Background: an optimization exercise with open tools, aiming at small area and a short achievable clock period. Do not read the settings as production practice.
RTL that was checked went through simulation tests only; none was proved equivalent to the original.
Not every run is shown, and edits may drop behaviour that the tests do not exercise.
Only the layout flow was run in runs 3, 4 and 7; the RTL was not checked for function there.
No activity file was given, so power comes from the tool's default toggle rates.

`design/flow/config.mk`:
```
export PLATFORM = sky130hd
export DESIGN_NAME = Top_Module
export DESIGN_NICKNAME = Top_Module
export VERILOG_FILES = /design/flow/design.v
export SDC_FILE = /design/flow/constraint.sdc
export NUM_CORES = 4
export LEC_CHECK = 0
export CAP_MARGIN = 20
export CORE_MARGIN = 2
export CORE_UTILIZATION = 55
export CTS_CLUSTER_DIAMETER = 120
export CTS_CLUSTER_SIZE = 30
export SLEW_MARGIN = 20
export SYNTH_HIERARCHICAL = 1
export SYNTH_MINIMUM_KEEP_SIZE = 0
```
`design/flow/constraint.sdc`:
```
create_clock -name core_clock -period 11.0 [get_ports {clk}]
set_input_delay 2.2000 -clock core_clock [delete_from_list [all_inputs] [get_ports {clk}]]
set_output_delay 2.2000 -clock core_clock [all_outputs]
set_load 0.01 [all_outputs]
```
`design/flow/design.v`:
```
module Top_Module(
    input clk,
    input wire [31:0] Num1,
    input wire [31:0] Num2,
    output reg [31:0] out
);
    wire [24:0] be = {1'b1, Num2[22:0], 1'b0};
    reg [11:0] bo, bt, bn;         
    reg [22:0] ma;
    reg [7:0]  ea1, eb1;
    reg        fa1, fb1, s1;
    integer k;
    always @(posedge clk) begin
        for (k = 0; k < 12; k = k + 1) begin
            bo[k] <= be[2*k+1] ^ be[2*k];
            bt[k] <= (be[2*k+2] & ~be[2*k+1] & ~be[2*k]) | (~be[2*k+2] & be[2*k+1] & be[2*k]);
            bn[k] <= be[2*k+2];
        end
        ma  <= Num1[22:0];
        ea1 <= Num1[30:23];
        eb1 <= Num2[30:23];
        fa1 <= (Num1[22:0] == 23'd0);
        fb1 <= (Num2[22:0] == 23'd0);
        s1  <= Num1[31] ^ Num2[31];
    end
    wire zero1 = (ea1 == 8'h00);
    wire zero2 = (eb1 == 8'h00);
    wire max1  = (ea1 == 8'hFF);
    wire max2  = (eb1 == 8'hFF);
    wire inf1  = max1 & fa1;
    wire inf2  = max2 & fb1;
    wire is_nan = (max1 & ~fa1) | (max2 & ~fb1) | (inf1 & zero2) | (inf2 & zero1);
    wire is_inf = inf1 | inf2;
    wire is_zero = zero1 | zero2;
    wire [9:0] esum = {2'b00, ea1} + {2'b00, eb1} - 10'd127;
    wire [9:0] e2 = (is_nan | is_inf) ? 10'd383 : is_zero ? 10'h380 : esum;
    wire pp_0_0 = bn[0] ^ ((bo[0] & ma[0]));
    wire pp_0_1 = bn[0] ^ ((bo[0] & ma[1]) | (bt[0] & ma[0]));
    wire pp_0_2 = bn[0] ^ ((bo[0] & ma[2]) | (bt[0] & ma[1]));
    wire pp_0_3 = bn[0] ^ ((bo[0] & ma[3]) | (bt[0] & ma[2]));
    wire pp_0_4 = bn[0] ^ ((bo[0] & ma[4]) | (bt[0] & ma[3]));
    wire pp_0_5 = bn[0] ^ ((bo[0] & ma[5]) | (bt[0] & ma[4]));
    wire pp_0_6 = bn[0] ^ ((bo[0] & ma[6]) | (bt[0] & ma[5]));
    wire pp_0_7 = bn[0] ^ ((bo[0] & ma[7]) | (bt[0] & ma[6]));
    wire pp_0_8 = bn[0] ^ ((bo[0] & ma[8]) | (bt[0] & ma[7]));
    wire pp_0_9 = bn[0] ^ ((bo[0] & ma[9]) | (bt[0] & ma[8]));
    wire pp_0_10 = bn[0] ^ ((bo[0] & ma[10]) | (bt[0] & ma[9]));
    wire pp_0_11 = bn[0] ^ ((bo[0] & ma[11]) | (bt[0] & ma[10]));
    wire pp_0_12 = bn[0] ^ ((bo[0] & ma[12]) | (bt[0] & ma[11]));
    wire pp_0_13 = bn[0] ^ ((bo[0] & ma[13]) | (bt[0] & ma[12]));
    wire pp_0_14 = bn[0] ^ ((bo[0] & ma[14]) | (bt[0] & ma[13]));
    wire pp_0_15 = bn[0] ^ ((bo[0] & ma[15]) | (bt[0] & ma[14]));
    wire pp_0_16 = bn[0] ^ ((bo[0] & ma[16]) | (bt[0] & ma[15]));
    wire pp_0_17 = bn[0] ^ ((bo[0] & ma[17]) | (bt[0] & ma[16]));
    wire pp_0_18 = bn[0] ^ ((bo[0] & ma[18]) | (bt[0] & ma[17]));
    wire pp_0_19 = bn[0] ^ ((bo[0] & ma[19]) | (bt[0] & ma[18]));
    wire pp_0_20 = bn[0] ^ ((bo[0] & ma[20]) | (bt[0] & ma[19]));
    wire pp_0_21 = bn[0] ^ ((bo[0] & ma[21]) | (bt[0] & ma[20]));
    wire pp_0_22 = bn[0] ^ ((bo[0] & ma[22]) | (bt[0] & ma[21]));
    wire pp_0_23 = bn[0] ^ (bo[0] | (bt[0] & ma[22]));
    wire pp_0_24 = bn[0] ^ (bt[0]);
    wire sn_0 = ~bn[0];
    wire pp_1_0 = bn[1] ^ ((bo[1] & ma[0]));
    wire pp_1_1 = bn[1] ^ ((bo[1] & ma[1]) | (bt[1] & ma[0]));
    wire pp_1_2 = bn[1] ^ ((bo[1] & ma[2]) | (bt[1] & ma[1]));
    wire pp_1_3 = bn[1] ^ ((bo[1] & ma[3]) | (bt[1] & ma[2]));
    wire pp_1_4 = bn[1] ^ ((bo[1] & ma[4]) | (bt[1] & ma[3]));
    wire pp_1_5 = bn[1] ^ ((bo[1] & ma[5]) | (bt[1] & ma[4]));
    wire pp_1_6 = bn[1] ^ ((bo[1] & ma[6]) | (bt[1] & ma[5]));
    wire pp_1_7 = bn[1] ^ ((bo[1] & ma[7]) | (bt[1] & ma[6]));
    wire pp_1_8 = bn[1] ^ ((bo[1] & ma[8]) | (bt[1] & ma[7]));
    wire pp_1_9 = bn[1] ^ ((bo[1] & ma[9]) | (bt[1] & ma[8]));
    wire pp_1_10 = bn[1] ^ ((bo[1] & ma[10]) | (bt[1] & ma[9]));
    wire pp_1_11 = bn[1] ^ ((bo[1] & ma[11]) | (bt[1] & ma[10]));
    wire pp_1_12 = bn[1] ^ ((bo[1] & ma[12]) | (bt[1] & ma[11]));
    wire pp_1_13 = bn[1] ^ ((bo[1] & ma[13]) | (bt[1] & ma[12]));
    wire pp_1_14 = bn[1] ^ ((bo[1] & ma[14]) | (bt[1] & ma[13]));
    wire pp_1_15 = bn[1] ^ ((bo[1] & ma[15]) | (bt[1] & ma[14]));
    wire pp_1_16 = bn[1] ^ ((bo[1] & ma[16]) | (bt[1] & ma[15]));
    wire pp_1_17 = bn[1] ^ ((bo[1] & ma[17]) | (bt[1] & ma[16]));
    wire pp_1_18 = bn[1] ^ ((bo[1] & ma[18]) | (bt[1] & ma[17]));
    wire pp_1_19 = bn[1] ^ ((bo[1] & ma[19]) | (bt[1] & ma[18]));
    wire pp_1_20 = bn[1] ^ ((bo[1] & ma[20]) | (bt[1] & ma[19]));
    wire pp_1_21 = bn[1] ^ ((bo[1] & ma[21]) | (bt[1] & ma[20]));
    wire pp_1_22 = bn[1] ^ ((bo[1] & ma[22]) | (bt[1] & ma[21]));
    wire pp_1_23 = bn[1] ^ (bo[1] | (bt[1] & ma[22]));
    wire pp_1_24 = bn[1] ^ (bt[1]);
    wire sn_1 = ~bn[1];
    wire pp_2_0 = bn[2] ^ ((bo[2] & ma[0]));
    wire pp_2_1 = bn[2] ^ ((bo[2] & ma[1]) | (bt[2] & ma[0]));
    wire pp_2_2 = bn[2] ^ ((bo[2] & ma[2]) | (bt[2] & ma[1]));
    wire pp_2_3 = bn[2] ^ ((bo[2] & ma[3]) | (bt[2] & ma[2]));
    wire pp_2_4 = bn[2] ^ ((bo[2] & ma[4]) | (bt[2] & ma[3]));
    wire pp_2_5 = bn[2] ^ ((bo[2] & ma[5]) | (bt[2] & ma[4]));
    wire pp_2_6 = bn[2] ^ ((bo[2] & ma[6]) | (bt[2] & ma[5]));
    wire pp_2_7 = bn[2] ^ ((bo[2] & ma[7]) | (bt[2] & ma[6]));
    wire pp_2_8 = bn[2] ^ ((bo[2] & ma[8]) | (bt[2] & ma[7]));
    wire pp_2_9 = bn[2] ^ ((bo[2] & ma[9]) | (bt[2] & ma[8]));
    wire pp_2_10 = bn[2] ^ ((bo[2] & ma[10]) | (bt[2] & ma[9]));
    wire pp_2_11 = bn[2] ^ ((bo[2] & ma[11]) | (bt[2] & ma[10]));
    wire pp_2_12 = bn[2] ^ ((bo[2] & ma[12]) | (bt[2] & ma[11]));
    wire pp_2_13 = bn[2] ^ ((bo[2] & ma[13]) | (bt[2] & ma[12]));
    wire pp_2_14 = bn[2] ^ ((bo[2] & ma[14]) | (bt[2] & ma[13]));
    wire pp_2_15 = bn[2] ^ ((bo[2] & ma[15]) | (bt[2] & ma[14]));
    wire pp_2_16 = bn[2] ^ ((bo[2] & ma[16]) | (bt[2] & ma[15]));
    wire pp_2_17 = bn[2] ^ ((bo[2] & ma[17]) | (bt[2] & ma[16]));
    wire pp_2_18 = bn[2] ^ ((bo[2] & ma[18]) | (bt[2] & ma[17]));
    wire pp_2_19 = bn[2] ^ ((bo[2] & ma[19]) | (bt[2] & ma[18]));
    wire pp_2_20 = bn[2] ^ ((bo[2] & ma[20]) | (bt[2] & ma[19]));
    wire pp_2_21 = bn[2] ^ ((bo[2] & ma[21]) | (bt[2] & ma[20]));
    wire pp_2_22 = bn[2] ^ ((bo[2] & ma[22]) | (bt[2] & ma[21]));
    wire pp_2_23 = bn[2] ^ (bo[2] | (bt[2] & ma[22]));
    wire pp_2_24 = bn[2] ^ (bt[2]);
    wire sn_2 = ~bn[2];
    wire pp_3_0 = bn[3] ^ ((bo[3] & ma[0]));
    wire pp_3_1 = bn[3] ^ ((bo[3] & ma[1]) | (bt[3] & ma[0]));
    wire pp_3_2 = bn[3] ^ ((bo[3] & ma[2]) | (bt[3] & ma[1]));
    wire pp_3_3 = bn[3] ^ ((bo[3] & ma[3]) | (bt[3] & ma[2]));
    wire pp_3_4 = bn[3] ^ ((bo[3] & ma[4]) | (bt[3] & ma[3]));
    wire pp_3_5 = bn[3] ^ ((bo[3] & ma[5]) | (bt[3] & ma[4]));
    wire pp_3_6 = bn[3] ^ ((bo[3] & ma[6]) | (bt[3] & ma[5]));
    wire pp_3_7 = bn[3] ^ ((bo[3] & ma[7]) | (bt[3] & ma[6]));
    wire pp_3_8 = bn[3] ^ ((bo[3] & ma[8]) | (bt[3] & ma[7]));
    wire pp_3_9 = bn[3] ^ ((bo[3] & ma[9]) | (bt[3] & ma[8]));
    wire pp_3_10 = bn[3] ^ ((bo[3] & ma[10]) | (bt[3] & ma[9]));
    wire pp_3_11 = bn[3] ^ ((bo[3] & ma[11]) | (bt[3] & ma[10]));
    wire pp_3_12 = bn[3] ^ ((bo[3] & ma[12]) | (bt[3] & ma[11]));
    wire pp_3_13 = bn[3] ^ ((bo[3] & ma[13]) | (bt[3] & ma[12]));
    wire pp_3_14 = bn[3] ^ ((bo[3] & ma[14]) | (bt[3] & ma[13]));
    wire pp_3_15 = bn[3] ^ ((bo[3] & ma[15]) | (bt[3] & ma[14]));
    wire pp_3_16 = bn[3] ^ ((bo[3] & ma[16]) | (bt[3] & ma[15]));
    wire pp_3_17 = bn[3] ^ ((bo[3] & ma[17]) | (bt[3] & ma[16]));
    wire pp_3_18 = bn[3] ^ ((bo[3] & ma[18]) | (bt[3] & ma[17]));
    wire pp_3_19 = bn[3] ^ ((bo[3] & ma[19]) | (bt[3] & ma[18]));
    wire pp_3_20 = bn[3] ^ ((bo[3] & ma[20]) | (bt[3] & ma[19]));
    wire pp_3_21 = bn[3] ^ ((bo[3] & ma[21]) | (bt[3] & ma[20]));
    wire pp_3_22 = bn[3] ^ ((bo[3] & ma[22]) | (bt[3] & ma[21]));
    wire pp_3_23 = bn[3] ^ (bo[3] | (bt[3] & ma[22]));
    wire pp_3_24 = bn[3] ^ (bt[3]);
    wire sn_3 = ~bn[3];
    wire pp_4_0 = bn[4] ^ ((bo[4] & ma[0]));
    wire pp_4_1 = bn[4] ^ ((bo[4] & ma[1]) | (bt[4] & ma[0]));
    wire pp_4_2 = bn[4] ^ ((bo[4] & ma[2]) | (bt[4] & ma[1]));
    wire pp_4_3 = bn[4] ^ ((bo[4] & ma[3]) | (bt[4] & ma[2]));
    wire pp_4_4 = bn[4] ^ ((bo[4] & ma[4]) | (bt[4] & ma[3]));
    wire pp_4_5 = bn[4] ^ ((bo[4] & ma[5]) | (bt[4] & ma[4]));
    wire pp_4_6 = bn[4] ^ ((bo[4] & ma[6]) | (bt[4] & ma[5]));
    wire pp_4_7 = bn[4] ^ ((bo[4] & ma[7]) | (bt[4] & ma[6]));
    wire pp_4_8 = bn[4] ^ ((bo[4] & ma[8]) | (bt[4] & ma[7]));
    wire pp_4_9 = bn[4] ^ ((bo[4] & ma[9]) | (bt[4] & ma[8]));
    wire pp_4_10 = bn[4] ^ ((bo[4] & ma[10]) | (bt[4] & ma[9]));
    wire pp_4_11 = bn[4] ^ ((bo[4] & ma[11]) | (bt[4] & ma[10]));
    wire pp_4_12 = bn[4] ^ ((bo[4] & ma[12]) | (bt[4] & ma[11]));
    wire pp_4_13 = bn[4] ^ ((bo[4] & ma[13]) | (bt[4] & ma[12]));
    wire pp_4_14 = bn[4] ^ ((bo[4] & ma[14]) | (bt[4] & ma[13]));
    wire pp_4_15 = bn[4] ^ ((bo[4] & ma[15]) | (bt[4] & ma[14]));
    wire pp_4_16 = bn[4] ^ ((bo[4] & ma[16]) | (bt[4] & ma[15]));
    wire pp_4_17 = bn[4] ^ ((bo[4] & ma[17]) | (bt[4] & ma[16]));
    wire pp_4_18 = bn[4] ^ ((bo[4] & ma[18]) | (bt[4] & ma[17]));
    wire pp_4_19 = bn[4] ^ ((bo[4] & ma[19]) | (bt[4] & ma[18]));
    wire pp_4_20 = bn[4] ^ ((bo[4] & ma[20]) | (bt[4] & ma[19]));
    wire pp_4_21 = bn[4] ^ ((bo[4] & ma[21]) | (bt[4] & ma[20]));
    wire pp_4_22 = bn[4] ^ ((bo[4] & ma[22]) | (bt[4] & ma[21]));
    wire pp_4_23 = bn[4] ^ (bo[4] | (bt[4] & ma[22]));
    wire pp_4_24 = bn[4] ^ (bt[4]);
    wire sn_4 = ~bn[4];
    wire pp_5_0 = bn[5] ^ ((bo[5] & ma[0]));
    wire pp_5_1 = bn[5] ^ ((bo[5] & ma[1]) | (bt[5] & ma[0]));
    wire pp_5_2 = bn[5] ^ ((bo[5] & ma[2]) | (bt[5] & ma[1]));
    wire pp_5_3 = bn[5] ^ ((bo[5] & ma[3]) | (bt[5] & ma[2]));
    wire pp_5_4 = bn[5] ^ ((bo[5] & ma[4]) | (bt[5] & ma[3]));
    wire pp_5_5 = bn[5] ^ ((bo[5] & ma[5]) | (bt[5] & ma[4]));
    wire pp_5_6 = bn[5] ^ ((bo[5] & ma[6]) | (bt[5] & ma[5]));
    wire pp_5_7 = bn[5] ^ ((bo[5] & ma[7]) | (bt[5] & ma[6]));
    wire pp_5_8 = bn[5] ^ ((bo[5] & ma[8]) | (bt[5] & ma[7]));
    wire pp_5_9 = bn[5] ^ ((bo[5] & ma[9]) | (bt[5] & ma[8]));
    wire pp_5_10 = bn[5] ^ ((bo[5] & ma[10]) | (bt[5] & ma[9]));
    wire pp_5_11 = bn[5] ^ ((bo[5] & ma[11]) | (bt[5] & ma[10]));
    wire pp_5_12 = bn[5] ^ ((bo[5] & ma[12]) | (bt[5] & ma[11]));
    wire pp_5_13 = bn[5] ^ ((bo[5] & ma[13]) | (bt[5] & ma[12]));
    wire pp_5_14 = bn[5] ^ ((bo[5] & ma[14]) | (bt[5] & ma[13]));
    wire pp_5_15 = bn[5] ^ ((bo[5] & ma[15]) | (bt[5] & ma[14]));
    wire pp_5_16 = bn[5] ^ ((bo[5] & ma[16]) | (bt[5] & ma[15]));
    wire pp_5_17 = bn[5] ^ ((bo[5] & ma[17]) | (bt[5] & ma[16]));
    wire pp_5_18 = bn[5] ^ ((bo[5] & ma[18]) | (bt[5] & ma[17]));
    wire pp_5_19 = bn[5] ^ ((bo[5] & ma[19]) | (bt[5] & ma[18]));
    wire pp_5_20 = bn[5] ^ ((bo[5] & ma[20]) | (bt[5] & ma[19]));
    wire pp_5_21 = bn[5] ^ ((bo[5] & ma[21]) | (bt[5] & ma[20]));
    wire pp_5_22 = bn[5] ^ ((bo[5] & ma[22]) | (bt[5] & ma[21]));
    wire pp_5_23 = bn[5] ^ (bo[5] | (bt[5] & ma[22]));
    wire pp_5_24 = bn[5] ^ (bt[5]);
    wire sn_5 = ~bn[5];
    wire pp_6_0 = bn[6] ^ ((bo[6] & ma[0]));
    wire pp_6_1 = bn[6] ^ ((bo[6] & ma[1]) | (bt[6] & ma[0]));
    wire pp_6_2 = bn[6] ^ ((bo[6] & ma[2]) | (bt[6] & ma[1]));
    wire pp_6_3 = bn[6] ^ ((bo[6] & ma[3]) | (bt[6] & ma[2]));
    wire pp_6_4 = bn[6] ^ ((bo[6] & ma[4]) | (bt[6] & ma[3]));
    wire pp_6_5 = bn[6] ^ ((bo[6] & ma[5]) | (bt[6] & ma[4]));
    wire pp_6_6 = bn[6] ^ ((bo[6] & ma[6]) | (bt[6] & ma[5]));
    wire pp_6_7 = bn[6] ^ ((bo[6] & ma[7]) | (bt[6] & ma[6]));
    wire pp_6_8 = bn[6] ^ ((bo[6] & ma[8]) | (bt[6] & ma[7]));
    wire pp_6_9 = bn[6] ^ ((bo[6] & ma[9]) | (bt[6] & ma[8]));
    wire pp_6_10 = bn[6] ^ ((bo[6] & ma[10]) | (bt[6] & ma[9]));
    wire pp_6_11 = bn[6] ^ ((bo[6] & ma[11]) | (bt[6] & ma[10]));
    wire pp_6_12 = bn[6] ^ ((bo[6] & ma[12]) | (bt[6] & ma[11]));
    wire pp_6_13 = bn[6] ^ ((bo[6] & ma[13]) | (bt[6] & ma[12]));
    wire pp_6_14 = bn[6] ^ ((bo[6] & ma[14]) | (bt[6] & ma[13]));
    wire pp_6_15 = bn[6] ^ ((bo[6] & ma[15]) | (bt[6] & ma[14]));
    wire pp_6_16 = bn[6] ^ ((bo[6] & ma[16]) | (bt[6] & ma[15]));
    wire pp_6_17 = bn[6] ^ ((bo[6] & ma[17]) | (bt[6] & ma[16]));
    wire pp_6_18 = bn[6] ^ ((bo[6] & ma[18]) | (bt[6] & ma[17]));
    wire pp_6_19 = bn[6] ^ ((bo[6] & ma[19]) | (bt[6] & ma[18]));
    wire pp_6_20 = bn[6] ^ ((bo[6] & ma[20]) | (bt[6] & ma[19]));
    wire pp_6_21 = bn[6] ^ ((bo[6] & ma[21]) | (bt[6] & ma[20]));
    wire pp_6_22 = bn[6] ^ ((bo[6] & ma[22]) | (bt[6] & ma[21]));
    wire pp_6_23 = bn[6] ^ (bo[6] | (bt[6] & ma[22]));
    wire pp_6_24 = bn[6] ^ (bt[6]);
    wire sn_6 = ~bn[6];
    wire pp_7_0 = bn[7] ^ ((bo[7] & ma[0]));
    wire pp_7_1 = bn[7] ^ ((bo[7] & ma[1]) | (bt[7] & ma[0]));
    wire pp_7_2 = bn[7] ^ ((bo[7] & ma[2]) | (bt[7] & ma[1]));
    wire pp_7_3 = bn[7] ^ ((bo[7] & ma[3]) | (bt[7] & ma[2]));
    wire pp_7_4 = bn[7] ^ ((bo[7] & ma[4]) | (bt[7] & ma[3]));
    wire pp_7_5 = bn[7] ^ ((bo[7] & ma[5]) | (bt[7] & ma[4]));
    wire pp_7_6 = bn[7] ^ ((bo[7] & ma[6]) | (bt[7] & ma[5]));
    wire pp_7_7 = bn[7] ^ ((bo[7] & ma[7]) | (bt[7] & ma[6]));
    wire pp_7_8 = bn[7] ^ ((bo[7] & ma[8]) | (bt[7] & ma[7]));
    wire pp_7_9 = bn[7] ^ ((bo[7] & ma[9]) | (bt[7] & ma[8]));
    wire pp_7_10 = bn[7] ^ ((bo[7] & ma[10]) | (bt[7] & ma[9]));
    wire pp_7_11 = bn[7] ^ ((bo[7] & ma[11]) | (bt[7] & ma[10]));
    wire pp_7_12 = bn[7] ^ ((bo[7] & ma[12]) | (bt[7] & ma[11]));
    wire pp_7_13 = bn[7] ^ ((bo[7] & ma[13]) | (bt[7] & ma[12]));
    wire pp_7_14 = bn[7] ^ ((bo[7] & ma[14]) | (bt[7] & ma[13]));
    wire pp_7_15 = bn[7] ^ ((bo[7] & ma[15]) | (bt[7] & ma[14]));
    wire pp_7_16 = bn[7] ^ ((bo[7] & ma[16]) | (bt[7] & ma[15]));
    wire pp_7_17 = bn[7] ^ ((bo[7] & ma[17]) | (bt[7] & ma[16]));
    wire pp_7_18 = bn[7] ^ ((bo[7] & ma[18]) | (bt[7] & ma[17]));
    wire pp_7_19 = bn[7] ^ ((bo[7] & ma[19]) | (bt[7] & ma[18]));
    wire pp_7_20 = bn[7] ^ ((bo[7] & ma[20]) | (bt[7] & ma[19]));
    wire pp_7_21 = bn[7] ^ ((bo[7] & ma[21]) | (bt[7] & ma[20]));
    wire pp_7_22 = bn[7] ^ ((bo[7] & ma[22]) | (bt[7] & ma[21]));
    wire pp_7_23 = bn[7] ^ (bo[7] | (bt[7] & ma[22]));
    wire pp_7_24 = bn[7] ^ (bt[7]);
    wire sn_7 = ~bn[7];
    wire pp_8_0 = bn[8] ^ ((bo[8] & ma[0]));
    wire pp_8_1 = bn[8] ^ ((bo[8] & ma[1]) | (bt[8] & ma[0]));
    wire pp_8_2 = bn[8] ^ ((bo[8] & ma[2]) | (bt[8] & ma[1]));
    wire pp_8_3 = bn[8] ^ ((bo[8] & ma[3]) | (bt[8] & ma[2]));
    wire pp_8_4 = bn[8] ^ ((bo[8] & ma[4]) | (bt[8] & ma[3]));
    wire pp_8_5 = bn[8] ^ ((bo[8] & ma[5]) | (bt[8] & ma[4]));
    wire pp_8_6 = bn[8] ^ ((bo[8] & ma[6]) | (bt[8] & ma[5]));
    wire pp_8_7 = bn[8] ^ ((bo[8] & ma[7]) | (bt[8] & ma[6]));
    wire pp_8_8 = bn[8] ^ ((bo[8] & ma[8]) | (bt[8] & ma[7]));
    wire pp_8_9 = bn[8] ^ ((bo[8] & ma[9]) | (bt[8] & ma[8]));
    wire pp_8_10 = bn[8] ^ ((bo[8] & ma[10]) | (bt[8] & ma[9]));
    wire pp_8_11 = bn[8] ^ ((bo[8] & ma[11]) | (bt[8] & ma[10]));
    wire pp_8_12 = bn[8] ^ ((bo[8] & ma[12]) | (bt[8] & ma[11]));
    wire pp_8_13 = bn[8] ^ ((bo[8] & ma[13]) | (bt[8] & ma[12]));
    wire pp_8_14 = bn[8] ^ ((bo[8] & ma[14]) | (bt[8] & ma[13]));
    wire pp_8_15 = bn[8] ^ ((bo[8] & ma[15]) | (bt[8] & ma[14]));
    wire pp_8_16 = bn[8] ^ ((bo[8] & ma[16]) | (bt[8] & ma[15]));
    wire pp_8_17 = bn[8] ^ ((bo[8] & ma[17]) | (bt[8] & ma[16]));
    wire pp_8_18 = bn[8] ^ ((bo[8] & ma[18]) | (bt[8] & ma[17]));
    wire pp_8_19 = bn[8] ^ ((bo[8] & ma[19]) | (bt[8] & ma[18]));
    wire pp_8_20 = bn[8] ^ ((bo[8] & ma[20]) | (bt[8] & ma[19]));
    wire pp_8_21 = bn[8] ^ ((bo[8] & ma[21]) | (bt[8] & ma[20]));
    wire pp_8_22 = bn[8] ^ ((bo[8] & ma[22]) | (bt[8] & ma[21]));
    wire pp_8_23 = bn[8] ^ (bo[8] | (bt[8] & ma[22]));
    wire pp_8_24 = bn[8] ^ (bt[8]);
    wire sn_8 = ~bn[8];
    wire pp_9_0 = bn[9] ^ ((bo[9] & ma[0]));
    wire pp_9_1 = bn[9] ^ ((bo[9] & ma[1]) | (bt[9] & ma[0]));
    wire pp_9_2 = bn[9] ^ ((bo[9] & ma[2]) | (bt[9] & ma[1]));
    wire pp_9_3 = bn[9] ^ ((bo[9] & ma[3]) | (bt[9] & ma[2]));
    wire pp_9_4 = bn[9] ^ ((bo[9] & ma[4]) | (bt[9] & ma[3]));
    wire pp_9_5 = bn[9] ^ ((bo[9] & ma[5]) | (bt[9] & ma[4]));
    wire pp_9_6 = bn[9] ^ ((bo[9] & ma[6]) | (bt[9] & ma[5]));
    wire pp_9_7 = bn[9] ^ ((bo[9] & ma[7]) | (bt[9] & ma[6]));
    wire pp_9_8 = bn[9] ^ ((bo[9] & ma[8]) | (bt[9] & ma[7]));
    wire pp_9_9 = bn[9] ^ ((bo[9] & ma[9]) | (bt[9] & ma[8]));
    wire pp_9_10 = bn[9] ^ ((bo[9] & ma[10]) | (bt[9] & ma[9]));
    wire pp_9_11 = bn[9] ^ ((bo[9] & ma[11]) | (bt[9] & ma[10]));
    wire pp_9_12 = bn[9] ^ ((bo[9] & ma[12]) | (bt[9] & ma[11]));
    wire pp_9_13 = bn[9] ^ ((bo[9] & ma[13]) | (bt[9] & ma[12]));
    wire pp_9_14 = bn[9] ^ ((bo[9] & ma[14]) | (bt[9] & ma[13]));
    wire pp_9_15 = bn[9] ^ ((bo[9] & ma[15]) | (bt[9] & ma[14]));
    wire pp_9_16 = bn[9] ^ ((bo[9] & ma[16]) | (bt[9] & ma[15]));
    wire pp_9_17 = bn[9] ^ ((bo[9] & ma[17]) | (bt[9] & ma[16]));
    wire pp_9_18 = bn[9] ^ ((bo[9] & ma[18]) | (bt[9] & ma[17]));
    wire pp_9_19 = bn[9] ^ ((bo[9] & ma[19]) | (bt[9] & ma[18]));
    wire pp_9_20 = bn[9] ^ ((bo[9] & ma[20]) | (bt[9] & ma[19]));
    wire pp_9_21 = bn[9] ^ ((bo[9] & ma[21]) | (bt[9] & ma[20]));
    wire pp_9_22 = bn[9] ^ ((bo[9] & ma[22]) | (bt[9] & ma[21]));
    wire pp_9_23 = bn[9] ^ (bo[9] | (bt[9] & ma[22]));
    wire pp_9_24 = bn[9] ^ (bt[9]);
    wire sn_9 = ~bn[9];
    wire pp_10_0 = bn[10] ^ ((bo[10] & ma[0]));
    wire pp_10_1 = bn[10] ^ ((bo[10] & ma[1]) | (bt[10] & ma[0]));
    wire pp_10_2 = bn[10] ^ ((bo[10] & ma[2]) | (bt[10] & ma[1]));
    wire pp_10_3 = bn[10] ^ ((bo[10] & ma[3]) | (bt[10] & ma[2]));
    wire pp_10_4 = bn[10] ^ ((bo[10] & ma[4]) | (bt[10] & ma[3]));
    wire pp_10_5 = bn[10] ^ ((bo[10] & ma[5]) | (bt[10] & ma[4]));
    wire pp_10_6 = bn[10] ^ ((bo[10] & ma[6]) | (bt[10] & ma[5]));
    wire pp_10_7 = bn[10] ^ ((bo[10] & ma[7]) | (bt[10] & ma[6]));
    wire pp_10_8 = bn[10] ^ ((bo[10] & ma[8]) | (bt[10] & ma[7]));
    wire pp_10_9 = bn[10] ^ ((bo[10] & ma[9]) | (bt[10] & ma[8]));
    wire pp_10_10 = bn[10] ^ ((bo[10] & ma[10]) | (bt[10] & ma[9]));
    wire pp_10_11 = bn[10] ^ ((bo[10] & ma[11]) | (bt[10] & ma[10]));
    wire pp_10_12 = bn[10] ^ ((bo[10] & ma[12]) | (bt[10] & ma[11]));
    wire pp_10_13 = bn[10] ^ ((bo[10] & ma[13]) | (bt[10] & ma[12]));
    wire pp_10_14 = bn[10] ^ ((bo[10] & ma[14]) | (bt[10] & ma[13]));
    wire pp_10_15 = bn[10] ^ ((bo[10] & ma[15]) | (bt[10] & ma[14]));
    wire pp_10_16 = bn[10] ^ ((bo[10] & ma[16]) | (bt[10] & ma[15]));
    wire pp_10_17 = bn[10] ^ ((bo[10] & ma[17]) | (bt[10] & ma[16]));
    wire pp_10_18 = bn[10] ^ ((bo[10] & ma[18]) | (bt[10] & ma[17]));
    wire pp_10_19 = bn[10] ^ ((bo[10] & ma[19]) | (bt[10] & ma[18]));
    wire pp_10_20 = bn[10] ^ ((bo[10] & ma[20]) | (bt[10] & ma[19]));
    wire pp_10_21 = bn[10] ^ ((bo[10] & ma[21]) | (bt[10] & ma[20]));
    wire pp_10_22 = bn[10] ^ ((bo[10] & ma[22]) | (bt[10] & ma[21]));
    wire pp_10_23 = bn[10] ^ (bo[10] | (bt[10] & ma[22]));
    wire pp_10_24 = bn[10] ^ (bt[10]);
    wire sn_10 = ~bn[10];
    wire pp_11_0 = bn[11] ^ ((bo[11] & ma[0]));
    wire pp_11_1 = bn[11] ^ ((bo[11] & ma[1]) | (bt[11] & ma[0]));
    wire pp_11_2 = bn[11] ^ ((bo[11] & ma[2]) | (bt[11] & ma[1]));
    wire pp_11_3 = bn[11] ^ ((bo[11] & ma[3]) | (bt[11] & ma[2]));
    wire pp_11_4 = bn[11] ^ ((bo[11] & ma[4]) | (bt[11] & ma[3]));
    wire pp_11_5 = bn[11] ^ ((bo[11] & ma[5]) | (bt[11] & ma[4]));
    wire pp_11_6 = bn[11] ^ ((bo[11] & ma[6]) | (bt[11] & ma[5]));
    wire pp_11_7 = bn[11] ^ ((bo[11] & ma[7]) | (bt[11] & ma[6]));
    wire pp_11_8 = bn[11] ^ ((bo[11] & ma[8]) | (bt[11] & ma[7]));
    wire pp_11_9 = bn[11] ^ ((bo[11] & ma[9]) | (bt[11] & ma[8]));
    wire pp_11_10 = bn[11] ^ ((bo[11] & ma[10]) | (bt[11] & ma[9]));
    wire pp_11_11 = bn[11] ^ ((bo[11] & ma[11]) | (bt[11] & ma[10]));
    wire pp_11_12 = bn[11] ^ ((bo[11] & ma[12]) | (bt[11] & ma[11]));
    wire pp_11_13 = bn[11] ^ ((bo[11] & ma[13]) | (bt[11] & ma[12]));
    wire pp_11_14 = bn[11] ^ ((bo[11] & ma[14]) | (bt[11] & ma[13]));
    wire pp_11_15 = bn[11] ^ ((bo[11] & ma[15]) | (bt[11] & ma[14]));
    wire pp_11_16 = bn[11] ^ ((bo[11] & ma[16]) | (bt[11] & ma[15]));
    wire pp_11_17 = bn[11] ^ ((bo[11] & ma[17]) | (bt[11] & ma[16]));
    wire pp_11_18 = bn[11] ^ ((bo[11] & ma[18]) | (bt[11] & ma[17]));
    wire pp_11_19 = bn[11] ^ ((bo[11] & ma[19]) | (bt[11] & ma[18]));
    wire pp_11_20 = bn[11] ^ ((bo[11] & ma[20]) | (bt[11] & ma[19]));
    wire pp_11_21 = bn[11] ^ ((bo[11] & ma[21]) | (bt[11] & ma[20]));
    wire pp_11_22 = bn[11] ^ ((bo[11] & ma[22]) | (bt[11] & ma[21]));
    wire pp_11_23 = bn[11] ^ (bo[11] | (bt[11] & ma[22]));
    wire pp_11_24 = bn[11] ^ (bt[11]);
    wire sn_11 = ~bn[11];
    wire f0_s, f0_c;
    fa u_f0 (.a(bn[1]), .b(pp_0_2), .c(pp_1_0), .s(f0_s), .co(f0_c));
    wire h0_s, h0_c;
    ha u_h0 (.a(pp_0_3), .b(pp_1_1), .s(h0_s), .co(h0_c));
    wire f1_s, f1_c;
    fa u_f1 (.a(bn[2]), .b(pp_0_4), .c(pp_1_2), .s(f1_s), .co(f1_c));
    wire h1_s, h1_c;
    ha u_h1 (.a(pp_2_0), .b(h0_c), .s(h1_s), .co(h1_c));
    wire f2_s, f2_c;
    fa u_f2 (.a(pp_0_5), .b(pp_1_3), .c(pp_2_1), .s(f2_s), .co(f2_c));
    wire f3_s, f3_c;
    fa u_f3 (.a(h1_c), .b(f1_c), .c(f2_s), .s(f3_s), .co(f3_c));
    wire f4_s, f4_c;
    fa u_f4 (.a(bn[3]), .b(pp_0_6), .c(pp_1_4), .s(f4_s), .co(f4_c));
    wire f5_s, f5_c;
    fa u_f5 (.a(pp_2_2), .b(pp_3_0), .c(f2_c), .s(f5_s), .co(f5_c));
    wire f6_s, f6_c;
    fa u_f6 (.a(f4_s), .b(f3_c), .c(f5_s), .s(f6_s), .co(f6_c));
    wire f7_s, f7_c;
    fa u_f7 (.a(pp_0_7), .b(pp_1_5), .c(pp_2_3), .s(f7_s), .co(f7_c));
    wire f8_s, f8_c;
    fa u_f8 (.a(pp_3_1), .b(f4_c), .c(f7_s), .s(f8_s), .co(f8_c));
    wire h2_s, h2_c;
    ha u_h2 (.a(f5_c), .b(f8_s), .s(h2_s), .co(h2_c));
    wire f9_s, f9_c;
    fa u_f9 (.a(f7_c), .b(f8_c), .c(h2_c), .s(f9_s), .co(f9_c));
    wire f10_s, f10_c;
    fa u_f10 (.a(bn[4]), .b(pp_0_8), .c(pp_1_6), .s(f10_s), .co(f10_c));
    wire f11_s, f11_c;
    fa u_f11 (.a(pp_2_4), .b(pp_3_2), .c(pp_4_0), .s(f11_s), .co(f11_c));
    wire f12_s, f12_c;
    fa u_f12 (.a(pp_0_9), .b(pp_1_7), .c(pp_2_5), .s(f12_s), .co(f12_c));
    wire f13_s, f13_c;
    fa u_f13 (.a(pp_3_3), .b(pp_4_1), .c(f10_c), .s(f13_s), .co(f13_c));
    wire f14_s, f14_c;
    fa u_f14 (.a(f11_c), .b(f12_s), .c(f13_s), .s(f14_s), .co(f14_c));
    wire f15_s, f15_c;
    fa u_f15 (.a(bn[5]), .b(pp_0_10), .c(pp_1_8), .s(f15_s), .co(f15_c));
    wire f16_s, f16_c;
    fa u_f16 (.a(pp_2_6), .b(pp_3_4), .c(pp_4_2), .s(f16_s), .co(f16_c));
    wire f17_s, f17_c;
    fa u_f17 (.a(pp_5_0), .b(f12_c), .c(f15_s), .s(f17_s), .co(f17_c));
    wire f18_s, f18_c;
    fa u_f18 (.a(f16_s), .b(f13_c), .c(f17_s), .s(f18_s), .co(f18_c));
    wire f19_s, f19_c;
    fa u_f19 (.a(pp_0_11), .b(pp_1_9), .c(pp_2_7), .s(f19_s), .co(f19_c));
    wire f20_s, f20_c;
    fa u_f20 (.a(pp_3_5), .b(pp_4_3), .c(pp_5_1), .s(f20_s), .co(f20_c));
    wire f21_s, f21_c;
    fa u_f21 (.a(f15_c), .b(f16_c), .c(f19_s), .s(f21_s), .co(f21_c));
    wire f22_s, f22_c;
    fa u_f22 (.a(f20_s), .b(f17_c), .c(f21_s), .s(f22_s), .co(f22_c));
    wire f23_s, f23_c;
    fa u_f23 (.a(bn[6]), .b(pp_0_12), .c(pp_1_10), .s(f23_s), .co(f23_c));
    wire f24_s, f24_c;
    fa u_f24 (.a(pp_2_8), .b(pp_3_6), .c(pp_4_4), .s(f24_s), .co(f24_c));
    wire f25_s, f25_c;
    fa u_f25 (.a(pp_5_2), .b(pp_6_0), .c(f19_c), .s(f25_s), .co(f25_c));
    wire f26_s, f26_c;
    fa u_f26 (.a(f20_c), .b(f23_s), .c(f24_s), .s(f26_s), .co(f26_c));
    wire f27_s, f27_c;
    fa u_f27 (.a(f21_c), .b(f25_s), .c(f26_s), .s(f27_s), .co(f27_c));
    wire f28_s, f28_c;
    fa u_f28 (.a(pp_0_13), .b(pp_1_11), .c(pp_2_9), .s(f28_s), .co(f28_c));
    wire f29_s, f29_c;
    fa u_f29 (.a(pp_3_7), .b(pp_4_5), .c(pp_5_3), .s(f29_s), .co(f29_c));
    wire f30_s, f30_c;
    fa u_f30 (.a(pp_6_1), .b(f23_c), .c(f24_c), .s(f30_s), .co(f30_c));
    wire f31_s, f31_c;
    fa u_f31 (.a(f28_s), .b(f29_s), .c(f25_c), .s(f31_s), .co(f31_c));
    wire f32_s, f32_c;
    fa u_f32 (.a(f26_c), .b(f30_s), .c(f31_s), .s(f32_s), .co(f32_c));
    wire f33_s, f33_c;
    fa u_f33 (.a(bn[7]), .b(pp_0_14), .c(pp_1_12), .s(f33_s), .co(f33_c));
    wire f34_s, f34_c;
    fa u_f34 (.a(pp_2_10), .b(pp_3_8), .c(pp_4_6), .s(f34_s), .co(f34_c));
    wire f35_s, f35_c;
    fa u_f35 (.a(pp_5_4), .b(pp_6_2), .c(pp_7_0), .s(f35_s), .co(f35_c));
    wire f36_s, f36_c;
    fa u_f36 (.a(f28_c), .b(f29_c), .c(f33_s), .s(f36_s), .co(f36_c));
    wire f37_s, f37_c;
    fa u_f37 (.a(f34_s), .b(f35_s), .c(f30_c), .s(f37_s), .co(f37_c));
    wire f38_s, f38_c;
    fa u_f38 (.a(f36_s), .b(f31_c), .c(f37_s), .s(f38_s), .co(f38_c));
    wire f39_s, f39_c;
    fa u_f39 (.a(pp_0_15), .b(pp_1_13), .c(pp_2_11), .s(f39_s), .co(f39_c));
    wire f40_s, f40_c;
    fa u_f40 (.a(pp_3_9), .b(pp_4_7), .c(pp_5_5), .s(f40_s), .co(f40_c));
    wire f41_s, f41_c;
    fa u_f41 (.a(pp_6_3), .b(pp_7_1), .c(f33_c), .s(f41_s), .co(f41_c));
    wire f42_s, f42_c;
    fa u_f42 (.a(f34_c), .b(f35_c), .c(f39_s), .s(f42_s), .co(f42_c));
    wire f43_s, f43_c;
    fa u_f43 (.a(f40_s), .b(f36_c), .c(f41_s), .s(f43_s), .co(f43_c));
    wire f44_s, f44_c;
    fa u_f44 (.a(f42_s), .b(f37_c), .c(f43_s), .s(f44_s), .co(f44_c));
    wire f45_s, f45_c;
    fa u_f45 (.a(bn[8]), .b(pp_0_16), .c(pp_1_14), .s(f45_s), .co(f45_c));
    wire f46_s, f46_c;
    fa u_f46 (.a(pp_2_12), .b(pp_3_10), .c(pp_4_8), .s(f46_s), .co(f46_c));
    wire f47_s, f47_c;
    fa u_f47 (.a(pp_5_6), .b(pp_6_4), .c(pp_7_2), .s(f47_s), .co(f47_c));
    wire f48_s, f48_c;
    fa u_f48 (.a(pp_8_0), .b(f39_c), .c(f40_c), .s(f48_s), .co(f48_c));
    wire f49_s, f49_c;
    fa u_f49 (.a(f45_s), .b(f46_s), .c(f47_s), .s(f49_s), .co(f49_c));
    wire f50_s, f50_c;
    fa u_f50 (.a(f41_c), .b(f42_c), .c(f48_s), .s(f50_s), .co(f50_c));
    wire f51_s, f51_c;
    fa u_f51 (.a(f49_s), .b(f43_c), .c(f50_s), .s(f51_s), .co(f51_c));
    wire f52_s, f52_c;
    fa u_f52 (.a(pp_0_17), .b(pp_1_15), .c(pp_2_13), .s(f52_s), .co(f52_c));
    wire f53_s, f53_c;
    fa u_f53 (.a(pp_3_11), .b(pp_4_9), .c(pp_5_7), .s(f53_s), .co(f53_c));
    wire f54_s, f54_c;
    fa u_f54 (.a(pp_6_5), .b(pp_7_3), .c(pp_8_1), .s(f54_s), .co(f54_c));
    wire f55_s, f55_c;
    fa u_f55 (.a(f45_c), .b(f46_c), .c(f47_c), .s(f55_s), .co(f55_c));
    wire f56_s, f56_c;
    fa u_f56 (.a(f52_s), .b(f53_s), .c(f54_s), .s(f56_s), .co(f56_c));
    wire f57_s, f57_c;
    fa u_f57 (.a(f48_c), .b(f49_c), .c(f55_s), .s(f57_s), .co(f57_c));
    wire f58_s, f58_c;
    fa u_f58 (.a(f56_s), .b(f50_c), .c(f57_s), .s(f58_s), .co(f58_c));
    wire f59_s, f59_c;
    fa u_f59 (.a(bn[9]), .b(pp_0_18), .c(pp_1_16), .s(f59_s), .co(f59_c));
    wire f60_s, f60_c;
    fa u_f60 (.a(pp_2_14), .b(pp_3_12), .c(pp_4_10), .s(f60_s), .co(f60_c));
    wire f61_s, f61_c;
    fa u_f61 (.a(pp_5_8), .b(pp_6_6), .c(pp_7_4), .s(f61_s), .co(f61_c));
    wire f62_s, f62_c;
    fa u_f62 (.a(pp_8_2), .b(pp_9_0), .c(f52_c), .s(f62_s), .co(f62_c));
    wire f63_s, f63_c;
    fa u_f63 (.a(f53_c), .b(f54_c), .c(f59_s), .s(f63_s), .co(f63_c));
    wire f64_s, f64_c;
    fa u_f64 (.a(f60_s), .b(f61_s), .c(f55_c), .s(f64_s), .co(f64_c));
    wire f65_s, f65_c;
    fa u_f65 (.a(f56_c), .b(f62_s), .c(f63_s), .s(f65_s), .co(f65_c));
    wire f66_s, f66_c;
    fa u_f66 (.a(f57_c), .b(f64_s), .c(f65_s), .s(f66_s), .co(f66_c));
    wire f67_s, f67_c;
    fa u_f67 (.a(pp_0_19), .b(pp_1_17), .c(pp_2_15), .s(f67_s), .co(f67_c));
    wire f68_s, f68_c;
    fa u_f68 (.a(pp_3_13), .b(pp_4_11), .c(pp_5_9), .s(f68_s), .co(f68_c));
    wire f69_s, f69_c;
    fa u_f69 (.a(pp_6_7), .b(pp_7_5), .c(pp_8_3), .s(f69_s), .co(f69_c));
    wire f70_s, f70_c;
    fa u_f70 (.a(pp_9_1), .b(f59_c), .c(f60_c), .s(f70_s), .co(f70_c));
    wire f71_s, f71_c;
    fa u_f71 (.a(f61_c), .b(f67_s), .c(f68_s), .s(f71_s), .co(f71_c));
    wire f72_s, f72_c;
    fa u_f72 (.a(f69_s), .b(f62_c), .c(f63_c), .s(f72_s), .co(f72_c));
    wire f73_s, f73_c;
    fa u_f73 (.a(f70_s), .b(f71_s), .c(f64_c), .s(f73_s), .co(f73_c));
    wire f74_s, f74_c;
    fa u_f74 (.a(bn[10]), .b(pp_0_20), .c(pp_1_18), .s(f74_s), .co(f74_c));
    wire f75_s, f75_c;
    fa u_f75 (.a(pp_2_16), .b(pp_3_14), .c(pp_4_12), .s(f75_s), .co(f75_c));
    wire f76_s, f76_c;
    fa u_f76 (.a(pp_5_10), .b(pp_6_8), .c(pp_7_6), .s(f76_s), .co(f76_c));
    wire f77_s, f77_c;
    fa u_f77 (.a(pp_8_4), .b(pp_9_2), .c(pp_10_0), .s(f77_s), .co(f77_c));
    wire f78_s, f78_c;
    fa u_f78 (.a(f67_c), .b(f68_c), .c(f69_c), .s(f78_s), .co(f78_c));
    wire f79_s, f79_c;
    fa u_f79 (.a(f74_s), .b(f75_s), .c(f76_s), .s(f79_s), .co(f79_c));
    wire f80_s, f80_c;
    fa u_f80 (.a(f77_s), .b(f70_c), .c(f71_c), .s(f80_s), .co(f80_c));
    wire f81_s, f81_c;
    fa u_f81 (.a(f78_s), .b(f79_s), .c(f72_c), .s(f81_s), .co(f81_c));
    wire f82_s, f82_c;
    fa u_f82 (.a(pp_0_21), .b(pp_1_19), .c(pp_2_17), .s(f82_s), .co(f82_c));
    wire f83_s, f83_c;
    fa u_f83 (.a(pp_3_15), .b(pp_4_13), .c(pp_5_11), .s(f83_s), .co(f83_c));
    wire f84_s, f84_c;
    fa u_f84 (.a(pp_6_9), .b(pp_7_7), .c(pp_8_5), .s(f84_s), .co(f84_c));
    wire f85_s, f85_c;
    fa u_f85 (.a(pp_9_3), .b(pp_10_1), .c(f74_c), .s(f85_s), .co(f85_c));
    wire f86_s, f86_c;
    fa u_f86 (.a(f75_c), .b(f76_c), .c(f77_c), .s(f86_s), .co(f86_c));
    wire f87_s, f87_c;
    fa u_f87 (.a(f82_s), .b(f83_s), .c(f84_s), .s(f87_s), .co(f87_c));
    wire f88_s, f88_c;
    fa u_f88 (.a(f78_c), .b(f79_c), .c(f85_s), .s(f88_s), .co(f88_c));
    wire f89_s, f89_c;
    fa u_f89 (.a(f86_s), .b(f87_s), .c(f80_c), .s(f89_s), .co(f89_c));
    wire f90_s, f90_c;
    fa u_f90 (.a(bn[11]), .b(pp_0_22), .c(pp_1_20), .s(f90_s), .co(f90_c));
    wire f91_s, f91_c;
    fa u_f91 (.a(pp_2_18), .b(pp_3_16), .c(pp_4_14), .s(f91_s), .co(f91_c));
    wire f92_s, f92_c;
    fa u_f92 (.a(pp_5_12), .b(pp_6_10), .c(pp_7_8), .s(f92_s), .co(f92_c));
    wire f93_s, f93_c;
    fa u_f93 (.a(pp_8_6), .b(pp_9_4), .c(pp_10_2), .s(f93_s), .co(f93_c));
    wire f94_s, f94_c;
    fa u_f94 (.a(pp_11_0), .b(f82_c), .c(f83_c), .s(f94_s), .co(f94_c));
    wire f95_s, f95_c;
    fa u_f95 (.a(f84_c), .b(f90_s), .c(f91_s), .s(f95_s), .co(f95_c));
    wire f96_s, f96_c;
    fa u_f96 (.a(f92_s), .b(f93_s), .c(f85_c), .s(f96_s), .co(f96_c));
    wire f97_s, f97_c;
    fa u_f97 (.a(f86_c), .b(f87_c), .c(f94_s), .s(f97_s), .co(f97_c));
    wire f98_s, f98_c;
    fa u_f98 (.a(f95_s), .b(f88_c), .c(f96_s), .s(f98_s), .co(f98_c));
    wire f99_s, f99_c;
    fa u_f99 (.a(pp_0_23), .b(pp_1_21), .c(pp_2_19), .s(f99_s), .co(f99_c));
    wire f100_s, f100_c;
    fa u_f100 (.a(pp_3_17), .b(pp_4_15), .c(pp_5_13), .s(f100_s), .co(f100_c));
    wire f101_s, f101_c;
    fa u_f101 (.a(pp_6_11), .b(pp_7_9), .c(pp_8_7), .s(f101_s), .co(f101_c));
    wire f102_s, f102_c;
    fa u_f102 (.a(pp_9_5), .b(pp_10_3), .c(pp_11_1), .s(f102_s), .co(f102_c));
    wire f103_s, f103_c;
    fa u_f103 (.a(f90_c), .b(f91_c), .c(f92_c), .s(f103_s), .co(f103_c));
    wire f104_s, f104_c;
    fa u_f104 (.a(f93_c), .b(f99_s), .c(f100_s), .s(f104_s), .co(f104_c));
    wire f105_s, f105_c;
    fa u_f105 (.a(f101_s), .b(f102_s), .c(f94_c), .s(f105_s), .co(f105_c));
    wire f106_s, f106_c;
    fa u_f106 (.a(f95_c), .b(f103_s), .c(f104_s), .s(f106_s), .co(f106_c));
    wire f107_s, f107_c;
    fa u_f107 (.a(f96_c), .b(f97_c), .c(f105_s), .s(f107_s), .co(f107_c));
    wire f108_s, f108_c;
    fa u_f108 (.a(ma[0]), .b(pp_0_24), .c(pp_1_22), .s(f108_s), .co(f108_c));
    wire f109_s, f109_c;
    fa u_f109 (.a(pp_2_20), .b(pp_3_18), .c(pp_4_16), .s(f109_s), .co(f109_c));
    wire f110_s, f110_c;
    fa u_f110 (.a(pp_5_14), .b(pp_6_12), .c(pp_7_10), .s(f110_s), .co(f110_c));
    wire f111_s, f111_c;
    fa u_f111 (.a(pp_8_8), .b(pp_9_6), .c(pp_10_4), .s(f111_s), .co(f111_c));
    wire f112_s, f112_c;
    fa u_f112 (.a(pp_11_2), .b(f99_c), .c(f100_c), .s(f112_s), .co(f112_c));
    wire f113_s, f113_c;
    fa u_f113 (.a(f101_c), .b(f102_c), .c(f108_s), .s(f113_s), .co(f113_c));
    wire f114_s, f114_c;
    fa u_f114 (.a(f109_s), .b(f110_s), .c(f111_s), .s(f114_s), .co(f114_c));
    wire f115_s, f115_c;
    fa u_f115 (.a(f103_c), .b(f104_c), .c(f112_s), .s(f115_s), .co(f115_c));
    wire f116_s, f116_c;
    fa u_f116 (.a(f113_s), .b(f114_s), .c(f105_c), .s(f116_s), .co(f116_c));
    wire f117_s = ~(ma[1] ^ sn_0);
    wire f117_c = ma[1] | sn_0;
    wire f118_s, f118_c;
    fa u_f118 (.a(f117_s), .b(pp_1_23), .c(pp_2_21), .s(f118_s), .co(f118_c));
    wire f119_s, f119_c;
    fa u_f119 (.a(pp_3_19), .b(pp_4_17), .c(pp_5_15), .s(f119_s), .co(f119_c));
    wire f120_s, f120_c;
    fa u_f120 (.a(pp_6_13), .b(pp_7_11), .c(pp_8_9), .s(f120_s), .co(f120_c));
    wire f121_s, f121_c;
    fa u_f121 (.a(pp_9_7), .b(pp_10_5), .c(pp_11_3), .s(f121_s), .co(f121_c));
    wire f122_s, f122_c;
    fa u_f122 (.a(f108_c), .b(f109_c), .c(f110_c), .s(f122_s), .co(f122_c));
    wire f123_s, f123_c;
    fa u_f123 (.a(f111_c), .b(f118_s), .c(f119_s), .s(f123_s), .co(f123_c));
    wire f124_s, f124_c;
    fa u_f124 (.a(f120_s), .b(f121_s), .c(f112_c), .s(f124_s), .co(f124_c));
    wire f125_s, f125_c;
    fa u_f125 (.a(f113_c), .b(f114_c), .c(f122_s), .s(f125_s), .co(f125_c));
    wire f126_s, f126_c;
    fa u_f126 (.a(f123_s), .b(f115_c), .c(f124_s), .s(f126_s), .co(f126_c));
    wire f127_s = ~(ma[2] ^ f117_c);
    wire f127_c = ma[2] | f117_c;
    wire f128_s, f128_c;
    fa u_f128 (.a(f127_s), .b(pp_1_24), .c(pp_2_22), .s(f128_s), .co(f128_c));
    wire f129_s, f129_c;
    fa u_f129 (.a(pp_3_20), .b(pp_4_18), .c(pp_5_16), .s(f129_s), .co(f129_c));
    wire f130_s, f130_c;
    fa u_f130 (.a(pp_6_14), .b(pp_7_12), .c(pp_8_10), .s(f130_s), .co(f130_c));
    wire f131_s, f131_c;
    fa u_f131 (.a(pp_9_8), .b(pp_10_6), .c(pp_11_4), .s(f131_s), .co(f131_c));
    wire f132_s, f132_c;
    fa u_f132 (.a(f118_c), .b(f119_c), .c(f120_c), .s(f132_s), .co(f132_c));
    wire f133_s, f133_c;
    fa u_f133 (.a(f121_c), .b(f128_s), .c(f129_s), .s(f133_s), .co(f133_c));
    wire f134_s, f134_c;
    fa u_f134 (.a(f130_s), .b(f131_s), .c(f122_c), .s(f134_s), .co(f134_c));
    wire f135_s, f135_c;
    fa u_f135 (.a(f123_c), .b(f132_s), .c(f133_s), .s(f135_s), .co(f135_c));
    wire f136_s, f136_c;
    fa u_f136 (.a(f124_c), .b(f125_c), .c(f134_s), .s(f136_s), .co(f136_c));
    wire f137_s, f137_c;
    fa u_f137 (.a(ma[3]), .b(sn_1), .c(f127_c), .s(f137_s), .co(f137_c));
    wire f138_s, f138_c;
    fa u_f138 (.a(pp_2_23), .b(pp_3_21), .c(pp_4_19), .s(f138_s), .co(f138_c));
    wire f139_s, f139_c;
    fa u_f139 (.a(pp_5_17), .b(pp_6_15), .c(pp_7_13), .s(f139_s), .co(f139_c));
    wire f140_s, f140_c;
    fa u_f140 (.a(pp_8_11), .b(pp_9_9), .c(pp_10_7), .s(f140_s), .co(f140_c));
    wire f141_s, f141_c;
    fa u_f141 (.a(pp_11_5), .b(f137_s), .c(f128_c), .s(f141_s), .co(f141_c));
    wire f142_s, f142_c;
    fa u_f142 (.a(f129_c), .b(f130_c), .c(f131_c), .s(f142_s), .co(f142_c));
    wire f143_s, f143_c;
    fa u_f143 (.a(f138_s), .b(f139_s), .c(f140_s), .s(f143_s), .co(f143_c));
    wire f144_s, f144_c;
    fa u_f144 (.a(f132_c), .b(f133_c), .c(f141_s), .s(f144_s), .co(f144_c));
    wire f145_s, f145_c;
    fa u_f145 (.a(f142_s), .b(f143_s), .c(f134_c), .s(f145_s), .co(f145_c));
    wire f146_s = ~(ma[4] ^ pp_2_24);
    wire f146_c = ma[4] | pp_2_24;
    wire f147_s, f147_c;
    fa u_f147 (.a(pp_3_22), .b(pp_4_20), .c(pp_5_18), .s(f147_s), .co(f147_c));
    wire f148_s, f148_c;
    fa u_f148 (.a(pp_6_16), .b(pp_7_14), .c(pp_8_12), .s(f148_s), .co(f148_c));
    wire f149_s, f149_c;
    fa u_f149 (.a(pp_9_10), .b(pp_10_8), .c(pp_11_6), .s(f149_s), .co(f149_c));
    wire f150_s, f150_c;
    fa u_f150 (.a(f137_c), .b(f146_s), .c(f138_c), .s(f150_s), .co(f150_c));
    wire f151_s, f151_c;
    fa u_f151 (.a(f139_c), .b(f140_c), .c(f147_s), .s(f151_s), .co(f151_c));
    wire f152_s, f152_c;
    fa u_f152 (.a(f148_s), .b(f149_s), .c(f141_c), .s(f152_s), .co(f152_c));
    wire f153_s, f153_c;
    fa u_f153 (.a(f142_c), .b(f143_c), .c(f150_s), .s(f153_s), .co(f153_c));
    wire f154_s, f154_c;
    fa u_f154 (.a(f151_s), .b(f144_c), .c(f152_s), .s(f154_s), .co(f154_c));
    wire f155_s, f155_c;
    fa u_f155 (.a(ma[5]), .b(sn_2), .c(pp_3_23), .s(f155_s), .co(f155_c));
    wire f156_s, f156_c;
    fa u_f156 (.a(pp_4_21), .b(pp_5_19), .c(pp_6_17), .s(f156_s), .co(f156_c));
    wire f157_s, f157_c;
    fa u_f157 (.a(pp_7_15), .b(pp_8_13), .c(pp_9_11), .s(f157_s), .co(f157_c));
    wire f158_s, f158_c;
    fa u_f158 (.a(pp_10_9), .b(pp_11_7), .c(f146_c), .s(f158_s), .co(f158_c));
    wire f159_s, f159_c;
    fa u_f159 (.a(f147_c), .b(f148_c), .c(f149_c), .s(f159_s), .co(f159_c));
    wire f160_s, f160_c;
    fa u_f160 (.a(f155_s), .b(f156_s), .c(f157_s), .s(f160_s), .co(f160_c));
    wire f161_s, f161_c;
    fa u_f161 (.a(f158_s), .b(f150_c), .c(f151_c), .s(f161_s), .co(f161_c));
    wire f162_s, f162_c;
    fa u_f162 (.a(f159_s), .b(f160_s), .c(f152_c), .s(f162_s), .co(f162_c));
    wire f163_s = ~(ma[6] ^ pp_3_24);
    wire f163_c = ma[6] | pp_3_24;
    wire f164_s, f164_c;
    fa u_f164 (.a(pp_4_22), .b(pp_5_20), .c(pp_6_18), .s(f164_s), .co(f164_c));
    wire f165_s, f165_c;
    fa u_f165 (.a(pp_7_16), .b(pp_8_14), .c(pp_9_12), .s(f165_s), .co(f165_c));
    wire f166_s, f166_c;
    fa u_f166 (.a(pp_10_10), .b(pp_11_8), .c(f163_s), .s(f166_s), .co(f166_c));
    wire f167_s, f167_c;
    fa u_f167 (.a(f155_c), .b(f156_c), .c(f157_c), .s(f167_s), .co(f167_c));
    wire f168_s, f168_c;
    fa u_f168 (.a(f164_s), .b(f165_s), .c(f158_c), .s(f168_s), .co(f168_c));
    wire f169_s, f169_c;
    fa u_f169 (.a(f166_s), .b(f159_c), .c(f160_c), .s(f169_s), .co(f169_c));
    wire f170_s, f170_c;
    fa u_f170 (.a(f167_s), .b(f168_s), .c(f161_c), .s(f170_s), .co(f170_c));
    wire f171_s, f171_c;
    fa u_f171 (.a(ma[7]), .b(sn_3), .c(pp_4_23), .s(f171_s), .co(f171_c));
    wire f172_s, f172_c;
    fa u_f172 (.a(pp_5_21), .b(pp_6_19), .c(pp_7_17), .s(f172_s), .co(f172_c));
    wire f173_s, f173_c;
    fa u_f173 (.a(pp_8_15), .b(pp_9_13), .c(pp_10_11), .s(f173_s), .co(f173_c));
    wire f174_s, f174_c;
    fa u_f174 (.a(pp_11_9), .b(f163_c), .c(f164_c), .s(f174_s), .co(f174_c));
    wire f175_s, f175_c;
    fa u_f175 (.a(f165_c), .b(f171_s), .c(f172_s), .s(f175_s), .co(f175_c));
    wire f176_s, f176_c;
    fa u_f176 (.a(f173_s), .b(f166_c), .c(f167_c), .s(f176_s), .co(f176_c));
    wire f177_s, f177_c;
    fa u_f177 (.a(f174_s), .b(f175_s), .c(f168_c), .s(f177_s), .co(f177_c));
    wire f178_s = ~(ma[8] ^ pp_4_24);
    wire f178_c = ma[8] | pp_4_24;
    wire f179_s, f179_c;
    fa u_f179 (.a(pp_5_22), .b(pp_6_20), .c(pp_7_18), .s(f179_s), .co(f179_c));
    wire f180_s, f180_c;
    fa u_f180 (.a(pp_8_16), .b(pp_9_14), .c(pp_10_12), .s(f180_s), .co(f180_c));
    wire f181_s, f181_c;
    fa u_f181 (.a(pp_11_10), .b(f178_s), .c(f171_c), .s(f181_s), .co(f181_c));
    wire f182_s, f182_c;
    fa u_f182 (.a(f172_c), .b(f173_c), .c(f179_s), .s(f182_s), .co(f182_c));
    wire f183_s, f183_c;
    fa u_f183 (.a(f180_s), .b(f174_c), .c(f175_c), .s(f183_s), .co(f183_c));
    wire f184_s, f184_c;
    fa u_f184 (.a(f181_s), .b(f182_s), .c(f176_c), .s(f184_s), .co(f184_c));
    wire f185_s, f185_c;
    fa u_f185 (.a(ma[9]), .b(sn_4), .c(pp_5_23), .s(f185_s), .co(f185_c));
    wire f186_s, f186_c;
    fa u_f186 (.a(pp_6_21), .b(pp_7_19), .c(pp_8_17), .s(f186_s), .co(f186_c));
    wire f187_s, f187_c;
    fa u_f187 (.a(pp_9_15), .b(pp_10_13), .c(pp_11_11), .s(f187_s), .co(f187_c));
    wire f188_s, f188_c;
    fa u_f188 (.a(f178_c), .b(f179_c), .c(f180_c), .s(f188_s), .co(f188_c));
    wire f189_s, f189_c;
    fa u_f189 (.a(f185_s), .b(f186_s), .c(f187_s), .s(f189_s), .co(f189_c));
    wire f190_s, f190_c;
    fa u_f190 (.a(f181_c), .b(f182_c), .c(f188_s), .s(f190_s), .co(f190_c));
    wire f191_s, f191_c;
    fa u_f191 (.a(f189_s), .b(f183_c), .c(f190_s), .s(f191_s), .co(f191_c));
    wire f192_s = ~(ma[10] ^ pp_5_24);
    wire f192_c = ma[10] | pp_5_24;
    wire f193_s, f193_c;
    fa u_f193 (.a(pp_6_22), .b(pp_7_20), .c(pp_8_18), .s(f193_s), .co(f193_c));
    wire f194_s, f194_c;
    fa u_f194 (.a(pp_9_16), .b(pp_10_14), .c(pp_11_12), .s(f194_s), .co(f194_c));
    wire f195_s, f195_c;
    fa u_f195 (.a(f192_s), .b(f185_c), .c(f186_c), .s(f195_s), .co(f195_c));
    wire f196_s, f196_c;
    fa u_f196 (.a(f187_c), .b(f193_s), .c(f194_s), .s(f196_s), .co(f196_c));
    wire f197_s, f197_c;
    fa u_f197 (.a(f188_c), .b(f189_c), .c(f195_s), .s(f197_s), .co(f197_c));
    wire f198_s, f198_c;
    fa u_f198 (.a(f196_s), .b(f190_c), .c(f197_s), .s(f198_s), .co(f198_c));
    wire f199_s, f199_c;
    fa u_f199 (.a(ma[11]), .b(sn_5), .c(pp_6_23), .s(f199_s), .co(f199_c));
    wire f200_s, f200_c;
    fa u_f200 (.a(pp_7_21), .b(pp_8_19), .c(pp_9_17), .s(f200_s), .co(f200_c));
    wire f201_s, f201_c;
    fa u_f201 (.a(pp_10_15), .b(pp_11_13), .c(f192_c), .s(f201_s), .co(f201_c));
    wire f202_s, f202_c;
    fa u_f202 (.a(f193_c), .b(f194_c), .c(f199_s), .s(f202_s), .co(f202_c));
    wire f203_s, f203_c;
    fa u_f203 (.a(f200_s), .b(f201_s), .c(f195_c), .s(f203_s), .co(f203_c));
    wire f204_s, f204_c;
    fa u_f204 (.a(f196_c), .b(f202_s), .c(f197_c), .s(f204_s), .co(f204_c));
    wire f205_s = ~(ma[12] ^ pp_6_24);
    wire f205_c = ma[12] | pp_6_24;
    wire f206_s, f206_c;
    fa u_f206 (.a(pp_7_22), .b(pp_8_20), .c(pp_9_18), .s(f206_s), .co(f206_c));
    wire f207_s, f207_c;
    fa u_f207 (.a(pp_10_16), .b(pp_11_14), .c(f205_s), .s(f207_s), .co(f207_c));
    wire f208_s, f208_c;
    fa u_f208 (.a(f199_c), .b(f200_c), .c(f206_s), .s(f208_s), .co(f208_c));
    wire f209_s, f209_c;
    fa u_f209 (.a(f201_c), .b(f207_s), .c(f202_c), .s(f209_s), .co(f209_c));
    wire f210_s, f210_c;
    fa u_f210 (.a(f208_s), .b(f203_c), .c(f209_s), .s(f210_s), .co(f210_c));
    wire f211_s, f211_c;
    fa u_f211 (.a(ma[13]), .b(sn_6), .c(pp_7_23), .s(f211_s), .co(f211_c));
    wire f212_s, f212_c;
    fa u_f212 (.a(pp_8_21), .b(pp_9_19), .c(pp_10_17), .s(f212_s), .co(f212_c));
    wire f213_s, f213_c;
    fa u_f213 (.a(pp_11_15), .b(f205_c), .c(f206_c), .s(f213_s), .co(f213_c));
    wire f214_s, f214_c;
    fa u_f214 (.a(f211_s), .b(f212_s), .c(f207_c), .s(f214_s), .co(f214_c));
    wire f215_s, f215_c;
    fa u_f215 (.a(f208_c), .b(f213_s), .c(f214_s), .s(f215_s), .co(f215_c));
    wire f216_s = ~(ma[14] ^ pp_7_24);
    wire f216_c = ma[14] | pp_7_24;
    wire f217_s, f217_c;
    fa u_f217 (.a(pp_8_22), .b(pp_9_20), .c(pp_10_18), .s(f217_s), .co(f217_c));
    wire f218_s, f218_c;
    fa u_f218 (.a(pp_11_16), .b(f216_s), .c(f211_c), .s(f218_s), .co(f218_c));
    wire f219_s, f219_c;
    fa u_f219 (.a(f212_c), .b(f217_s), .c(f213_c), .s(f219_s), .co(f219_c));
    wire f220_s, f220_c;
    fa u_f220 (.a(f218_s), .b(f214_c), .c(f219_s), .s(f220_s), .co(f220_c));
    wire f221_s, f221_c;
    fa u_f221 (.a(ma[15]), .b(sn_7), .c(pp_8_23), .s(f221_s), .co(f221_c));
    wire f222_s, f222_c;
    fa u_f222 (.a(pp_9_21), .b(pp_10_19), .c(pp_11_17), .s(f222_s), .co(f222_c));
    wire f223_s, f223_c;
    fa u_f223 (.a(f216_c), .b(f217_c), .c(f221_s), .s(f223_s), .co(f223_c));
    wire f224_s, f224_c;
    fa u_f224 (.a(f222_s), .b(f218_c), .c(f223_s), .s(f224_s), .co(f224_c));
    wire f225_s = ~(ma[16] ^ pp_8_24);
    wire f225_c = ma[16] | pp_8_24;
    wire f226_s, f226_c;
    fa u_f226 (.a(pp_9_22), .b(pp_10_20), .c(pp_11_18), .s(f226_s), .co(f226_c));
    wire f227_s, f227_c;
    fa u_f227 (.a(f225_s), .b(f221_c), .c(f222_c), .s(f227_s), .co(f227_c));
    wire f228_s, f228_c;
    fa u_f228 (.a(f226_s), .b(f223_c), .c(f227_s), .s(f228_s), .co(f228_c));
    wire f229_s, f229_c;
    fa u_f229 (.a(ma[17]), .b(sn_8), .c(pp_9_23), .s(f229_s), .co(f229_c));
    wire f230_s, f230_c;
    fa u_f230 (.a(pp_10_21), .b(pp_11_19), .c(f225_c), .s(f230_s), .co(f230_c));
    wire f231_s, f231_c;
    fa u_f231 (.a(f226_c), .b(f229_s), .c(f230_s), .s(f231_s), .co(f231_c));
    wire f232_s, f232_c;
    fa u_f232 (.a(f227_c), .b(f231_s), .c(f228_c), .s(f232_s), .co(f232_c));
    wire f233_s = ~(ma[18] ^ pp_9_24);
    wire f233_c = ma[18] | pp_9_24;
    wire f234_s, f234_c;
    fa u_f234 (.a(pp_10_22), .b(pp_11_20), .c(f233_s), .s(f234_s), .co(f234_c));
    wire f235_s, f235_c;
    fa u_f235 (.a(f229_c), .b(f230_c), .c(f234_s), .s(f235_s), .co(f235_c));
    wire f236_s, f236_c;
    fa u_f236 (.a(ma[19]), .b(sn_9), .c(pp_10_23), .s(f236_s), .co(f236_c));
    wire f237_s, f237_c;
    fa u_f237 (.a(pp_11_21), .b(f233_c), .c(f236_s), .s(f237_s), .co(f237_c));
    wire f238_s, f238_c;
    fa u_f238 (.a(f234_c), .b(f237_s), .c(f235_c), .s(f238_s), .co(f238_c));
    wire f239_s = ~(ma[20] ^ pp_10_24);
    wire f239_c = ma[20] | pp_10_24;
    wire f240_s, f240_c;
    fa u_f240 (.a(pp_11_22), .b(f239_s), .c(f236_c), .s(f240_s), .co(f240_c));
    wire f241_s, f241_c;
    fa u_f241 (.a(ma[21]), .b(sn_10), .c(pp_11_23), .s(f241_s), .co(f241_c));
    wire h3_s, h3_c;
    ha u_h3 (.a(f239_c), .b(f241_s), .s(h3_s), .co(h3_c));
    wire f242_s = ~(ma[22] ^ pp_11_24);
    wire f242_c = ma[22] | pp_11_24;
    wire f243_s, f243_c;
    fa u_f243 (.a(f242_s), .b(f241_c), .c(h3_c), .s(f243_s), .co(f243_c));
    wire f244_s = ~(sn_11 ^ f242_c);
    wire f244_c = sn_11 | f242_c;
    wire [8:0] lsum = {1'b0, h2_s, f6_s, f3_s, f1_s, h0_s, f0_s, pp_0_1, bn[0]} + {1'b0, f6_c, 1'b0, 1'b0, h1_s, f0_c, 1'b0, 1'b0, pp_0_0};
    reg q8_0, q8_1, q8_2, q9_0, q9_1, q10_0, q10_1, q11_0, q11_1, q12_0, q12_1, q13_0, q13_1, q14_0, q14_1, q15_0, q15_1, q16_0, q16_1, q17_0, q17_1, q18_0, q18_1, q19_0, q19_1, q19_2, q19_3, q20_0, q20_1, q20_2, q21_0, q21_1, q21_2, q22_0, q22_1, q22_2, q23_0, q23_1, q23_2, q24_0, q24_1, q24_2, q24_3, q25_0, q25_1, q25_2, q26_0, q26_1, q26_2, q27_0, q27_1, q27_2, q27_3, q28_0, q28_1, q28_2, q29_0, q29_1, q29_2, q29_3, q30_0, q30_1, q30_2, q31_0, q31_1, q31_2, q31_3, q32_0, q32_1, q32_2, q33_0, q33_1, q34_0, q34_1, q35_0, q35_1, q35_2, q36_0, q36_1, q37_0, q37_1, q37_2, q38_0, q38_1, q39_0, q39_1, q39_2, q40_0, q40_1, q41_0, q42_0, q42_1, q42_2, q43_0, q44_0, q44_1, q44_2, q45_0, q45_1, q46_0, q47_0, q47_1;
    reg        s2, n2;
    reg [9:0]  x2;
    reg        lc2, ls2;
    always @(posedge clk) begin
        q8_0 <= f10_s;
        q8_1 <= f11_s;
        q8_2 <= f9_s;
        q9_0 <= f14_s;
        q9_1 <= f9_c;
        q10_0 <= f14_c;
        q10_1 <= f18_s;
        q11_0 <= f18_c;
        q11_1 <= f22_s;
        q12_0 <= f22_c;
        q12_1 <= f27_s;
        q13_0 <= f27_c;
        q13_1 <= f32_s;
        q14_0 <= f32_c;
        q14_1 <= f38_s;
        q15_0 <= f38_c;
        q15_1 <= f44_s;
        q16_0 <= f44_c;
        q16_1 <= f51_s;
        q17_0 <= f51_c;
        q17_1 <= f58_s;
        q18_0 <= f58_c;
        q18_1 <= f66_s;
        q19_0 <= f65_c;
        q19_1 <= f72_s;
        q19_2 <= f73_s;
        q19_3 <= f66_c;
        q20_0 <= f80_s;
        q20_1 <= f73_c;
        q20_2 <= f81_s;
        q21_0 <= f88_s;
        q21_1 <= f81_c;
        q21_2 <= f89_s;
        q22_0 <= f97_s;
        q22_1 <= f89_c;
        q22_2 <= f98_s;
        q23_0 <= f106_s;
        q23_1 <= f98_c;
        q23_2 <= f107_s;
        q24_0 <= f106_c;
        q24_1 <= f115_s;
        q24_2 <= f107_c;
        q24_3 <= f116_s;
        q25_0 <= f125_s;
        q25_1 <= f116_c;
        q25_2 <= f126_s;
        q26_0 <= f135_s;
        q26_1 <= f126_c;
        q26_2 <= f136_s;
        q27_0 <= f135_c;
        q27_1 <= f144_s;
        q27_2 <= f136_c;
        q27_3 <= f145_s;
        q28_0 <= f153_s;
        q28_1 <= f145_c;
        q28_2 <= f154_s;
        q29_0 <= f153_c;
        q29_1 <= f161_s;
        q29_2 <= f154_c;
        q29_3 <= f162_s;
        q30_0 <= f169_s;
        q30_1 <= f162_c;
        q30_2 <= f170_s;
        q31_0 <= f169_c;
        q31_1 <= f176_s;
        q31_2 <= f177_s;
        q31_3 <= f170_c;
        q32_0 <= f183_s;
        q32_1 <= f177_c;
        q32_2 <= f184_s;
        q33_0 <= f184_c;
        q33_1 <= f191_s;
        q34_0 <= f191_c;
        q34_1 <= f198_s;
        q35_0 <= f203_s;
        q35_1 <= f204_s;
        q35_2 <= f198_c;
        q36_0 <= f204_c;
        q36_1 <= f210_s;
        q37_0 <= f209_c;
        q37_1 <= f215_s;
        q37_2 <= f210_c;
        q38_0 <= f215_c;
        q38_1 <= f220_s;
        q39_0 <= f219_c;
        q39_1 <= f224_s;
        q39_2 <= f220_c;
        q40_0 <= f224_c;
        q40_1 <= f228_s;
        q41_0 <= f232_s;
        q42_0 <= f231_c;
        q42_1 <= f235_s;
        q42_2 <= f232_c;
        q43_0 <= f238_s;
        q44_0 <= f237_c;
        q44_1 <= f240_s;
        q44_2 <= f238_c;
        q45_0 <= h3_s;
        q45_1 <= f240_c;
        q46_0 <= f243_s;
        q47_0 <= f244_s;
        q47_1 <= f243_c;
        lc2 <= lsum[8];
        ls2 <= |lsum[7:0];
        s2 <= s1 & ~is_nan;
        n2 <= is_nan;
        x2 <= e2;
    end
    wire mf245_s, mf245_c;
    fa u_mf245 (.a(q8_0), .b(q8_1), .c(q8_2), .s(mf245_s), .co(mf245_c));
    wire mh4_s, mh4_c;
    ha u_mh4 (.a(q9_0), .b(q9_1), .s(mh4_s), .co(mh4_c));
    wire mf246_s, mf246_c;
    fa u_mf246 (.a(q10_0), .b(q10_1), .c(mh4_c), .s(mf246_s), .co(mf246_c));
    wire mh5_s, mh5_c;
    ha u_mh5 (.a(q11_0), .b(q11_1), .s(mh5_s), .co(mh5_c));
    wire mf247_s, mf247_c;
    fa u_mf247 (.a(q12_0), .b(q12_1), .c(mh5_c), .s(mf247_s), .co(mf247_c));
    wire mh6_s, mh6_c;
    ha u_mh6 (.a(q13_0), .b(q13_1), .s(mh6_s), .co(mh6_c));
    wire mf248_s, mf248_c;
    fa u_mf248 (.a(q14_0), .b(q14_1), .c(mh6_c), .s(mf248_s), .co(mf248_c));
    wire mh7_s, mh7_c;
    ha u_mh7 (.a(q15_0), .b(q15_1), .s(mh7_s), .co(mh7_c));
    wire mf249_s, mf249_c;
    fa u_mf249 (.a(q16_0), .b(q16_1), .c(mh7_c), .s(mf249_s), .co(mf249_c));
    wire mh8_s, mh8_c;
    ha u_mh8 (.a(q17_0), .b(q17_1), .s(mh8_s), .co(mh8_c));
    wire mf250_s, mf250_c;
    fa u_mf250 (.a(q18_0), .b(q18_1), .c(mh8_c), .s(mf250_s), .co(mf250_c));
    wire mf251_s, mf251_c;
    fa u_mf251 (.a(q19_0), .b(q19_1), .c(q19_2), .s(mf251_s), .co(mf251_c));
    wire mf252_s, mf252_c;
    fa u_mf252 (.a(q19_3), .b(mf251_s), .c(mf250_c), .s(mf252_s), .co(mf252_c));
    wire mf253_s, mf253_c;
    fa u_mf253 (.a(q20_0), .b(q20_1), .c(q20_2), .s(mf253_s), .co(mf253_c));
    wire mh9_s, mh9_c;
    ha u_mh9 (.a(mf251_c), .b(mf253_s), .s(mh9_s), .co(mh9_c));
    wire mf254_s, mf254_c;
    fa u_mf254 (.a(q21_0), .b(q21_1), .c(q21_2), .s(mf254_s), .co(mf254_c));
    wire mf255_s, mf255_c;
    fa u_mf255 (.a(mf253_c), .b(mf254_s), .c(mh9_c), .s(mf255_s), .co(mf255_c));
    wire mf256_s, mf256_c;
    fa u_mf256 (.a(q22_0), .b(q22_1), .c(q22_2), .s(mf256_s), .co(mf256_c));
    wire mh10_s, mh10_c;
    ha u_mh10 (.a(mf254_c), .b(mf256_s), .s(mh10_s), .co(mh10_c));
    wire mf257_s, mf257_c;
    fa u_mf257 (.a(q23_0), .b(q23_1), .c(q23_2), .s(mf257_s), .co(mf257_c));
    wire mf258_s, mf258_c;
    fa u_mf258 (.a(mf256_c), .b(mf257_s), .c(mh10_c), .s(mf258_s), .co(mf258_c));
    wire mf259_s, mf259_c;
    fa u_mf259 (.a(q24_0), .b(q24_1), .c(q24_2), .s(mf259_s), .co(mf259_c));
    wire mf260_s, mf260_c;
    fa u_mf260 (.a(q24_3), .b(mf257_c), .c(mf259_s), .s(mf260_s), .co(mf260_c));
    wire mf261_s, mf261_c;
    fa u_mf261 (.a(q25_0), .b(q25_1), .c(q25_2), .s(mf261_s), .co(mf261_c));
    wire mh11_s, mh11_c;
    ha u_mh11 (.a(mf259_c), .b(mf261_s), .s(mh11_s), .co(mh11_c));
    wire mf262_s, mf262_c;
    fa u_mf262 (.a(q26_0), .b(q26_1), .c(q26_2), .s(mf262_s), .co(mf262_c));
    wire mf263_s, mf263_c;
    fa u_mf263 (.a(mf261_c), .b(mf262_s), .c(mh11_c), .s(mf263_s), .co(mf263_c));
    wire mf264_s, mf264_c;
    fa u_mf264 (.a(q27_0), .b(q27_1), .c(q27_2), .s(mf264_s), .co(mf264_c));
    wire mf265_s, mf265_c;
    fa u_mf265 (.a(q27_3), .b(mf262_c), .c(mf264_s), .s(mf265_s), .co(mf265_c));
    wire mf266_s, mf266_c;
    fa u_mf266 (.a(q28_0), .b(q28_1), .c(q28_2), .s(mf266_s), .co(mf266_c));
    wire mh12_s, mh12_c;
    ha u_mh12 (.a(mf264_c), .b(mf266_s), .s(mh12_s), .co(mh12_c));
    wire mf267_s, mf267_c;
    fa u_mf267 (.a(q29_0), .b(q29_1), .c(q29_2), .s(mf267_s), .co(mf267_c));
    wire mf268_s, mf268_c;
    fa u_mf268 (.a(q29_3), .b(mf266_c), .c(mf267_s), .s(mf268_s), .co(mf268_c));
    wire mf269_s, mf269_c;
    fa u_mf269 (.a(q30_0), .b(q30_1), .c(q30_2), .s(mf269_s), .co(mf269_c));
    wire mh13_s, mh13_c;
    ha u_mh13 (.a(mf267_c), .b(mf269_s), .s(mh13_s), .co(mh13_c));
    wire mf270_s, mf270_c;
    fa u_mf270 (.a(q31_0), .b(q31_1), .c(q31_2), .s(mf270_s), .co(mf270_c));
    wire mf271_s, mf271_c;
    fa u_mf271 (.a(q31_3), .b(mf269_c), .c(mf270_s), .s(mf271_s), .co(mf271_c));
    wire mf272_s, mf272_c;
    fa u_mf272 (.a(q32_0), .b(q32_1), .c(q32_2), .s(mf272_s), .co(mf272_c));
    wire mh14_s, mh14_c;
    ha u_mh14 (.a(mf270_c), .b(mf272_s), .s(mh14_s), .co(mh14_c));
    wire mf273_s, mf273_c;
    fa u_mf273 (.a(q33_0), .b(q33_1), .c(mf272_c), .s(mf273_s), .co(mf273_c));
    wire mh15_s, mh15_c;
    ha u_mh15 (.a(q34_0), .b(q34_1), .s(mh15_s), .co(mh15_c));
    wire mf274_s, mf274_c;
    fa u_mf274 (.a(q35_0), .b(q35_1), .c(q35_2), .s(mf274_s), .co(mf274_c));
    wire mh16_s, mh16_c;
    ha u_mh16 (.a(q36_0), .b(q36_1), .s(mh16_s), .co(mh16_c));
    wire mf275_s, mf275_c;
    fa u_mf275 (.a(q37_0), .b(q37_1), .c(q37_2), .s(mf275_s), .co(mf275_c));
    wire mh17_s, mh17_c;
    ha u_mh17 (.a(q38_0), .b(q38_1), .s(mh17_s), .co(mh17_c));
    wire mf276_s, mf276_c;
    fa u_mf276 (.a(q39_0), .b(q39_1), .c(q39_2), .s(mf276_s), .co(mf276_c));
    wire mh18_s, mh18_c;
    ha u_mh18 (.a(q40_0), .b(q40_1), .s(mh18_s), .co(mh18_c));
    wire mf277_s, mf277_c;
    fa u_mf277 (.a(q42_0), .b(q42_1), .c(q42_2), .s(mf277_s), .co(mf277_c));
    wire mf278_s, mf278_c;
    fa u_mf278 (.a(q44_0), .b(q44_1), .c(q44_2), .s(mf278_s), .co(mf278_c));
    wire mh19_s, mh19_c;
    ha u_mh19 (.a(q45_0), .b(q45_1), .s(mh19_s), .co(mh19_c));
    wire [39:0] u0 = {q47_0, q46_0, mh19_s, mf278_s, q43_0, mf277_s, q41_0, mh18_s, mh17_c, mh17_s, mh16_c, mh16_s, mh15_c, mh15_s, mh14_c, mh14_s, mh13_c, mh13_s, mh12_c, mh12_s, mf265_s, mf263_s, mh11_s, mf260_s, mf258_s, mh10_s, mf255_s, mh9_s, mf252_s, mf250_s, mh8_s, mf249_s, mh7_s, mf248_s, mh6_s, mf247_s, mh5_s, mf246_s, mh4_s, lc2};
    wire [39:0] u1 = {q47_1, mh19_c, mf278_c, 1'b0, mf277_c, 1'b0, mh18_c, mf276_c, mf276_s, mf275_c, mf275_s, mf274_c, mf274_s, mf273_c, mf273_s, mf271_c, mf271_s, mf268_c, mf268_s, mf265_c, mf263_c, 1'b0, mf260_c, mf258_c, 1'b0, mf255_c, 1'b0, mf252_c, 1'b0, 1'b0, mf249_c, 1'b0, mf248_c, 1'b0, mf247_c, 1'b0, mf246_c, 1'b0, mf245_c, mf245_s};
    wire [39:0] ph = u0 + u1;       
    reg [25:0] p3;
    reg        st3, s3, n3;
    reg [9:0]  x3;
    always @(posedge clk) begin
        p3  <= ph[39:14];
        st3 <= (|ph[13:0]) | ls2;
        s3  <= s2;
        n3  <= n2;
        x3  <= x2;
    end
    wire top = p3[25];
    wire [22:0] mt = top ? p3[24:2] : p3[23:1];
    wire guard = top ? p3[1] : p3[0];
    wire sticky = top ? (p3[0] | st3) : st3;
    wire rnd = guard & (sticky | mt[0]);
    wire [23:0] ones;
    assign ones[0] = 1'b1;
    genvar gi;
    generate for (gi = 1; gi < 24; gi = gi + 1) begin : g_ones
        assign ones[gi] = &mt[gi-1:0];
    end endgenerate
    wire [22:0] mr = mt ^ ({23{rnd}} & ones[22:0]);
    wire cry = rnd & ones[23];
    wire [9:0] ea = x3 + {9'd0, top};
    wire [9:0] eb = x3 + {9'd0, top} + 10'd1;
    wire ovf_a = ~ea[9] & (ea[8] | (ea[7:0] == 8'hFF));
    wire ovf_b = ~eb[9] & (eb[8] | (eb[7:0] == 8'hFF));
    wire unf_a = ea[9] | (ea == 10'd0);
    wire unf_b = eb[9] | (eb == 10'd0);
    wire [7:0] ex = cry ? eb[7:0] : ea[7:0];
    wire ovf = cry ? ovf_b : ovf_a;
    wire unf = cry ? unf_b : unf_a;
    reg [31:0] res;
    always @(*) begin
        if (n3)
            res = 32'h7FC00000;
        else if (ovf)
            res = {s3, 8'hFF, 23'd0};
        else if (unf)
            res = {s3, 31'd0};
        else
            res = {s3, ex, mr};
    end
    always @(posedge clk)
        out <= res;
endmodule
module fa(input a, input b, input c, output s, output co);
    assign s = a ^ b ^ c;
    assign co = (a & b) | (a & c) | (b & c);
endmodule
module ha(input a, input b, output s, output co);
    assign s = a ^ b;
    assign co = a & b;
endmodule
```
`design/flow/flow/run.sh`:
```
#!/bin/bash
# Standard layout (standard.sh) with two changes to how it is made:
# port buffers use buf_2 instead of the default delay-cell choice, and timing
# repair aims for a setup slack of 7.8 ns instead of 0. The clock period and
# all constraints are unchanged. Full tool output goes to standard.log.
bash standard.sh SETUP_SLACK_MARGIN=7.8 "BUFFER_PORTS_ARGS=-buffer_cell sky130_fd_sc_hd__buf_2" finish > standard.log 2>&1
```
`design/flow/standard.sh`:
```
#!/bin/bash
# synth_recipe.tcl (not shown) runs the flow's synth.tcl, then flattens the netlist and writes it again
# the make line also repeats each setting of config.mk as NAME=value (left out here)
make -C /OpenROAD-flow-scripts/flow DESIGN_CONFIG=/design/flow/config.mk WORK_HOME=/design/flow/orfs CLKGATE_MAP_FILE= SYNTH_SCRIPT=/design/flow/synth_recipe.tcl "${@:-finish}"
```
run_1/layers.png
Scale bar: 50 um.
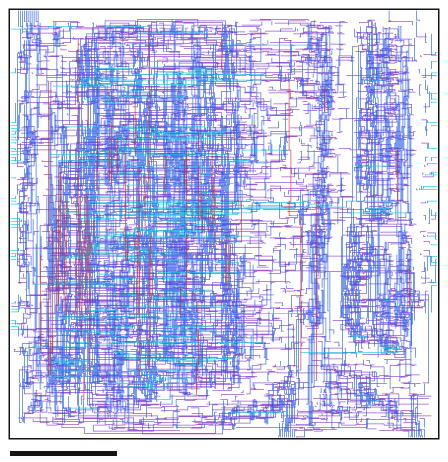
- purple: M1 (wire length 25.5 mm)
- red: M4 (wire length 2080 um)
- blue: M2 (wire length 27.4 mm)
- cyan: M3 (wire length 5270 um)
Tot GR Track Use: 29.9%
final wirelength: 60.3 mm
drt wl/cell: 23.2 um
via count: 16000

run_1/class_map.png
Scale bar: 50 um. Fill, decap, tap and diode cells in grey.
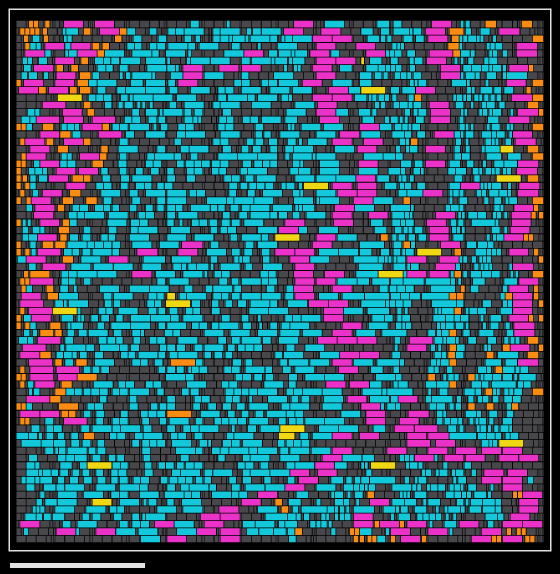
- cyan: remaining logic cells (cells 1615; share of their area 68%)
- magenta: registers (cells 264; share of their area 24%)
- orange: remaining buffers and delay cells (cells 186; share of their area 6.2%)
- yellow: clock drivers and dummy loads (cells 18; share of their area 1.7%)
sequential share of cell area: 23.0%
fin area: 23500 um^2
Rows: 71
Finished Core Util: 62.3%
core area: 37700 um^2

run_1/clock_wires.png
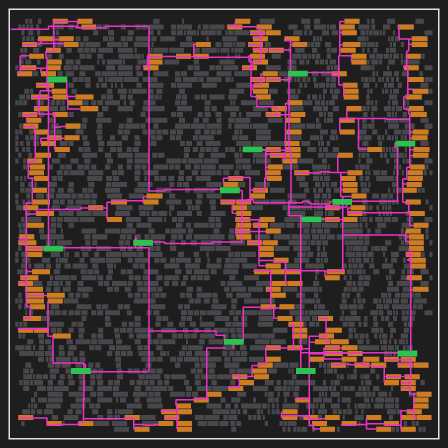
- orange: flip-flops (count 264)
- magenta: clock wires (length 3040 um)
- green: clock-net drivers (count 13)
- routed clock nets: 14
- flops lie: all over the die
clk_skew: 12.7 ps
power in the clock group: 0.561 mW
Clk network pwr share: 7.2%
worst skew pair latency: 520 ps

run_1/routed.png
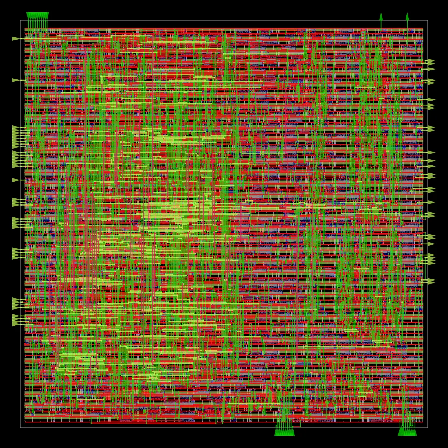
wire length on met1: 25.5 mm
met2 WL post-DR: 27.4 mm
Top Layer Used: met4
metal3 WL: 5.27 mm

-- run 1: cell type report --
type	count	area (um^2)
timing repair buffer	186	1420
clock buffer	15	343
inverter	84	315
sequential	264	5390
fill	3209	14200
clock inverter	3	45.0
tap	511	639
multi-input combinational	1531	15300
-- run 1: registers in the layout, summed over array words and instances (netlist names), 8 cells and up --
register	flops
out	32
p3	26
ma	23
bo	12
bt	12
bn	11
x2	10
x3	10
ea1	8
eb1	8
-- run 1: per-module statistics from Yosys, one instance, submodules excluded --
module	flops+latches	times used	cells inside
Top_Module	264	1	1754
ha	0	20	1
fa	0	266	1
-- run 1: worst max-delay path, delay by kind of cell (launching register included) --
family          cells  cell delay, ps
flops               1             330
xor+xnor            1             140
fa+ha+maj           3            1100
simple gates        3             880
compound gates      4             870
-- run 1: layer usage --
layer | routed length, um | global-route usage, % | vias to the layer above
met5 | 0 | 0 | -
met4 | 2080 | 10.8 | 0
met3 | 5270 | 5.81 | 158
met2 | 27400 | 47.6 | 785
met1 | 25500 | 40.8 | 7924
li1 | - | - | 7132
==> impl_results.md, run 1 <==
- Synth cell types: 75
- Synth Area in Compound Gates: 16.2%
- Setup TNS: 0 ps
- Die width: 200 um
- Outcome: complete, no violations
- DRC viols: 0
- Hold Path Sink: x3[5]
- Final period utilization: 30.7%
- Placed Area: 22000 um^2
- Hpwl dp: 38.3 mm
- H-tree depth: 1
- Worst Setup SP: q8_0
- Final WS setup: 7620 ps
- Final setup vio count: 0
- Initial drt markers: 1485
- Power Density: 330 nW/um^2
- Synth top cells by count: xnor2_1 (315), fa_1 (268), a22oi_1 (266)
- Tightest Hold Check Type: flip-flop to flip-flop
- Grt total ovfl: 0
- Post-CTS setup buffer count: 25
- Synth Area in Simple Gates: 7.58%
- Seq pwr: 1.63 mW
- Total power: 7.74 mW
- First-pass iteration count of the detailed router: 5
- Pin count of the biggest net entering global routing: 32
- Post-synthesis register bit count: 264
- Mux cell area share after synthesis: 0.939%
- Final Wtd Congestion: 0.878
- Reg clk slew, reported paths: 110 ps
- Mean Syn Cell Area: 10.3 um^2
- Initial Util: 55.9%
- TritonCTS buffer count: 13
- Clock Sinks: 264
- Cells after synthesis: 2040
- Required @ worst endpoint: 11450 ps
- Ant. Diodes: 0
- R2R cell count: 11
- Slowest-stage cell, CP: or4b_4
- Worst slew margin: 44.6%
- Comb pwr: 5.54 mW
- Critical path, cell by cell: fa_1 -> ha_2 -> fa_2 -> a311oi_4 -> o311ai_4 -> a32oi_1 -> nand3_1 -> and3_4 -> or4b_4 -> a41oi_2 -> xnor2_1
- Largest power group: combinational cells
- Die height: 200 um
- Synth area leaders: fa_1 (25%), dfxtp_1 (25%), xnor2_1 (13%)
- ANT nets after route: 0
- CP endpoint kind: flip-flop
- Area leader, netlist: fa_1
- Critical path destination: p3[24]
- Gate power share: 71.6%
- Die ar.: 39900 um^2
- Port-buffer cells: 96
- Layout Nets: 2502
- Top-count cell post-synth: xnor2_1
- Initial antenna violation count: 0
- Post-Synth XOR/XNOR Area: 14.8%
- F_max: 0.296 GHz
- TritonCTS clock tree: built
- # IOs: 97
- Worst r2r src: q8_0
- Slew Limit Fails: 0
- Flop2flop setup slack: 7620 ps
- Final Critical Period: 3380 ps
- Clock buffer depth: 3
- CTS Hold Bufs: 0
- Final Hold Viols: 0
- Worst R2R End: p3[24]
- Max Cap Viol: 0
- CTS root buf: clkbuf_16
- Worst hold path startpoint: x2[5]
- Worst EP arrival: 3830 ps
- Main combinational cell family by area after synthesis: adder cells
run_1/m2.png
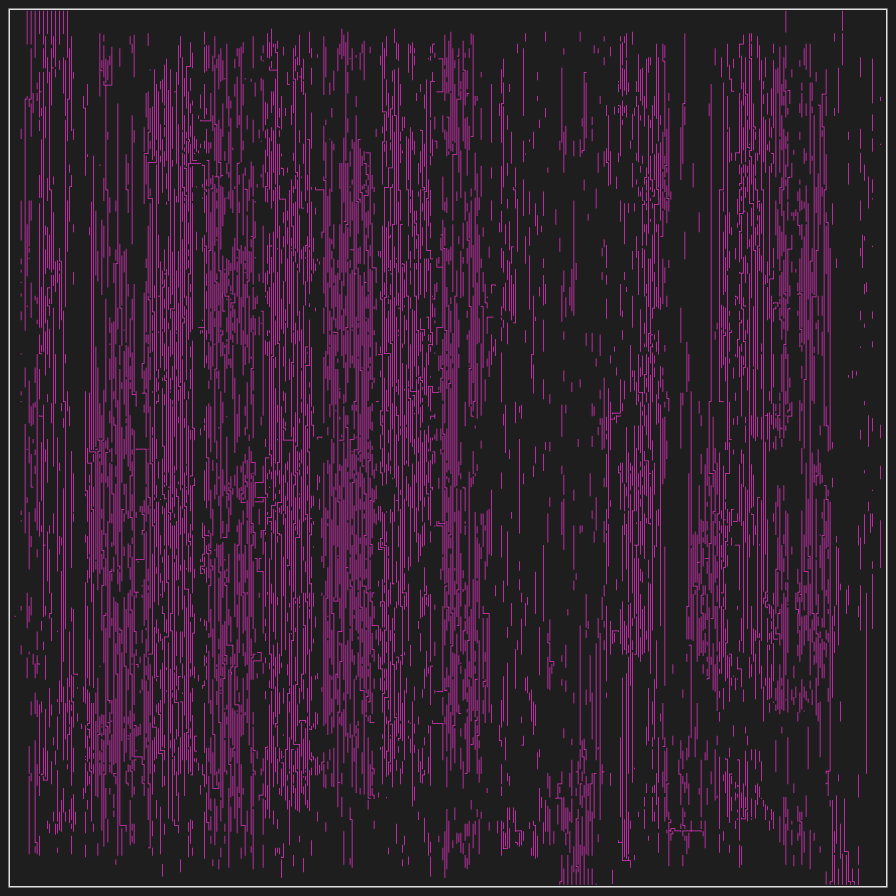

==> run 2, diff against run 1 <==
==> design/flow/flow/run.sh (replaced) <==
#!/bin/bash
# Standard layout (standard.sh) with two changes to how it is made:
# port buffers use buf_2 instead of the default delay-cell choice, and timing
# repair aims for a setup slack of 7.7 ns instead of 0. The clock period and
# all constraints are unchanged. Full tool output goes to standard.log.
bash standard.sh SETUP_SLACK_MARGIN=7.7 "BUFFER_PORTS_ARGS=-buffer_cell sky130_fd_sc_hd__buf_2" finish > standard.log 2>&1
--- a/design/flow/config.mk
+++ b/design/flow/config.mk
@@ -7,9 +7,7 @@
 export LEC_CHECK = 0
 export CAP_MARGIN = 20
 export CORE_MARGIN = 2
-export CORE_UTILIZATION = 55
-export CTS_CLUSTER_DIAMETER = 120
-export CTS_CLUSTER_SIZE = 30
+export CORE_UTILIZATION = 40
 export SLEW_MARGIN = 20
 export SYNTH_HIERARCHICAL = 1
 export SYNTH_MINIMUM_KEEP_SIZE = 0
run_2/m2.png
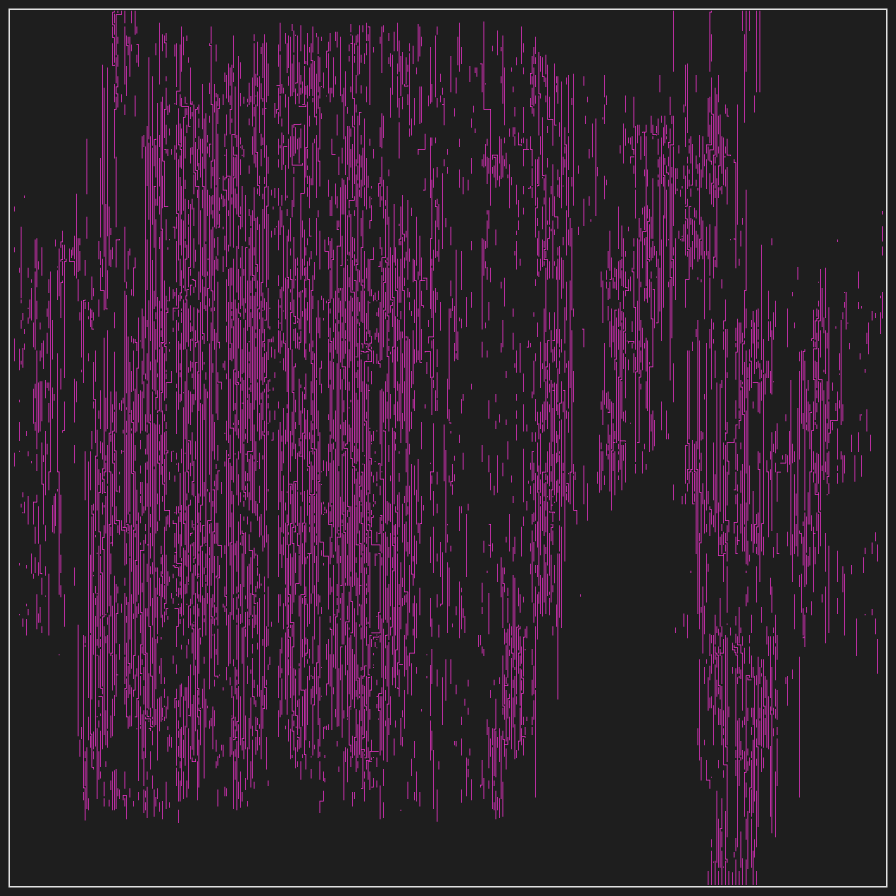
- main direction: vertical
- nets with wire on the layer: 2101
- share of all routed wire: 46%
- wire length on this layer: 28.3 mm
routing usage on met2: 36.7%
final wirelength: 61.7 mm
via count: 16100

run_2/layers.png
Scale bar: 50 um.
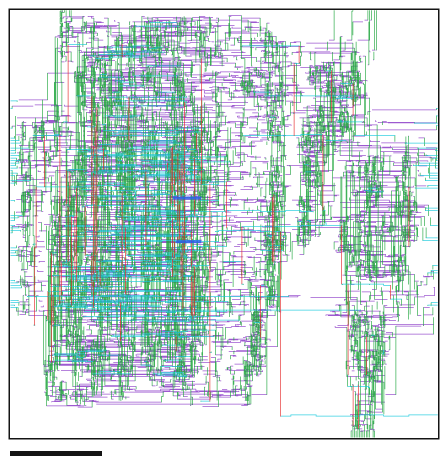
- blue: M5 (wire length 25.8 um)
- cyan: M3 (wire length 5740 um)
- red: M4 (wire length 2320 um)
- green: M2 (wire length 28.3 mm)
- purple: M1 (wire length 25.3 mm)
Tot GR Track Use: 22.5%
drt wl/cell: 22.0 um

run_2/routed.png
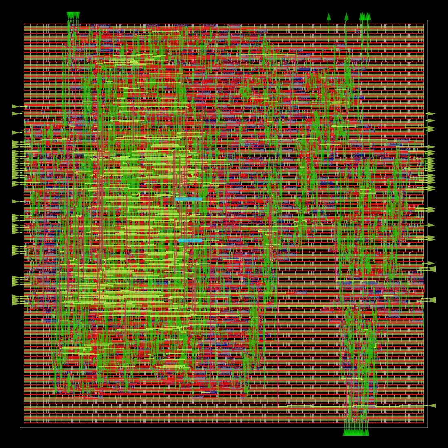
metal3 WL: 5.74 mm
met2 WL post-DR: 28.3 mm
Top Layer Used: met5
wire length on met1: 25.3 mm

==> run 2 against run 1 <==
  * Global-route usage is 7.5 points lower
  * Synthesized cell count unchanged
  * Critical path depth increased by 3
  * Die area up 37%
  * Sequential share of layout area fell by 0.84 points
  * Via count increased by 0.81%
  * Total power rose by 6.2%
  * Final area grew 2.8%
  * Routed wire length grew 2.3%
  * Area after synthesis is the same
  * Utilization shrank 16 points
  * Critical endpoint is now p3[18]
==> impl_results.md, run 2 <==
- Clock buffer depth: 3 (unchanged)
- RSZ-0062 raised after global routing: yes (unchanged)
- Power in the clock group: 0.957 mW (was 0.561 mW)
- Slowest-stage cell, CP: fa_1 (was or4b_4)
- Switching power total: 3.69 mW (was 3.55 mW)
- Cells after synthesis: 2040 (unchanged)
- Worst EP arrival: 3840 ps (was 3830 ps)
- Final Wtd Congestion: 0.868 (was 0.878)
- Met1 GRT Util: 29.0% (was 40.8%)
- Placed insts: 2709 (was 2525)
- Biggest regs: out (32), p3 (26), ma (23) (unchanged)
- Post-CTS resize count: 74 (was 84)
- Max Cap Viol: 0 (unchanged)
- Worst skew pair latency: 580 ps (was 520 ps)
- Initial antenna violation count: 4 (was 0)
- Worst vdd ir: 0.194 mV (was 0.245 mV)
- Commonest non-fill, non-tap cell in the layout: xnor2_1 (unchanged)
- Die width: 233 um (was 200 um)
- Pin count of the biggest net entering global routing: 28 (was 32)
- Post-CTS setup buffer count: 18 (was 25)
- Core area: 52300 um^2 (was 37700 um^2)
- Worst-margin pin slew: 835 ps (was 824 ps)
- Final WS setup: 7650 ps (was 7620 ps)
- Mean Syn Cell Area: 10.3 um^2 (unchanged)
- Crit-path leading delay family: adder cells (unchanged)
- Most frequent cells in the layout: xnor2_1 (314), fa_1 (265), a22oi_1 (264) (was xnor2_1 (313), a22oi_1 (264), fa_1 (262))
- Crit path buf inv count: 2 (was 0)
- Seq pwr: 1.63 mW (about the same)
- Final setup vio count: 0 (unchanged)
- Top FF cell, synth: dfxtp_1 (unchanged)
- Vias in the first global route: 17000 (was 16200)
- Synth async-reset ratio: 0% (unchanged)
- Vias per cell: 5.76 (was 6.17)
- Sw Ratio: 44.9% (was 45.9%)
- Register with the most flip-flops: out (unchanged)
- Final period utilization: 30.5% (was 30.7%)
- Power Density: 340 nW/um^2 (was 330 nW/um^2)
- CP endpoint kind: flip-flop (unchanged)
- Post-synth top area share: 25.5% (unchanged)
- Area leader, netlist: fa_1 (unchanged)
- Initial drt markers: 1485 (unchanged)
- CTS Hold Bufs: 0 (unchanged)
- Rows: 84 (was 71)
- First-pass GRT wire length: 95.0 mm (was 91.3 mm)
- Crit-path max cell delay: 480 ps (was 530 ps)
- Initial Util: 40.2% (was 55.9%)
- Top-count cell post-synth: xnor2_1 (unchanged)
- Setup Crit Path Kind: flip-flop to flip-flop (unchanged)
- First-pass iteration count of the detailed router: 8 (was 5)
- Fin area: 24100 um^2 (was 23500 um^2)
- Required @ worst endpoint: 11490 ps (was 11450 ps)
- ANT nets after route: 0 (unchanged)
- Post-synthesis cell area: 21100 um^2 (unchanged)
- Synth cell types: 75 (unchanged)
- Placed Area: 22200 um^2 (was 22000 um^2)
- GR peak layer: met2 (unchanged)
- Synth area leaders: fa_1 (25%), dfxtp_1 (25%), xnor2_1 (13%) (unchanged)
- TritonCTS buffer count: 30 (was 13)
- Largest power group: combinational cells (unchanged)
- Clk network pwr share: 11.7% (was 7.2%)
- Layout cell share with drive strength beyond 1: 15.8% (was 16.0%)
- Pre-CTS setup slack: 6680 ps (was 6930 ps)
- CTS root buf: clkbuf_16 (unchanged)
- Clk_skew: 11.9 ps (was 12.7 ps)
- Tightest Hold Check Type: flip-flop to flip-flop (unchanged)
- Reg clk slew, reported paths: 60 ps (was 110 ps)
- Area delta synth->final: 14.6% (was 11.4%)
- Clock Sinks: 264 (unchanged)
- Part of the power in registers: 19.9% (was 21.1%)
- Post-synthesis register bit count: 264 (unchanged)
- Worst slew margin: 43.9% (was 44.6%)
- Synth top cells by count: xnor2_1 (315), fa_1 (268), a22oi_1 (266) (unchanged)
- Total power: 8.21 mW (was 7.74 mW)
- Port-buffer cells: 96 (unchanged)
- Die ar.: 54500 um^2 (was 39900 um^2)
- WHS: 327 ps (was 333 ps)
- Critical path, cell by cell: fa_1 -> ha_2 -> fa_2 -> ha_4 -> nand3_4 -> nor4_4 -> a32oi_1 -> nand3_1 -> and3_4 -> buf_4 -> buf_6 -> a41oi_4 -> a21oi_2 -> xor2_1 (was fa_1 -> ha_2 -> fa_2 -> a311oi_4 -> o311ai_4 -> a32oi_1 -> nand3_1 -> and3_4 -> or4b_4 -> a41oi_2 -> xnor2_1)
- TritonCTS clock tree: built (unchanged)
- Slew Limit Fails: 0 (unchanged)
- Grt total ovfl: 0 (unchanged)
- Final Critical Period: 3350 ps (was 3380 ps)
- Synth warnings: 7 (unchanged)
- F_max: 0.298 GHz (was 0.296 GHz)
- H-tree depth: 1 (unchanged)
- Gate power share: 68.4% (was 71.6%)
- Outcome: complete, no violations (unchanged)
- # IOs: 97 (unchanged)
- Layout Nets: 2514 (was 2502)
- Max FFs per register: 32 (unchanged)
- Static leakage: 9.37 nW (was 9.10 nW)
- Fin cells: 2802 (was 2594)
- DRC viols: 0 (unchanged)
- Met3 Use GR: 5.22% (was 5.81%)
- Comb pwr: 5.62 mW (was 5.54 mW)
- Die height: 233 um (was 200 um)
- P_int: 4.53 mW (was 4.19 mW)
- Hpwl dp: 39.8 mm (was 38.3 mm)
- Setup crit start kind: flip-flop (unchanged)
- CP max FO: 5 (was 3)
- Post-synth EDFFs: 0 (unchanged)
- Setup TNS: 0 ps (unchanged)
- Finished Core Util: 46.1% (was 62.3%)
- Final Hold Viols: 0 (unchanged)
[run 2: changes by cell type in the layout (fill, tap and decap cells not counted), moves of 4 or more]
cell / change
buf_12: +7
dfxtp_2: -4
clkbuf_16: +18
dfxtp_1: +16
clkbuf_1: +5
buf_2: +15
buf_6: -27
clkbuf_8: +4
clkinv_2: +7
dfxtp_4: -12
[run 2: final timing paths]
kind	startpoint	end	slack, ps	cells after the start
min reg2reg	x2[4]	x3[4]	330	0
max	q25_2	p3[18]	7650	14
max reg2reg	q25_2	p3[18]	7650	14
min	x2[4]	x3[4]	330	0
[run 2: cell type report]
type                    count  area, um^2
repair buffers            182        1410
clock inverters            12         106
diodes                      1        2.50
multi-input cells        1530       15300
flip-flops and latches    264        5340
clock buffers              41         842
inverters                  84         315
fillers                  4894       28200
well taps                 688         861
[run 2: cells by family after synthesis]
| family | Yosys count | synth area share (%) |
|---|---|---|
| adders and majority gates | 357 | 30.8 |
| xor gates and xnor gates | 356 | 14.8 |
| buffers and inverters | 249 | 4.60 |
| AOI/OAI and AO/OA | 485 | 16.2 |
| DFF | 264 | 25.1 |
| and+or+nand+nor | 309 | 7.58 |
| other | 1 | 0.0178 |
| muxes | 19 | 0.938 |
run_2/class_map.png
Scale bar: 50 um. Fill, decap, tap and diode cells in grey.
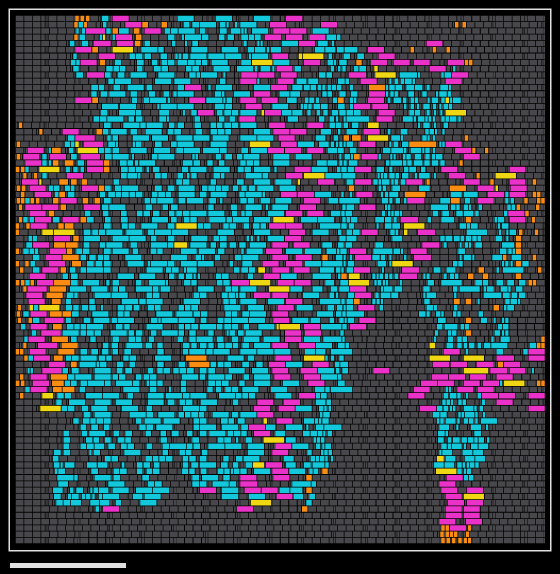

==> run 3, diff against run 2 <==
--- a/design/flow/design.v
+++ b/design/flow/design.v
@@ -1058,9 +1058,173 @@
     fa u_mf278 (.a(q44_0), .b(q44_1), .c(q44_2), .s(mf278_s), .co(mf278_c));
     wire mh19_s, mh19_c;
     ha u_mh19 (.a(q45_0), .b(q45_1), .s(mh19_s), .co(mh19_c));
-    wire [39:0] u0 = {q47_0, q46_0, mh19_s, mf278_s, q43_0, mf277_s, q41_0, mh18_s, mh17_c, mh17_s, mh16_c, mh16_s, mh15_c, mh15_s, mh14_c, mh14_s, mh13_c, mh13_s, mh12_c, mh12_s, mf265_s, mf263_s, mh11_s, mf260_s, mf258_s, mh10_s, mf255_s, mh9_s, mf252_s, mf250_s, mh8_s, mf249_s, mh7_s, mf248_s, mh6_s, mf247_s, mh5_s, mf246_s, mh4_s, lc2};
-    wire [39:0] u1 = {q47_1, mh19_c, mf278_c, 1'b0, mf277_c, 1'b0, mh18_c, mf276_c, mf276_s, mf275_c, mf275_s, mf274_c, mf274_s, mf273_c, mf273_s, mf271_c, mf271_s, mf268_c, mf268_s, mf265_c, mf263_c, 1'b0, mf260_c, mf258_c, 1'b0, mf255_c, 1'b0, mf252_c, 1'b0, 1'b0, mf249_c, 1'b0, mf248_c, 1'b0, mf247_c, 1'b0, mf246_c, 1'b0, mf245_c, mf245_s};
-    wire [39:0] ph = u0 + u1;       
+    wire [39:0] u0 = {q47_0, q46_0, mh19_s, mf278_s, q43_0, mf277_s, q41_0, mh18_s, mh17_c, mh17_s, mh16_c, mh16_s, mh15_c, mh15_s, mh14_c, mh14_s, mh13_c, mh13_s, mh12_c, mh12_s, mf265_s, mf263_s, mh11_s, mf260_s, mf258_s, mh10_s, mf255_s, mh9_s, mf252_s, mf250_s, mh8_s, mf249_s, mh7_s, mf248_s, mh6_s, mf247_s, mh5_s, mf246_s, mh4_s, mf245_s};
+    wire [39:0] u1 = {q47_1, mh19_c, mf278_c, 1'b0, mf277_c, 1'b0, mh18_c, mf276_c, mf276_s, mf275_c, mf275_s, mf274_c, mf274_s, mf273_c, mf273_s, mf271_c, mf271_s, mf268_c, mf268_s, mf265_c, mf263_c, 1'b0, mf260_c, mf258_c, 1'b0, mf255_c, 1'b0, mf252_c, 1'b0, 1'b0, mf249_c, 1'b0, mf248_c, 1'b0, mf247_c, 1'b0, mf246_c, 1'b0, mf245_c, 1'b0};
+    wire [39:0] cp = u0 ^ u1;
+    wire [39:0] cg = u0 & u1;
+    wire kc0 = cg[0] | (cp[0] & lc2);
+    wire kg1 = cg[1] | (cp[1] & kc0);
+    wire kg2 = cg[3] | (cp[3] & cg[2]);
+    wire kp2 = cp[3] & cp[2];
+    wire kg3 = cg[5] | (cp[5] & cg[4]);
+    wire kp3 = cp[5] & cp[4];
+    wire kg4 = cg[7] | (cp[7] & cg[6]);
+    wire kp4 = cp[7] & cp[6];
+    wire kg5 = cg[9] | (cp[9] & cg[8]);
+    wire kp5 = cp[9] & cp[8];
+    wire kg6 = cg[11] | (cp[11] & cg[10]);
+    wire kp6 = cp[11] & cp[10];
+    wire kg7 = cg[13] | (cp[13] & cg[12]);
+    wire kp7 = cp[13] & cp[12];
+    wire kg8 = cg[15] | (cp[15] & cg[14]);
+    wire kp8 = cp[15] & cp[14];
+    wire kg9 = cg[17] | (cp[17] & cg[16]);
+    wire kp9 = cp[17] & cp[16];
+    wire kg10 = cg[19] | (cp[19] & cg[18]);
+    wire kp10 = cp[19] & cp[18];
+    wire kg11 = cg[21] | (cp[21] & cg[20]);
+    wire kp11 = cp[21] & cp[20];
+    wire kg12 = cg[23] | (cp[23] & cg[22]);
+    wire kp12 = cp[23] & cp[22];
+    wire kg13 = cg[25] | (cp[25] & cg[24]);
+    wire kp13 = cp[25] & cp[24];
+    wire kg14 = cg[27] | (cp[27] & cg[26]);
+    wire kp14 = cp[27] & cp[26];
+    wire kg15 = cg[29] | (cp[29] & cg[28]);
+    wire kp15 = cp[29] & cp[28];
+    wire kg16 = cg[31] | (cp[31] & cg[30]);
+    wire kp16 = cp[31] & cp[30];
+    wire kg17 = cg[33] | (cp[33] & cg[32]);
+    wire kp17 = cp[33] & cp[32];
+    wire kg18 = cg[35] | (cp[35] & cg[34]);
+    wire kp18 = cp[35] & cp[34];
+    wire kg19 = cg[37] | (cp[37] & cg[36]);
+    wire kp19 = cp[37] & cp[36];
+    wire kg20 = cg[39] | (cp[39] & cg[38]);
+    wire kp20 = cp[39] & cp[38];
+    wire kg21 = cg[2] | (cp[2] & kg1);
+    wire kg22 = kg2 | (kp2 & kg1);
+    wire kg23 = cg[6] | (cp[6] & kg3);
+    wire kp23 = cp[6] & kp3;
+    wire kg24 = kg4 | (kp4 & kg3);
+    wire kp24 = kp4 & kp3;
+    wire kg25 = cg[10] | (cp[10] & kg5);
+    wire kp25 = cp[10] & kp5;
+    wire kg26 = kg6 | (kp6 & kg5);
+    wire kp26 = kp6 & kp5;
+    wire kg27 = cg[14] | (cp[14] & kg7);
+    wire kp27 = cp[14] & kp7;
+    wire kg28 = kg8 | (kp8 & kg7);
+    wire kp28 = kp8 & kp7;
+    wire kg29 = cg[18] | (cp[18] & kg9);
+    wire kp29 = cp[18] & kp9;
+    wire kg30 = kg10 | (kp10 & kg9);
+    wire kp30 = kp10 & kp9;
+    wire kg31 = cg[22] | (cp[22] & kg11);
+    wire kp31 = cp[22] & kp11;
+    wire kg32 = kg12 | (kp12 & kg11);
+    wire kp32 = kp12 & kp11;
+    wire kg33 = cg[26] | (cp[26] & kg13);
+    wire kp33 = cp[26] & kp13;
+    wire kg34 = kg14 | (kp14 & kg13);
+    wire kp34 = kp14 & kp13;
+    wire kg35 = cg[30] | (cp[30] & kg15);
+    wire kp35 = cp[30] & kp15;
+    wire kg36 = kg16 | (kp16 & kg15);
+    wire kp36 = kp16 & kp15;
+    wire kg37 = cg[34] | (cp[34] & kg17);
+    wire kp37 = cp[34] & kp17;
+    wire kg38 = kg18 | (kp18 & kg17);
+    wire kp38 = kp18 & kp17;
+    wire kg39 = cg[38] | (cp[38] & kg19);
+    wire kp39 = cp[38] & kp19;
+    wire kg40 = kg20 | (kp20 & kg19);
+    wire kp40 = kp20 & kp19;
+    wire kg41 = cg[4] | (cp[4] & kg22);
+    wire kg42 = kg3 | (kp3 & kg22);
+    wire kg43 = kg23 | (kp23 & kg22);
+    wire kg44 = kg24 | (kp24 & kg22);
+    wire kg45 = cg[12] | (cp[12] & kg26);
+    wire kp45 = cp[12] & kp26;
+    wire kg46 = kg7 | (kp7 & kg26);
+    wire kp46 = kp7 & kp26;
+    wire kg47 = kg27 | (kp27 & kg26);
+    wire kp47 = kp27 & kp26;
+    wire kg48 = kg28 | (kp28 & kg26);
+    wire kp48 = kp28 & kp26;
+    wire kg49 = cg[20] | (cp[20] & kg30);
+    wire kp49 = cp[20] & kp30;
+    wire kg50 = kg11 | (kp11 & kg30);
+    wire kp50 = kp11 & kp30;
+    wire kg51 = kg31 | (kp31 & kg30);
+    wire kp51 = kp31 & kp30;
+    wire kg52 = kg32 | (kp32 & kg30);
+    wire kp52 = kp32 & kp30;
+    wire kg53 = cg[28] | (cp[28] & kg34);
+    wire kp53 = cp[28] & kp34;
+    wire kg54 = kg15 | (kp15 & kg34);
+    wire kp54 = kp15 & kp34;
+    wire kg55 = kg35 | (kp35 & kg34);
+    wire kp55 = kp35 & kp34;
+    wire kg56 = kg36 | (kp36 & kg34);
+    wire kp56 = kp36 & kp34;
+    wire kg57 = cg[36] | (cp[36] & kg38);
+    wire kp57 = cp[36] & kp38;
+    wire kg58 = kg19 | (kp19 & kg38);
+    wire kp58 = kp19 & kp38;
+    wire kg59 = kg39 | (kp39 & kg38);
+    wire kp59 = kp39 & kp38;
+    wire kg60 = kg40 | (kp40 & kg38);
+    wire kp60 = kp40 & kp38;
+    wire kg61 = cg[8] | (cp[8] & kg44);
+    wire kg62 = kg5 | (kp5 & kg44);
+    wire kg63 = kg25 | (kp25 & kg44);
+    wire kg64 = kg26 | (kp26 & kg44);
+    wire kg65 = kg45 | (kp45 & kg44);
+    wire kg66 = kg46 | (kp46 & kg44);
+    wire kg67 = kg47 | (kp47 & kg44);
+    wire kg68 = kg48 | (kp48 & kg44);
+    wire kg69 = cg[24] | (cp[24] & kg52);
+    wire kp69 = cp[24] & kp52;
+    wire kg70 = kg13 | (kp13 & kg52);
+    wire kp70 = kp13 & kp52;
+    wire kg71 = kg33 | (kp33 & kg52);
+    wire kp71 = kp33 & kp52;
+    wire kg72 = kg34 | (kp34 & kg52);
+    wire kp72 = kp34 & kp52;
+    wire kg73 = kg53 | (kp53 & kg52);
+    wire kp73 = kp53 & kp52;
+    wire kg74 = kg54 | (kp54 & kg52);
+    wire kp74 = kp54 & kp52;
+    wire kg75 = kg55 | (kp55 & kg52);
+    wire kp75 = kp55 & kp52;
+    wire kg76 = kg56 | (kp56 & kg52);
+    wire kp76 = kp56 & kp52;
+    wire kg77 = cg[16] | (cp[16] & kg68);
+    wire kg78 = kg9 | (kp9 & kg68);
+    wire kg79 = kg29 | (kp29 & kg68);
+    wire kg80 = kg30 | (kp30 & kg68);
+    wire kg81 = kg49 | (kp49 & kg68);
+    wire kg82 = kg50 | (kp50 & kg68);
+    wire kg83 = kg51 | (kp51 & kg68);
+    wire kg84 = kg52 | (kp52 & kg68);
+    wire kg85 = kg69 | (kp69 & kg68);
+    wire kg86 = kg70 | (kp70 & kg68);
+    wire kg87 = kg71 | (kp71 & kg68);
+    wire kg88 = kg72 | (kp72 & kg68);
+    wire kg89 = kg73 | (kp73 & kg68);
+    wire kg90 = kg74 | (kp74 & kg68);
+    wire kg91 = kg75 | (kp75 & kg68);
+    wire kg92 = kg76 | (kp76 & kg68);
+    wire kg93 = cg[32] | (cp[32] & kg92);
+    wire kg94 = kg17 | (kp17 & kg92);
+    wire kg95 = kg37 | (kp37 & kg92);
+    wire kg96 = kg38 | (kp38 & kg92);
+    wire kg97 = kg57 | (kp57 & kg92);
+    wire kg98 = kg58 | (kp58 & kg92);
+    wire kg99 = kg59 | (kp59 & kg92);
+    wire kg100 = kg60 | (kp60 & kg92);
+    wire [39:0] ph = cp ^ {kg99, kg98, kg97, kg96, kg95, kg94, kg93, kg92, kg91, kg90, kg89, kg88, kg87, kg86, kg85, kg84, kg83, kg82, kg81, kg80, kg79, kg78, kg77, kg68, kg67, kg66, kg65, kg64, kg63, kg62, kg61, kg44, kg43, kg42, kg41, kg22, kg21, kg1, kc0, lc2};
     reg [25:0] p3;
     reg        st3, s3, n3;
     reg [9:0]  x3;
==> design/flow/flow/run.sh (replaced) <==
#!/bin/bash
# Standard layout (standard.sh) with two changes to how it is made:
# port buffers use buf_2 instead of the default delay-cell choice, and timing
# repair aims for a setup slack of 7.8 ns instead of 0. The clock period and
# all constraints are unchanged. Full tool output goes to standard.log.
bash standard.sh SETUP_SLACK_MARGIN=7.8 "BUFFER_PORTS_ARGS=-buffer_cell sky130_fd_sc_hd__buf_2" finish > standard.log 2>&1
--- a/design/flow/config.mk
+++ b/design/flow/config.mk
@@ -7,7 +7,9 @@
 export LEC_CHECK = 0
 export CAP_MARGIN = 20
 export CORE_MARGIN = 2
-export CORE_UTILIZATION = 40
+export CORE_UTILIZATION = 55
+export CTS_CLUSTER_DIAMETER = 120
+export CTS_CLUSTER_SIZE = 30
 export SLEW_MARGIN = 20
 export SYNTH_HIERARCHICAL = 1
 export SYNTH_MINIMUM_KEEP_SIZE = 0
run_3/class_map.png
Scale bar: 50 um. Fill, decap, tap and diode cells in grey.
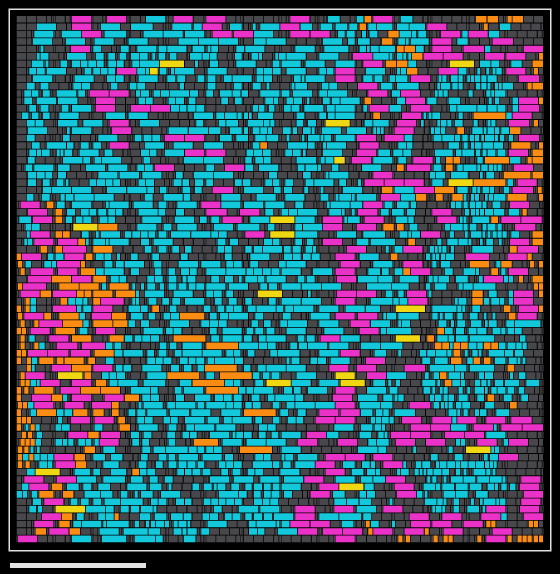
- magenta: registers (cells 264; share of their area 23%)
- yellow: clock drivers and dummy loads (cells 20; share of their area 2.0%)
- orange: remaining buffers and delay cells (cells 235; share of their area 10%)
- cyan: remaining logic cells (cells 1536; share of their area 65%)
fin area: 24300 um^2
sequential share of cell area: 22.0%
Finished Core Util: 65.2%
core area: 37300 um^2

run_3/m2.png
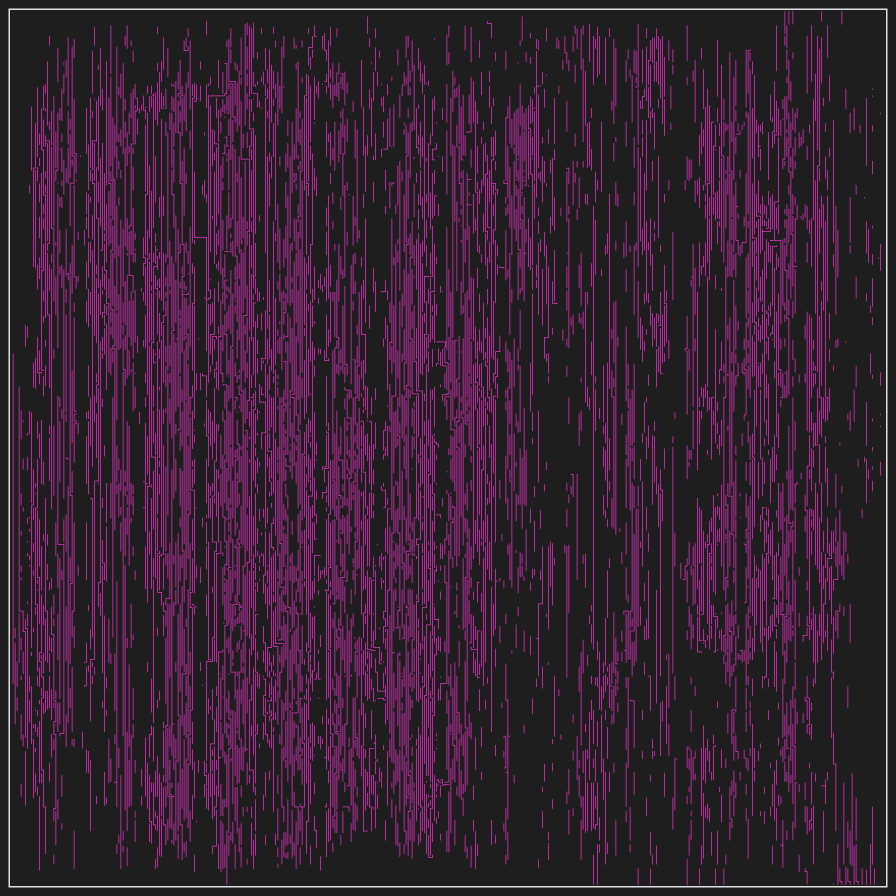
- longest straight run: 100 um
- nets with wire on the layer: 2071
via count: 15900
routing usage on met2: 54.6%
final wirelength: 63.7 mm

==> run 3 against run 2 <==
  * First-iteration DRC count rose by 2.4%
  * Register-to-register slack worse by 190 ps
  * Largest power group unchanged
  * Still clean
  * Clock power down 34%
  * Routed wire length increased by 3.3%
  * Setup slack worse by 190 ps
==> impl_results.md, run 3 <==
- Layout Nets: 2477 (was 2514)
- Worst-margin pin slew: 773 ps (was 835 ps)
- Initial drt markers: 1521 (was 1485)
- Vias per cell: 6.27 (was 5.76)
- Signal buffers: 235 (was 182)
- Drt wl/cell: 25.2 um (was 22.0 um)
- Area leader, netlist: fa_1 (unchanged)
- Synth warnings: 7 (unchanged)
- Hpwl dp: 38.0 mm (was 39.8 mm)
- RSZ-0062 raised after global routing: yes (unchanged)
- CP endpoint kind: flip-flop (unchanged)
- Post-synth EDFFs: 0 (unchanged)
- TritonCTS clock tree: built (unchanged)
- Register with the most flip-flops: out (unchanged)
- Layout cell share with drive strength beyond 1: 21.3% (was 15.8%)
- Top Layer Used: met5 (unchanged)
- Largest class: multi-input gates (unchanged)
- GR peak layer: met2 (unchanged)
- Pre-CTS setup slack: 6170 ps (was 6680 ps)
- Final WS setup: 7460 ps (was 7650 ps)
- Setup crit start kind: flip-flop (unchanged)
- F_max: 0.282 GHz (was 0.298 GHz)
- Rows: 71 (was 84)
- CTS Hold Bufs: 0 (unchanged)
- WHS: 330 ps (was 327 ps)
- Post-synthesis cell area: 20700 um^2 (was 21100 um^2)
- Worst EP arrival: 3950 ps (was 3840 ps)
- Tightest Hold Check Type: flip-flop to flip-flop (unchanged)
- Port-buffer cells: 96 (unchanged)
- Largest power group: combinational cells (unchanged)
- Part of the power in registers: 20.7% (was 19.9%)
- Die ar.: 39200 um^2 (was 54500 um^2)
- Wire length on met1: 25.1 mm (was 25.3 mm)
- Clock Sinks: 264 (unchanged)
- Register Area: 5350 um^2 (was 5340 um^2)
- Fraction of area in multi-input gates: 62.5% (was 63.2%)
- Top FF cell, synth: dfxtp_1 (unchanged)
- Outcome: complete, no violations (unchanged)
- Initial antenna violation count: 2 (was 4)
- Switching power total: 3.49 mW (was 3.69 mW)
- Critical path, cell by cell: fa_1 -> fa_2 -> ha_4 -> nand4_1 -> nor4_4 -> a31oi_4 -> a21oi_4 -> o21ai_2 -> nand2_2 -> a21oi_4 -> o21ai_2 -> fa_2 (was fa_1 -> ha_2 -> fa_2 -> ha_4 -> nand3_4 -> nor4_4 -> a32oi_1 -> nand3_1 -> and3_4 -> buf_4 -> buf_6 -> a41oi_4 -> a21oi_2 -> xor2_1)
- Data buffer area share: 9.95% (was 5.84%)
- Slew Limit Fails: 0 (unchanged)
- Biggest regs: out (32), p3 (26), ma (23) (unchanged)
- Commonest non-fill, non-tap cell in the layout: xnor2_1 (unchanged)
- Reg clk slew, reported paths: 120 ps (was 60 ps)
- Met2 WL post-DR: 29.6 mm (was 28.3 mm)
- Grt total ovfl: 0 (unchanged)
- Metal3 WL: 6.29 mm (was 5.74 mm)
- Clock-cell share: 1.95% (was 3.93%)
- Ant. Diodes: 0 (was 1)
- First-pass GRT wire length: 97.7 mm (was 95.0 mm)
- Gate power share: 71.3% (was 68.4%)
- Inverters: 75 (was 84)
- Met3 Use GR: 7.32% (was 5.22%)
- Max FFs per register: 32 (unchanged)
- Placed Area: 21700 um^2 (was 22200 um^2)
- Required @ worst endpoint: 11410 ps (was 11490 ps)
- Final setup vio count: 0 (unchanged)
- Clock buf count: 15 (was 41)
- Hold Crit Depth: 0 (unchanged)
run_3/clock_wires.png
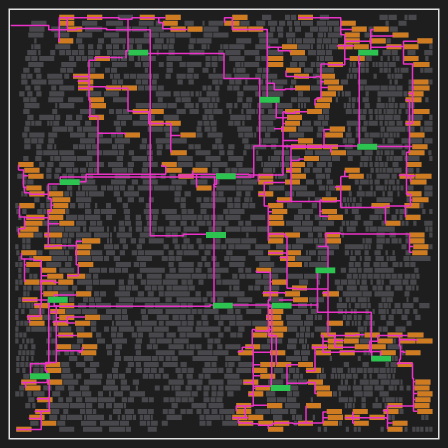
- orange: flip-flops (count 264)
- green: clock-net drivers (count 14)
- magenta: clock wires (length 3080 um)
- routed clock nets: 15
clk_skew: 46.5 ps
power in the clock group: 0.628 mW
worst skew pair latency: 530 ps
Clk network pwr share: 8.0%

[run 3: repair_timing]
action                                  4_1_cts  5_1_grt
pin swaps                                    44       70
setup buffers                                45       21
gates resized for setup                     157      134
endpoints found under the setup margin       99       83
gates cloned                                 14        2
[run 3: critical path: cells and delay by family, from the launching register on]
kind,cells,cell delay [ps]
AND/OR/NAND/NOR,3,630
adder cells (fa/ha/maj),4,1790
AO/OA/AOI/OAI,5,650
flip-flops,1,340
[run 3: Yosys stat by module, one instance, submodules excluded]
module / flops+latches / cells inside / cell area, um^2 / times used
Top_Module: 264 / 1672 / 15100 / 1
fa: 0 / 1 / 20.0 / 266
ha: 0 / 1 / 12.5 / 20
[run 3: logic make-up after synthesis]
kind of cell / share of synthesized area [%]
mux: 0.871
xor+xnor: 14.7
compound gates: 15.2
buf+inv: 4.41
flops: 25.6
fa+ha+maj: 31.7
other cells: 0.0181
simple gates: 7.61
[run 3: worst paths after layout]
kind | from | end
setup / recovery | q27_0 | p3[18]
hold / removal | x2[7] | x3[7]
setup reg to reg | q27_0 | p3[18]
hold reg to reg | x2[7] | x3[7]
run_3/layers.png
Scale bar: 50 um.
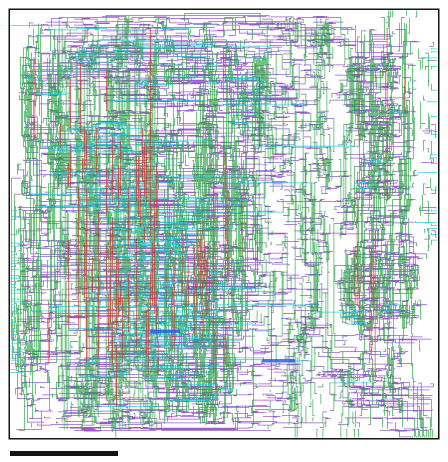

==> run 4, diff against run 3 <==
--- a/design/flow/design.v
+++ b/design/flow/design.v
@@ -1063,167 +1063,206 @@
     wire [39:0] cp = u0 ^ u1;
     wire [39:0] cg = u0 & u1;
     wire kc0 = cg[0] | (cp[0] & lc2);
-    wire kg1 = cg[1] | (cp[1] & kc0);
-    wire kg2 = cg[3] | (cp[3] & cg[2]);
-    wire kp2 = cp[3] & cp[2];
-    wire kg3 = cg[5] | (cp[5] & cg[4]);
-    wire kp3 = cp[5] & cp[4];
-    wire kg4 = cg[7] | (cp[7] & cg[6]);
-    wire kp4 = cp[7] & cp[6];
-    wire kg5 = cg[9] | (cp[9] & cg[8]);
-    wire kp5 = cp[9] & cp[8];
-    wire kg6 = cg[11] | (cp[11] & cg[10]);
-    wire kp6 = cp[11] & cp[10];
-    wire kg7 = cg[13] | (cp[13] & cg[12]);
-    wire kp7 = cp[13] & cp[12];
-    wire kg8 = cg[15] | (cp[15] & cg[14]);
-    wire kp8 = cp[15] & cp[14];
-    wire kg9 = cg[17] | (cp[17] & cg[16]);
-    wire kp9 = cp[17] & cp[16];
-    wire kg10 = cg[19] | (cp[19] & cg[18]);
-    wire kp10 = cp[19] & cp[18];
-    wire kg11 = cg[21] | (cp[21] & cg[20]);
-    wire kp11 = cp[21] & cp[20];
-    wire kg12 = cg[23] | (cp[23] & cg[22]);
-    wire kp12 = cp[23] & cp[22];
-    wire kg13 = cg[25] | (cp[25] & cg[24]);
-    wire kp13 = cp[25] & cp[24];
-    wire kg14 = cg[27] | (cp[27] & cg[26]);
-    wire kp14 = cp[27] & cp[26];
-    wire kg15 = cg[29] | (cp[29] & cg[28]);
-    wire kp15 = cp[29] & cp[28];
-    wire kg16 = cg[31] | (cp[31] & cg[30]);
-    wire kp16 = cp[31] & cp[30];
-    wire kg17 = cg[33] | (cp[33] & cg[32]);
-    wire kp17 = cp[33] & cp[32];
-    wire kg18 = cg[35] | (cp[35] & cg[34]);
-    wire kp18 = cp[35] & cp[34];
-    wire kg19 = cg[37] | (cp[37] & cg[36]);
-    wire kp19 = cp[37] & cp[36];
-    wire kg20 = cg[39] | (cp[39] & cg[38]);
-    wire kp20 = cp[39] & cp[38];
-    wire kg21 = cg[2] | (cp[2] & kg1);
-    wire kg22 = kg2 | (kp2 & kg1);
-    wire kg23 = cg[6] | (cp[6] & kg3);
-    wire kp23 = cp[6] & kp3;
-    wire kg24 = kg4 | (kp4 & kg3);
-    wire kp24 = kp4 & kp3;
-    wire kg25 = cg[10] | (cp[10] & kg5);
-    wire kp25 = cp[10] & kp5;
-    wire kg26 = kg6 | (kp6 & kg5);
-    wire kp26 = kp6 & kp5;
-    wire kg27 = cg[14] | (cp[14] & kg7);
-    wire kp27 = cp[14] & kp7;
-    wire kg28 = kg8 | (kp8 & kg7);
-    wire kp28 = kp8 & kp7;
-    wire kg29 = cg[18] | (cp[18] & kg9);
-    wire kp29 = cp[18] & kp9;
-    wire kg30 = kg10 | (kp10 & kg9);
-    wire kp30 = kp10 & kp9;
-    wire kg31 = cg[22] | (cp[22] & kg11);
-    wire kp31 = cp[22] & kp11;
-    wire kg32 = kg12 | (kp12 & kg11);
-    wire kp32 = kp12 & kp11;
-    wire kg33 = cg[26] | (cp[26] & kg13);
-    wire kp33 = cp[26] & kp13;
-    wire kg34 = kg14 | (kp14 & kg13);
-    wire kp34 = kp14 & kp13;
-    wire kg35 = cg[30] | (cp[30] & kg15);
-    wire kp35 = cp[30] & kp15;
-    wire kg36 = kg16 | (kp16 & kg15);
-    wire kp36 = kp16 & kp15;
-    wire kg37 = cg[34] | (cp[34] & kg17);
-    wire kp37 = cp[34] & kp17;
-    wire kg38 = kg18 | (kp18 & kg17);
-    wire kp38 = kp18 & kp17;
-    wire kg39 = cg[38] | (cp[38] & kg19);
-    wire kp39 = cp[38] & kp19;
-    wire kg40 = kg20 | (kp20 & kg19);
-    wire kp40 = kp20 & kp19;
-    wire kg41 = cg[4] | (cp[4] & kg22);
-    wire kg42 = kg3 | (kp3 & kg22);
-    wire kg43 = kg23 | (kp23 & kg22);
-    wire kg44 = kg24 | (kp24 & kg22);
-    wire kg45 = cg[12] | (cp[12] & kg26);
-    wire kp45 = cp[12] & kp26;
-    wire kg46 = kg7 | (kp7 & kg26);
-    wire kp46 = kp7 & kp26;
-    wire kg47 = kg27 | (kp27 & kg26);
-    wire kp47 = kp27 & kp26;
-    wire kg48 = kg28 | (kp28 & kg26);
-    wire kp48 = kp28 & kp26;
-    wire kg49 = cg[20] | (cp[20] & kg30);
-    wire kp49 = cp[20] & kp30;
-    wire kg50 = kg11 | (kp11 & kg30);
-    wire kp50 = kp11 & kp30;
-    wire kg51 = kg31 | (kp31 & kg30);
-    wire kp51 = kp31 & kp30;
-    wire kg52 = kg32 | (kp32 & kg30);
-    wire kp52 = kp32 & kp30;
-    wire kg53 = cg[28] | (cp[28] & kg34);
-    wire kp53 = cp[28] & kp34;
-    wire kg54 = kg15 | (kp15 & kg34);
-    wire kp54 = kp15 & kp34;
-    wire kg55 = kg35 | (kp35 & kg34);
-    wire kp55 = kp35 & kp34;
-    wire kg56 = kg36 | (kp36 & kg34);
-    wire kp56 = kp36 & kp34;
-    wire kg57 = cg[36] | (cp[36] & kg38);
-    wire kp57 = cp[36] & kp38;
-    wire kg58 = kg19 | (kp19 & kg38);
-    wire kp58 = kp19 & kp38;
-    wire kg59 = kg39 | (kp39 & kg38);
-    wire kp59 = kp39 & kp38;
-    wire kg60 = kg40 | (kp40 & kg38);
-    wire kp60 = kp40 & kp38;
-    wire kg61 = cg[8] | (cp[8] & kg44);
-    wire kg62 = kg5 | (kp5 & kg44);
-    wire kg63 = kg25 | (kp25 & kg44);
-    wire kg64 = kg26 | (kp26 & kg44);
-    wire kg65 = kg45 | (kp45 & kg44);
-    wire kg66 = kg46 | (kp46 & kg44);
-    wire kg67 = kg47 | (kp47 & kg44);
-    wire kg68 = kg48 | (kp48 & kg44);
-    wire kg69 = cg[24] | (cp[24] & kg52);
-    wire kp69 = cp[24] & kp52;
-    wire kg70 = kg13 | (kp13 & kg52);
-    wire kp70 = kp13 & kp52;
-    wire kg71 = kg33 | (kp33 & kg52);
-    wire kp71 = kp33 & kp52;
-    wire kg72 = kg34 | (kp34 & kg52);
-    wire kp72 = kp34 & kp52;
-    wire kg73 = kg53 | (kp53 & kg52);
-    wire kp73 = kp53 & kp52;
-    wire kg74 = kg54 | (kp54 & kg52);
-    wire kp74 = kp54 & kp52;
-    wire kg75 = kg55 | (kp55 & kg52);
-    wire kp75 = kp55 & kp52;
-    wire kg76 = kg56 | (kp56 & kg52);
-    wire kp76 = kp56 & kp52;
-    wire kg77 = cg[16] | (cp[16] & kg68);
-    wire kg78 = kg9 | (kp9 & kg68);
-    wire kg79 = kg29 | (kp29 & kg68);
-    wire kg80 = kg30 | (kp30 & kg68);
-    wire kg81 = kg49 | (kp49 & kg68);
-    wire kg82 = kg50 | (kp50 & kg68);
-    wire kg83 = kg51 | (kp51 & kg68);
-    wire kg84 = kg52 | (kp52 & kg68);
-    wire kg85 = kg69 | (kp69 & kg68);
-    wire kg86 = kg70 | (kp70 & kg68);
-    wire kg87 = kg71 | (kp71 & kg68);
-    wire kg88 = kg72 | (kp72 & kg68);
-    wire kg89 = kg73 | (kp73 & kg68);
-    wire kg90 = kg74 | (kp74 & kg68);
-    wire kg91 = kg75 | (kp75 & kg68);
-    wire kg92 = kg76 | (kp76 & kg68);
-    wire kg93 = cg[32] | (cp[32] & kg92);
-    wire kg94 = kg17 | (kp17 & kg92);
-    wire kg95 = kg37 | (kp37 & kg92);
-    wire kg96 = kg38 | (kp38 & kg92);
-    wire kg97 = kg57 | (kp57 & kg92);
-    wire kg98 = kg58 | (kp58 & kg92);
-    wire kg99 = kg59 | (kp59 & kg92);
-    wire kg100 = kg60 | (kp60 & kg92);
+    wire kg1;
+    gc u_k1 (.gh(cg[1]), .ph(cp[1]), .gl(kc0), .g(kg1));
+    wire kg2, kp2;
+    pgc u_k2 (.gh(cg[3]), .ph(cp[3]), .gl(cg[2]), .pl(cp[2]), .g(kg2), .p(kp2));
+    wire kg3, kp3;
+    pgc u_k3 (.gh(cg[5]), .ph(cp[5]), .gl(cg[4]), .pl(cp[4]), .g(kg3), .p(kp3));
+    wire kg4, kp4;
+    pgc u_k4 (.gh(cg[7]), .ph(cp[7]), .gl(cg[6]), .pl(cp[6]), .g(kg4), .p(kp4));
+    wire kg5, kp5;
+    pgc u_k5 (.gh(cg[9]), .ph(cp[9]), .gl(cg[8]), .pl(cp[8]), .g(kg5), .p(kp5));
+    wire kg6, kp6;
+    pgc u_k6 (.gh(cg[11]), .ph(cp[11]), .gl(cg[10]), .pl(cp[10]), .g(kg6), .p(kp6));
+    wire kg7, kp7;
+    pgc u_k7 (.gh(cg[13]), .ph(cp[13]), .gl(cg[12]), .pl(cp[12]), .g(kg7), .p(kp7));
+    wire kg8, kp8;
+    pgc u_k8 (.gh(cg[15]), .ph(cp[15]), .gl(cg[14]), .pl(cp[14]), .g(kg8), .p(kp8));
+    wire kg9, kp9;
+    pgc u_k9 (.gh(cg[17]), .ph(cp[17]), .gl(cg[16]), .pl(cp[16]), .g(kg9), .p(kp9));
+    wire kg10, kp10;
+    pgc u_k10 (.gh(cg[19]), .ph(cp[19]), .gl(cg[18]), .pl(cp[18]), .g(kg10), .p(kp10));
+    wire kg11, kp11;
+    pgc u_k11 (.gh(cg[21]), .ph(cp[21]), .gl(cg[20]), .pl(cp[20]), .g(kg11), .p(kp11));
+    wire kg12, kp12;
+    pgc u_k12 (.gh(cg[23]), .ph(cp[23]), .gl(cg[22]), .pl(cp[22]), .g(kg12), .p(kp12));
+    wire kg13, kp13;
+    pgc u_k13 (.gh(cg[25]), .ph(cp[25]), .gl(cg[24]), .pl(cp[24]), .g(kg13), .p(kp13));
+    wire kg14, kp14;
+    pgc u_k14 (.gh(cg[27]), .ph(cp[27]), .gl(cg[26]), .pl(cp[26]), .g(kg14), .p(kp14));
+    wire kg15, kp15;
+    pgc u_k15 (.gh(cg[29]), .ph(cp[29]), .gl(cg[28]), .pl(cp[28]), .g(kg15), .p(kp15));
+    wire kg16, kp16;
+    pgc u_k16 (.gh(cg[31]), .ph(cp[31]), .gl(cg[30]), .pl(cp[30]), .g(kg16), .p(kp16));
+    wire kg17, kp17;
+    pgc u_k17 (.gh(cg[33]), .ph(cp[33]), .gl(cg[32]), .pl(cp[32]), .g(kg17), .p(kp17));
+    wire kg18, kp18;
+    pgc u_k18 (.gh(cg[35]), .ph(cp[35]), .gl(cg[34]), .pl(cp[34]), .g(kg18), .p(kp18));
+    wire kg19, kp19;
+    pgc u_k19 (.gh(cg[37]), .ph(cp[37]), .gl(cg[36]), .pl(cp[36]), .g(kg19), .p(kp19));
+    wire kg20, kp20;
+    pgc u_k20 (.gh(cg[39]), .ph(cp[39]), .gl(cg[38]), .pl(cp[38]), .g(kg20), .p(kp20));
+    wire kg21;
+    gc u_k21 (.gh(cg[2]), .ph(cp[2]), .gl(kg1), .g(kg21));
+    wire kg22;
+    gc u_k22 (.gh(kg2), .ph(kp2), .gl(kg1), .g(kg22));
+    wire kg23, kp23;
+    pgc u_k23 (.gh(cg[6]), .ph(cp[6]), .gl(kg3), .pl(kp3), .g(kg23), .p(kp23));
+    wire kg24, kp24;
+    pgc u_k24 (.gh(kg4), .ph(kp4), .gl(kg3), .pl(kp3), .g(kg24), .p(kp24));
+    wire kg25, kp25;
+    pgc u_k25 (.gh(cg[10]), .ph(cp[10]), .gl(kg5), .pl(kp5), .g(kg25), .p(kp25));
+    wire kg26, kp26;
+    pgc u_k26 (.gh(kg6), .ph(kp6), .gl(kg5), .pl(kp5), .g(kg26), .p(kp26));
+    wire kg27, kp27;
+    pgc u_k27 (.gh(cg[14]), .ph(cp[14]), .gl(kg7), .pl(kp7), .g(kg27), .p(kp27));
+    wire kg28, kp28;
+    pgc u_k28 (.gh(kg8), .ph(kp8), .gl(kg7), .pl(kp7), .g(kg28), .p(kp28));
+    wire kg29, kp29;
+    pgc u_k29 (.gh(cg[18]), .ph(cp[18]), .gl(kg9), .pl(kp9), .g(kg29), .p(kp29));
+    wire kg30, kp30;
+    pgc u_k30 (.gh(kg10), .ph(kp10), .gl(kg9), .pl(kp9), .g(kg30), .p(kp30));
+    wire kg31, kp31;
+    pgc u_k31 (.gh(cg[22]), .ph(cp[22]), .gl(kg11), .pl(kp11), .g(kg31), .p(kp31));
+    wire kg32, kp32;
+    pgc u_k32 (.gh(kg12), .ph(kp12), .gl(kg11), .pl(kp11), .g(kg32), .p(kp32));
+    wire kg33, kp33;
+    pgc u_k33 (.gh(cg[26]), .ph(cp[26]), .gl(kg13), .pl(kp13), .g(kg33), .p(kp33));
+    wire kg34, kp34;
+    pgc u_k34 (.gh(kg14), .ph(kp14), .gl(kg13), .pl(kp13), .g(kg34), .p(kp34));
+    wire kg35, kp35;
+    pgc u_k35 (.gh(cg[30]), .ph(cp[30]), .gl(kg15), .pl(kp15), .g(kg35), .p(kp35));
+    wire kg36, kp36;
+    pgc u_k36 (.gh(kg16), .ph(kp16), .gl(kg15), .pl(kp15), .g(kg36), .p(kp36));
+    wire kg37, kp37;
+    pgc u_k37 (.gh(cg[34]), .ph(cp[34]), .gl(kg17), .pl(kp17), .g(kg37), .p(kp37));
+    wire kg38, kp38;
+    pgc u_k38 (.gh(kg18), .ph(kp18), .gl(kg17), .pl(kp17), .g(kg38), .p(kp38));
+    wire kg39, kp39;
+    pgc u_k39 (.gh(cg[38]), .ph(cp[38]), .gl(kg19), .pl(kp19), .g(kg39), .p(kp39));
+    wire kg40, kp40;
+    pgc u_k40 (.gh(kg20), .ph(kp20), .gl(kg19), .pl(kp19), .g(kg40), .p(kp40));
+    wire kg41;
+    gc u_k41 (.gh(cg[4]), .ph(cp[4]), .gl(kg22), .g(kg41));
+    wire kg42;
+    gc u_k42 (.gh(kg3), .ph(kp3), .gl(kg22), .g(kg42));
+    wire kg43;
+    gc u_k43 (.gh(kg23), .ph(kp23), .gl(kg22), .g(kg43));
+    wire kg44;
+    gc u_k44 (.gh(kg24), .ph(kp24), .gl(kg22), .g(kg44));
+    wire kg45, kp45;
+    pgc u_k45 (.gh(cg[12]), .ph(cp[12]), .gl(kg26), .pl(kp26), .g(kg45), .p(kp45));
+    wire kg46, kp46;
+    pgc u_k46 (.gh(kg7), .ph(kp7), .gl(kg26), .pl(kp26), .g(kg46), .p(kp46));
+    wire kg47, kp47;
+    pgc u_k47 (.gh(kg27), .ph(kp27), .gl(kg26), .pl(kp26), .g(kg47), .p(kp47));
+    wire kg48, kp48;
+    pgc u_k48 (.gh(kg28), .ph(kp28), .gl(kg26), .pl(kp26), .g(kg48), .p(kp48));
+    wire kg49, kp49;
+    pgc u_k49 (.gh(cg[20]), .ph(cp[20]), .gl(kg30), .pl(kp30), .g(kg49), .p(kp49));
+    wire kg50, kp50;
+    pgc u_k50 (.gh(kg11), .ph(kp11), .gl(kg30), .pl(kp30), .g(kg50), .p(kp50));
+    wire kg51, kp51;
+    pgc u_k51 (.gh(kg31), .ph(kp31), .gl(kg30), .pl(kp30), .g(kg51), .p(kp51));
+    wire kg52, kp52;
+    pgc u_k52 (.gh(kg32), .ph(kp32), .gl(kg30), .pl(kp30), .g(kg52), .p(kp52));
+    wire kg53, kp53;
+    pgc u_k53 (.gh(cg[28]), .ph(cp[28]), .gl(kg34), .pl(kp34), .g(kg53), .p(kp53));
+    wire kg54, kp54;
+    pgc u_k54 (.gh(kg15), .ph(kp15), .gl(kg34), .pl(kp34), .g(kg54), .p(kp54));
+    wire kg55, kp55;
+    pgc u_k55 (.gh(kg35), .ph(kp35), .gl(kg34), .pl(kp34), .g(kg55), .p(kp55));
+    wire kg56, kp56;
+    pgc u_k56 (.gh(kg36), .ph(kp36), .gl(kg34), .pl(kp34), .g(kg56), .p(kp56));
+    wire kg57, kp57;
+    pgc u_k57 (.gh(cg[36]), .ph(cp[36]), .gl(kg38), .pl(kp38), .g(kg57), .p(kp57));
+    wire kg58, kp58;
+    pgc u_k58 (.gh(kg19), .ph(kp19), .gl(kg38), .pl(kp38), .g(kg58), .p(kp58));
+    wire kg59, kp59;
+    pgc u_k59 (.gh(kg39), .ph(kp39), .gl(kg38), .pl(kp38), .g(kg59), .p(kp59));
+    wire kg60, kp60;
+    pgc u_k60 (.gh(kg40), .ph(kp40), .gl(kg38), .pl(kp38), .g(kg60), .p(kp60));
+    wire kg61;
+    gc u_k61 (.gh(cg[8]), .ph(cp[8]), .gl(kg44), .g(kg61));
+    wire kg62;
+    gc u_k62 (.gh(kg5), .ph(kp5), .gl(kg44), .g(kg62));
+    wire kg63;
+    gc u_k63 (.gh(kg25), .ph(kp25), .gl(kg44), .g(kg63));
+    wire kg64;
+    gc u_k64 (.gh(kg26), .ph(kp26), .gl(kg44), .g(kg64));
+    wire kg65;
+    gc u_k65 (.gh(kg45), .ph(kp45), .gl(kg44), .g(kg65));
+    wire kg66;
+    gc u_k66 (.gh(kg46), .ph(kp46), .gl(kg44), .g(kg66));
+    wire kg67;
+    gc u_k67 (.gh(kg47), .ph(kp47), .gl(kg44), .g(kg67));
+    wire kg68;
+    gc u_k68 (.gh(kg48), .ph(kp48), .gl(kg44), .g(kg68));
+    wire kg69, kp69;
+    pgc u_k69 (.gh(cg[24]), .ph(cp[24]), .gl(kg52), .pl(kp52), .g(kg69), .p(kp69));
+    wire kg70, kp70;
+    pgc u_k70 (.gh(kg13), .ph(kp13), .gl(kg52), .pl(kp52), .g(kg70), .p(kp70));
+    wire kg71, kp71;
+    pgc u_k71 (.gh(kg33), .ph(kp33), .gl(kg52), .pl(kp52), .g(kg71), .p(kp71));
+    wire kg72, kp72;
+    pgc u_k72 (.gh(kg34), .ph(kp34), .gl(kg52), .pl(kp52), .g(kg72), .p(kp72));
+    wire kg73, kp73;
+    pgc u_k73 (.gh(kg53), .ph(kp53), .gl(kg52), .pl(kp52), .g(kg73), .p(kp73));
+    wire kg74, kp74;
+    pgc u_k74 (.gh(kg54), .ph(kp54), .gl(kg52), .pl(kp52), .g(kg74), .p(kp74));
+    wire kg75, kp75;
+    pgc u_k75 (.gh(kg55), .ph(kp55), .gl(kg52), .pl(kp52), .g(kg75), .p(kp75));
+    wire kg76, kp76;
+    pgc u_k76 (.gh(kg56), .ph(kp56), .gl(kg52), .pl(kp52), .g(kg76), .p(kp76));
+    wire kg77;
+    gc u_k77 (.gh(cg[16]), .ph(cp[16]), .gl(kg68), .g(kg77));
+    wire kg78;
+    gc u_k78 (.gh(kg9), .ph(kp9), .gl(kg68), .g(kg78));
+    wire kg79;
+    gc u_k79 (.gh(kg29), .ph(kp29), .gl(kg68), .g(kg79));
+    wire kg80;
+    gc u_k80 (.gh(kg30), .ph(kp30), .gl(kg68), .g(kg80));
+    wire kg81;
+    gc u_k81 (.gh(kg49), .ph(kp49), .gl(kg68), .g(kg81));
+    wire kg82;
+    gc u_k82 (.gh(kg50), .ph(kp50), .gl(kg68), .g(kg82));
+    wire kg83;
+    gc u_k83 (.gh(kg51), .ph(kp51), .gl(kg68), .g(kg83));
+    wire kg84;
+    gc u_k84 (.gh(kg52), .ph(kp52), .gl(kg68), .g(kg84));
+    wire kg85;
+    gc u_k85 (.gh(kg69), .ph(kp69), .gl(kg68), .g(kg85));
+    wire kg86;
+    gc u_k86 (.gh(kg70), .ph(kp70), .gl(kg68), .g(kg86));
+    wire kg87;
+    gc u_k87 (.gh(kg71), .ph(kp71), .gl(kg68), .g(kg87));
+    wire kg88;
+    gc u_k88 (.gh(kg72), .ph(kp72), .gl(kg68), .g(kg88));
+    wire kg89;
+    gc u_k89 (.gh(kg73), .ph(kp73), .gl(kg68), .g(kg89));
+    wire kg90;
+    gc u_k90 (.gh(kg74), .ph(kp74), .gl(kg68), .g(kg90));
+    wire kg91;
+    gc u_k91 (.gh(kg75), .ph(kp75), .gl(kg68), .g(kg91));
+    wire kg92;
+    gc u_k92 (.gh(kg76), .ph(kp76), .gl(kg68), .g(kg92));
+    wire kg93;
+    gc u_k93 (.gh(cg[32]), .ph(cp[32]), .gl(kg92), .g(kg93));
+    wire kg94;
+    gc u_k94 (.gh(kg17), .ph(kp17), .gl(kg92), .g(kg94));
+    wire kg95;
+    gc u_k95 (.gh(kg37), .ph(kp37), .gl(kg92), .g(kg95));
+    wire kg96;
+    gc u_k96 (.gh(kg38), .ph(kp38), .gl(kg92), .g(kg96));
+    wire kg97;
+    gc u_k97 (.gh(kg57), .ph(kp57), .gl(kg92), .g(kg97));
+    wire kg98;
+    gc u_k98 (.gh(kg58), .ph(kp58), .gl(kg92), .g(kg98));
+    wire kg99;
+    gc u_k99 (.gh(kg59), .ph(kp59), .gl(kg92), .g(kg99));
+    wire kg100;
+    gc u_k100 (.gh(kg60), .ph(kp60), .gl(kg92), .g(kg100));
     wire [39:0] ph = cp ^ {kg99, kg98, kg97, kg96, kg95, kg94, kg93, kg92, kg91, kg90, kg89, kg88, kg87, kg86, kg85, kg84, kg83, kg82, kg81, kg80, kg79, kg78, kg77, kg68, kg67, kg66, kg65, kg64, kg63, kg62, kg61, kg44, kg43, kg42, kg41, kg22, kg21, kg1, kc0, lc2};
     reg [25:0] p3;
     reg        st3, s3, n3;
@@ -1279,3 +1318,10 @@
     assign s = a ^ b;
     assign co = a & b;
 endmodule
+module pgc(input gh, input ph, input gl, input pl, output g, output p);
+    assign g = gh | (ph & gl);
+    assign p = ph & pl;
+endmodule
+module gc(input gh, input ph, input gl, output g);
+    assign g = gh | (ph & gl);
+endmodule
run_4/layers.png
Scale bar: 50 um.
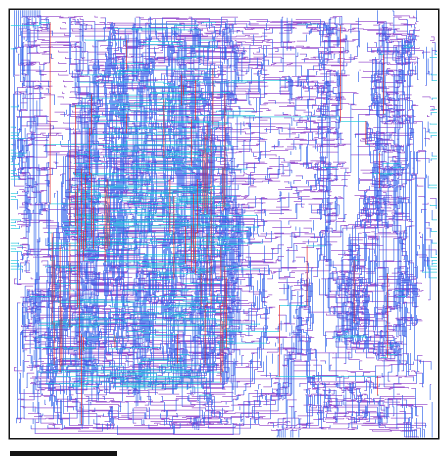
- cyan: M3 (wire length 5800 um)
- purple: M1 (wire length 25.6 mm)
- red: M4 (wire length 1840 um)
- blue: M2 (wire length 27.4 mm)
final wirelength: 60.6 mm
via count: 15900

run_4/clock_wires.png
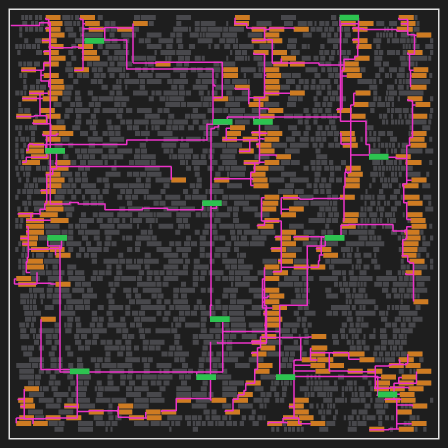
- orange: flip-flops (count 264)
- green: clock-net drivers (count 14)
- magenta: clock wires (length 3090 um)
- routed clock nets: 15
- flops lie: all over the die
power in the clock group: 0.631 mW
clk_skew: 17.9 ps

==> run 4 against run 3 <==
  * Register-to-register slack better by 330 ps
  * Global-route usage down 3.6 points
  * Combinational power about the same
  * Final area down 0.76%
  * Highest routed layer is now met4
  * Area after synthesis up 3.0%
  * Sequential power about the same
  * Setup slack better by 330 ps
  * Still clean on timing, DRC and antenna
  * Clock skew down 29 ps
==> impl_results.md, run 4 <==
- Seq pwr: 1.63 mW (was 1.62 mW)
- Part of the power in registers: 20.8% (was 20.7%)
- Die ar.: 40300 um^2 (was 39200 um^2)
- Synth cell types: 66 (was 70)
- Static leakage: 9.93 nW (was 9.50 nW)
- Final WS setup: 7790 ps (was 7460 ps)
- ANT nets after route: 0 (unchanged)
- CP endpoint kind: flip-flop (unchanged)
- Hpwl dp: 37.9 mm (was 38.0 mm)
- Worst skew pair latency: 530 ps (about the same)
- Worst r2r src: p3[25] (was q27_0)
- Clock buffer depth: 3 (unchanged)
- Biggest regs: out (32), p3 (26), ma (23) (unchanged)
- Worst-margin pin slew: 871 ps (was 773 ps)
- Synth Area in Simple Gates: 7.62% (was 7.61%)
- Critical path depth: 16 (was 12)
- Die height: 201 um (was 198 um)
- Rows: 72 (was 71)
- Setup TNS: 0 ps (unchanged)
- Post-synth top area share: 25.1% (was 26.1%)
- CP max FO: 8 (was 2)
- F_max: 0.311 GHz (was 0.282 GHz)
- Cells after synthesis: 2049 (was 1958)
- Top FF cell, synth: dfxtp_1 (unchanged)
- Gate power share: 71.1% (was 71.3%)
- Worst Setup SP: p3[25] (was q27_0)
- P_int: 4.43 mW (was 4.36 mW)
- Largest power group: combinational cells (unchanged)
- Commonest non-fill, non-tap cell in the layout: xnor2_1 (unchanged)
- Post-synth EDFFs: 0 (unchanged)
- Synth top cells by count: xnor2_1 (287), a22oi_1 (269), fa_1 (267) (was xnor2_1 (307), fa_1 (270), a22oi_1 (265))
- CP most frequent cell: buf_6
- Setup Crit Path Kind: flip-flop to flip-flop (unchanged)
- First-pass GRT wire length: 93.0 mm (was 97.7 mm)
- Initial Util: 55.4% (about the same)
- Post-synthesis cell area: 21300 um^2 (was 20700 um^2)
- Switching power total: 3.42 mW (was 3.49 mW)
- Pre-CTS setup slack: 6390 ps (was 6170 ps)
- Required @ worst endpoint: 11430 ps (was 11410 ps)
- Placed insts: 2562 (was 2427)
- Adder-cell share of the synthesized area: 30.3% (was 31.7%)
- Final period utilization: 29.2% (was 32.2%)
- Sw Ratio: 43.6% (was 44.5%)
- Crit path buf inv count: 5 (was 0)
- Worst hold path startpoint: x2[2] (was x2[7])
- Tot GR Track Use: 29.3% (was 33.0%)
- RSZ-0062 raised after global routing: yes (unchanged)
- WHS: 332 ps (was 330 ps)
- Fin cells: 2639 (was 2529)
- Critical path destination: out[17] (was p3[18])
- Most frequent cells in the layout: xnor2_1 (285), a22oi_1 (265), fa_1 (261) (was xnor2_1 (299), fa_1 (255), a22oi_1 (254))
- Outcome: complete, no violations (unchanged)
- Setup crit start kind: flip-flop (unchanged)
- Final Critical Period: 3210 ps (was 3540 ps)
- Synth warnings: 7 (unchanged)
- Final Hold Viols: 0 (unchanged)
- Max Cap Viol: 0 (unchanged)
- Post-synthesis register bit count: 264 (unchanged)
- R2R cell count: 16 (was 12)
- Layout cell share with drive strength beyond 1: 16.1% (was 21.3%)
- Crit-path max cell delay: 410 ps (was 560 ps)
- Crit-path leading delay family: compound AO/OA/AOI/OAI gates (was adder cells)
- Finished Core Util: 62.8% (was 65.2%)
- DRC viols: 0 (unchanged)
- Slew Limit Fails: 0 (unchanged)
- Final setup vio count: 0 (unchanged)
- Main combinational cell family by area after synthesis: adder cells (unchanged)
- Reg clk slew, reported paths: 110 ps (was 120 ps)
- Area delta synth->final: 13.4% (was 17.7%)
- Register with the most flip-flops: out (unchanged)
- # IOs: 97 (unchanged)
- Tightest Hold Check Type: flip-flop to flip-flop (unchanged)
- First-pass iteration count of the detailed router: 6 (unchanged)
- Ant. Diodes: 0 (unchanged)
- Layout Nets: 2537 (was 2477)
- Drt wl/cell: 23.0 um (was 25.2 um)
- Clock Sinks: 264 (unchanged)
- Pin count of the biggest net entering global routing: 31 (unchanged)
- Clk network pwr share: 8.0% (about the same)
- Synth Area in Compound Gates: 16.5% (was 15.2%)
- Filler instances: 3235 (was 2971)
- Max FFs per register: 32 (unchanged)
- Vias per cell: 6.02 (was 6.27)
- Hold Path Sink: x3[2] (was x3[7])
- Synth area leaders: fa_1 (25%), dfxtp_1 (25%), xnor2_1 (12%) (was fa_1 (26%), dfxtp_1 (26%), xnor2_1 (13%))
- Worst EP arrival: 3640 ps (was 3950 ps)
- Mux cell area share after synthesis: 1.37% (was 0.871%)
- Port-buffer cells: 96 (unchanged)
- Placed Area: 22200 um^2 (was 21700 um^2)
- Mean Syn Cell Area: 10.4 um^2 (was 10.6 um^2)
- Flop2flop setup slack: 7790 ps (was 7460 ps)
- Synth async-reset ratio: 0% (unchanged)
- Area leader, netlist: fa_1 (unchanged)
- Worst R2R End: out[17] (was p3[18])
- Slowest-stage cell, CP: or4_4 (was fa_1)
- Post-Synth XOR/XNOR Area: 14.9% (was 14.7%)
- Vias in the first global route: 16300 (was 16800)
- Grt total ovfl: 0 (unchanged)
- Worst vdd ir: 0.232 mV (was 0.250 mV)
- Top-count cell post-synth: xnor2_1 (unchanged)
- Die width: 201 um (was 198 um)
- CTS root buf: clkbuf_16 (unchanged)
- Final Wtd Congestion: 0.895 (was 0.851)
- Initial drt markers: 1330 (was 1521)
- Comb pwr: 5.58 mW (was 5.60 mW)
- Total power: 7.85 mW (about the same)
- TritonCTS clock tree: built (unchanged)
- Initial antenna violation count: 0 (was 2)
run_4/class_map.png
Scale bar: 50 um. Fill, decap, tap and diode cells in grey.
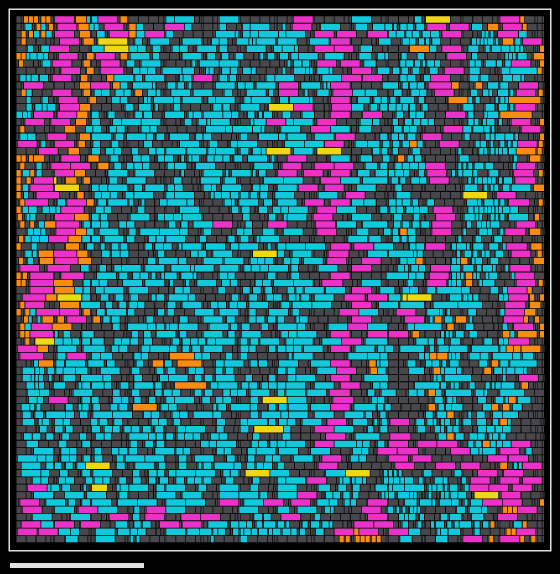
- cyan: remaining logic cells (cells 1640; share of their area 68%)
- yellow: clock drivers and dummy loads (cells 21; share of their area 2.0%)
- magenta: registers (cells 264; share of their area 23%)
- orange: remaining buffers and delay cells (cells 196; share of their area 7.1%)
fin area: 24100 um^2
core area: 38500 um^2

==> run 4: cell types whose count changed in the layout (fill, tap and decap cells not counted), moves of 12 or more <==
cell,delta
o21ai_0,+12
xnor2_1,-14
and2_1,+50
nor2_4,-12
buf_12,-15
xor2_1,+36
a21oi_1,-25
a21o_1,+87
conb_1,+19
==> run 4: timing repair <==
item	4_1_cts	5_1_grt
resized for setup	95	98
setup endpoints to repair	99	64
hold buffers	0	0
cloned	6	3
buffers inserted	24	23
pin swaps	20	37
==> run 4: layer usage <==
layer  share of wire, %  up-vias  global-route usage (%)
met5                  0        -                       0
li1                   -     7128                       -
met2                 45      783                    46.7
met3                9.6      156                    4.71
met1                 42     7827                    41.5
met4                3.0        0                    8.44
==> run 4: layout make-up <==
| type | instances | area (um^2) | area share, % |
|---|---|---|---|
| inverter | 79 | 297 | 1.23 |
| clock inverter | 5 | 101 | 0.420 |
| clock buffer | 16 | 379 | 1.57 |
| multi-input combinational | 1561 | 15700 | 64.9 |
| sequential | 264 | 5380 | 22.3 |
| tap | 518 | 648 | 2.68 |
| timing repair buffer | 196 | 1670 | 6.93 |
run_4/m2.png
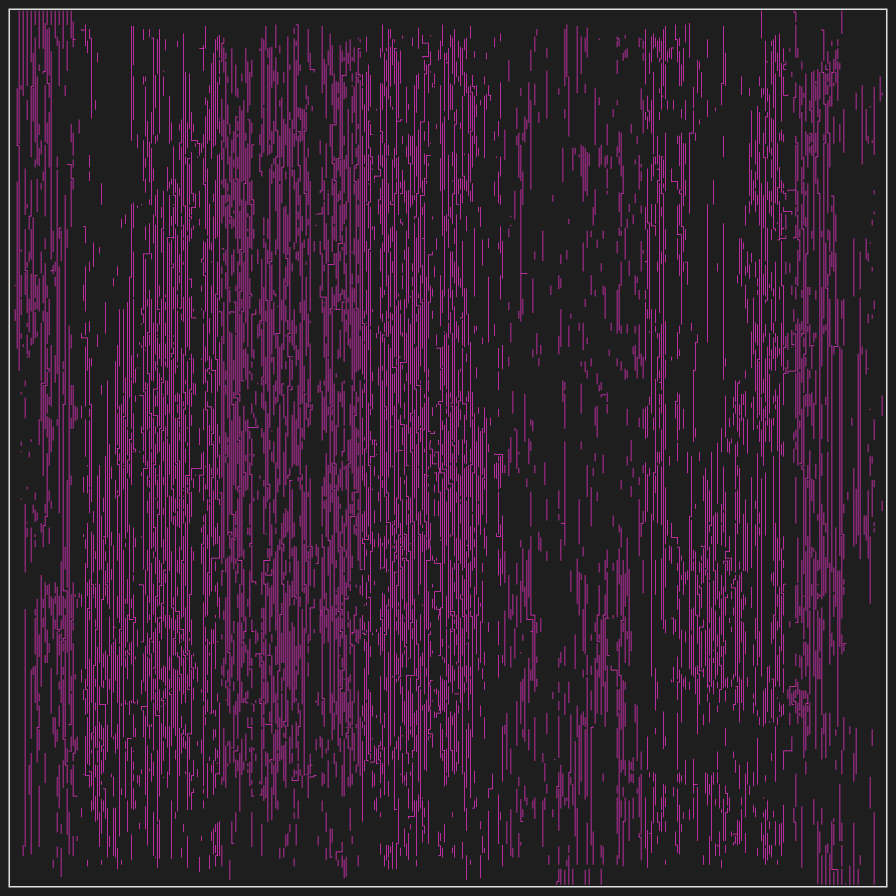

==> run 5, diff against run 4 <==
--- a/design/flow/design.v
+++ b/design/flow/design.v
@@ -1264,15 +1264,24 @@
     wire kg100;
     gc u_k100 (.gh(kg60), .ph(kp60), .gl(kg92), .g(kg100));
     wire [39:0] ph = cp ^ {kg99, kg98, kg97, kg96, kg95, kg94, kg93, kg92, kg91, kg90, kg89, kg88, kg87, kg86, kg85, kg84, kg83, kg82, kg81, kg80, kg79, kg78, kg77, kg68, kg67, kg66, kg65, kg64, kg63, kg62, kg61, kg44, kg43, kg42, kg41, kg22, kg21, kg1, kc0, lc2};
+    wire ov0 = ~x2[9] & (x2[8] | (x2[7:0] == 8'hFF));    
+    wire ov1 = ~x2[9] & (x2[8] | (x2[7:1] == 7'h7F));    
+    wire ov2 = ~x2[9] & (x2[8] | (x2[7:0] >= 8'hFD));    
+    wire un0 = x2[9] | (x2 == 10'd0);                    
+    wire un1 = x2[9];                                    
+    wire un2 = x2[9] & (x2 != 10'h3FF);                  
     reg [25:0] p3;
     reg        st3, s3, n3;
-    reg [9:0]  x3;
+    reg [7:0]  x3;
+    reg [2:0]  ov3, un3;
     always @(posedge clk) begin
         p3  <= ph[39:14];
         st3 <= (|ph[13:0]) | ls2;
         s3  <= s2;
         n3  <= n2;
-        x3  <= x2;
+        x3  <= x2[7:0];
+        ov3 <= {ov2, ov1, ov0};
+        un3 <= {un2, un1, un0};
     end
     wire top = p3[25];
     wire [22:0] mt = top ? p3[24:2] : p3[23:1];
@@ -1287,15 +1296,13 @@
     end endgenerate
     wire [22:0] mr = mt ^ ({23{rnd}} & ones[22:0]);
     wire cry = rnd & ones[23];
-    wire [9:0] ea = x3 + {9'd0, top};
-    wire [9:0] eb = x3 + {9'd0, top} + 10'd1;
-    wire ovf_a = ~ea[9] & (ea[8] | (ea[7:0] == 8'hFF));
-    wire ovf_b = ~eb[9] & (eb[8] | (eb[7:0] == 8'hFF));
-    wire unf_a = ea[9] | (ea == 10'd0);
-    wire unf_b = eb[9] | (eb == 10'd0);
-    wire [7:0] ex = cry ? eb[7:0] : ea[7:0];
-    wire ovf = cry ? ovf_b : ovf_a;
-    wire unf = cry ? unf_b : unf_a;
+    wire [7:0] e1x = x3 + 8'd1;
+    wire [7:0] e2x = x3 + 8'd2;
+    wire i2 = top & cry;
+    wire i1 = top ^ cry;
+    wire [7:0] ex = i2 ? e2x : i1 ? e1x : x3;
+    wire ovf = i2 ? ov3[2] : i1 ? ov3[1] : ov3[0];
+    wire unf = i2 ? un3[2] : i1 ? un3[1] : un3[0];
     reg [31:0] res;
     always @(*) begin
         if (n3)
==> design/flow/flow/run.sh (replaced) <==
#!/bin/bash
# Standard layout (standard.sh) with two changes to how it is made:
# port buffers use buf_2 instead of the default delay-cell choice, and timing
# repair aims for a setup slack of 7.75 ns instead of 0. The clock period and
# all constraints are unchanged. Full tool output goes to standard.log.
bash standard.sh SETUP_SLACK_MARGIN=7.75 "BUFFER_PORTS_ARGS=-buffer_cell sky130_fd_sc_hd__buf_2" finish > standard.log 2>&1
run_5/m2.png
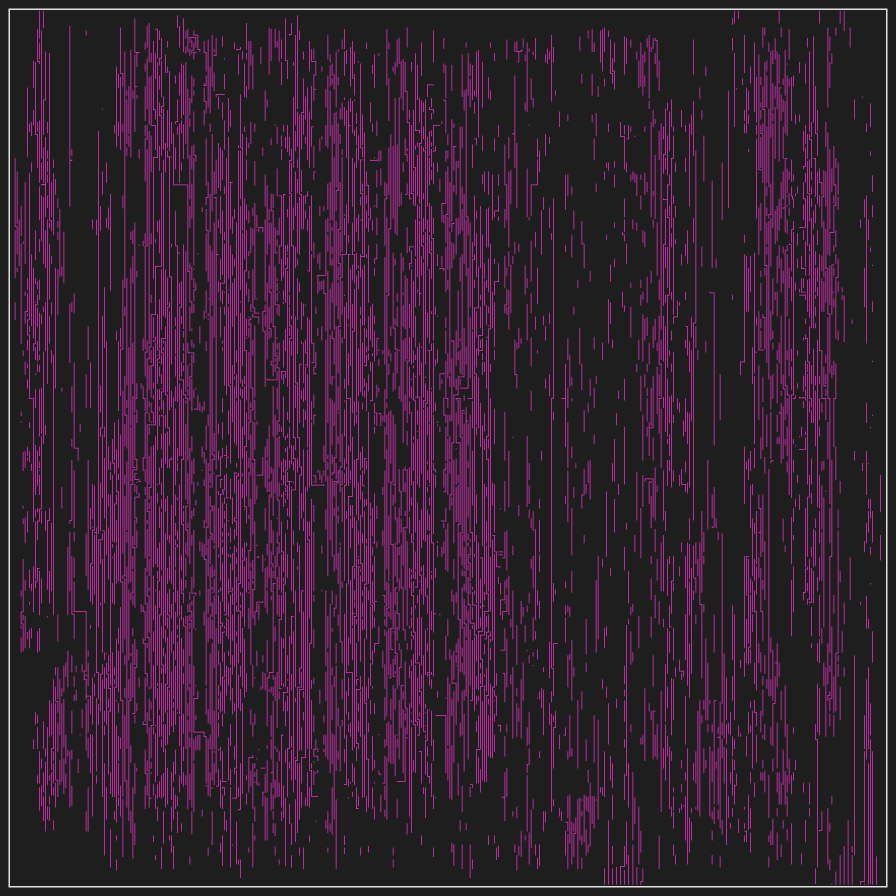
- wire length on this layer: 26.8 mm
- longest straight run: 91.1 um
- main direction: vertical
- share of all routed wire: 45%
- nets with wire on the layer: 2007
routing usage on met2: 48.6%
via count: 15300
final wirelength: 59.0 mm

run_5/routed.png
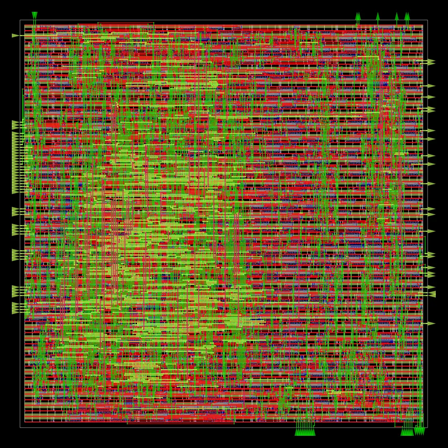
met2 WL post-DR: 26.8 mm
wire length on met1: 24.0 mm

==> run 5 against run 4 <==
  * Clock power decreased by 3.5%
  * Register-to-register slack got worse by 20 ps
  * Synthesized cell count down 5.3%
  * Utilization down 0.079 points
  * Area after synthesis fell by 2.5%
  * Highest routed layer unchanged
==> impl_results.md, run 5 <==
- Top FF cell, synth: dfxtp_1 (unchanged)
- Synth top cells by count: xnor2_1 (286), dfxtp_1 (268), fa_1 (267) (was xnor2_1 (287), a22oi_1 (269), fa_1 (267))
- Clock Sinks: 268 (was 264)
- TritonCTS buffer count: 14 (unchanged)
- CTS root buf: clkbuf_16 (unchanged)
- Final Hold Viols: 0 (unchanged)
- First-pass iteration count of the detailed router: 6 (unchanged)
- Synth area leaders: dfxtp_1 (26%), fa_1 (26%), xnor2_1 (12%) (was fa_1 (25%), dfxtp_1 (25%), xnor2_1 (12%))
- WHS: 347 ps (was 332 ps)
- Port-buffer cells: 96 (unchanged)
- Power Density: 332 nW/um^2 (was 325 nW/um^2)
- Critical path destination: out[21] (was out[17])
- H-tree depth: 1 (unchanged)
- CP max FO: 8 (unchanged)
- Synth Area in Simple Gates: 6.72% (was 7.62%)
- Ant. Diodes: 0 (unchanged)
- Critical path depth: 11 (was 16)
- Worst skew pair latency: 540 ps (was 530 ps)
- Total power: 7.78 mW (was 7.85 mW)
- Synth warnings: 7 (unchanged)
- Worst Setup SP: p3[25] (unchanged)
- Max FFs per register: 32 (unchanged)
- Register with the most flip-flops: out (unchanged)
- CP most frequent cell: mux2_4 (was buf_6)
- Post-Synth XOR/XNOR Area: 14.7% (was 14.9%)
- # IOs: 97 (unchanged)
- Worst-margin pin slew: 600 ps (was 871 ps)
- Layout Nets: 2436 (was 2537)
- Tightest Hold Check Type: flip-flop to flip-flop (unchanged)
- Final period utilization: 29.4% (was 29.2%)
- Synth Area in Compound Gates: 16.5% (about the same)
- Synth async-reset ratio: 0% (unchanged)
- Post-synth EDFFs: 0 (unchanged)
- Mean Syn Cell Area: 10.7 um^2 (was 10.4 um^2)
- Die width: 198 um (was 201 um)
- Worst slew margin: 60.0% (was 41.5%)
- Area leader, netlist: dfxtp_1 (was fa_1)
- Multi-input logic area: 15000 um^2 (was 15700 um^2)
- Clock buffer depth: 3 (unchanged)
- R2R cell count: 11 (was 16)
- F_max: 0.310 GHz (was 0.311 GHz)
- Filler instances: 3051 (was 3235)
- Crit-path leading delay family: simple AND/OR/NAND/NOR gates (was compound AO/OA/AOI/OAI gates)
- Outcome: complete, no violations (unchanged)
- Grt total ovfl: 0 (unchanged)
- Adder-cell share of the synthesized area: 30.9% (was 30.3%)
- Most frequent cells in the layout: xnor2_1 (282), a22oi_1 (259), fa_1 (256) (was xnor2_1 (285), a22oi_1 (265), fa_1 (261))
- Hpwl dp: 36.7 mm (was 37.9 mm)
- Vias in the first global route: 15800 (was 16300)
- Register Area: 5450 um^2 (was 5380 um^2)
- Crit-path max cell delay: 480 ps (was 410 ps)
- First-pass GRT wire length: 91.2 mm (was 93.0 mm)
- DRC viols: 0 (unchanged)
- Hold Crit Depth: 0 (unchanged)
- RSZ-0062 raised after global routing: yes (unchanged)
- Die ar.: 39300 um^2 (was 40300 um^2)
- Setup crit start kind: flip-flop (unchanged)
- Slew Limit Fails: 0 (unchanged)
run_5/layers.png
Scale bar: 50 um.
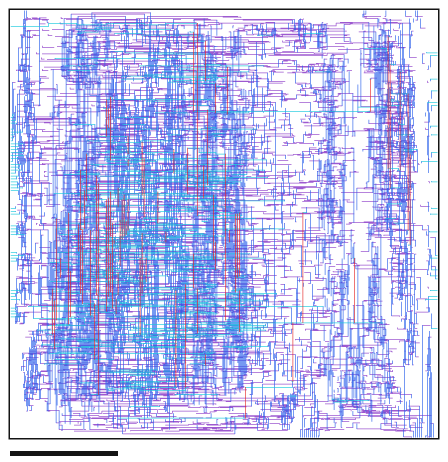
- red: M4 (wire length 2060 um)
- purple: M1 (wire length 24.0 mm)
- blue: M2 (wire length 26.8 mm)
- cyan: M3 (wire length 6150 um)
Tot GR Track Use: 30.4%
drt wl/cell: 23.3 um

-- run 5: cell count changes in the layout (fill, tap and decap cells not counted), moves of 6 or more --
cell / delta
buf_2: +8
nand2_1: -20
a21oi_2: -7
buf_6: -27
buf_4: +11
inv_1: -9
o21ai_0: -15
bufbuf_16: +6
a22oi_1: -6
nor2_1: -11
xor2_1: -11
dfxtp_1: +6
a21oi_1: +8
-- run 5: cell type report --
class,instances,share of cell area [%]
repair buffers,192,7.00
clock buffers,15,1.60
flip-flops and latches,268,23.3
well taps,511,2.73
multi-input cells,1473,63.9
clock inverters,3,0.342
inverters,69,1.12
-- run 5: where the power goes --
part	leakage [nW]	internal (mW)	switching, mW
clock	0.217	0.262	0.347
sequential	2.26	1.41	0.227
combinational	7.24	2.70	2.83
total	9.72	4.37	3.40
-- run 5: per-layer routing --
metal	share of wire, %	GRT usage [%]	wire length (um)
met1	41	40.3	24000
met2	45	48.6	26800
met3	10	7.36	6150
met4	3.5	11.1	2060
met5	0	0	0
-- run 5: timing repair --
action                                  4_1_cts  5_1_grt
pin swaps                                    28       26
resized for setup                           103       61
endpoints found under the setup margin       86       53
buffers inserted                             26       11
cloned                                        9        2
run_5/clock_wires.png
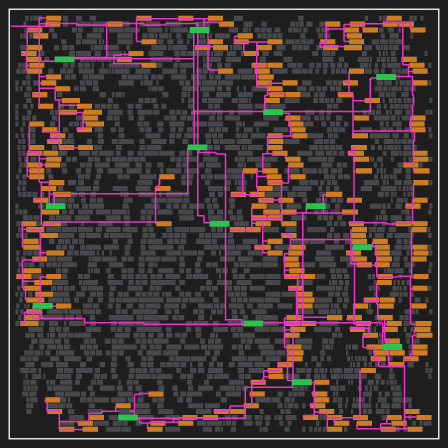

==> run 6, diff against run 5 <==
==> design/flow/flow/run.sh (replaced) <==
#!/bin/bash
# Standard layout (standard.sh) with two changes to how it is made:
# port buffers use buf_2 instead of the default delay-cell choice, and timing
# repair aims for a setup slack of 8.0 ns instead of 0. The clock period and
# all constraints are unchanged. Full tool output goes to standard.log.
bash standard.sh SETUP_SLACK_MARGIN=8.0 "BUFFER_PORTS_ARGS=-buffer_cell sky130_fd_sc_hd__buf_2" finish > standard.log 2>&1
run_6/clock_wires.png
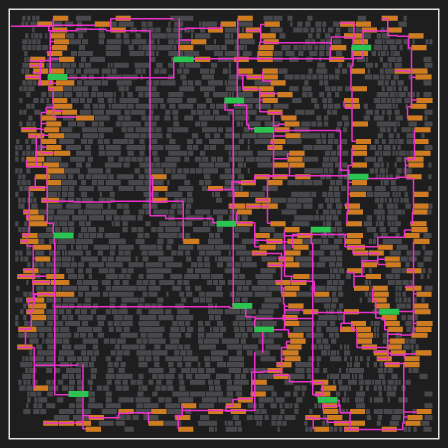
- magenta: clock wires (length 3160 um)
- green: clock-net drivers (count 14)
- orange: flip-flops (count 268)
- routed clock nets: 15
clk_skew: 46.6 ps
Clk network pwr share: 7.7%

run_6/routed.png
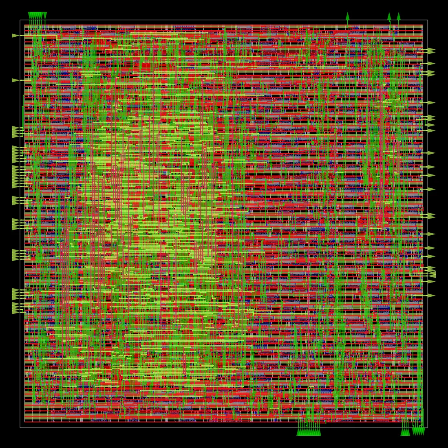
met2 WL post-DR: 27.8 mm
Top Layer Used: met4
final wirelength: 62.4 mm

==> run 6 against run 5 <==
  * Final cell count up 1.6%
  * First-iteration DRC count up 34%
  * Sequential power about the same
  * Synthesized cell count unchanged
  * Largest power group unchanged
  * Clock skew up 16 ps
  * Total power up 5.7%
  * Highest routed layer unchanged
  * Critical endpoint is now out[27]
  * Sequential share of layout area down 1.1 points
  * Area after synthesis unchanged
  * Still clean on timing, DRC and antenna
==> impl_results.md, run 6 <==
- Outcome: complete, no violations (unchanged)
- Fin area: 24800 um^2 (was 23400 um^2)
- GR peak layer: met2 (unchanged)
- Total power: 8.22 mW (was 7.78 mW)
- Sw Ratio: 42.9% (was 43.8%)
- Initial Util: 55.5% (unchanged)
- CP endpoint kind: output port (was flip-flop)
- Core area: 37400 um^2 (unchanged)
- TritonCTS buffer count: 14 (unchanged)
- ANT nets after route: 0 (unchanged)
- Seq pwr: 1.65 mW (was 1.64 mW)
- Worst vdd ir: 0.249 mV (was 0.219 mV)
- First-pass iteration count of the detailed router: 6 (unchanged)
- Slowest-stage cell, CP: dfxtp_2 (was or3_4)
- Hpwl dp: 37.0 mm (was 36.7 mm)
- Crit path buf inv count: 1 (unchanged)
- P_int: 4.70 mW (was 4.37 mW)
- Required @ worst endpoint: 8800 ps (was 11470 ps)
- Met3 Use GR: 7.20% (was 7.36%)
- Filler instances: 2888 (was 3051)
- Synth area leaders: dfxtp_1 (26%), fa_1 (26%), xnor2_1 (12%) (unchanged)
- Pin count of the biggest net entering global routing: 31 (unchanged)
- Worst EP arrival: 980 ps (was 3690 ps)
- Die width: 198 um (unchanged)
- Pre-CTS setup slack: 6970 ps (was 6650 ps)
- Mean Syn Cell Area: 10.7 um^2 (unchanged)
- Synth top cells by count: xnor2_1 (286), dfxtp_1 (268), fa_1 (267) (unchanged)
- Synth async-reset ratio: 0% (unchanged)
- TritonCTS clock tree: built (unchanged)
- R2R cell count: 12 (was 11)
- Multi-input logic area: 15500 um^2 (was 15000 um^2)
- Die ar.: 39300 um^2 (unchanged)
- # IOs: 97 (unchanged)
- Final Wtd Congestion: 0.895 (was 0.890)
- Gate power share: 72.2% (was 71.1%)
- Layout cell share with drive strength beyond 1: 24.1% (was 16.0%)
- Largest power group: combinational cells (unchanged)
- CTS root buf: clkbuf_16 (unchanged)
- Final Critical Period: 3180 ps (was 3230 ps)
- Clock buffer depth: 3 (unchanged)
- Register with the most flip-flops: out (unchanged)
- Post-synth top area share: 25.8% (unchanged)
- WHS: 342 ps (was 347 ps)
- Switching power total: 3.52 mW (was 3.40 mW)
- Max FFs per register: 32 (unchanged)
run_6/layers.png
Scale bar: 50 um.
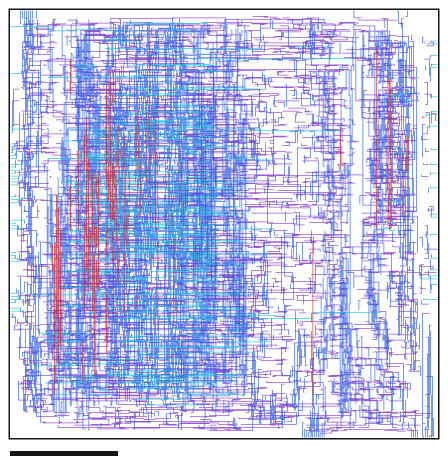
- purple: M1 (wire length 25.0 mm)
- cyan: M3 (wire length 6970 um)
- red: M4 (wire length 2680 um)
- blue: M2 (wire length 27.8 mm)
drt wl/cell: 24.3 um
via count: 15800
Tot GR Track Use: 31.0%

[run 6: final cells by class]
type / count / share of cell area [%]
clock buffers: 17 / 1.54
diodes: 2 / 0.0202
flip-flops and latches: 268 / 22.2
inverters: 69 / 1.06
multi-input cells: 1474 / 62.4
well taps: 511 / 2.58
repair buffers: 226 / 9.89
clock inverters: 4 / 0.388
[run 6: what timing repair did]
item,in CTS,in global routing
resized for setup,178,187
pin swaps,56,63
cloned,7,10
buffers inserted,47,24
endpoints found under the setup margin,150,120
[run 6: kinds of logic (layout without fill, tap and decap cells)]
logic type,Yosys count,after routing,synth area share [%]
AO/OA/AOI/OAI,475,475,16.5
flip-flops,268,268,25.8
adder cells (fa/ha/maj),353,353,30.9
other,2,22,0.0362
XOR/XNOR,348,348,14.7
AND/OR/NAND/NOR,251,254,6.72
buffers and inverters,220,316,4.05
multiplexers,24,24,1.28
[run 6: path summary, 6_finish.rpt]
path	startpoint	end	slack (ps)
min	s2	s3	340
max reg2reg	q22_0	p3[25]	7830
min reg2reg	s2	s3	340
max	out[27]	out[27]	7820
[run 6: Yosys stat by module (local to each module, per instance)]
module,flip-flops and latches,cells
pgc,0,2
ha,0,1
gc,0,1
Top_Module,268,1501
fa,0,1
run_6/m2.png
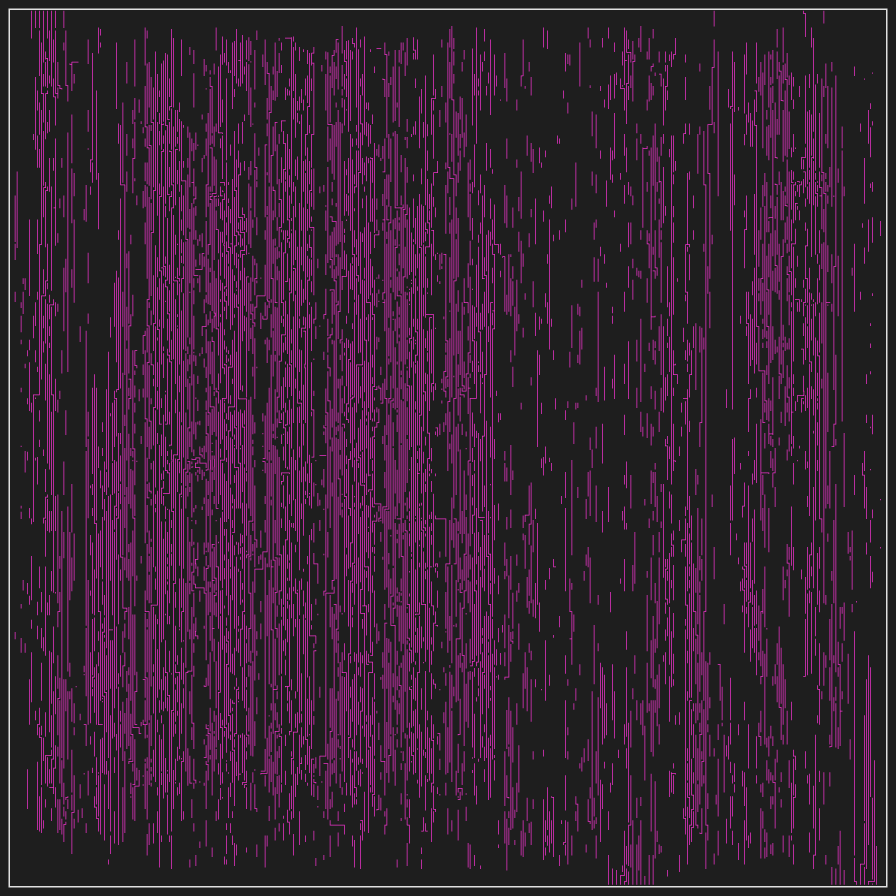

==> run 7, diff against run 6 <==
--- a/design/flow/design.v
+++ b/design/flow/design.v
@@ -845,6 +845,9 @@
     wire f244_s = ~(sn_11 ^ f242_c);
     wire f244_c = sn_11 | f242_c;
     wire [8:0] lsum = {1'b0, h2_s, f6_s, f3_s, f1_s, h0_s, f0_s, pp_0_1, bn[0]} + {1'b0, f6_c, 1'b0, 1'b0, h1_s, f0_c, 1'b0, 1'b0, pp_0_0};
+    wire [7:0] lx = {h2_s, f6_s, f3_s, f1_s, h0_s, f0_s, pp_0_1, bn[0]};
+    wire [7:0] ly = {f6_c, 1'b0, 1'b0, h1_s, f0_c, 1'b0, 1'b0, pp_0_0};
+    wire lsz = (lx[0] ^ ly[0]) | (|((lx[7:1] ^ ly[7:1]) ^ (lx[6:0] | ly[6:0])));
     reg q8_0, q8_1, q8_2, q9_0, q9_1, q10_0, q10_1, q11_0, q11_1, q12_0, q12_1, q13_0, q13_1, q14_0, q14_1, q15_0, q15_1, q16_0, q16_1, q17_0, q17_1, q18_0, q18_1, q19_0, q19_1, q19_2, q19_3, q20_0, q20_1, q20_2, q21_0, q21_1, q21_2, q22_0, q22_1, q22_2, q23_0, q23_1, q23_2, q24_0, q24_1, q24_2, q24_3, q25_0, q25_1, q25_2, q26_0, q26_1, q26_2, q27_0, q27_1, q27_2, q27_3, q28_0, q28_1, q28_2, q29_0, q29_1, q29_2, q29_3, q30_0, q30_1, q30_2, q31_0, q31_1, q31_2, q31_3, q32_0, q32_1, q32_2, q33_0, q33_1, q34_0, q34_1, q35_0, q35_1, q35_2, q36_0, q36_1, q37_0, q37_1, q37_2, q38_0, q38_1, q39_0, q39_1, q39_2, q40_0, q40_1, q41_0, q42_0, q42_1, q42_2, q43_0, q44_0, q44_1, q44_2, q45_0, q45_1, q46_0, q47_0, q47_1;
     reg        s2, n2;
     reg [9:0]  x2;
@@ -953,7 +956,7 @@
         q47_0 <= f244_s;
         q47_1 <= f243_c;
         lc2 <= lsum[8];
-        ls2 <= |lsum[7:0];
+        ls2 <= lsz;
         s2 <= s1 & ~is_nan;
         n2 <= is_nan;
         x2 <= e2;
==> design/flow/flow/run.sh (replaced) <==
#!/bin/bash
# Standard layout (standard.sh) with two changes to how it is made:
# port buffers use buf_2 instead of the default delay-cell choice, and timing
# repair aims for a setup slack of 7.85 ns instead of 0. The clock period and
# all constraints are unchanged. Full tool output goes to standard.log.
bash standard.sh SETUP_SLACK_MARGIN=7.85 "BUFFER_PORTS_ARGS=-buffer_cell sky130_fd_sc_hd__buf_2" finish > standard.log 2>&1
run_7/m2.png
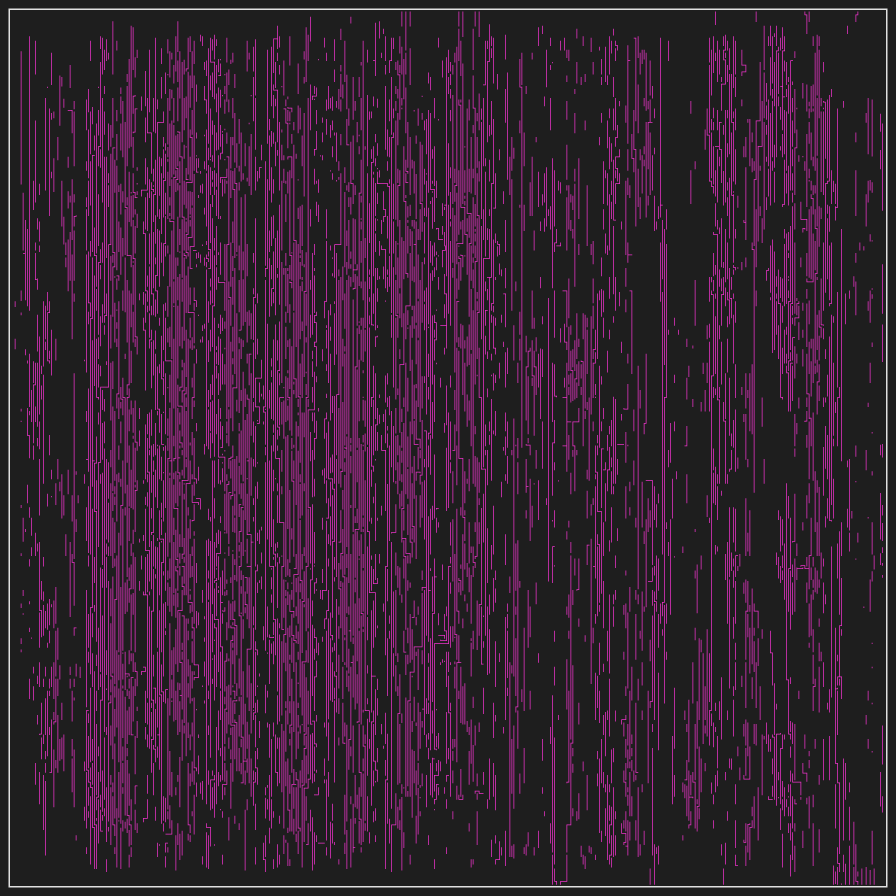
- longest straight run: 81.4 um
- main direction: vertical
- nets with wire on the layer: 2056
- wire length on this layer: 27.8 mm
- share of all routed wire: 45%
via count: 15600
routing usage on met2: 49.0%
final wirelength: 62.1 mm

run_7/routed.png
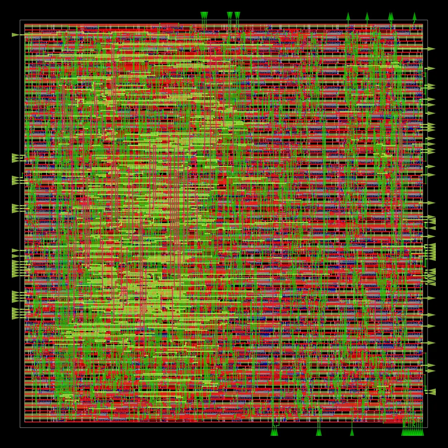
wire length on met1: 25.8 mm
drt wl/cell: 24.8 um
Tot GR Track Use: 31.1%
met2 WL post-DR: 27.8 mm

==> run 7 against run 6 <==
  * Still clean
  * Highest routed layer unchanged
  * Clock skew decreased by 9.6 ps
  * Die area decreased by 0.37%
  * Largest power group unchanged
  * Utilization decreased by 2.7 points
  * Combinational power decreased by 2%
  * Final area decreased by 4.3%
  * Sequential share of layout area increased by 0.91 points
  * Critical path depth increased by 3
==> impl_results.md, run 7 <==
- Vias in the first global route: 15900 (was 16200)
- Outcome: complete, no violations (unchanged)
- Multi-input logic area: 15000 um^2 (was 15500 um^2)
- CP endpoint kind: flip-flop (was output port)
- Port-buffer cells: 96 (unchanged)
- Top-count cell post-synth: xnor2_1 (unchanged)
- TritonCTS clock tree: built (unchanged)
- Tightest Hold Check Type: flip-flop to flip-flop (unchanged)
- Slowest-stage cell, CP: nor4_1 (was dfxtp_2)
- Main combinational cell family by area after synthesis: adder cells (unchanged)
- CP max FO: 2 (was 1)
- Synth warnings: 7 (unchanged)
- First-pass GRT wire length: 92.9 mm (was 92.7 mm)
- Final WS setup: 7820 ps (about the same)
- Post-synthesis cell area: 20700 um^2 (was 20800 um^2)
- Post-synth EDFFs: 0 (unchanged)
- Worst EP arrival: 3610 ps (was 980 ps)
- Vias per cell: 6.23 (was 6.14)
- Clock-cell share: 1.64% (was 1.93%)
- Adder-cell share of the synthesized area: 31.3% (was 30.9%)
- TritonCTS buffer count: 13 (was 14)
- Synth area leaders: dfxtp_1 (26%), fa_1 (26%), xnor2_1 (12%) (unchanged)
- Tap cells: 474 (was 511)
- Die height: 198 um (about the same)
- Biggest regs: out (32), p3 (26), ma (23) (unchanged)
- # IOs: 97 (unchanged)
- Met1 GRT Util: 42.9% (was 41.6%)
- Initial antenna violation count: 0 (was 1)
- Met3 Use GR: 6.39% (was 7.20%)
- CTS root buf: clkbuf_16 (unchanged)
- First-pass iteration count of the detailed router: 6 (unchanged)
- Placed insts: 2425 (was 2460)
- Signal buffers: 203 (was 226)
- Cells after synthesis: 1941 (unchanged)
- Worst slew margin: 20.2% (was 52.3%)
- Mean Syn Cell Area: 10.7 um^2 (about the same)
- Worst Setup SP: Num1[1] (was out[27])
- Final setup vio count: 0 (unchanged)
- Layout Nets: 2448 (was 2471)
- Total power: 8.02 mW (was 8.22 mW)
- Slew Limit Fails: 0 (unchanged)
- Register with the most flip-flops: out (unchanged)
- Post-synth top area share: 25.9% (was 25.8%)
- Synth top cells by count: xnor2_1 (288), dfxtp_1 (268), fa_1 (267) (was xnor2_1 (286), dfxtp_1 (268), fa_1 (267))
- Fraction of area in multi-input gates: 63.2% (was 62.4%)
- Clock buf count: 14 (was 17)
- #MultiIn Comb: 1468 (was 1474)
- Top FF cell, synth: dfxtp_1 (unchanged)
- Crit-path max cell delay: 990 ps (was 350 ps)
- Setup TNS: 0 ps (unchanged)
- Metal3 WL: 6.12 mm (was 6.97 mm)
- Core area: 37300 um^2 (was 37400 um^2)
- Power Density: 338 nW/um^2 (was 331 nW/um^2)
- Placed Area: 21600 um^2 (was 21900 um^2)
- Mux cell area share after synthesis: 0.810% (was 1.28%)
- Flop2flop setup slack: 7820 ps (was 7830 ps)
- Pin count of the biggest net entering global routing: 31 (unchanged)
- Inverters: 72 (was 69)
- Worst R2R End: p3[23] (was p3[25])
- Max FFs per register: 32 (unchanged)
- GR peak layer: met2 (unchanged)
- Final Hold Viols: 0 (unchanged)
- Synth async-reset ratio: 0% (unchanged)
- Post-CTS setup buffer count: 19 (was 47)
- Worst skew pair latency: 530 ps (was 540 ps)
- Clock Sinks: 268 (unchanged)
- Worst vdd ir: 0.233 mV (was 0.249 mV)
- Worst-margin pin slew: 1190 ps (was 696 ps)
- Largest class: multi-input gates (unchanged)
- Flip-flop and latch count: 268 (unchanged)
- Initial Util: 55.4% (was 55.5%)
- Critical path, cell by cell: buf_2 -> nor4_1 -> nand4_1 -> nor2_1 (was buf_6)
- Pre-CTS setup slack: 6290 ps (was 6970 ps)
- Area leader, netlist: dfxtp_1 (unchanged)
- Finished Core Util: 63.7% (was 66.4%)
- Required @ worst endpoint: 11440 ps (was 8800 ps)
- Synth Area in Simple Gates: 6.69% (was 6.72%)
- F_max: 0.315 GHz (was 0.314 GHz)
- Commonest non-fill, non-tap cell in the layout: xnor2_1 (unchanged)
- H-tree depth: 1 (unchanged)
- DRC viols: 0 (unchanged)
- Sequential share of cell area: 23.1% (was 22.2%)
- Final Wtd Congestion: 0.870 (was 0.895)
- Layout cell share with drive strength beyond 1: 17.5% (was 24.1%)
- Worst r2r src: q31_0 (was q22_0)
- Post-synthesis register bit count: 268 (unchanged)
- Max Cap Viol: 0 (unchanged)
- Setup Crit Path Kind: primary input to flip-flop (was flip-flop to output port)
- Critical path depth: 4 (was 1)
- RSZ-0062 raised after global routing: yes (unchanged)
- Final period utilization: 28.9% (about the same)
- Rows: 71 (unchanged)
- Most frequent cells in the layout: xnor2_1 (286), a22oi_1 (256), fa_1 (251) (was xnor2_1 (271), a22oi_1 (230), fa_1 (211))
- Die ar.: 39200 um^2 (was 39300 um^2)
- Worst hold path startpoint: n2 (was s2)
- Post-Synth XOR/XNOR Area: 14.8% (was 14.7%)
- Initial drt markers: 1554 (was 1860)
- ANT nets after route: 0 (unchanged)
- Fin cells: 2504 (was 2571)
- Data buffer area share: 8.46% (was 9.89%)
run_7/layers.png
Scale bar: 50 um.
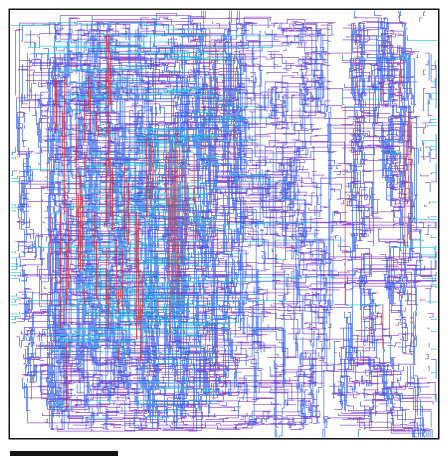
- cyan: M3 (wire length 6120 um)
- red: M4 (wire length 2380 um)
- purple: M1 (wire length 25.8 mm)
- blue: M2 (wire length 27.8 mm)

-- run 7: cell count changes after synthesis, moves of 5 or more --
cell and change:
and2_1 -5, o31ai_1 -5, a311oi_1 +5, nor2_1 +6, nor3_1 -6, nand3_1 +6
-- run 7: worst min path at each step --
stage / endpoint / slack, ps
after floorplan: n3 / 310
after global placement: s3 / 310
after detailed placement: n3 / 320
after CTS: n3 / 340
after global routing: s3 / 360
final: n3 / 350
-- run 7: per-module statistics from Yosys (local to each module, per instance) --
module | cells inside | flops+latches | times used | cell area (um^2)
Top_Module | 1501 | 268 | 1 | 14000
fa | 1 | 0 | 266 | 20.0
pgc | 2 | 0 | 58 | 13.8
ha | 1 | 0 | 20 | 12.5
gc | 1 | 0 | 38 | 7.51
-- run 7: where the power goes --
group	switching, mW	internal (mW)
logic	2.93	2.86
registers	0.243	1.41
clock network	0.339	0.233
-- run 7: worst reg2reg max path: stages, from the launching register on --
cell	delay (ps)
dfxtp_2	340
fa_1	490
fa_2	610
ha_4	230
a21o_1	190
a21o_1	180
a21o_4	190
a21o_1	160
a21o_4	210
buf_4	140
a21o_1	160
xor2_1	150
run_7/class_map.png
Scale bar: 50 um. Fill, decap, tap and diode cells in grey.
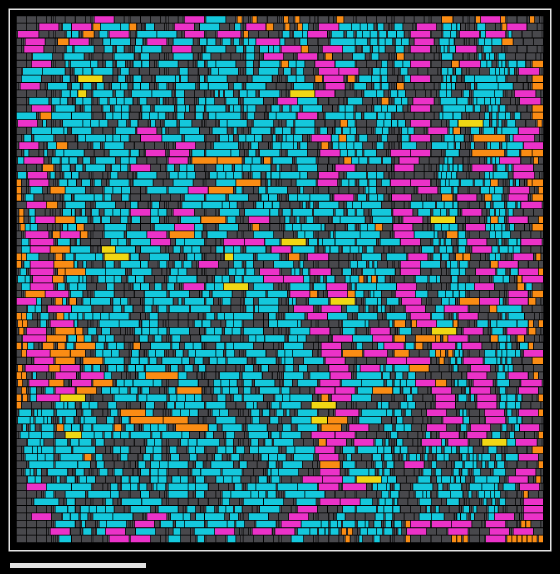

==> run 8, diff against run 7 <==
--- a/design/flow/design.v
+++ b/design/flow/design.v
@@ -8,7 +8,7 @@
     reg [11:0] bo, bt, bn;         
     reg [22:0] ma;
     reg [7:0]  ea1, eb1;
-    reg        fa1, fb1, s1;
+    reg        s1;
     integer k;
     always @(posedge clk) begin
         for (k = 0; k < 12; k = k + 1) begin
@@ -19,10 +19,10 @@
         ma  <= Num1[22:0];
         ea1 <= Num1[30:23];
         eb1 <= Num2[30:23];
-        fa1 <= (Num1[22:0] == 23'd0);
-        fb1 <= (Num2[22:0] == 23'd0);
         s1  <= Num1[31] ^ Num2[31];
     end
+    wire fa1 = (ma == 23'd0);
+    wire fb1 = ~(|bo) & ~(|bt[10:0]);
     wire zero1 = (ea1 == 8'h00);
     wire zero2 = (eb1 == 8'h00);
     wire max1  = (ea1 == 8'hFF);
run_8/class_map.png
Scale bar: 50 um. Fill, decap, tap and diode cells in grey.
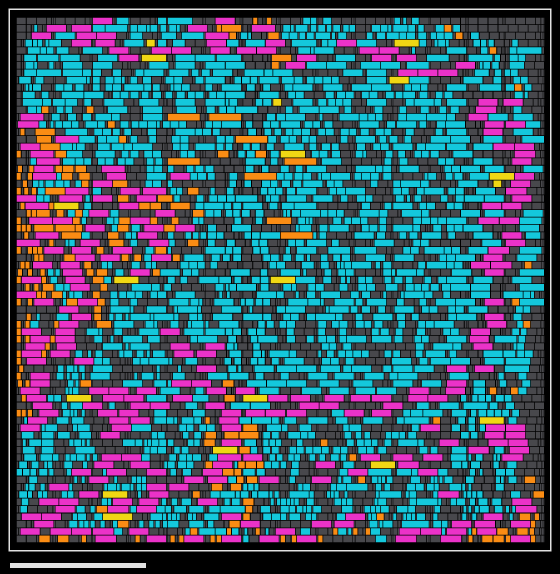
- orange: remaining buffers and delay cells (cells 208; share of their area 8.3%)
- yellow: clock drivers and dummy loads (cells 18; share of their area 1.7%)
- magenta: registers (cells 266; share of their area 23%)
- cyan: remaining logic cells (cells 1529; share of their area 67%)
Finished Core Util: 63.3%
fin area: 23700 um^2
sequential share of cell area: 22.8%
core area: 37500 um^2

run_8/layers.png
Scale bar: 50 um.
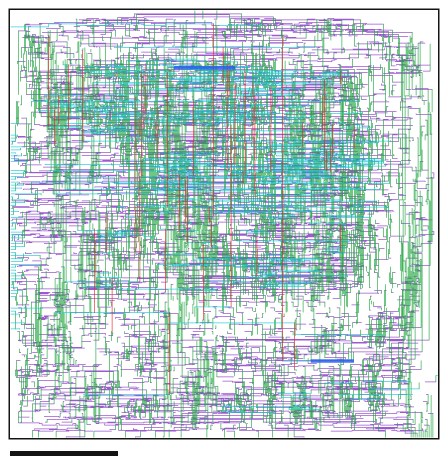
- red: M4 (wire length 1550 um)
- purple: M1 (wire length 25.9 mm)
- blue: M5 (wire length 45.1 um)
- cyan: M3 (wire length 6840 um)
- green: M2 (wire length 25.9 mm)
final wirelength: 60.2 mm
drt wl/cell: 23.8 um
via count: 15500
Tot GR Track Use: 30.5%

run_8/m2.png
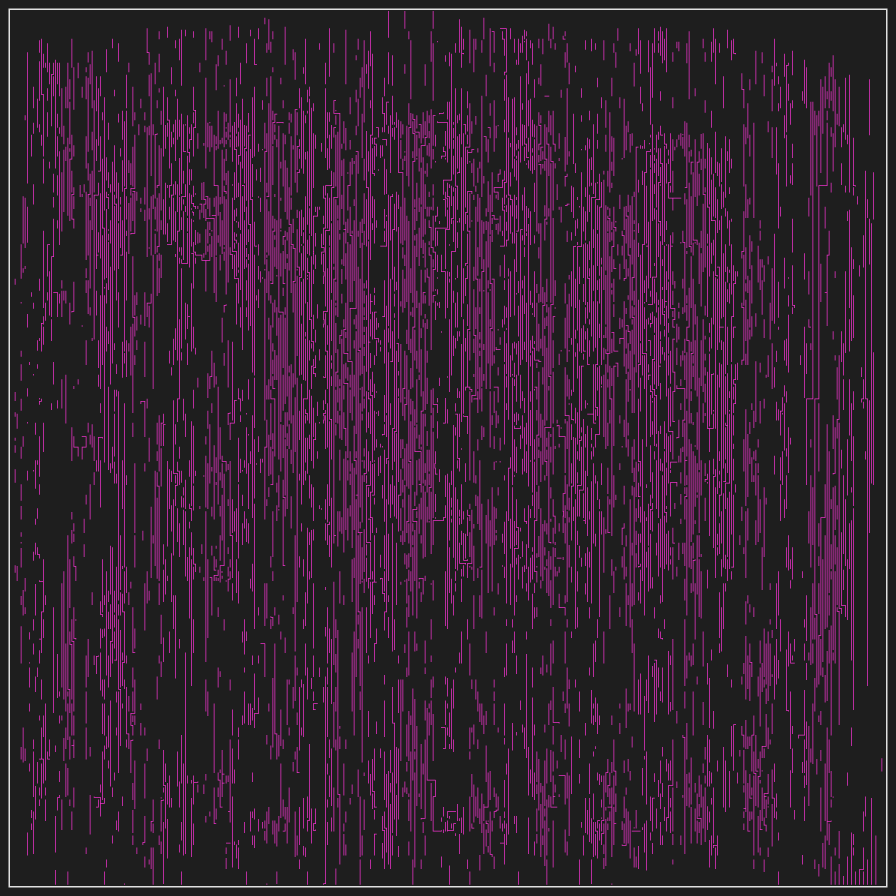
- share of all routed wire: 43%
- wire length on this layer: 25.9 mm
- nets with wire on the layer: 2082
routing usage on met2: 45.6%

==> run 8 against run 7 <==
  * Still clean
  * Non-clock buffer count is 5 higher
  * Final cell count is 1.1% higher
  * Synthesized cell count is 0.98% higher
  * Via count is 0.36% lower
  * Routed wire length is 3.0% lower
  * Sequential share of layout area is 0.25 points lower
  * Worst hold slack worse by 12 ps
  * Combinational power is 2% higher
  * Clock power is 1% higher
  * Critical path depth is 7 higher
  * Final area is 0.16% lower
  * Die area is 0.57% higher
  * Critical path type is now flip-flop to flip-flop
  * Highest routed layer is now met5
==> impl_results.md, run 8 <==
- Outcome: complete, no violations (unchanged)
- Pre-CTS setup slack: 6790 ps (was 6290 ps)
- Vias per cell: 6.14 (was 6.23)
- Required @ worst endpoint: 11430 ps (was 11440 ps)
- Tap cells: 511 (was 474)
- Post-synthesis register bit count: 266 (was 268)
- #MultiIn Comb: 1460 (was 1468)
- TritonCTS clock tree: built (unchanged)
- CP max FO: 3 (was 2)
- Crit-path max cell delay: 540 ps (was 990 ps)
- Met3 Use GR: 9.56% (was 6.39%)
- Area leader, netlist: fa_1 (was dfxtp_1)
- Area delta synth->final: 14.0% (was 14.8%)
- Worst Setup SP: q27_2 (was Num1[1])
- Die height: 199 um (was 198 um)
- Initial drt markers: 1556 (was 1554)
- Setup TNS: 0 ps (unchanged)
- CP endpoint kind: flip-flop (unchanged)
- Inverters: 69 (was 72)
- # IOs: 97 (unchanged)
- Post-CTS setup buffer count: 42 (was 19)
- Reg clk slew, reported paths: 110 ps (about the same)
- Slew Limit Fails: 0 (unchanged)
- Filler instances: 3083 (was 2975)
- Flip-flop and latch count: 266 (was 268)
- Metal3 WL: 6.84 mm (was 6.12 mm)
- Layout Nets: 2438 (was 2448)
- Commonest non-fill, non-tap cell in the layout: xnor2_1 (unchanged)
- Post-synth EDFFs: 0 (unchanged)
- Register with the most flip-flops: out (unchanged)
- Synth top cells by count: xnor2_1 (282), fa_1 (267), dfxtp_1 (266) (was xnor2_1 (288), dfxtp_1 (268), fa_1 (267))
- Setup crit start kind: flip-flop (was primary input)
- Ant. Diodes: 0 (was 1)
- Clk_skew: 25.8 ps (was 37.0 ps)
- Final Hold Viols: 0 (unchanged)
- Synth async-reset ratio: 0% (unchanged)
- Final Critical Period: 3190 ps (was 3180 ps)
- Most frequent cells in the layout: xnor2_1 (278), a22oi_1 (256), fa_1 (251) (was xnor2_1 (286), a22oi_1 (256), fa_1 (251))
- Power Density: 341 nW/um^2 (was 338 nW/um^2)
- CTS root buf: clkbuf_16 (unchanged)
- Hpwl dp: 37.6 mm (was 38.4 mm)
- Register Area: 5410 um^2 (was 5480 um^2)
- Worst r2r src: q27_2 (was q31_0)
- Final setup vio count: 0 (unchanged)
- Total power: 8.09 mW (was 8.02 mW)
- Pin count of the biggest net entering global routing: 31 (unchanged)
- Critical path, cell by cell: fa_1 -> fa_1 -> ha_4 -> and2_4 -> a21o_1 -> a21o_4 -> a21o_1 -> a21o_4 -> a21o_1 -> xnor2_2 -> xnor2_1 (was buf_2 -> nor4_1 -> nand4_1 -> nor2_1)
- WHS: 334 ps (was 346 ps)
- Synth area leaders: fa_1 (26%), dfxtp_1 (26%), xnor2_1 (12%) (was dfxtp_1 (26%), fa_1 (26%), xnor2_1 (12%))
- Vias in the first global route: 15800 (was 15900)
- Crit path buf inv count: 0 (was 1)
- DRC viols: 0 (unchanged)
- Clock buf count: 13 (was 14)
- Initial Util: 55.5% (was 55.4%)
- Fin cells: 2532 (was 2504)
- Top FF cell, synth: dfxtp_1 (unchanged)
- Multi-input logic area: 15100 um^2 (was 15000 um^2)
- Layout cell share with drive strength beyond 1: 18.0% (was 17.5%)
- Worst slew margin: 58.6% (was 20.2%)
- Clock Sinks: 266 (was 268)
- Slowest-stage cell, CP: fa_1 (was nor4_1)
- CP most frequent cell: a21o_1
- Grt total ovfl: 0 (unchanged)
- Final period utilization: 29.0% (was 28.9%)
- Die ar.: 39400 um^2 (was 39200 um^2)
- Max FFs per register: 32 (unchanged)
- Synth warnings: 7 (unchanged)
- CTS Hold Bufs: 0 (unchanged)
- Top Layer Used: met5 (was met4)
- Worst-margin pin slew: 622 ps (was 1190 ps)
- Rows: 71 (unchanged)
- Worst EP arrival: 3620 ps (was 3610 ps)
- F_max: 0.314 GHz (was 0.315 GHz)
- First-pass GRT wire length: 90.9 mm (was 92.9 mm)
- Post-CTS resize count: 134 (was 105)
- Max Cap Viol: 0 (unchanged)
- Post-synthesis cell area: 20800 um^2 (was 20700 um^2)
- Fraction of area in multi-input gates: 63.6% (was 63.2%)
- Cells after synthesis: 1960 (was 1941)
- ANT nets after route: 0 (unchanged)
- Initial antenna violation count: 1 (was 0)
- Clock-cell share: 1.69% (was 1.64%)
- Top-count cell post-synth: xnor2_1 (unchanged)
- Largest class: multi-input gates (unchanged)
- Final WS setup: 7810 ps (was 7820 ps)
- RSZ-0062 raised after global routing: yes (unchanged)
- Worst skew pair latency: 530 ps (about the same)
- Port-buffer cells: 96 (unchanged)
- Die width: 199 um (was 198 um)
- Synth cell types: 60 (was 52)
- Setup Crit Path Kind: flip-flop to flip-flop (was primary input to flip-flop)
- First-pass iteration count of the detailed router: 6 (unchanged)
- Final Wtd Congestion: 0.843 (was 0.870)
- Data buffer area share: 8.06% (was 8.46%)
- Worst vdd ir: 0.314 mV (was 0.233 mV)
- Wire length on met1: 25.9 mm (was 25.8 mm)
- Biggest regs: out (32), p3 (26), ma (23) (unchanged)
- Met2 WL post-DR: 25.9 mm (was 27.8 mm)
- Post-synth top area share: 25.7% (was 25.9%)
==> run 8: worst paths after layout <==
path / end / slack [ps] / depth (start not counted)
worst min register to register: n3 / 330 / 0
worst max register to register: p3[25] / 7810 / 11
worst max-delay path: p3[25] / 7810 / 11
worst min-delay path: n3 / 330 / 0
==> run 8: kinds of logic after synthesis <==
family | Yosys count | share of synthesized area (%)
simple gates | 245 | 6.75
xor+xnor | 347 | 14.6
other cells | 2 | 0.0361
fa+ha+maj | 355 | 31.0
compound gates | 471 | 16.3
buf+inv | 255 | 4.74
mux | 19 | 0.992
flops | 266 | 25.6
==> run 8: power breakdown <==
group	leakage, nW	switching [mW]	internal (mW)
clock	0.197	0.330	0.250
combinational	7.26	3.02	2.86
sequential	2.25	0.225	1.41
==> run 8: worst register-to-register path: stages (launching register included) <==
cell     delay, ps
dfxtp_2        330
fa_1           540
fa_1           450
ha_4           270
and2_4         160
a21o_1         190
a21o_4         240
a21o_1         190
a21o_4         200
a21o_1         210
xnor2_2        140
xnor2_1        180
==> run 8: Yosys stat by module (local to each module, per instance) <==
module	flip-flops and latches	cells	area, um^2
ha	0	1	12.5
fa	0	1	20.0
gc	0	1	7.51
pgc	0	2	13.8
Top_Module	266	1520	14100
run_8/routed.png
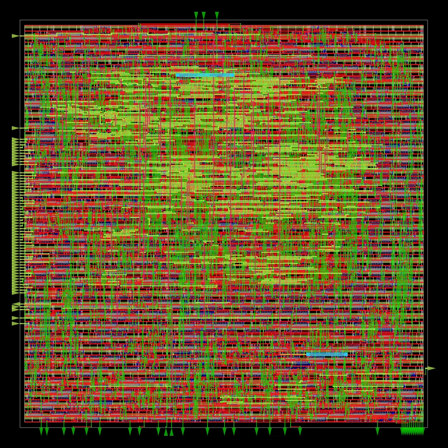

==> run 9, diff against run 8 <==
--- a/design/flow/config.mk
+++ b/design/flow/config.mk
@@ -8,8 +8,8 @@
 export CAP_MARGIN = 20
 export CORE_MARGIN = 2
 export CORE_UTILIZATION = 55
-export CTS_CLUSTER_DIAMETER = 120
-export CTS_CLUSTER_SIZE = 30
+export CTS_CLUSTER_DIAMETER = 100
+export CTS_CLUSTER_SIZE = 20
 export SLEW_MARGIN = 20
 export SYNTH_HIERARCHICAL = 1
 export SYNTH_MINIMUM_KEEP_SIZE = 0
run_9/routed.png
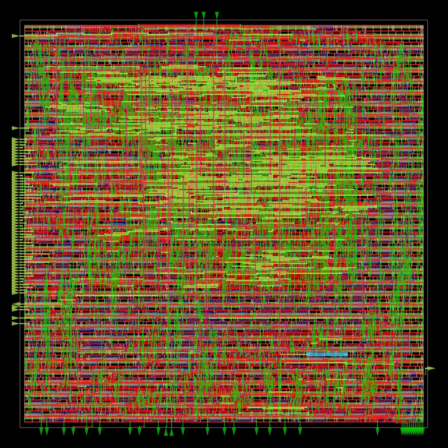
wire length on met1: 26.0 mm
via count: 15500
final wirelength: 60.4 mm

run_9/m2.png
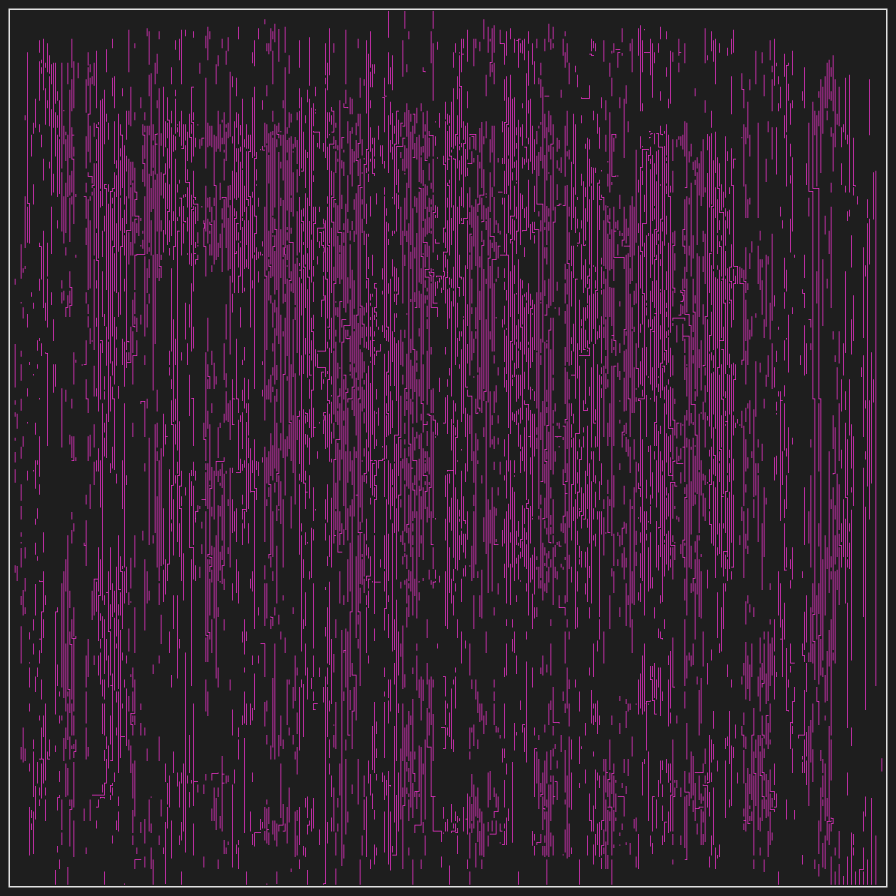
- share of all routed wire: 43%
- longest straight run: 117 um
- wire length on this layer: 25.9 mm
routing usage on met2: 45.3%

==> run 9 against run 8 <==
  * Still clean
  * Register-to-register slack barely moved
  * Die area did not move
  * Critical path depth rose by 1
  * Non-clock buffer count rose by 15
  * Area after synthesis did not move
  * Sequential share of layout area fell by 0.20 points
  * Synthesized cell count did not move
  * Sequential power barely moved
  * Setup slack got worse by 11 ps
  * Via count fell by 0.53%
  * First-iteration DRC count fell by 3.9%
  * Critical path type unchanged
  * Critical endpoint unchanged
  * Highest routed layer unchanged
==> impl_results.md, run 9 <==
- DRC viols: 0 (unchanged)
- Clock Sinks: 266 (unchanged)
- Area leader, netlist: fa_1 (unchanged)
- Setup Crit Path Kind: flip-flop to flip-flop (unchanged)
- Final Critical Period: 3200 ps (was 3190 ps)
- Critical path destination: p3[25] (unchanged)
- Crit path buf inv count: 0 (unchanged)
- Clock buf count: 17 (was 13)
- Met1 GRT Util: 43.1% (was 42.8%)
- Comb pwr: 5.89 mW (was 5.88 mW)
- Power Density: 341 nW/um^2 (about the same)
- Data buffer area share: 8.55% (was 8.06%)
- CTS root buf: clkbuf_16 (unchanged)
- Tot GR Track Use: 30.7% (was 30.5%)
- Worst slew margin: 59.4% (was 58.6%)
- Gate power share: 72.2% (was 72.7%)
- Sw Ratio: 43.8% (was 44.2%)
- WHS: 327 ps (was 334 ps)
- F_max: 0.313 GHz (was 0.314 GHz)
- CP most frequent cell: and2_4 (was a21o_1)
- Signal buffers: 223 (was 208)
- Post-synthesis cell area: 20800 um^2 (unchanged)
- Worst EP arrival: 3620 ps (about the same)
- Final Wtd Congestion: 0.843 (unchanged)
- Hold Path Sink: n3 (unchanged)
- Reg clk slew, reported paths: 80 ps (was 110 ps)
- Power in the clock group: 0.636 mW (was 0.579 mW)
- Final period utilization: 29.1% (was 29.0%)
- Largest power group: combinational cells (unchanged)
- Drt wl/cell: 23.7 um (was 23.8 um)
- Synth top cells by count: xnor2_1 (282), fa_1 (267), dfxtp_1 (266) (unchanged)
- Layout Nets: 2456 (was 2438)
- Clock-cell share: 1.99% (was 1.69%)
- H-tree depth: 1 (unchanged)
- Die width: 199 um (unchanged)
- Static leakage: 9.82 nW (was 9.70 nW)
- Ant. Diodes: 0 (unchanged)
- Post-synth top area share: 25.7% (unchanged)
- Cells after synthesis: 1960 (unchanged)
- Post-synth EDFFs: 0 (unchanged)
- Die height: 199 um (unchanged)
- Tightest Hold Check Type: flip-flop to flip-flop (unchanged)
- Worst Setup SP: q20_2 (was q27_2)
- #MultiIn Comb: 1459 (was 1460)
- Register with the most flip-flops: out (unchanged)
- Commonest non-fill, non-tap cell in the layout: xnor2_1 (unchanged)
- Final setup vio count: 0 (unchanged)
- Die ar.: 39400 um^2 (unchanged)
- Outcome: complete, no violations (unchanged)
- CP max FO: 3 (unchanged)
- Pin count of the biggest net entering global routing: 28 (was 31)
- Most frequent cells in the layout: xnor2_1 (276), a22oi_1 (256), fa_1 (253) (was xnor2_1 (278), a22oi_1 (256), fa_1 (251))
- Worst r2r src: q20_2 (was q27_2)
- Setup crit start kind: flip-flop (unchanged)
- Hold Crit Depth: 0 (unchanged)
- Worst-margin pin slew: 610 ps (was 622 ps)
- Hpwl dp: 37.6 mm (unchanged)
- Tap cells: 511 (unchanged)
- Synth warnings: 7 (unchanged)
- Clk network pwr share: 7.8% (was 7.2%)
run_9/class_map.png
Scale bar: 50 um. Fill, decap, tap and diode cells in grey.
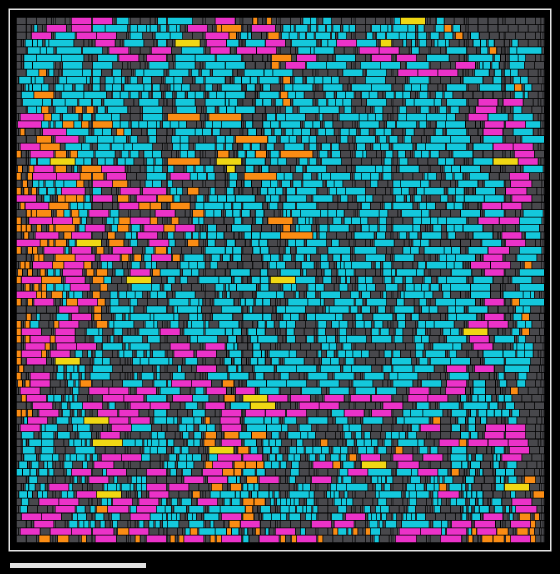
- orange: remaining buffers and delay cells (cells 223; share of their area 8.8%)
- magenta: registers (cells 266; share of their area 23%)
- cyan: remaining logic cells (cells 1528; share of their area 66%)
- yellow: clock drivers and dummy loads (cells 20; share of their area 2.0%)
Finished Core Util: 63.8%
sequential share of cell area: 22.6%
fin area: 23900 um^2

-- run 9: changes by cell type in the layout (fill, tap and decap cells not counted), moves of 4 or more --
cell / delta
clkbuf_16: +4
nor3_2: -4
dfxtp_2: -5
buf_6: +4
nor3_1: +4
dfxtp_1: +4
buf_4: +11
-- run 9: worst reg2reg max path: cells and delay by family, from the launching register on --
kind / cells / cell delay, ps
fa+ha+maj: 4 / 1310
compound gates: 3 / 700
simple gates: 3 / 440
xor+xnor: 2 / 330
flops: 1 / 320
-- run 9: repair_timing --
action                     CTS  global route
hold buffers                 0             0
gates resized for setup    137            87
pin swaps                   42            45
cloned                       9             1
setup buffers               45            22
setup endpoints to repair  124            86
-- run 9: cell families after synthesis --
| kind of cell | Yosys count | synth area share (%) |
|---|---|---|
| other cells | 2 | 0.0361 |
| fa+ha+maj | 355 | 31.0 |
| flops | 266 | 25.6 |
| mux | 19 | 0.992 |
| compound gates | 471 | 16.3 |
| simple gates | 245 | 6.75 |
| buf+inv | 255 | 4.74 |
| xor+xnor | 347 | 14.6 |
run_9/clock_wires.png
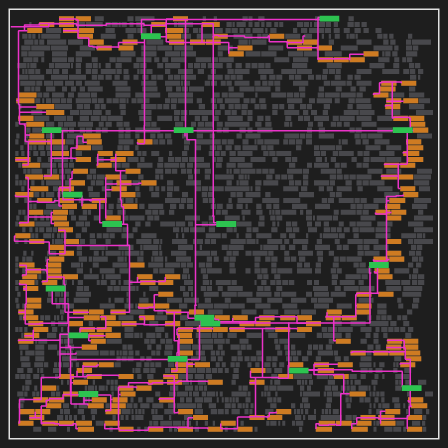

==> run 10, diff against run 9 <==
--- a/design/flow/config.mk
+++ b/design/flow/config.mk
@@ -7,9 +7,10 @@
 export LEC_CHECK = 0
 export CAP_MARGIN = 20
 export CORE_MARGIN = 2
-export CORE_UTILIZATION = 55
+export CORE_UTILIZATION = 62
 export CTS_CLUSTER_DIAMETER = 100
 export CTS_CLUSTER_SIZE = 20
+export PLACE_DENSITY = 0.72
 export SLEW_MARGIN = 20
 export SYNTH_HIERARCHICAL = 1
 export SYNTH_MINIMUM_KEEP_SIZE = 0
run_10/clock_wires.png
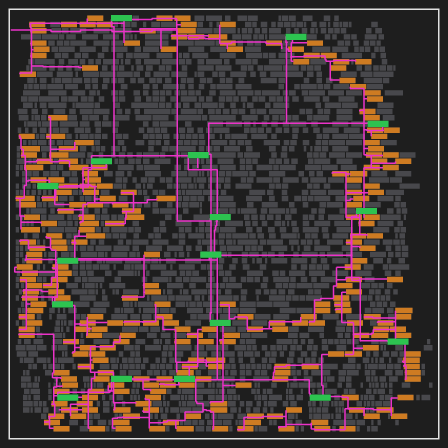
- orange: flip-flops (count 266)
- magenta: clock wires (length 3070 um)
- green: clock-net drivers (count 17)
- routed clock nets: 18
clk_skew: 14.9 ps
Clk network pwr share: 7.6%

run_10/routed.png
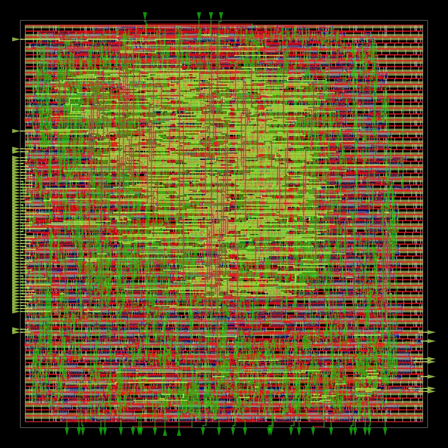
drt wl/cell: 24.1 um
metal3 WL: 8.19 mm

==> run 10 against run 9 <==
  * Still clean on timing, DRC and antenna
  * Total power decreased by 0.95%
  * Sequential power about the same
  * Via count is 2.9% higher
  * Routed wire length fell by 1.5%
  * Combinational power is 2% lower
  * Synthesized cell count unchanged
  * Final area fell by 1.2%
  * Maximum frequency grew 0.29%
  * Global-route usage grew 2.1 points
  * Utilization is 7.2 points higher
  * Sequential cell count unchanged
==> impl_results.md, run 10 <==
- Worst vdd ir: 0.242 mV (was 0.282 mV)
- CTS Hold Bufs: 0 (unchanged)
- # IOs: 97 (unchanged)
- Top FF cell, synth: dfxtp_1 (unchanged)
- Slowest-stage cell, CP: fa_1 (unchanged)
- Register Area: 5430 um^2 (was 5410 um^2)
- Grt total ovfl: 0 (unchanged)
- Vias in the first global route: 16300 (was 15800)
- Setup crit start kind: flip-flop (unchanged)
- First-pass GRT wire length: 90.1 mm (was 91.4 mm)
- Worst hold path startpoint: n2 (unchanged)
- CP endpoint kind: flip-flop (unchanged)
- Crit-path max cell delay: 480 ps (was 500 ps)
- Initial Util: 62.5% (was 55.5%)
- Signal buffers: 204 (was 223)
- Final Wtd Congestion: 0.868 (was 0.843)
- Die ar.: 35000 um^2 (was 39400 um^2)
- Synth area leaders: fa_1 (26%), dfxtp_1 (26%), xnor2_1 (12%) (unchanged)
- Initial drt markers: 1994 (was 1496)
- Data buffer area share: 8.02% (was 8.55%)
- Area leader, netlist: fa_1 (unchanged)
- Post-synth EDFFs: 0 (unchanged)
- Commonest non-fill, non-tap cell in the layout: xnor2_1 (unchanged)
- Max Cap Viol: 0 (unchanged)
- Post-synth top area share: 25.7% (unchanged)
- TritonCTS buffer count: 17 (unchanged)
- Largest class: multi-input gates (unchanged)
- Layout cell share with drive strength beyond 1: 17.8% (was 18.4%)
- Hpwl dp: 36.3 mm (was 37.6 mm)
- Critical path depth: 12 (unchanged)
- H-tree depth: 1 (unchanged)
- Core area: 33300 um^2 (was 37500 um^2)
- Seq pwr: 1.65 mW (was 1.63 mW)
- Die height: 187 um (was 199 um)
- Synth cell types: 60 (unchanged)
- Gate power share: 71.9% (was 72.2%)
- Biggest regs: out (32), p3 (26), ma (23) (unchanged)
- Sw Ratio: 44.1% (was 43.8%)
- GR peak layer: met2 (unchanged)
- Outcome: complete, no violations (unchanged)
- Fin cells: 2464 (was 2548)
- Synth async-reset ratio: 0% (unchanged)
- Synth top cells by count: xnor2_1 (282), fa_1 (267), dfxtp_1 (266) (unchanged)
- Tightest Hold Check Type: flip-flop to flip-flop (unchanged)
- #MultiIn Comb: 1457 (was 1459)
- Switching power total: 3.56 mW (was 3.57 mW)
- Finished Core Util: 71.0% (was 63.8%)
- Required @ worst endpoint: 11440 ps (was 11430 ps)
- Placed insts: 2381 (was 2451)
- ANT nets after route: 0 (unchanged)
- Tot GR Track Use: 32.8% (was 30.7%)
- Initial antenna violation count: 0 (was 1)
- Worst Setup SP: q20_2 (unchanged)
- CTS root buf: clkbuf_16 (unchanged)
- Fraction of area in multi-input gates: 63.6% (was 63.1%)
- Multi-input logic area: 15000 um^2 (was 15100 um^2)
- F_max: 0.314 GHz (was 0.313 GHz)
- Crit path buf inv count: 1 (was 0)
- Cells after synthesis: 1960 (unchanged)
- Final setup vio count: 0 (unchanged)
run_10/m2.png
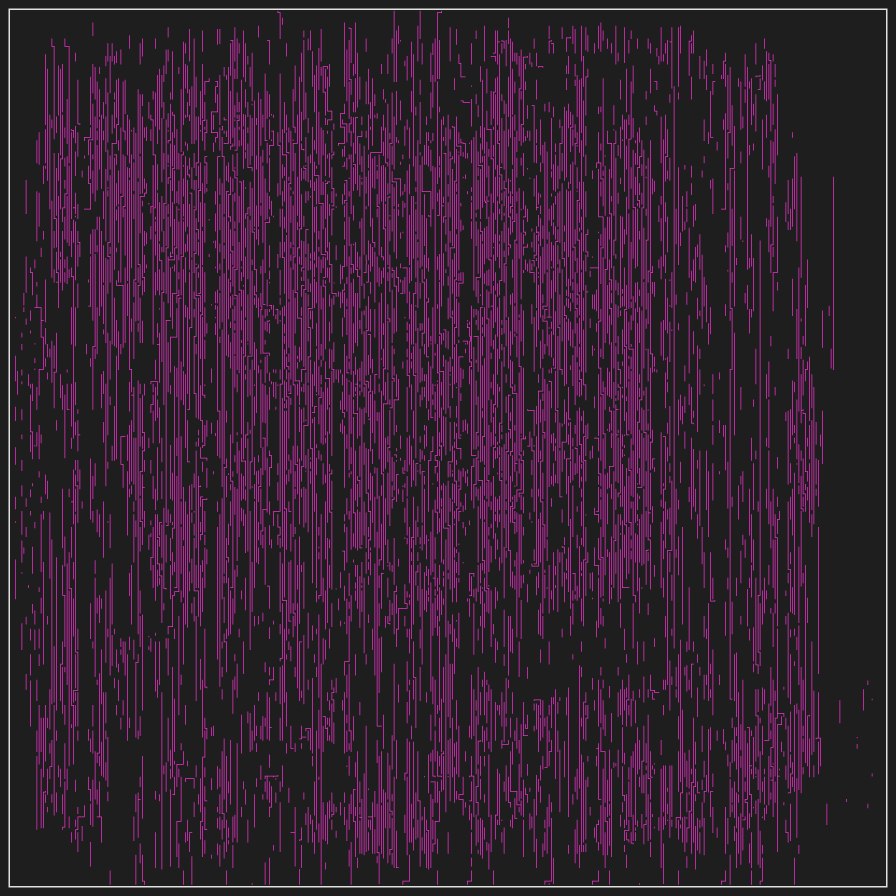
- longest straight run: 120 um
- nets with wire on the layer: 2092
- share of all routed wire: 44%
via count: 15900
routing usage on met2: 49.6%
final wirelength: 59.5 mm

==> run 10: cell counts after synthesis <==
Identical to the previous run, type by type.
==> run 10: repair_timing <==
action,4_1_cts,5_1_grt
buffers inserted,33,23
resized for setup,130,96
gates cloned,6,1
setup endpoints to repair,137,89
pin swaps,33,52
endpoints found under the hold margin,0,0
==> run 10: logic make-up (layout without fill, tap and decap cells) <==
group	Yosys count	count (layout)	share of synthesized area (%)
AO/OA/AOI/OAI	471	471	16.3
XOR/XNOR	347	347	14.6
adder cells (fa/ha/maj)	355	355	31.0
buffers and inverters	255	293	4.74
flip-flops	266	266	25.6
multiplexers	19	19	0.992
other	2	20	0.0361
AND/OR/NAND/NOR	245	245	6.75
==> run 10: per-layer routing <==
| layer | part of all wire [%] | wire length (um) | up-vias |
|---|---|---|---|
| li1 | - | - | 6756 |
| met1 | 38 | 22800 | 7743 |
| met2 | 44 | 26100 | 1175 |
| met3 | 14 | 8190 | 245 |
| met4 | 4.0 | 2390 | 0 |
| met5 | 0 | 0 | - |
==> run 10: modules after synthesis (local to each module, per instance) <==
module / copies in the design / cells
Top_Module: 1 / 1520
gc: 38 / 1
pgc: 58 / 2
fa: 266 / 1
ha: 20 / 1
==> run 11, diff against run 10 <==
==> design/flow/config.mk (replaced) <==
export PLATFORM = sky130hd
export DESIGN_NAME = Top_Module
export DESIGN_NICKNAME = Top_Module
export VERILOG_FILES = /design/flow/design.v
export SDC_FILE = /design/flow/constraint.sdc
export NUM_CORES = 4
export LEC_CHECK = 0
export CAP_MARGIN = 5
export CORE_MARGIN = 2
export CORE_UTILIZATION = 55
export CTS_CLUSTER_DIAMETER = 120
export CTS_CLUSTER_SIZE = 30
export SLEW_MARGIN = 5
export SYNTH_HIERARCHICAL = 1
export SYNTH_MINIMUM_KEEP_SIZE = 0
run_11/clock_wires.png
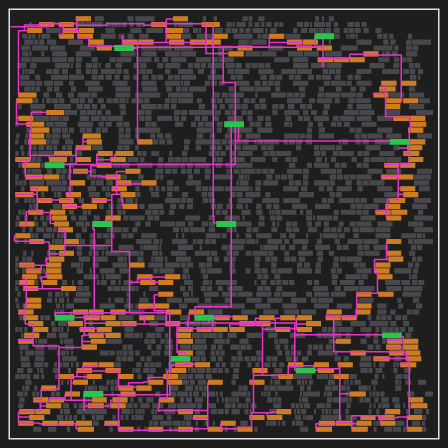
- magenta: clock wires (length 3190 um)
- green: clock-net drivers (count 13)
- orange: flip-flops (count 266)
- flops lie: all over the die
- routed clock nets: 14
Clk network pwr share: 7.2%
power in the clock group: 0.579 mW
clk_skew: 25.8 ps

==> run 11 against run 10 <==
  * Still clean on timing, DRC and antenna
  * Maximum frequency about the same
  * Final cell count increased by 2.8%
  * Total power increased by 0.25%
  * Utilization decreased by 7.7 points
  * Clock power decreased by 5.7%
  * Worst hold slack improved by 8.4 ps
  * Critical path type unchanged
==> impl_results.md, run 11 <==
- Outcome: complete, no violations (unchanged)
- Drt wl/cell: 23.8 um (was 24.1 um)
- DRC viols: 0 (unchanged)
- Finished Core Util: 63.3% (was 71.0%)
- Top-count cell post-synth: xnor2_1 (unchanged)
- Synth top cells by count: xnor2_1 (282), fa_1 (267), dfxtp_1 (266) (unchanged)
- Max FFs per register: 32 (unchanged)
- Slew Limit Fails: 0 (unchanged)
- Total power: 8.09 mW (was 8.07 mW)
- Port-buffer cells: 96 (unchanged)
- Initial antenna violation count: 1 (was 0)
- Synth warnings: 7 (unchanged)
- TritonCTS buffer count: 13 (was 17)
- Flop2flop setup slack: 7810 ps (about the same)
- Area delta synth->final: 14.0% (was 13.5%)
- Vias per cell: 6.14 (was 6.46)
- Register with the most flip-flops: out (unchanged)
- Reg clk slew, reported paths: 110 ps (was 80 ps)
- Worst EP arrival: 3620 ps (was 3630 ps)
- CP endpoint kind: flip-flop (unchanged)
- Max Cap Viol: 0 (unchanged)
- Worst-margin pin slew: 622 ps (was 587 ps)
- Synth cell types: 60 (unchanged)
- Final setup vio count: 0 (unchanged)
- Synth Area in Compound Gates: 16.3% (unchanged)
- Ant. Diodes: 0 (unchanged)
- Final Wtd Congestion: 0.843 (was 0.868)
- Filler instances: 3083 (was 2435)
- Pre-CTS setup slack: 6790 ps (was 6800 ps)
- Biggest regs: out (32), p3 (26), ma (23) (unchanged)
- Die width: 199 um (was 187 um)
- Via count: 15500 (was 15900)
- Initial Util: 55.5% (was 62.5%)
- Post-CTS setup buffer count: 42 (was 33)
- Crit-path leading delay family: adder cells (unchanged)
- Crit path buf inv count: 0 (was 1)
- Worst R2R End: p3[25] (was p3[19])
- Final Critical Period: 3190 ps (about the same)
- Critical path, cell by cell: fa_1 -> fa_1 -> ha_4 -> and2_4 -> a21o_1 -> a21o_4 -> a21o_1 -> a21o_4 -> a21o_1 -> xnor2_2 -> xnor2_1 (was fa_1 -> ha_2 -> fa_2 -> ha_4 -> and2_4 -> and2_4 -> and2_4 -> a21o_4 -> a21o_4 -> buf_12 -> a21o_1 -> xor2_1)
- Initial drt markers: 1556 (was 1994)
- Power Density: 341 nW/um^2 (was 342 nW/um^2)
- Setup Crit Path Kind: flip-flop to flip-flop (unchanged)
- Mux cell area share after synthesis: 0.992% (unchanged)
- WHS: 334 ps (was 326 ps)
- H-tree depth: 1 (unchanged)
- Grt total ovfl: 0 (unchanged)
- Die ar.: 39400 um^2 (was 35000 um^2)
- CTS Hold Bufs: 0 (unchanged)
- Static leakage: 9.70 nW (was 9.71 nW)
- Worst vdd ir: 0.314 mV (was 0.242 mV)
- Area leader, netlist: fa_1 (unchanged)
- Critical path depth: 11 (was 12)
- Hold Path Sink: n3 (unchanged)
- Adder-cell share of the synthesized area: 31.0% (unchanged)
- R2R cell count: 11 (was 12)
- Post-synth EDFFs: 0 (unchanged)
- Setup TNS: 0 ps (unchanged)
- First-pass iteration count of the detailed router: 6 (was 9)
- Synth Area in Simple Gates: 6.75% (unchanged)
- CP most frequent cell: a21o_1 (was and2_4)
- Tightest Hold Check Type: flip-flop to flip-flop (unchanged)
- Mean Syn Cell Area: 10.6 um^2 (unchanged)
- First-pass GRT wire length: 90.9 mm (was 90.1 mm)
- Post-synth top area share: 25.7% (unchanged)
- Placed insts: 2451 (was 2381)
- Setup crit start kind: flip-flop (unchanged)
## run 11: cell count changes in the layout (fill, tap and decap cells not counted), sizes merged
cell | before | now
buf | 196 | 199
bufbuf | 6 | 7
bufinv | 0 | 1
clkbuf | 19 | 15
inv | 70 | 71
or3 | 3 | 6
## run 11: final cells by class
type                       count  area, um^2  share of cell area (%)
multi-input combinational   1460       15100                    63.6
sequential                   266        5410                    22.8
timing repair buffer         208        1910                    8.06
tap                          511         639                    2.70
clock buffer                  13         325                    1.37
inverter                      69         263                    1.11
clock inverter                 5        76.3                   0.322
## run 11: power breakdown
part / total (mW) / switching (mW) / internal [mW]
Sequential: 1.63 / 0.225 / 1.41
Combinational: 5.88 / 3.02 / 2.86
Clock: 0.579 / 0.330 / 0.250
Total: 8.09 / 3.58 / 4.52
## run 11: layer usage
metal / global-route usage, % / up-vias / wire length, um
met5: 0 / - / 45
met4: 8.40 / 4 / 1550
met3: 9.56 / 119 / 6840
met2: 45.6 / 872 / 25900
met1: 42.8 / 7799 / 25900
li1: - / 6755 / -
## run 11: per-module statistics from Yosys (local to each module, per instance)
module      times used  cells
Top_Module           1   1520
fa                 266      1
gc                  38      1
ha                  20      1
pgc                 58      2
==> run 12, diff against run 11 <==
--- a/design/flow/design.v
+++ b/design/flow/design.v
@@ -8,7 +8,7 @@
     reg [11:0] bo, bt, bn;         
     reg [22:0] ma;
     reg [7:0]  ea1, eb1;
-    reg        s1;
+    reg        fa1, fb1, s1;
     integer k;
     always @(posedge clk) begin
         for (k = 0; k < 12; k = k + 1) begin
@@ -19,10 +19,10 @@
         ma  <= Num1[22:0];
         ea1 <= Num1[30:23];
         eb1 <= Num2[30:23];
+        fa1 <= (Num1[22:0] == 23'd0);
+        fb1 <= (Num2[22:0] == 23'd0);
         s1  <= Num1[31] ^ Num2[31];
     end
-    wire fa1 = (ma == 23'd0);
-    wire fb1 = ~(|bo) & ~(|bt[10:0]);
     wire zero1 = (ea1 == 8'h00);
     wire zero2 = (eb1 == 8'h00);
     wire max1  = (ea1 == 8'hFF);
@@ -845,9 +845,6 @@
     wire f244_s = ~(sn_11 ^ f242_c);
     wire f244_c = sn_11 | f242_c;
     wire [8:0] lsum = {1'b0, h2_s, f6_s, f3_s, f1_s, h0_s, f0_s, pp_0_1, bn[0]} + {1'b0, f6_c, 1'b0, 1'b0, h1_s, f0_c, 1'b0, 1'b0, pp_0_0};
-    wire [7:0] lx = {h2_s, f6_s, f3_s, f1_s, h0_s, f0_s, pp_0_1, bn[0]};
-    wire [7:0] ly = {f6_c, 1'b0, 1'b0, h1_s, f0_c, 1'b0, 1'b0, pp_0_0};
-    wire lsz = (lx[0] ^ ly[0]) | (|((lx[7:1] ^ ly[7:1]) ^ (lx[6:0] | ly[6:0])));
     reg q8_0, q8_1, q8_2, q9_0, q9_1, q10_0, q10_1, q11_0, q11_1, q12_0, q12_1, q13_0, q13_1, q14_0, q14_1, q15_0, q15_1, q16_0, q16_1, q17_0, q17_1, q18_0, q18_1, q19_0, q19_1, q19_2, q19_3, q20_0, q20_1, q20_2, q21_0, q21_1, q21_2, q22_0, q22_1, q22_2, q23_0, q23_1, q23_2, q24_0, q24_1, q24_2, q24_3, q25_0, q25_1, q25_2, q26_0, q26_1, q26_2, q27_0, q27_1, q27_2, q27_3, q28_0, q28_1, q28_2, q29_0, q29_1, q29_2, q29_3, q30_0, q30_1, q30_2, q31_0, q31_1, q31_2, q31_3, q32_0, q32_1, q32_2, q33_0, q33_1, q34_0, q34_1, q35_0, q35_1, q35_2, q36_0, q36_1, q37_0, q37_1, q37_2, q38_0, q38_1, q39_0, q39_1, q39_2, q40_0, q40_1, q41_0, q42_0, q42_1, q42_2, q43_0, q44_0, q44_1, q44_2, q45_0, q45_1, q46_0, q47_0, q47_1;
     reg        s2, n2;
     reg [9:0]  x2;
@@ -956,7 +953,7 @@
         q47_0 <= f244_s;
         q47_1 <= f243_c;
         lc2 <= lsum[8];
-        ls2 <= lsz;
+        ls2 <= |lsum[7:0];
         s2 <= s1 & ~is_nan;
         n2 <= is_nan;
         x2 <= e2;
run_12/class_map.png
Scale bar: 50 um. Fill, decap, tap and diode cells in grey.
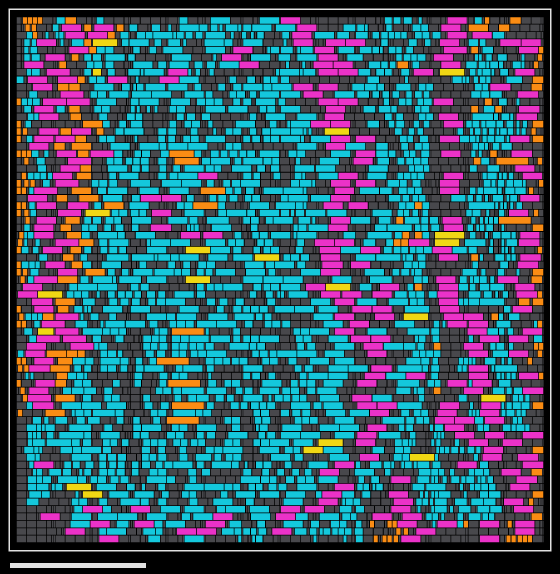
- orange: remaining buffers and delay cells (cells 173; share of their area 7.4%)
- magenta: registers (cells 268; share of their area 24%)
- cyan: remaining logic cells (cells 1542; share of their area 67%)
- yellow: clock drivers and dummy loads (cells 20; share of their area 2.1%)
core area: 37400 um^2
Finished Core Util: 62.8%
sequential share of cell area: 23.3%
fin area: 23500 um^2

run_12/m2.png
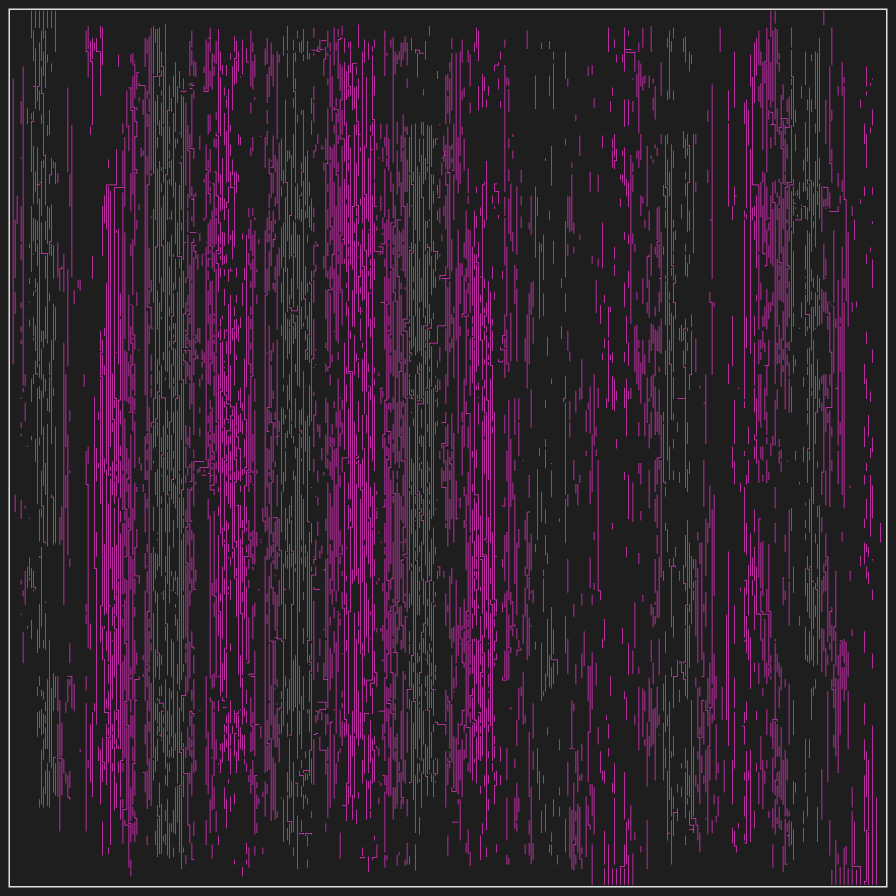
- share of all routed wire: 44%
- longest straight run: 72.1 um
routing usage on met2: 46.9%
final wirelength: 58.6 mm
via count: 15200

run_12/layers.png
Scale bar: 50 um.
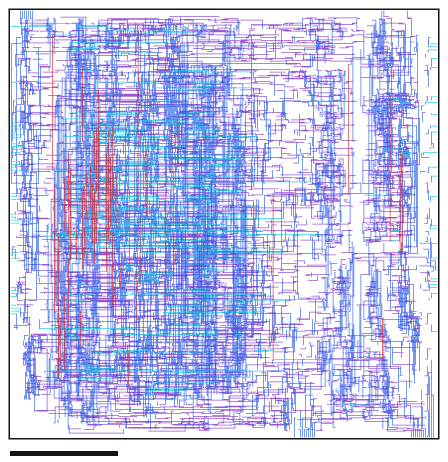
- purple: M1 (wire length 24.3 mm)
- cyan: M3 (wire length 6050 um)
- blue: M2 (wire length 26.1 mm)
- red: M4 (wire length 2180 um)
drt wl/cell: 23.3 um
Tot GR Track Use: 29.9%

==> run 12 against run 11 <==
  * Still clean
  * Die area fell by 0.20%
  * Synthesized cell count shrank 0.97%
  * Global-route usage down 0.58 points
  * Clock skew is 11 ps higher
  * Total power shrank 3.1%
  * Register-to-register slack about the same
  * Via count is 2.3% lower
  * Utilization fell by 0.43 points
  * Sequential cell count is 2 higher
  * Critical path depth is 2 higher
  * Worst hold slack better by 2.2 ps
  * Largest cell class unchanged
==> impl_results.md, run 12 <==
- Outcome: complete, no violations (unchanged)
- Post-CTS setup buffer count: 11 (was 42)
- Wire length on met1: 24.3 mm (was 25.9 mm)
- Post-CTS resize count: 110 (was 134)
- Hold Path Sink: n3 (unchanged)
- R2R cell count: 13 (was 11)
- Synth cell types: 62 (was 60)
- Synth Area in Simple Gates: 6.72% (was 6.75%)
- Synth warnings: 7 (unchanged)
- Final Critical Period: 3190 ps (about the same)
- CP max FO: 13 (was 3)
- Final setup vio count: 0 (unchanged)
- Top Layer Used: met4 (was met5)
- Vias per cell: 6.04 (was 6.14)
- TritonCTS clock tree: built (unchanged)
- Hpwl dp: 36.5 mm (was 37.6 mm)
- Worst skew pair latency: 530 ps (about the same)
- Setup crit start kind: flip-flop (unchanged)
- Worst R2R End: ls2 (was p3[25])
- Worst vdd ir: 0.266 mV (was 0.314 mV)
- Mux cell area share after synthesis: 1.28% (was 0.992%)
- CTS Hold Bufs: 0 (unchanged)
- Most frequent cells in the layout: xnor2_1 (283), a22oi_1 (261), fa_1 (254) (was xnor2_1 (278), a22oi_1 (256), fa_1 (251))
- CTS root buf: clkbuf_16 (unchanged)
- Post-Synth XOR/XNOR Area: 14.7% (was 14.6%)
- Setup TNS: 0 ps (unchanged)
- Die width: 198 um (was 199 um)
- Top FF cell, synth: dfxtp_1 (unchanged)
- Fin cells: 2514 (was 2532)
- Metal3 WL: 6.05 mm (was 6.84 mm)
- First-pass iteration count of the detailed router: 7 (was 6)
- Tightest Hold Check Type: flip-flop to flip-flop (unchanged)
- Crit-path leading delay family: adder cells (unchanged)
- Reg clk slew, reported paths: 100 ps (was 110 ps)
- Synth Area in Compound Gates: 16.5% (was 16.3%)
- Total power: 7.84 mW (was 8.09 mW)
- CP endpoint kind: flip-flop (unchanged)
- Synth async-reset ratio: 0% (unchanged)
- Port-buffer cells: 96 (unchanged)
- Synth area leaders: dfxtp_1 (26%), fa_1 (26%), xnor2_1 (12%) (was fa_1 (26%), dfxtp_1 (26%), xnor2_1 (12%))
- Area leader, netlist: dfxtp_1 (was fa_1)
- Commonest non-fill, non-tap cell in the layout: xnor2_1 (unchanged)
- Clk_skew: 36.6 ps (was 25.8 ps)
- Met3 Use GR: 7.73% (was 9.56%)
- Adder-cell share of the synthesized area: 30.9% (was 31.0%)
-- run 12: power by group --
part	internal (mW)	leakage [nW]	total [mW]	switching (mW)
Clock	0.286	0.230	0.632	0.346
Sequential	1.41	2.26	1.65	0.238
Combinational	2.76	7.19	5.56	2.80
-- run 12: per-module statistics from Yosys (local to each module, per instance) --
| module | cells inside | copies in the design | flops+latches | cell area (um^2) |
|---|---|---|---|---|
| Top_Module | 1501 | 1 | 268 | 14100 |
| fa | 1 | 266 | 0 | 20.0 |
| pgc | 2 | 58 | 0 | 13.8 |
| gc | 1 | 38 | 0 | 7.51 |
| ha | 1 | 20 | 0 | 12.5 |
-- run 12: layout make-up --
class,count,area [um^2]
Tap cell,511,639
Clock buffer,15,375
Multi-Input combinational cell,1473,15000
Sequential cell,268,5470
Clock inverter,5,95.1
Inverter,69,263
Timing Repair Buffer,173,1680
Fill cell,3097,13900
-- run 12: through the flow --
step	area, um^2	setup slack [ps]
6_report	23500	7810
5_1_grt	23500	7690
4_1_cts	22900	7750
3_5_place_dp	21700	6900
3_3_place_gp	21700	7030
2_1_floorplan	20900	7770
run_12/clock_wires.png
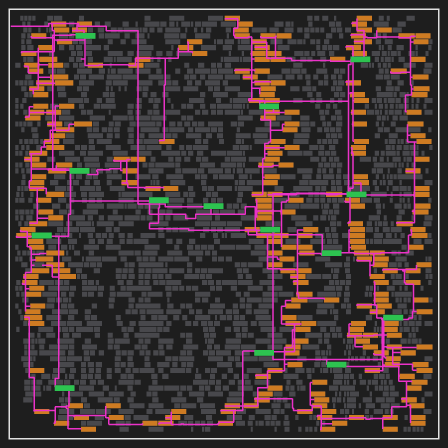

==> run 13, diff against run 12 <==
--- a/design/flow/config.mk
+++ b/design/flow/config.mk
@@ -5,11 +5,11 @@
 export SDC_FILE = /design/flow/constraint.sdc
 export NUM_CORES = 4
 export LEC_CHECK = 0
-export CAP_MARGIN = 5
+export CAP_MARGIN = 20
 export CORE_MARGIN = 2
 export CORE_UTILIZATION = 55
 export CTS_CLUSTER_DIAMETER = 120
 export CTS_CLUSTER_SIZE = 30
-export SLEW_MARGIN = 5
+export SLEW_MARGIN = 20
 export SYNTH_HIERARCHICAL = 1
 export SYNTH_MINIMUM_KEEP_SIZE = 0
run_13/clock_wires.png
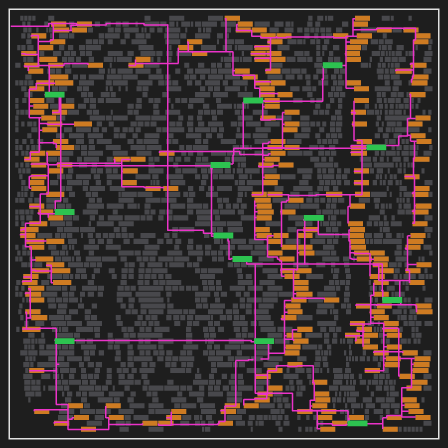
- orange: flip-flops (count 268)
- green: clock-net drivers (count 13)
- magenta: clock wires (length 3030 um)
- flops lie: all over the die
power in the clock group: 0.551 mW
Clk network pwr share: 7.1%

run_13/routed.png
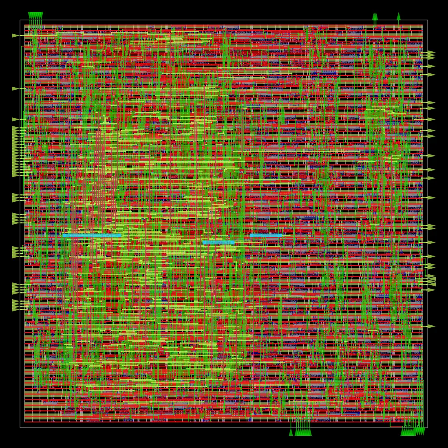
metal3 WL: 5.72 mm
Tot GR Track Use: 29.7%
Top Layer Used: met5

==> run 13 against run 12 <==
  * Register-to-register slack about the same
  * Final area down 0.72%
  * Clock skew down 19 ps
  * Combinational power about the same
  * Sequential share of layout area up 0.14 points
==> impl_results.md, run 13 <==
- Worst R2R End: ls2 (unchanged)
- Final WS setup: 7800 ps (was 7810 ps)
- Vias per cell: 6.11 (was 6.04)
- Hpwl dp: 36.6 mm (was 36.5 mm)
- Wire length on met1: 24.4 mm (was 24.3 mm)
- Most frequent cells in the layout: xnor2_1 (283), a22oi_1 (260), fa_1 (256) (was xnor2_1 (283), a22oi_1 (261), fa_1 (254))
- Core area: 37400 um^2 (unchanged)
- CP max FO: 13 (unchanged)
- Initial antenna violation count: 2 (was 0)
- Hold Path Sink: n3 (unchanged)
- Post-synth EDFFs: 0 (unchanged)
- Layout cell share with drive strength beyond 1: 15.5% (was 15.8%)
- Area delta synth->final: 12.3% (was 13.1%)
- Top-count cell post-synth: xnor2_1 (unchanged)
- Worst Setup SP: ma[6] (was ma[5])
- Final period utilization: 29.1% (was 29.0%)
- Setup TNS: 0 ps (unchanged)
- Outcome: complete, no violations (unchanged)
- CP endpoint kind: flip-flop (unchanged)
- Hold Crit Depth: 0 (unchanged)
- Flop2flop setup slack: 7800 ps (was 7810 ps)
- Total power: 7.72 mW (was 7.84 mW)
- Placed insts: 2461 (unchanged)
- Static leakage: 9.60 nW (was 9.68 nW)
- Post-synth top area share: 25.8% (unchanged)
- First-pass GRT wire length: 89.7 mm (was 90.3 mm)
- Die ar.: 39300 um^2 (unchanged)
- Worst hold path startpoint: n2 (unchanged)
- F_max: 0.313 GHz (was 0.314 GHz)
- Post-synthesis register bit count: 268 (unchanged)
- Final wirelength: 58.2 mm (was 58.6 mm)
- # IOs: 97 (unchanged)
- Worst-margin pin slew: 603 ps (was 608 ps)
- Critical path destination: ls2 (unchanged)
- Biggest regs: out (32), p3 (26), ma (23) (unchanged)
- Clock buffer depth: 3 (unchanged)
- Tightest Hold Check Type: flip-flop to flip-flop (unchanged)
- Filler instances: 3107 (was 3097)
- Mean Syn Cell Area: 10.7 um^2 (unchanged)
- Slew Limit Fails: 0 (unchanged)
- Pre-CTS setup slack: 6900 ps (about the same)
- Synth area leaders: dfxtp_1 (26%), fa_1 (26%), xnor2_1 (12%) (unchanged)
- Post-synthesis cell area: 20800 um^2 (unchanged)
- TritonCTS clock tree: built (unchanged)
- Post-CTS resize count: 107 (was 110)
- Placed Area: 21700 um^2 (about the same)
- Setup crit start kind: flip-flop (unchanged)
- Commonest non-fill, non-tap cell in the layout: xnor2_1 (unchanged)
- Post-CTS setup buffer count: 12 (was 11)
- Max FFs per register: 32 (unchanged)
- GR peak layer: met2 (unchanged)
- Final Wtd Congestion: 0.881 (unchanged)
- RSZ-0062 raised after global routing: yes (unchanged)
- Synth warnings: 7 (unchanged)
- Pin count of the biggest net entering global routing: 31 (unchanged)
- Met1 GRT Util: 40.2% (was 39.6%)
- Top FF cell, synth: dfxtp_1 (unchanged)
- Required @ worst endpoint: 11390 ps (was 11410 ps)
- Worst r2r src: ma[6] (was ma[5])
- Worst vdd ir: 0.222 mV (was 0.266 mV)
- Port-buffer cells: 96 (unchanged)
- Initial drt markers: 1341 (was 1498)
- Register with the most flip-flops: out (unchanged)
- Post-synthesis sequential area ratio: 25.8% (unchanged)
- Initial Util: 55.5% (unchanged)
- R2R cell count: 13 (unchanged)
- Worst slew margin: 59.8% (was 59.4%)
- Synth async-reset ratio: 0% (unchanged)
- Die height: 198 um (unchanged)
- Routing usage on met2: 46.7% (was 46.9%)
- Clk_skew: 17.7 ps (was 36.6 ps)
- Grt total ovfl: 0 (unchanged)
- Die width: 198 um (unchanged)
- Met3 Use GR: 7.32% (was 7.73%)
- TritonCTS buffer count: 13 (was 14)
- Final setup vio count: 0 (unchanged)
- Finished Core Util: 62.4% (was 62.8%)
- Cells after synthesis: 1941 (unchanged)
- CTS Hold Bufs: 0 (unchanged)
- Rows: 71 (unchanged)
- WHS: 336 ps (was 337 ps)
- Ant. Diodes: 0 (unchanged)
- Register Area: 5460 um^2 (was 5470 um^2)
- Vias in the first global route: 15700 (was 15900)
- Final Critical Period: 3200 ps (was 3190 ps)
- Synth cell types: 62 (unchanged)
- Worst EP arrival: 3580 ps (was 3600 ps)
- Reg clk slew, reported paths: 100 ps (about the same)
- Multi-input logic area: 15000 um^2 (about the same)
- H-tree depth: 1 (unchanged)
- Area leader, netlist: dfxtp_1 (unchanged)
- DRC viols: 0 (unchanged)
- Met2 WL post-DR: 26.1 mm (about the same)
- Max Cap Viol: 0 (unchanged)
- CTS root buf: clkbuf_16 (unchanged)
- Worst skew pair latency: 510 ps (was 530 ps)
- ANT nets after route: 0 (unchanged)
- Power Density: 331 nW/um^2 (was 334 nW/um^2)
- Synth top cells by count: xnor2_1 (286), dfxtp_1 (268), fa_1 (267) (unchanged)
- Fin area: 23300 um^2 (was 23500 um^2)
- Setup Crit Path Kind: flip-flop to flip-flop (unchanged)
- Clock Sinks: 268 (unchanged)
- Final Hold Viols: 0 (unchanged)
- Fin cells: 2507 (was 2514)
- First-pass iteration count of the detailed router: 6 (was 7)
- Layout Nets: 2413 (was 2417)
run_13/layers.png
Scale bar: 50 um.
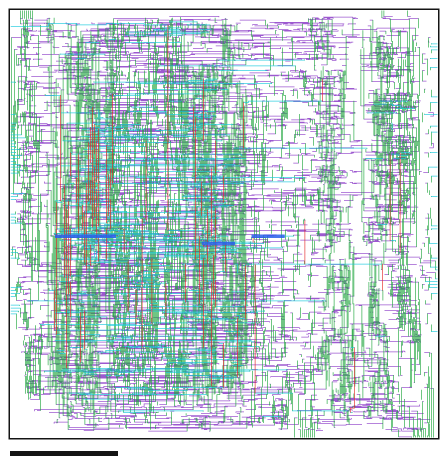
- green: M2 (wire length 26.1 mm)
- blue: M5 (wire length 54.3 um)
- red: M4 (wire length 1910 um)
- cyan: M3 (wire length 5720 um)
- purple: M1 (wire length 24.4 mm)
drt wl/cell: 23.2 um
via count: 15300

-- run 13: cell counts after synthesis --
Identical to the previous run, type by type.
-- run 13: power breakdown --
part / switching (mW) / total (mW) / internal (mW)
registers: 0.235 / 1.65 / 1.41
logic: 2.79 / 5.53 / 2.73
clock network: 0.320 / 0.551 / 0.230
total: 3.35 / 7.72 / 4.38
-- run 13: critical path, stage by stage (launching register included) --
cell      delay (ps)
dfxtp_4          380
buf_12           170
a22oi_2          190
xnor2_1          110
fa_1             560
fa_1             460
ha_4             300
ha_4             200
nor3_2           140
a211oi_2          80
nor3_1           190
nor2_1            80
nor4_2           130
nand3_1           90
-- run 13: final cells by class --
type / instances / share of cell area [%]
clock buffer: 14 / 1.45
clock inverter: 2 / 0.139
inverter: 69 / 1.13
multi-input combinational: 1473 / 64.2
sequential: 268 / 23.4
tap: 511 / 2.74
timing repair buffer: 170 / 6.90
-- run 13: kinds of logic (layout without fill, tap and decap cells) --
family          Yosys count  in the layout  share of synthesized area [%]
xor+xnor                348            348                           14.7
fa+ha+maj               353            353                           30.9
buf+inv                 220            255                           4.05
flops                   268            268                           25.8
compound gates          475            475                           16.5
other cells               2             20                         0.0362
simple gates            251            253                           6.72
mux                      24             24                           1.28

==> gallery <==
Placed cells, one colour a class.
Scale bar: 50 um. Fill, decap, tap and diode cells in grey.
picture 1
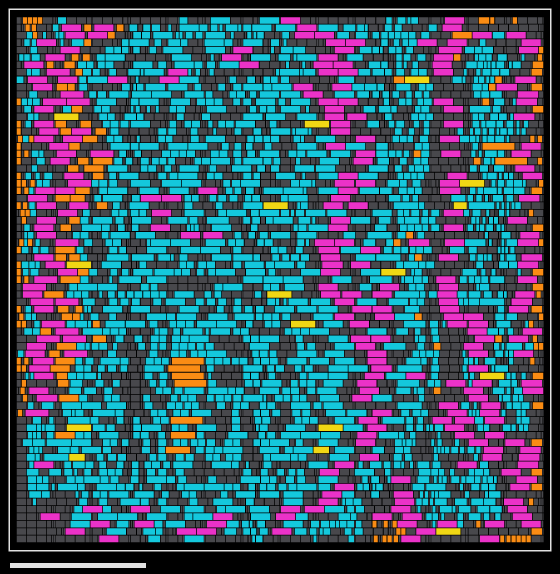
picture 2
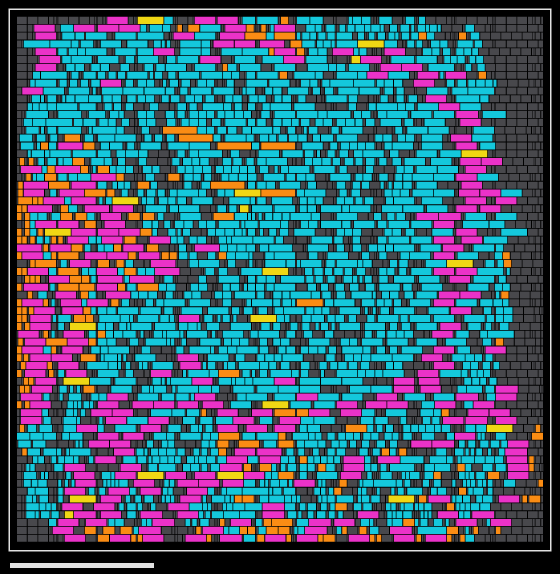
picture 2: run 10
picture 1: run 13

port drivers added, routing unchanged:
How much do the figures lean on ideal ports? The routed layouts below were timed once more, with nothing changed but the port constraints.
Step 1 assumes that a clkbuf_16 drives the clock port and a buf_2 every other input.
Step 2, shift: input delay + t, output delay - t, t = (earliest + latest rising clock arrival at the registers) / 2. This alone moves slack from input paths to output paths.
Three values: ideal, step 1, step 2; two values: the first two.
| run | shift t [ns] | setup slack, ns | pins driven straight from the clock port |
|---|---|---|---|
| run 1 | 0.575 | 7.621 / 7.621 / 7.572 | 1 |
| run 2 | 0.633 | 7.649 / 7.649 / 7.474 | 1 |
| run 3 | 0.565 | 7.459 / 7.459 / 7.457 | 1 |
| run 4 | 0.575 | 7.787 / 7.767 / 7.732 | 1 |
| run 5 | 0.579 | 7.771 / 7.747 / 7.482 | 1 |
| run 6 | 0.573 | 7.816 / 7.759 / 7.547 | 1 |
| run 7 | 0.565 | 7.824 / 7.791 / 7.296 | 1 |
| run 8 | 0.575 | 7.812 / 7.766 / 7.812 | 1 |
| run 9 | 0.579 | 7.801 / 7.767 / 7.801 | 1 |
| run 10 | 0.579 | 7.810 / 7.773 / 7.810 | 1 |
| run 11 | 0.575 | 7.812 / 7.766 / 7.812 | 1 |
| run 12 | 0.573 | 7.814 / 7.780 / 7.480 | 1 |
| run 13 | 0.559 | 7.802 / 7.789 / 7.437 | 1 |
After both steps every run listed still meets setup and hold. For run 7, which loses most, drivers alone change the setup slack by -0.033 ns; drivers and shift together by -0.528 ns.
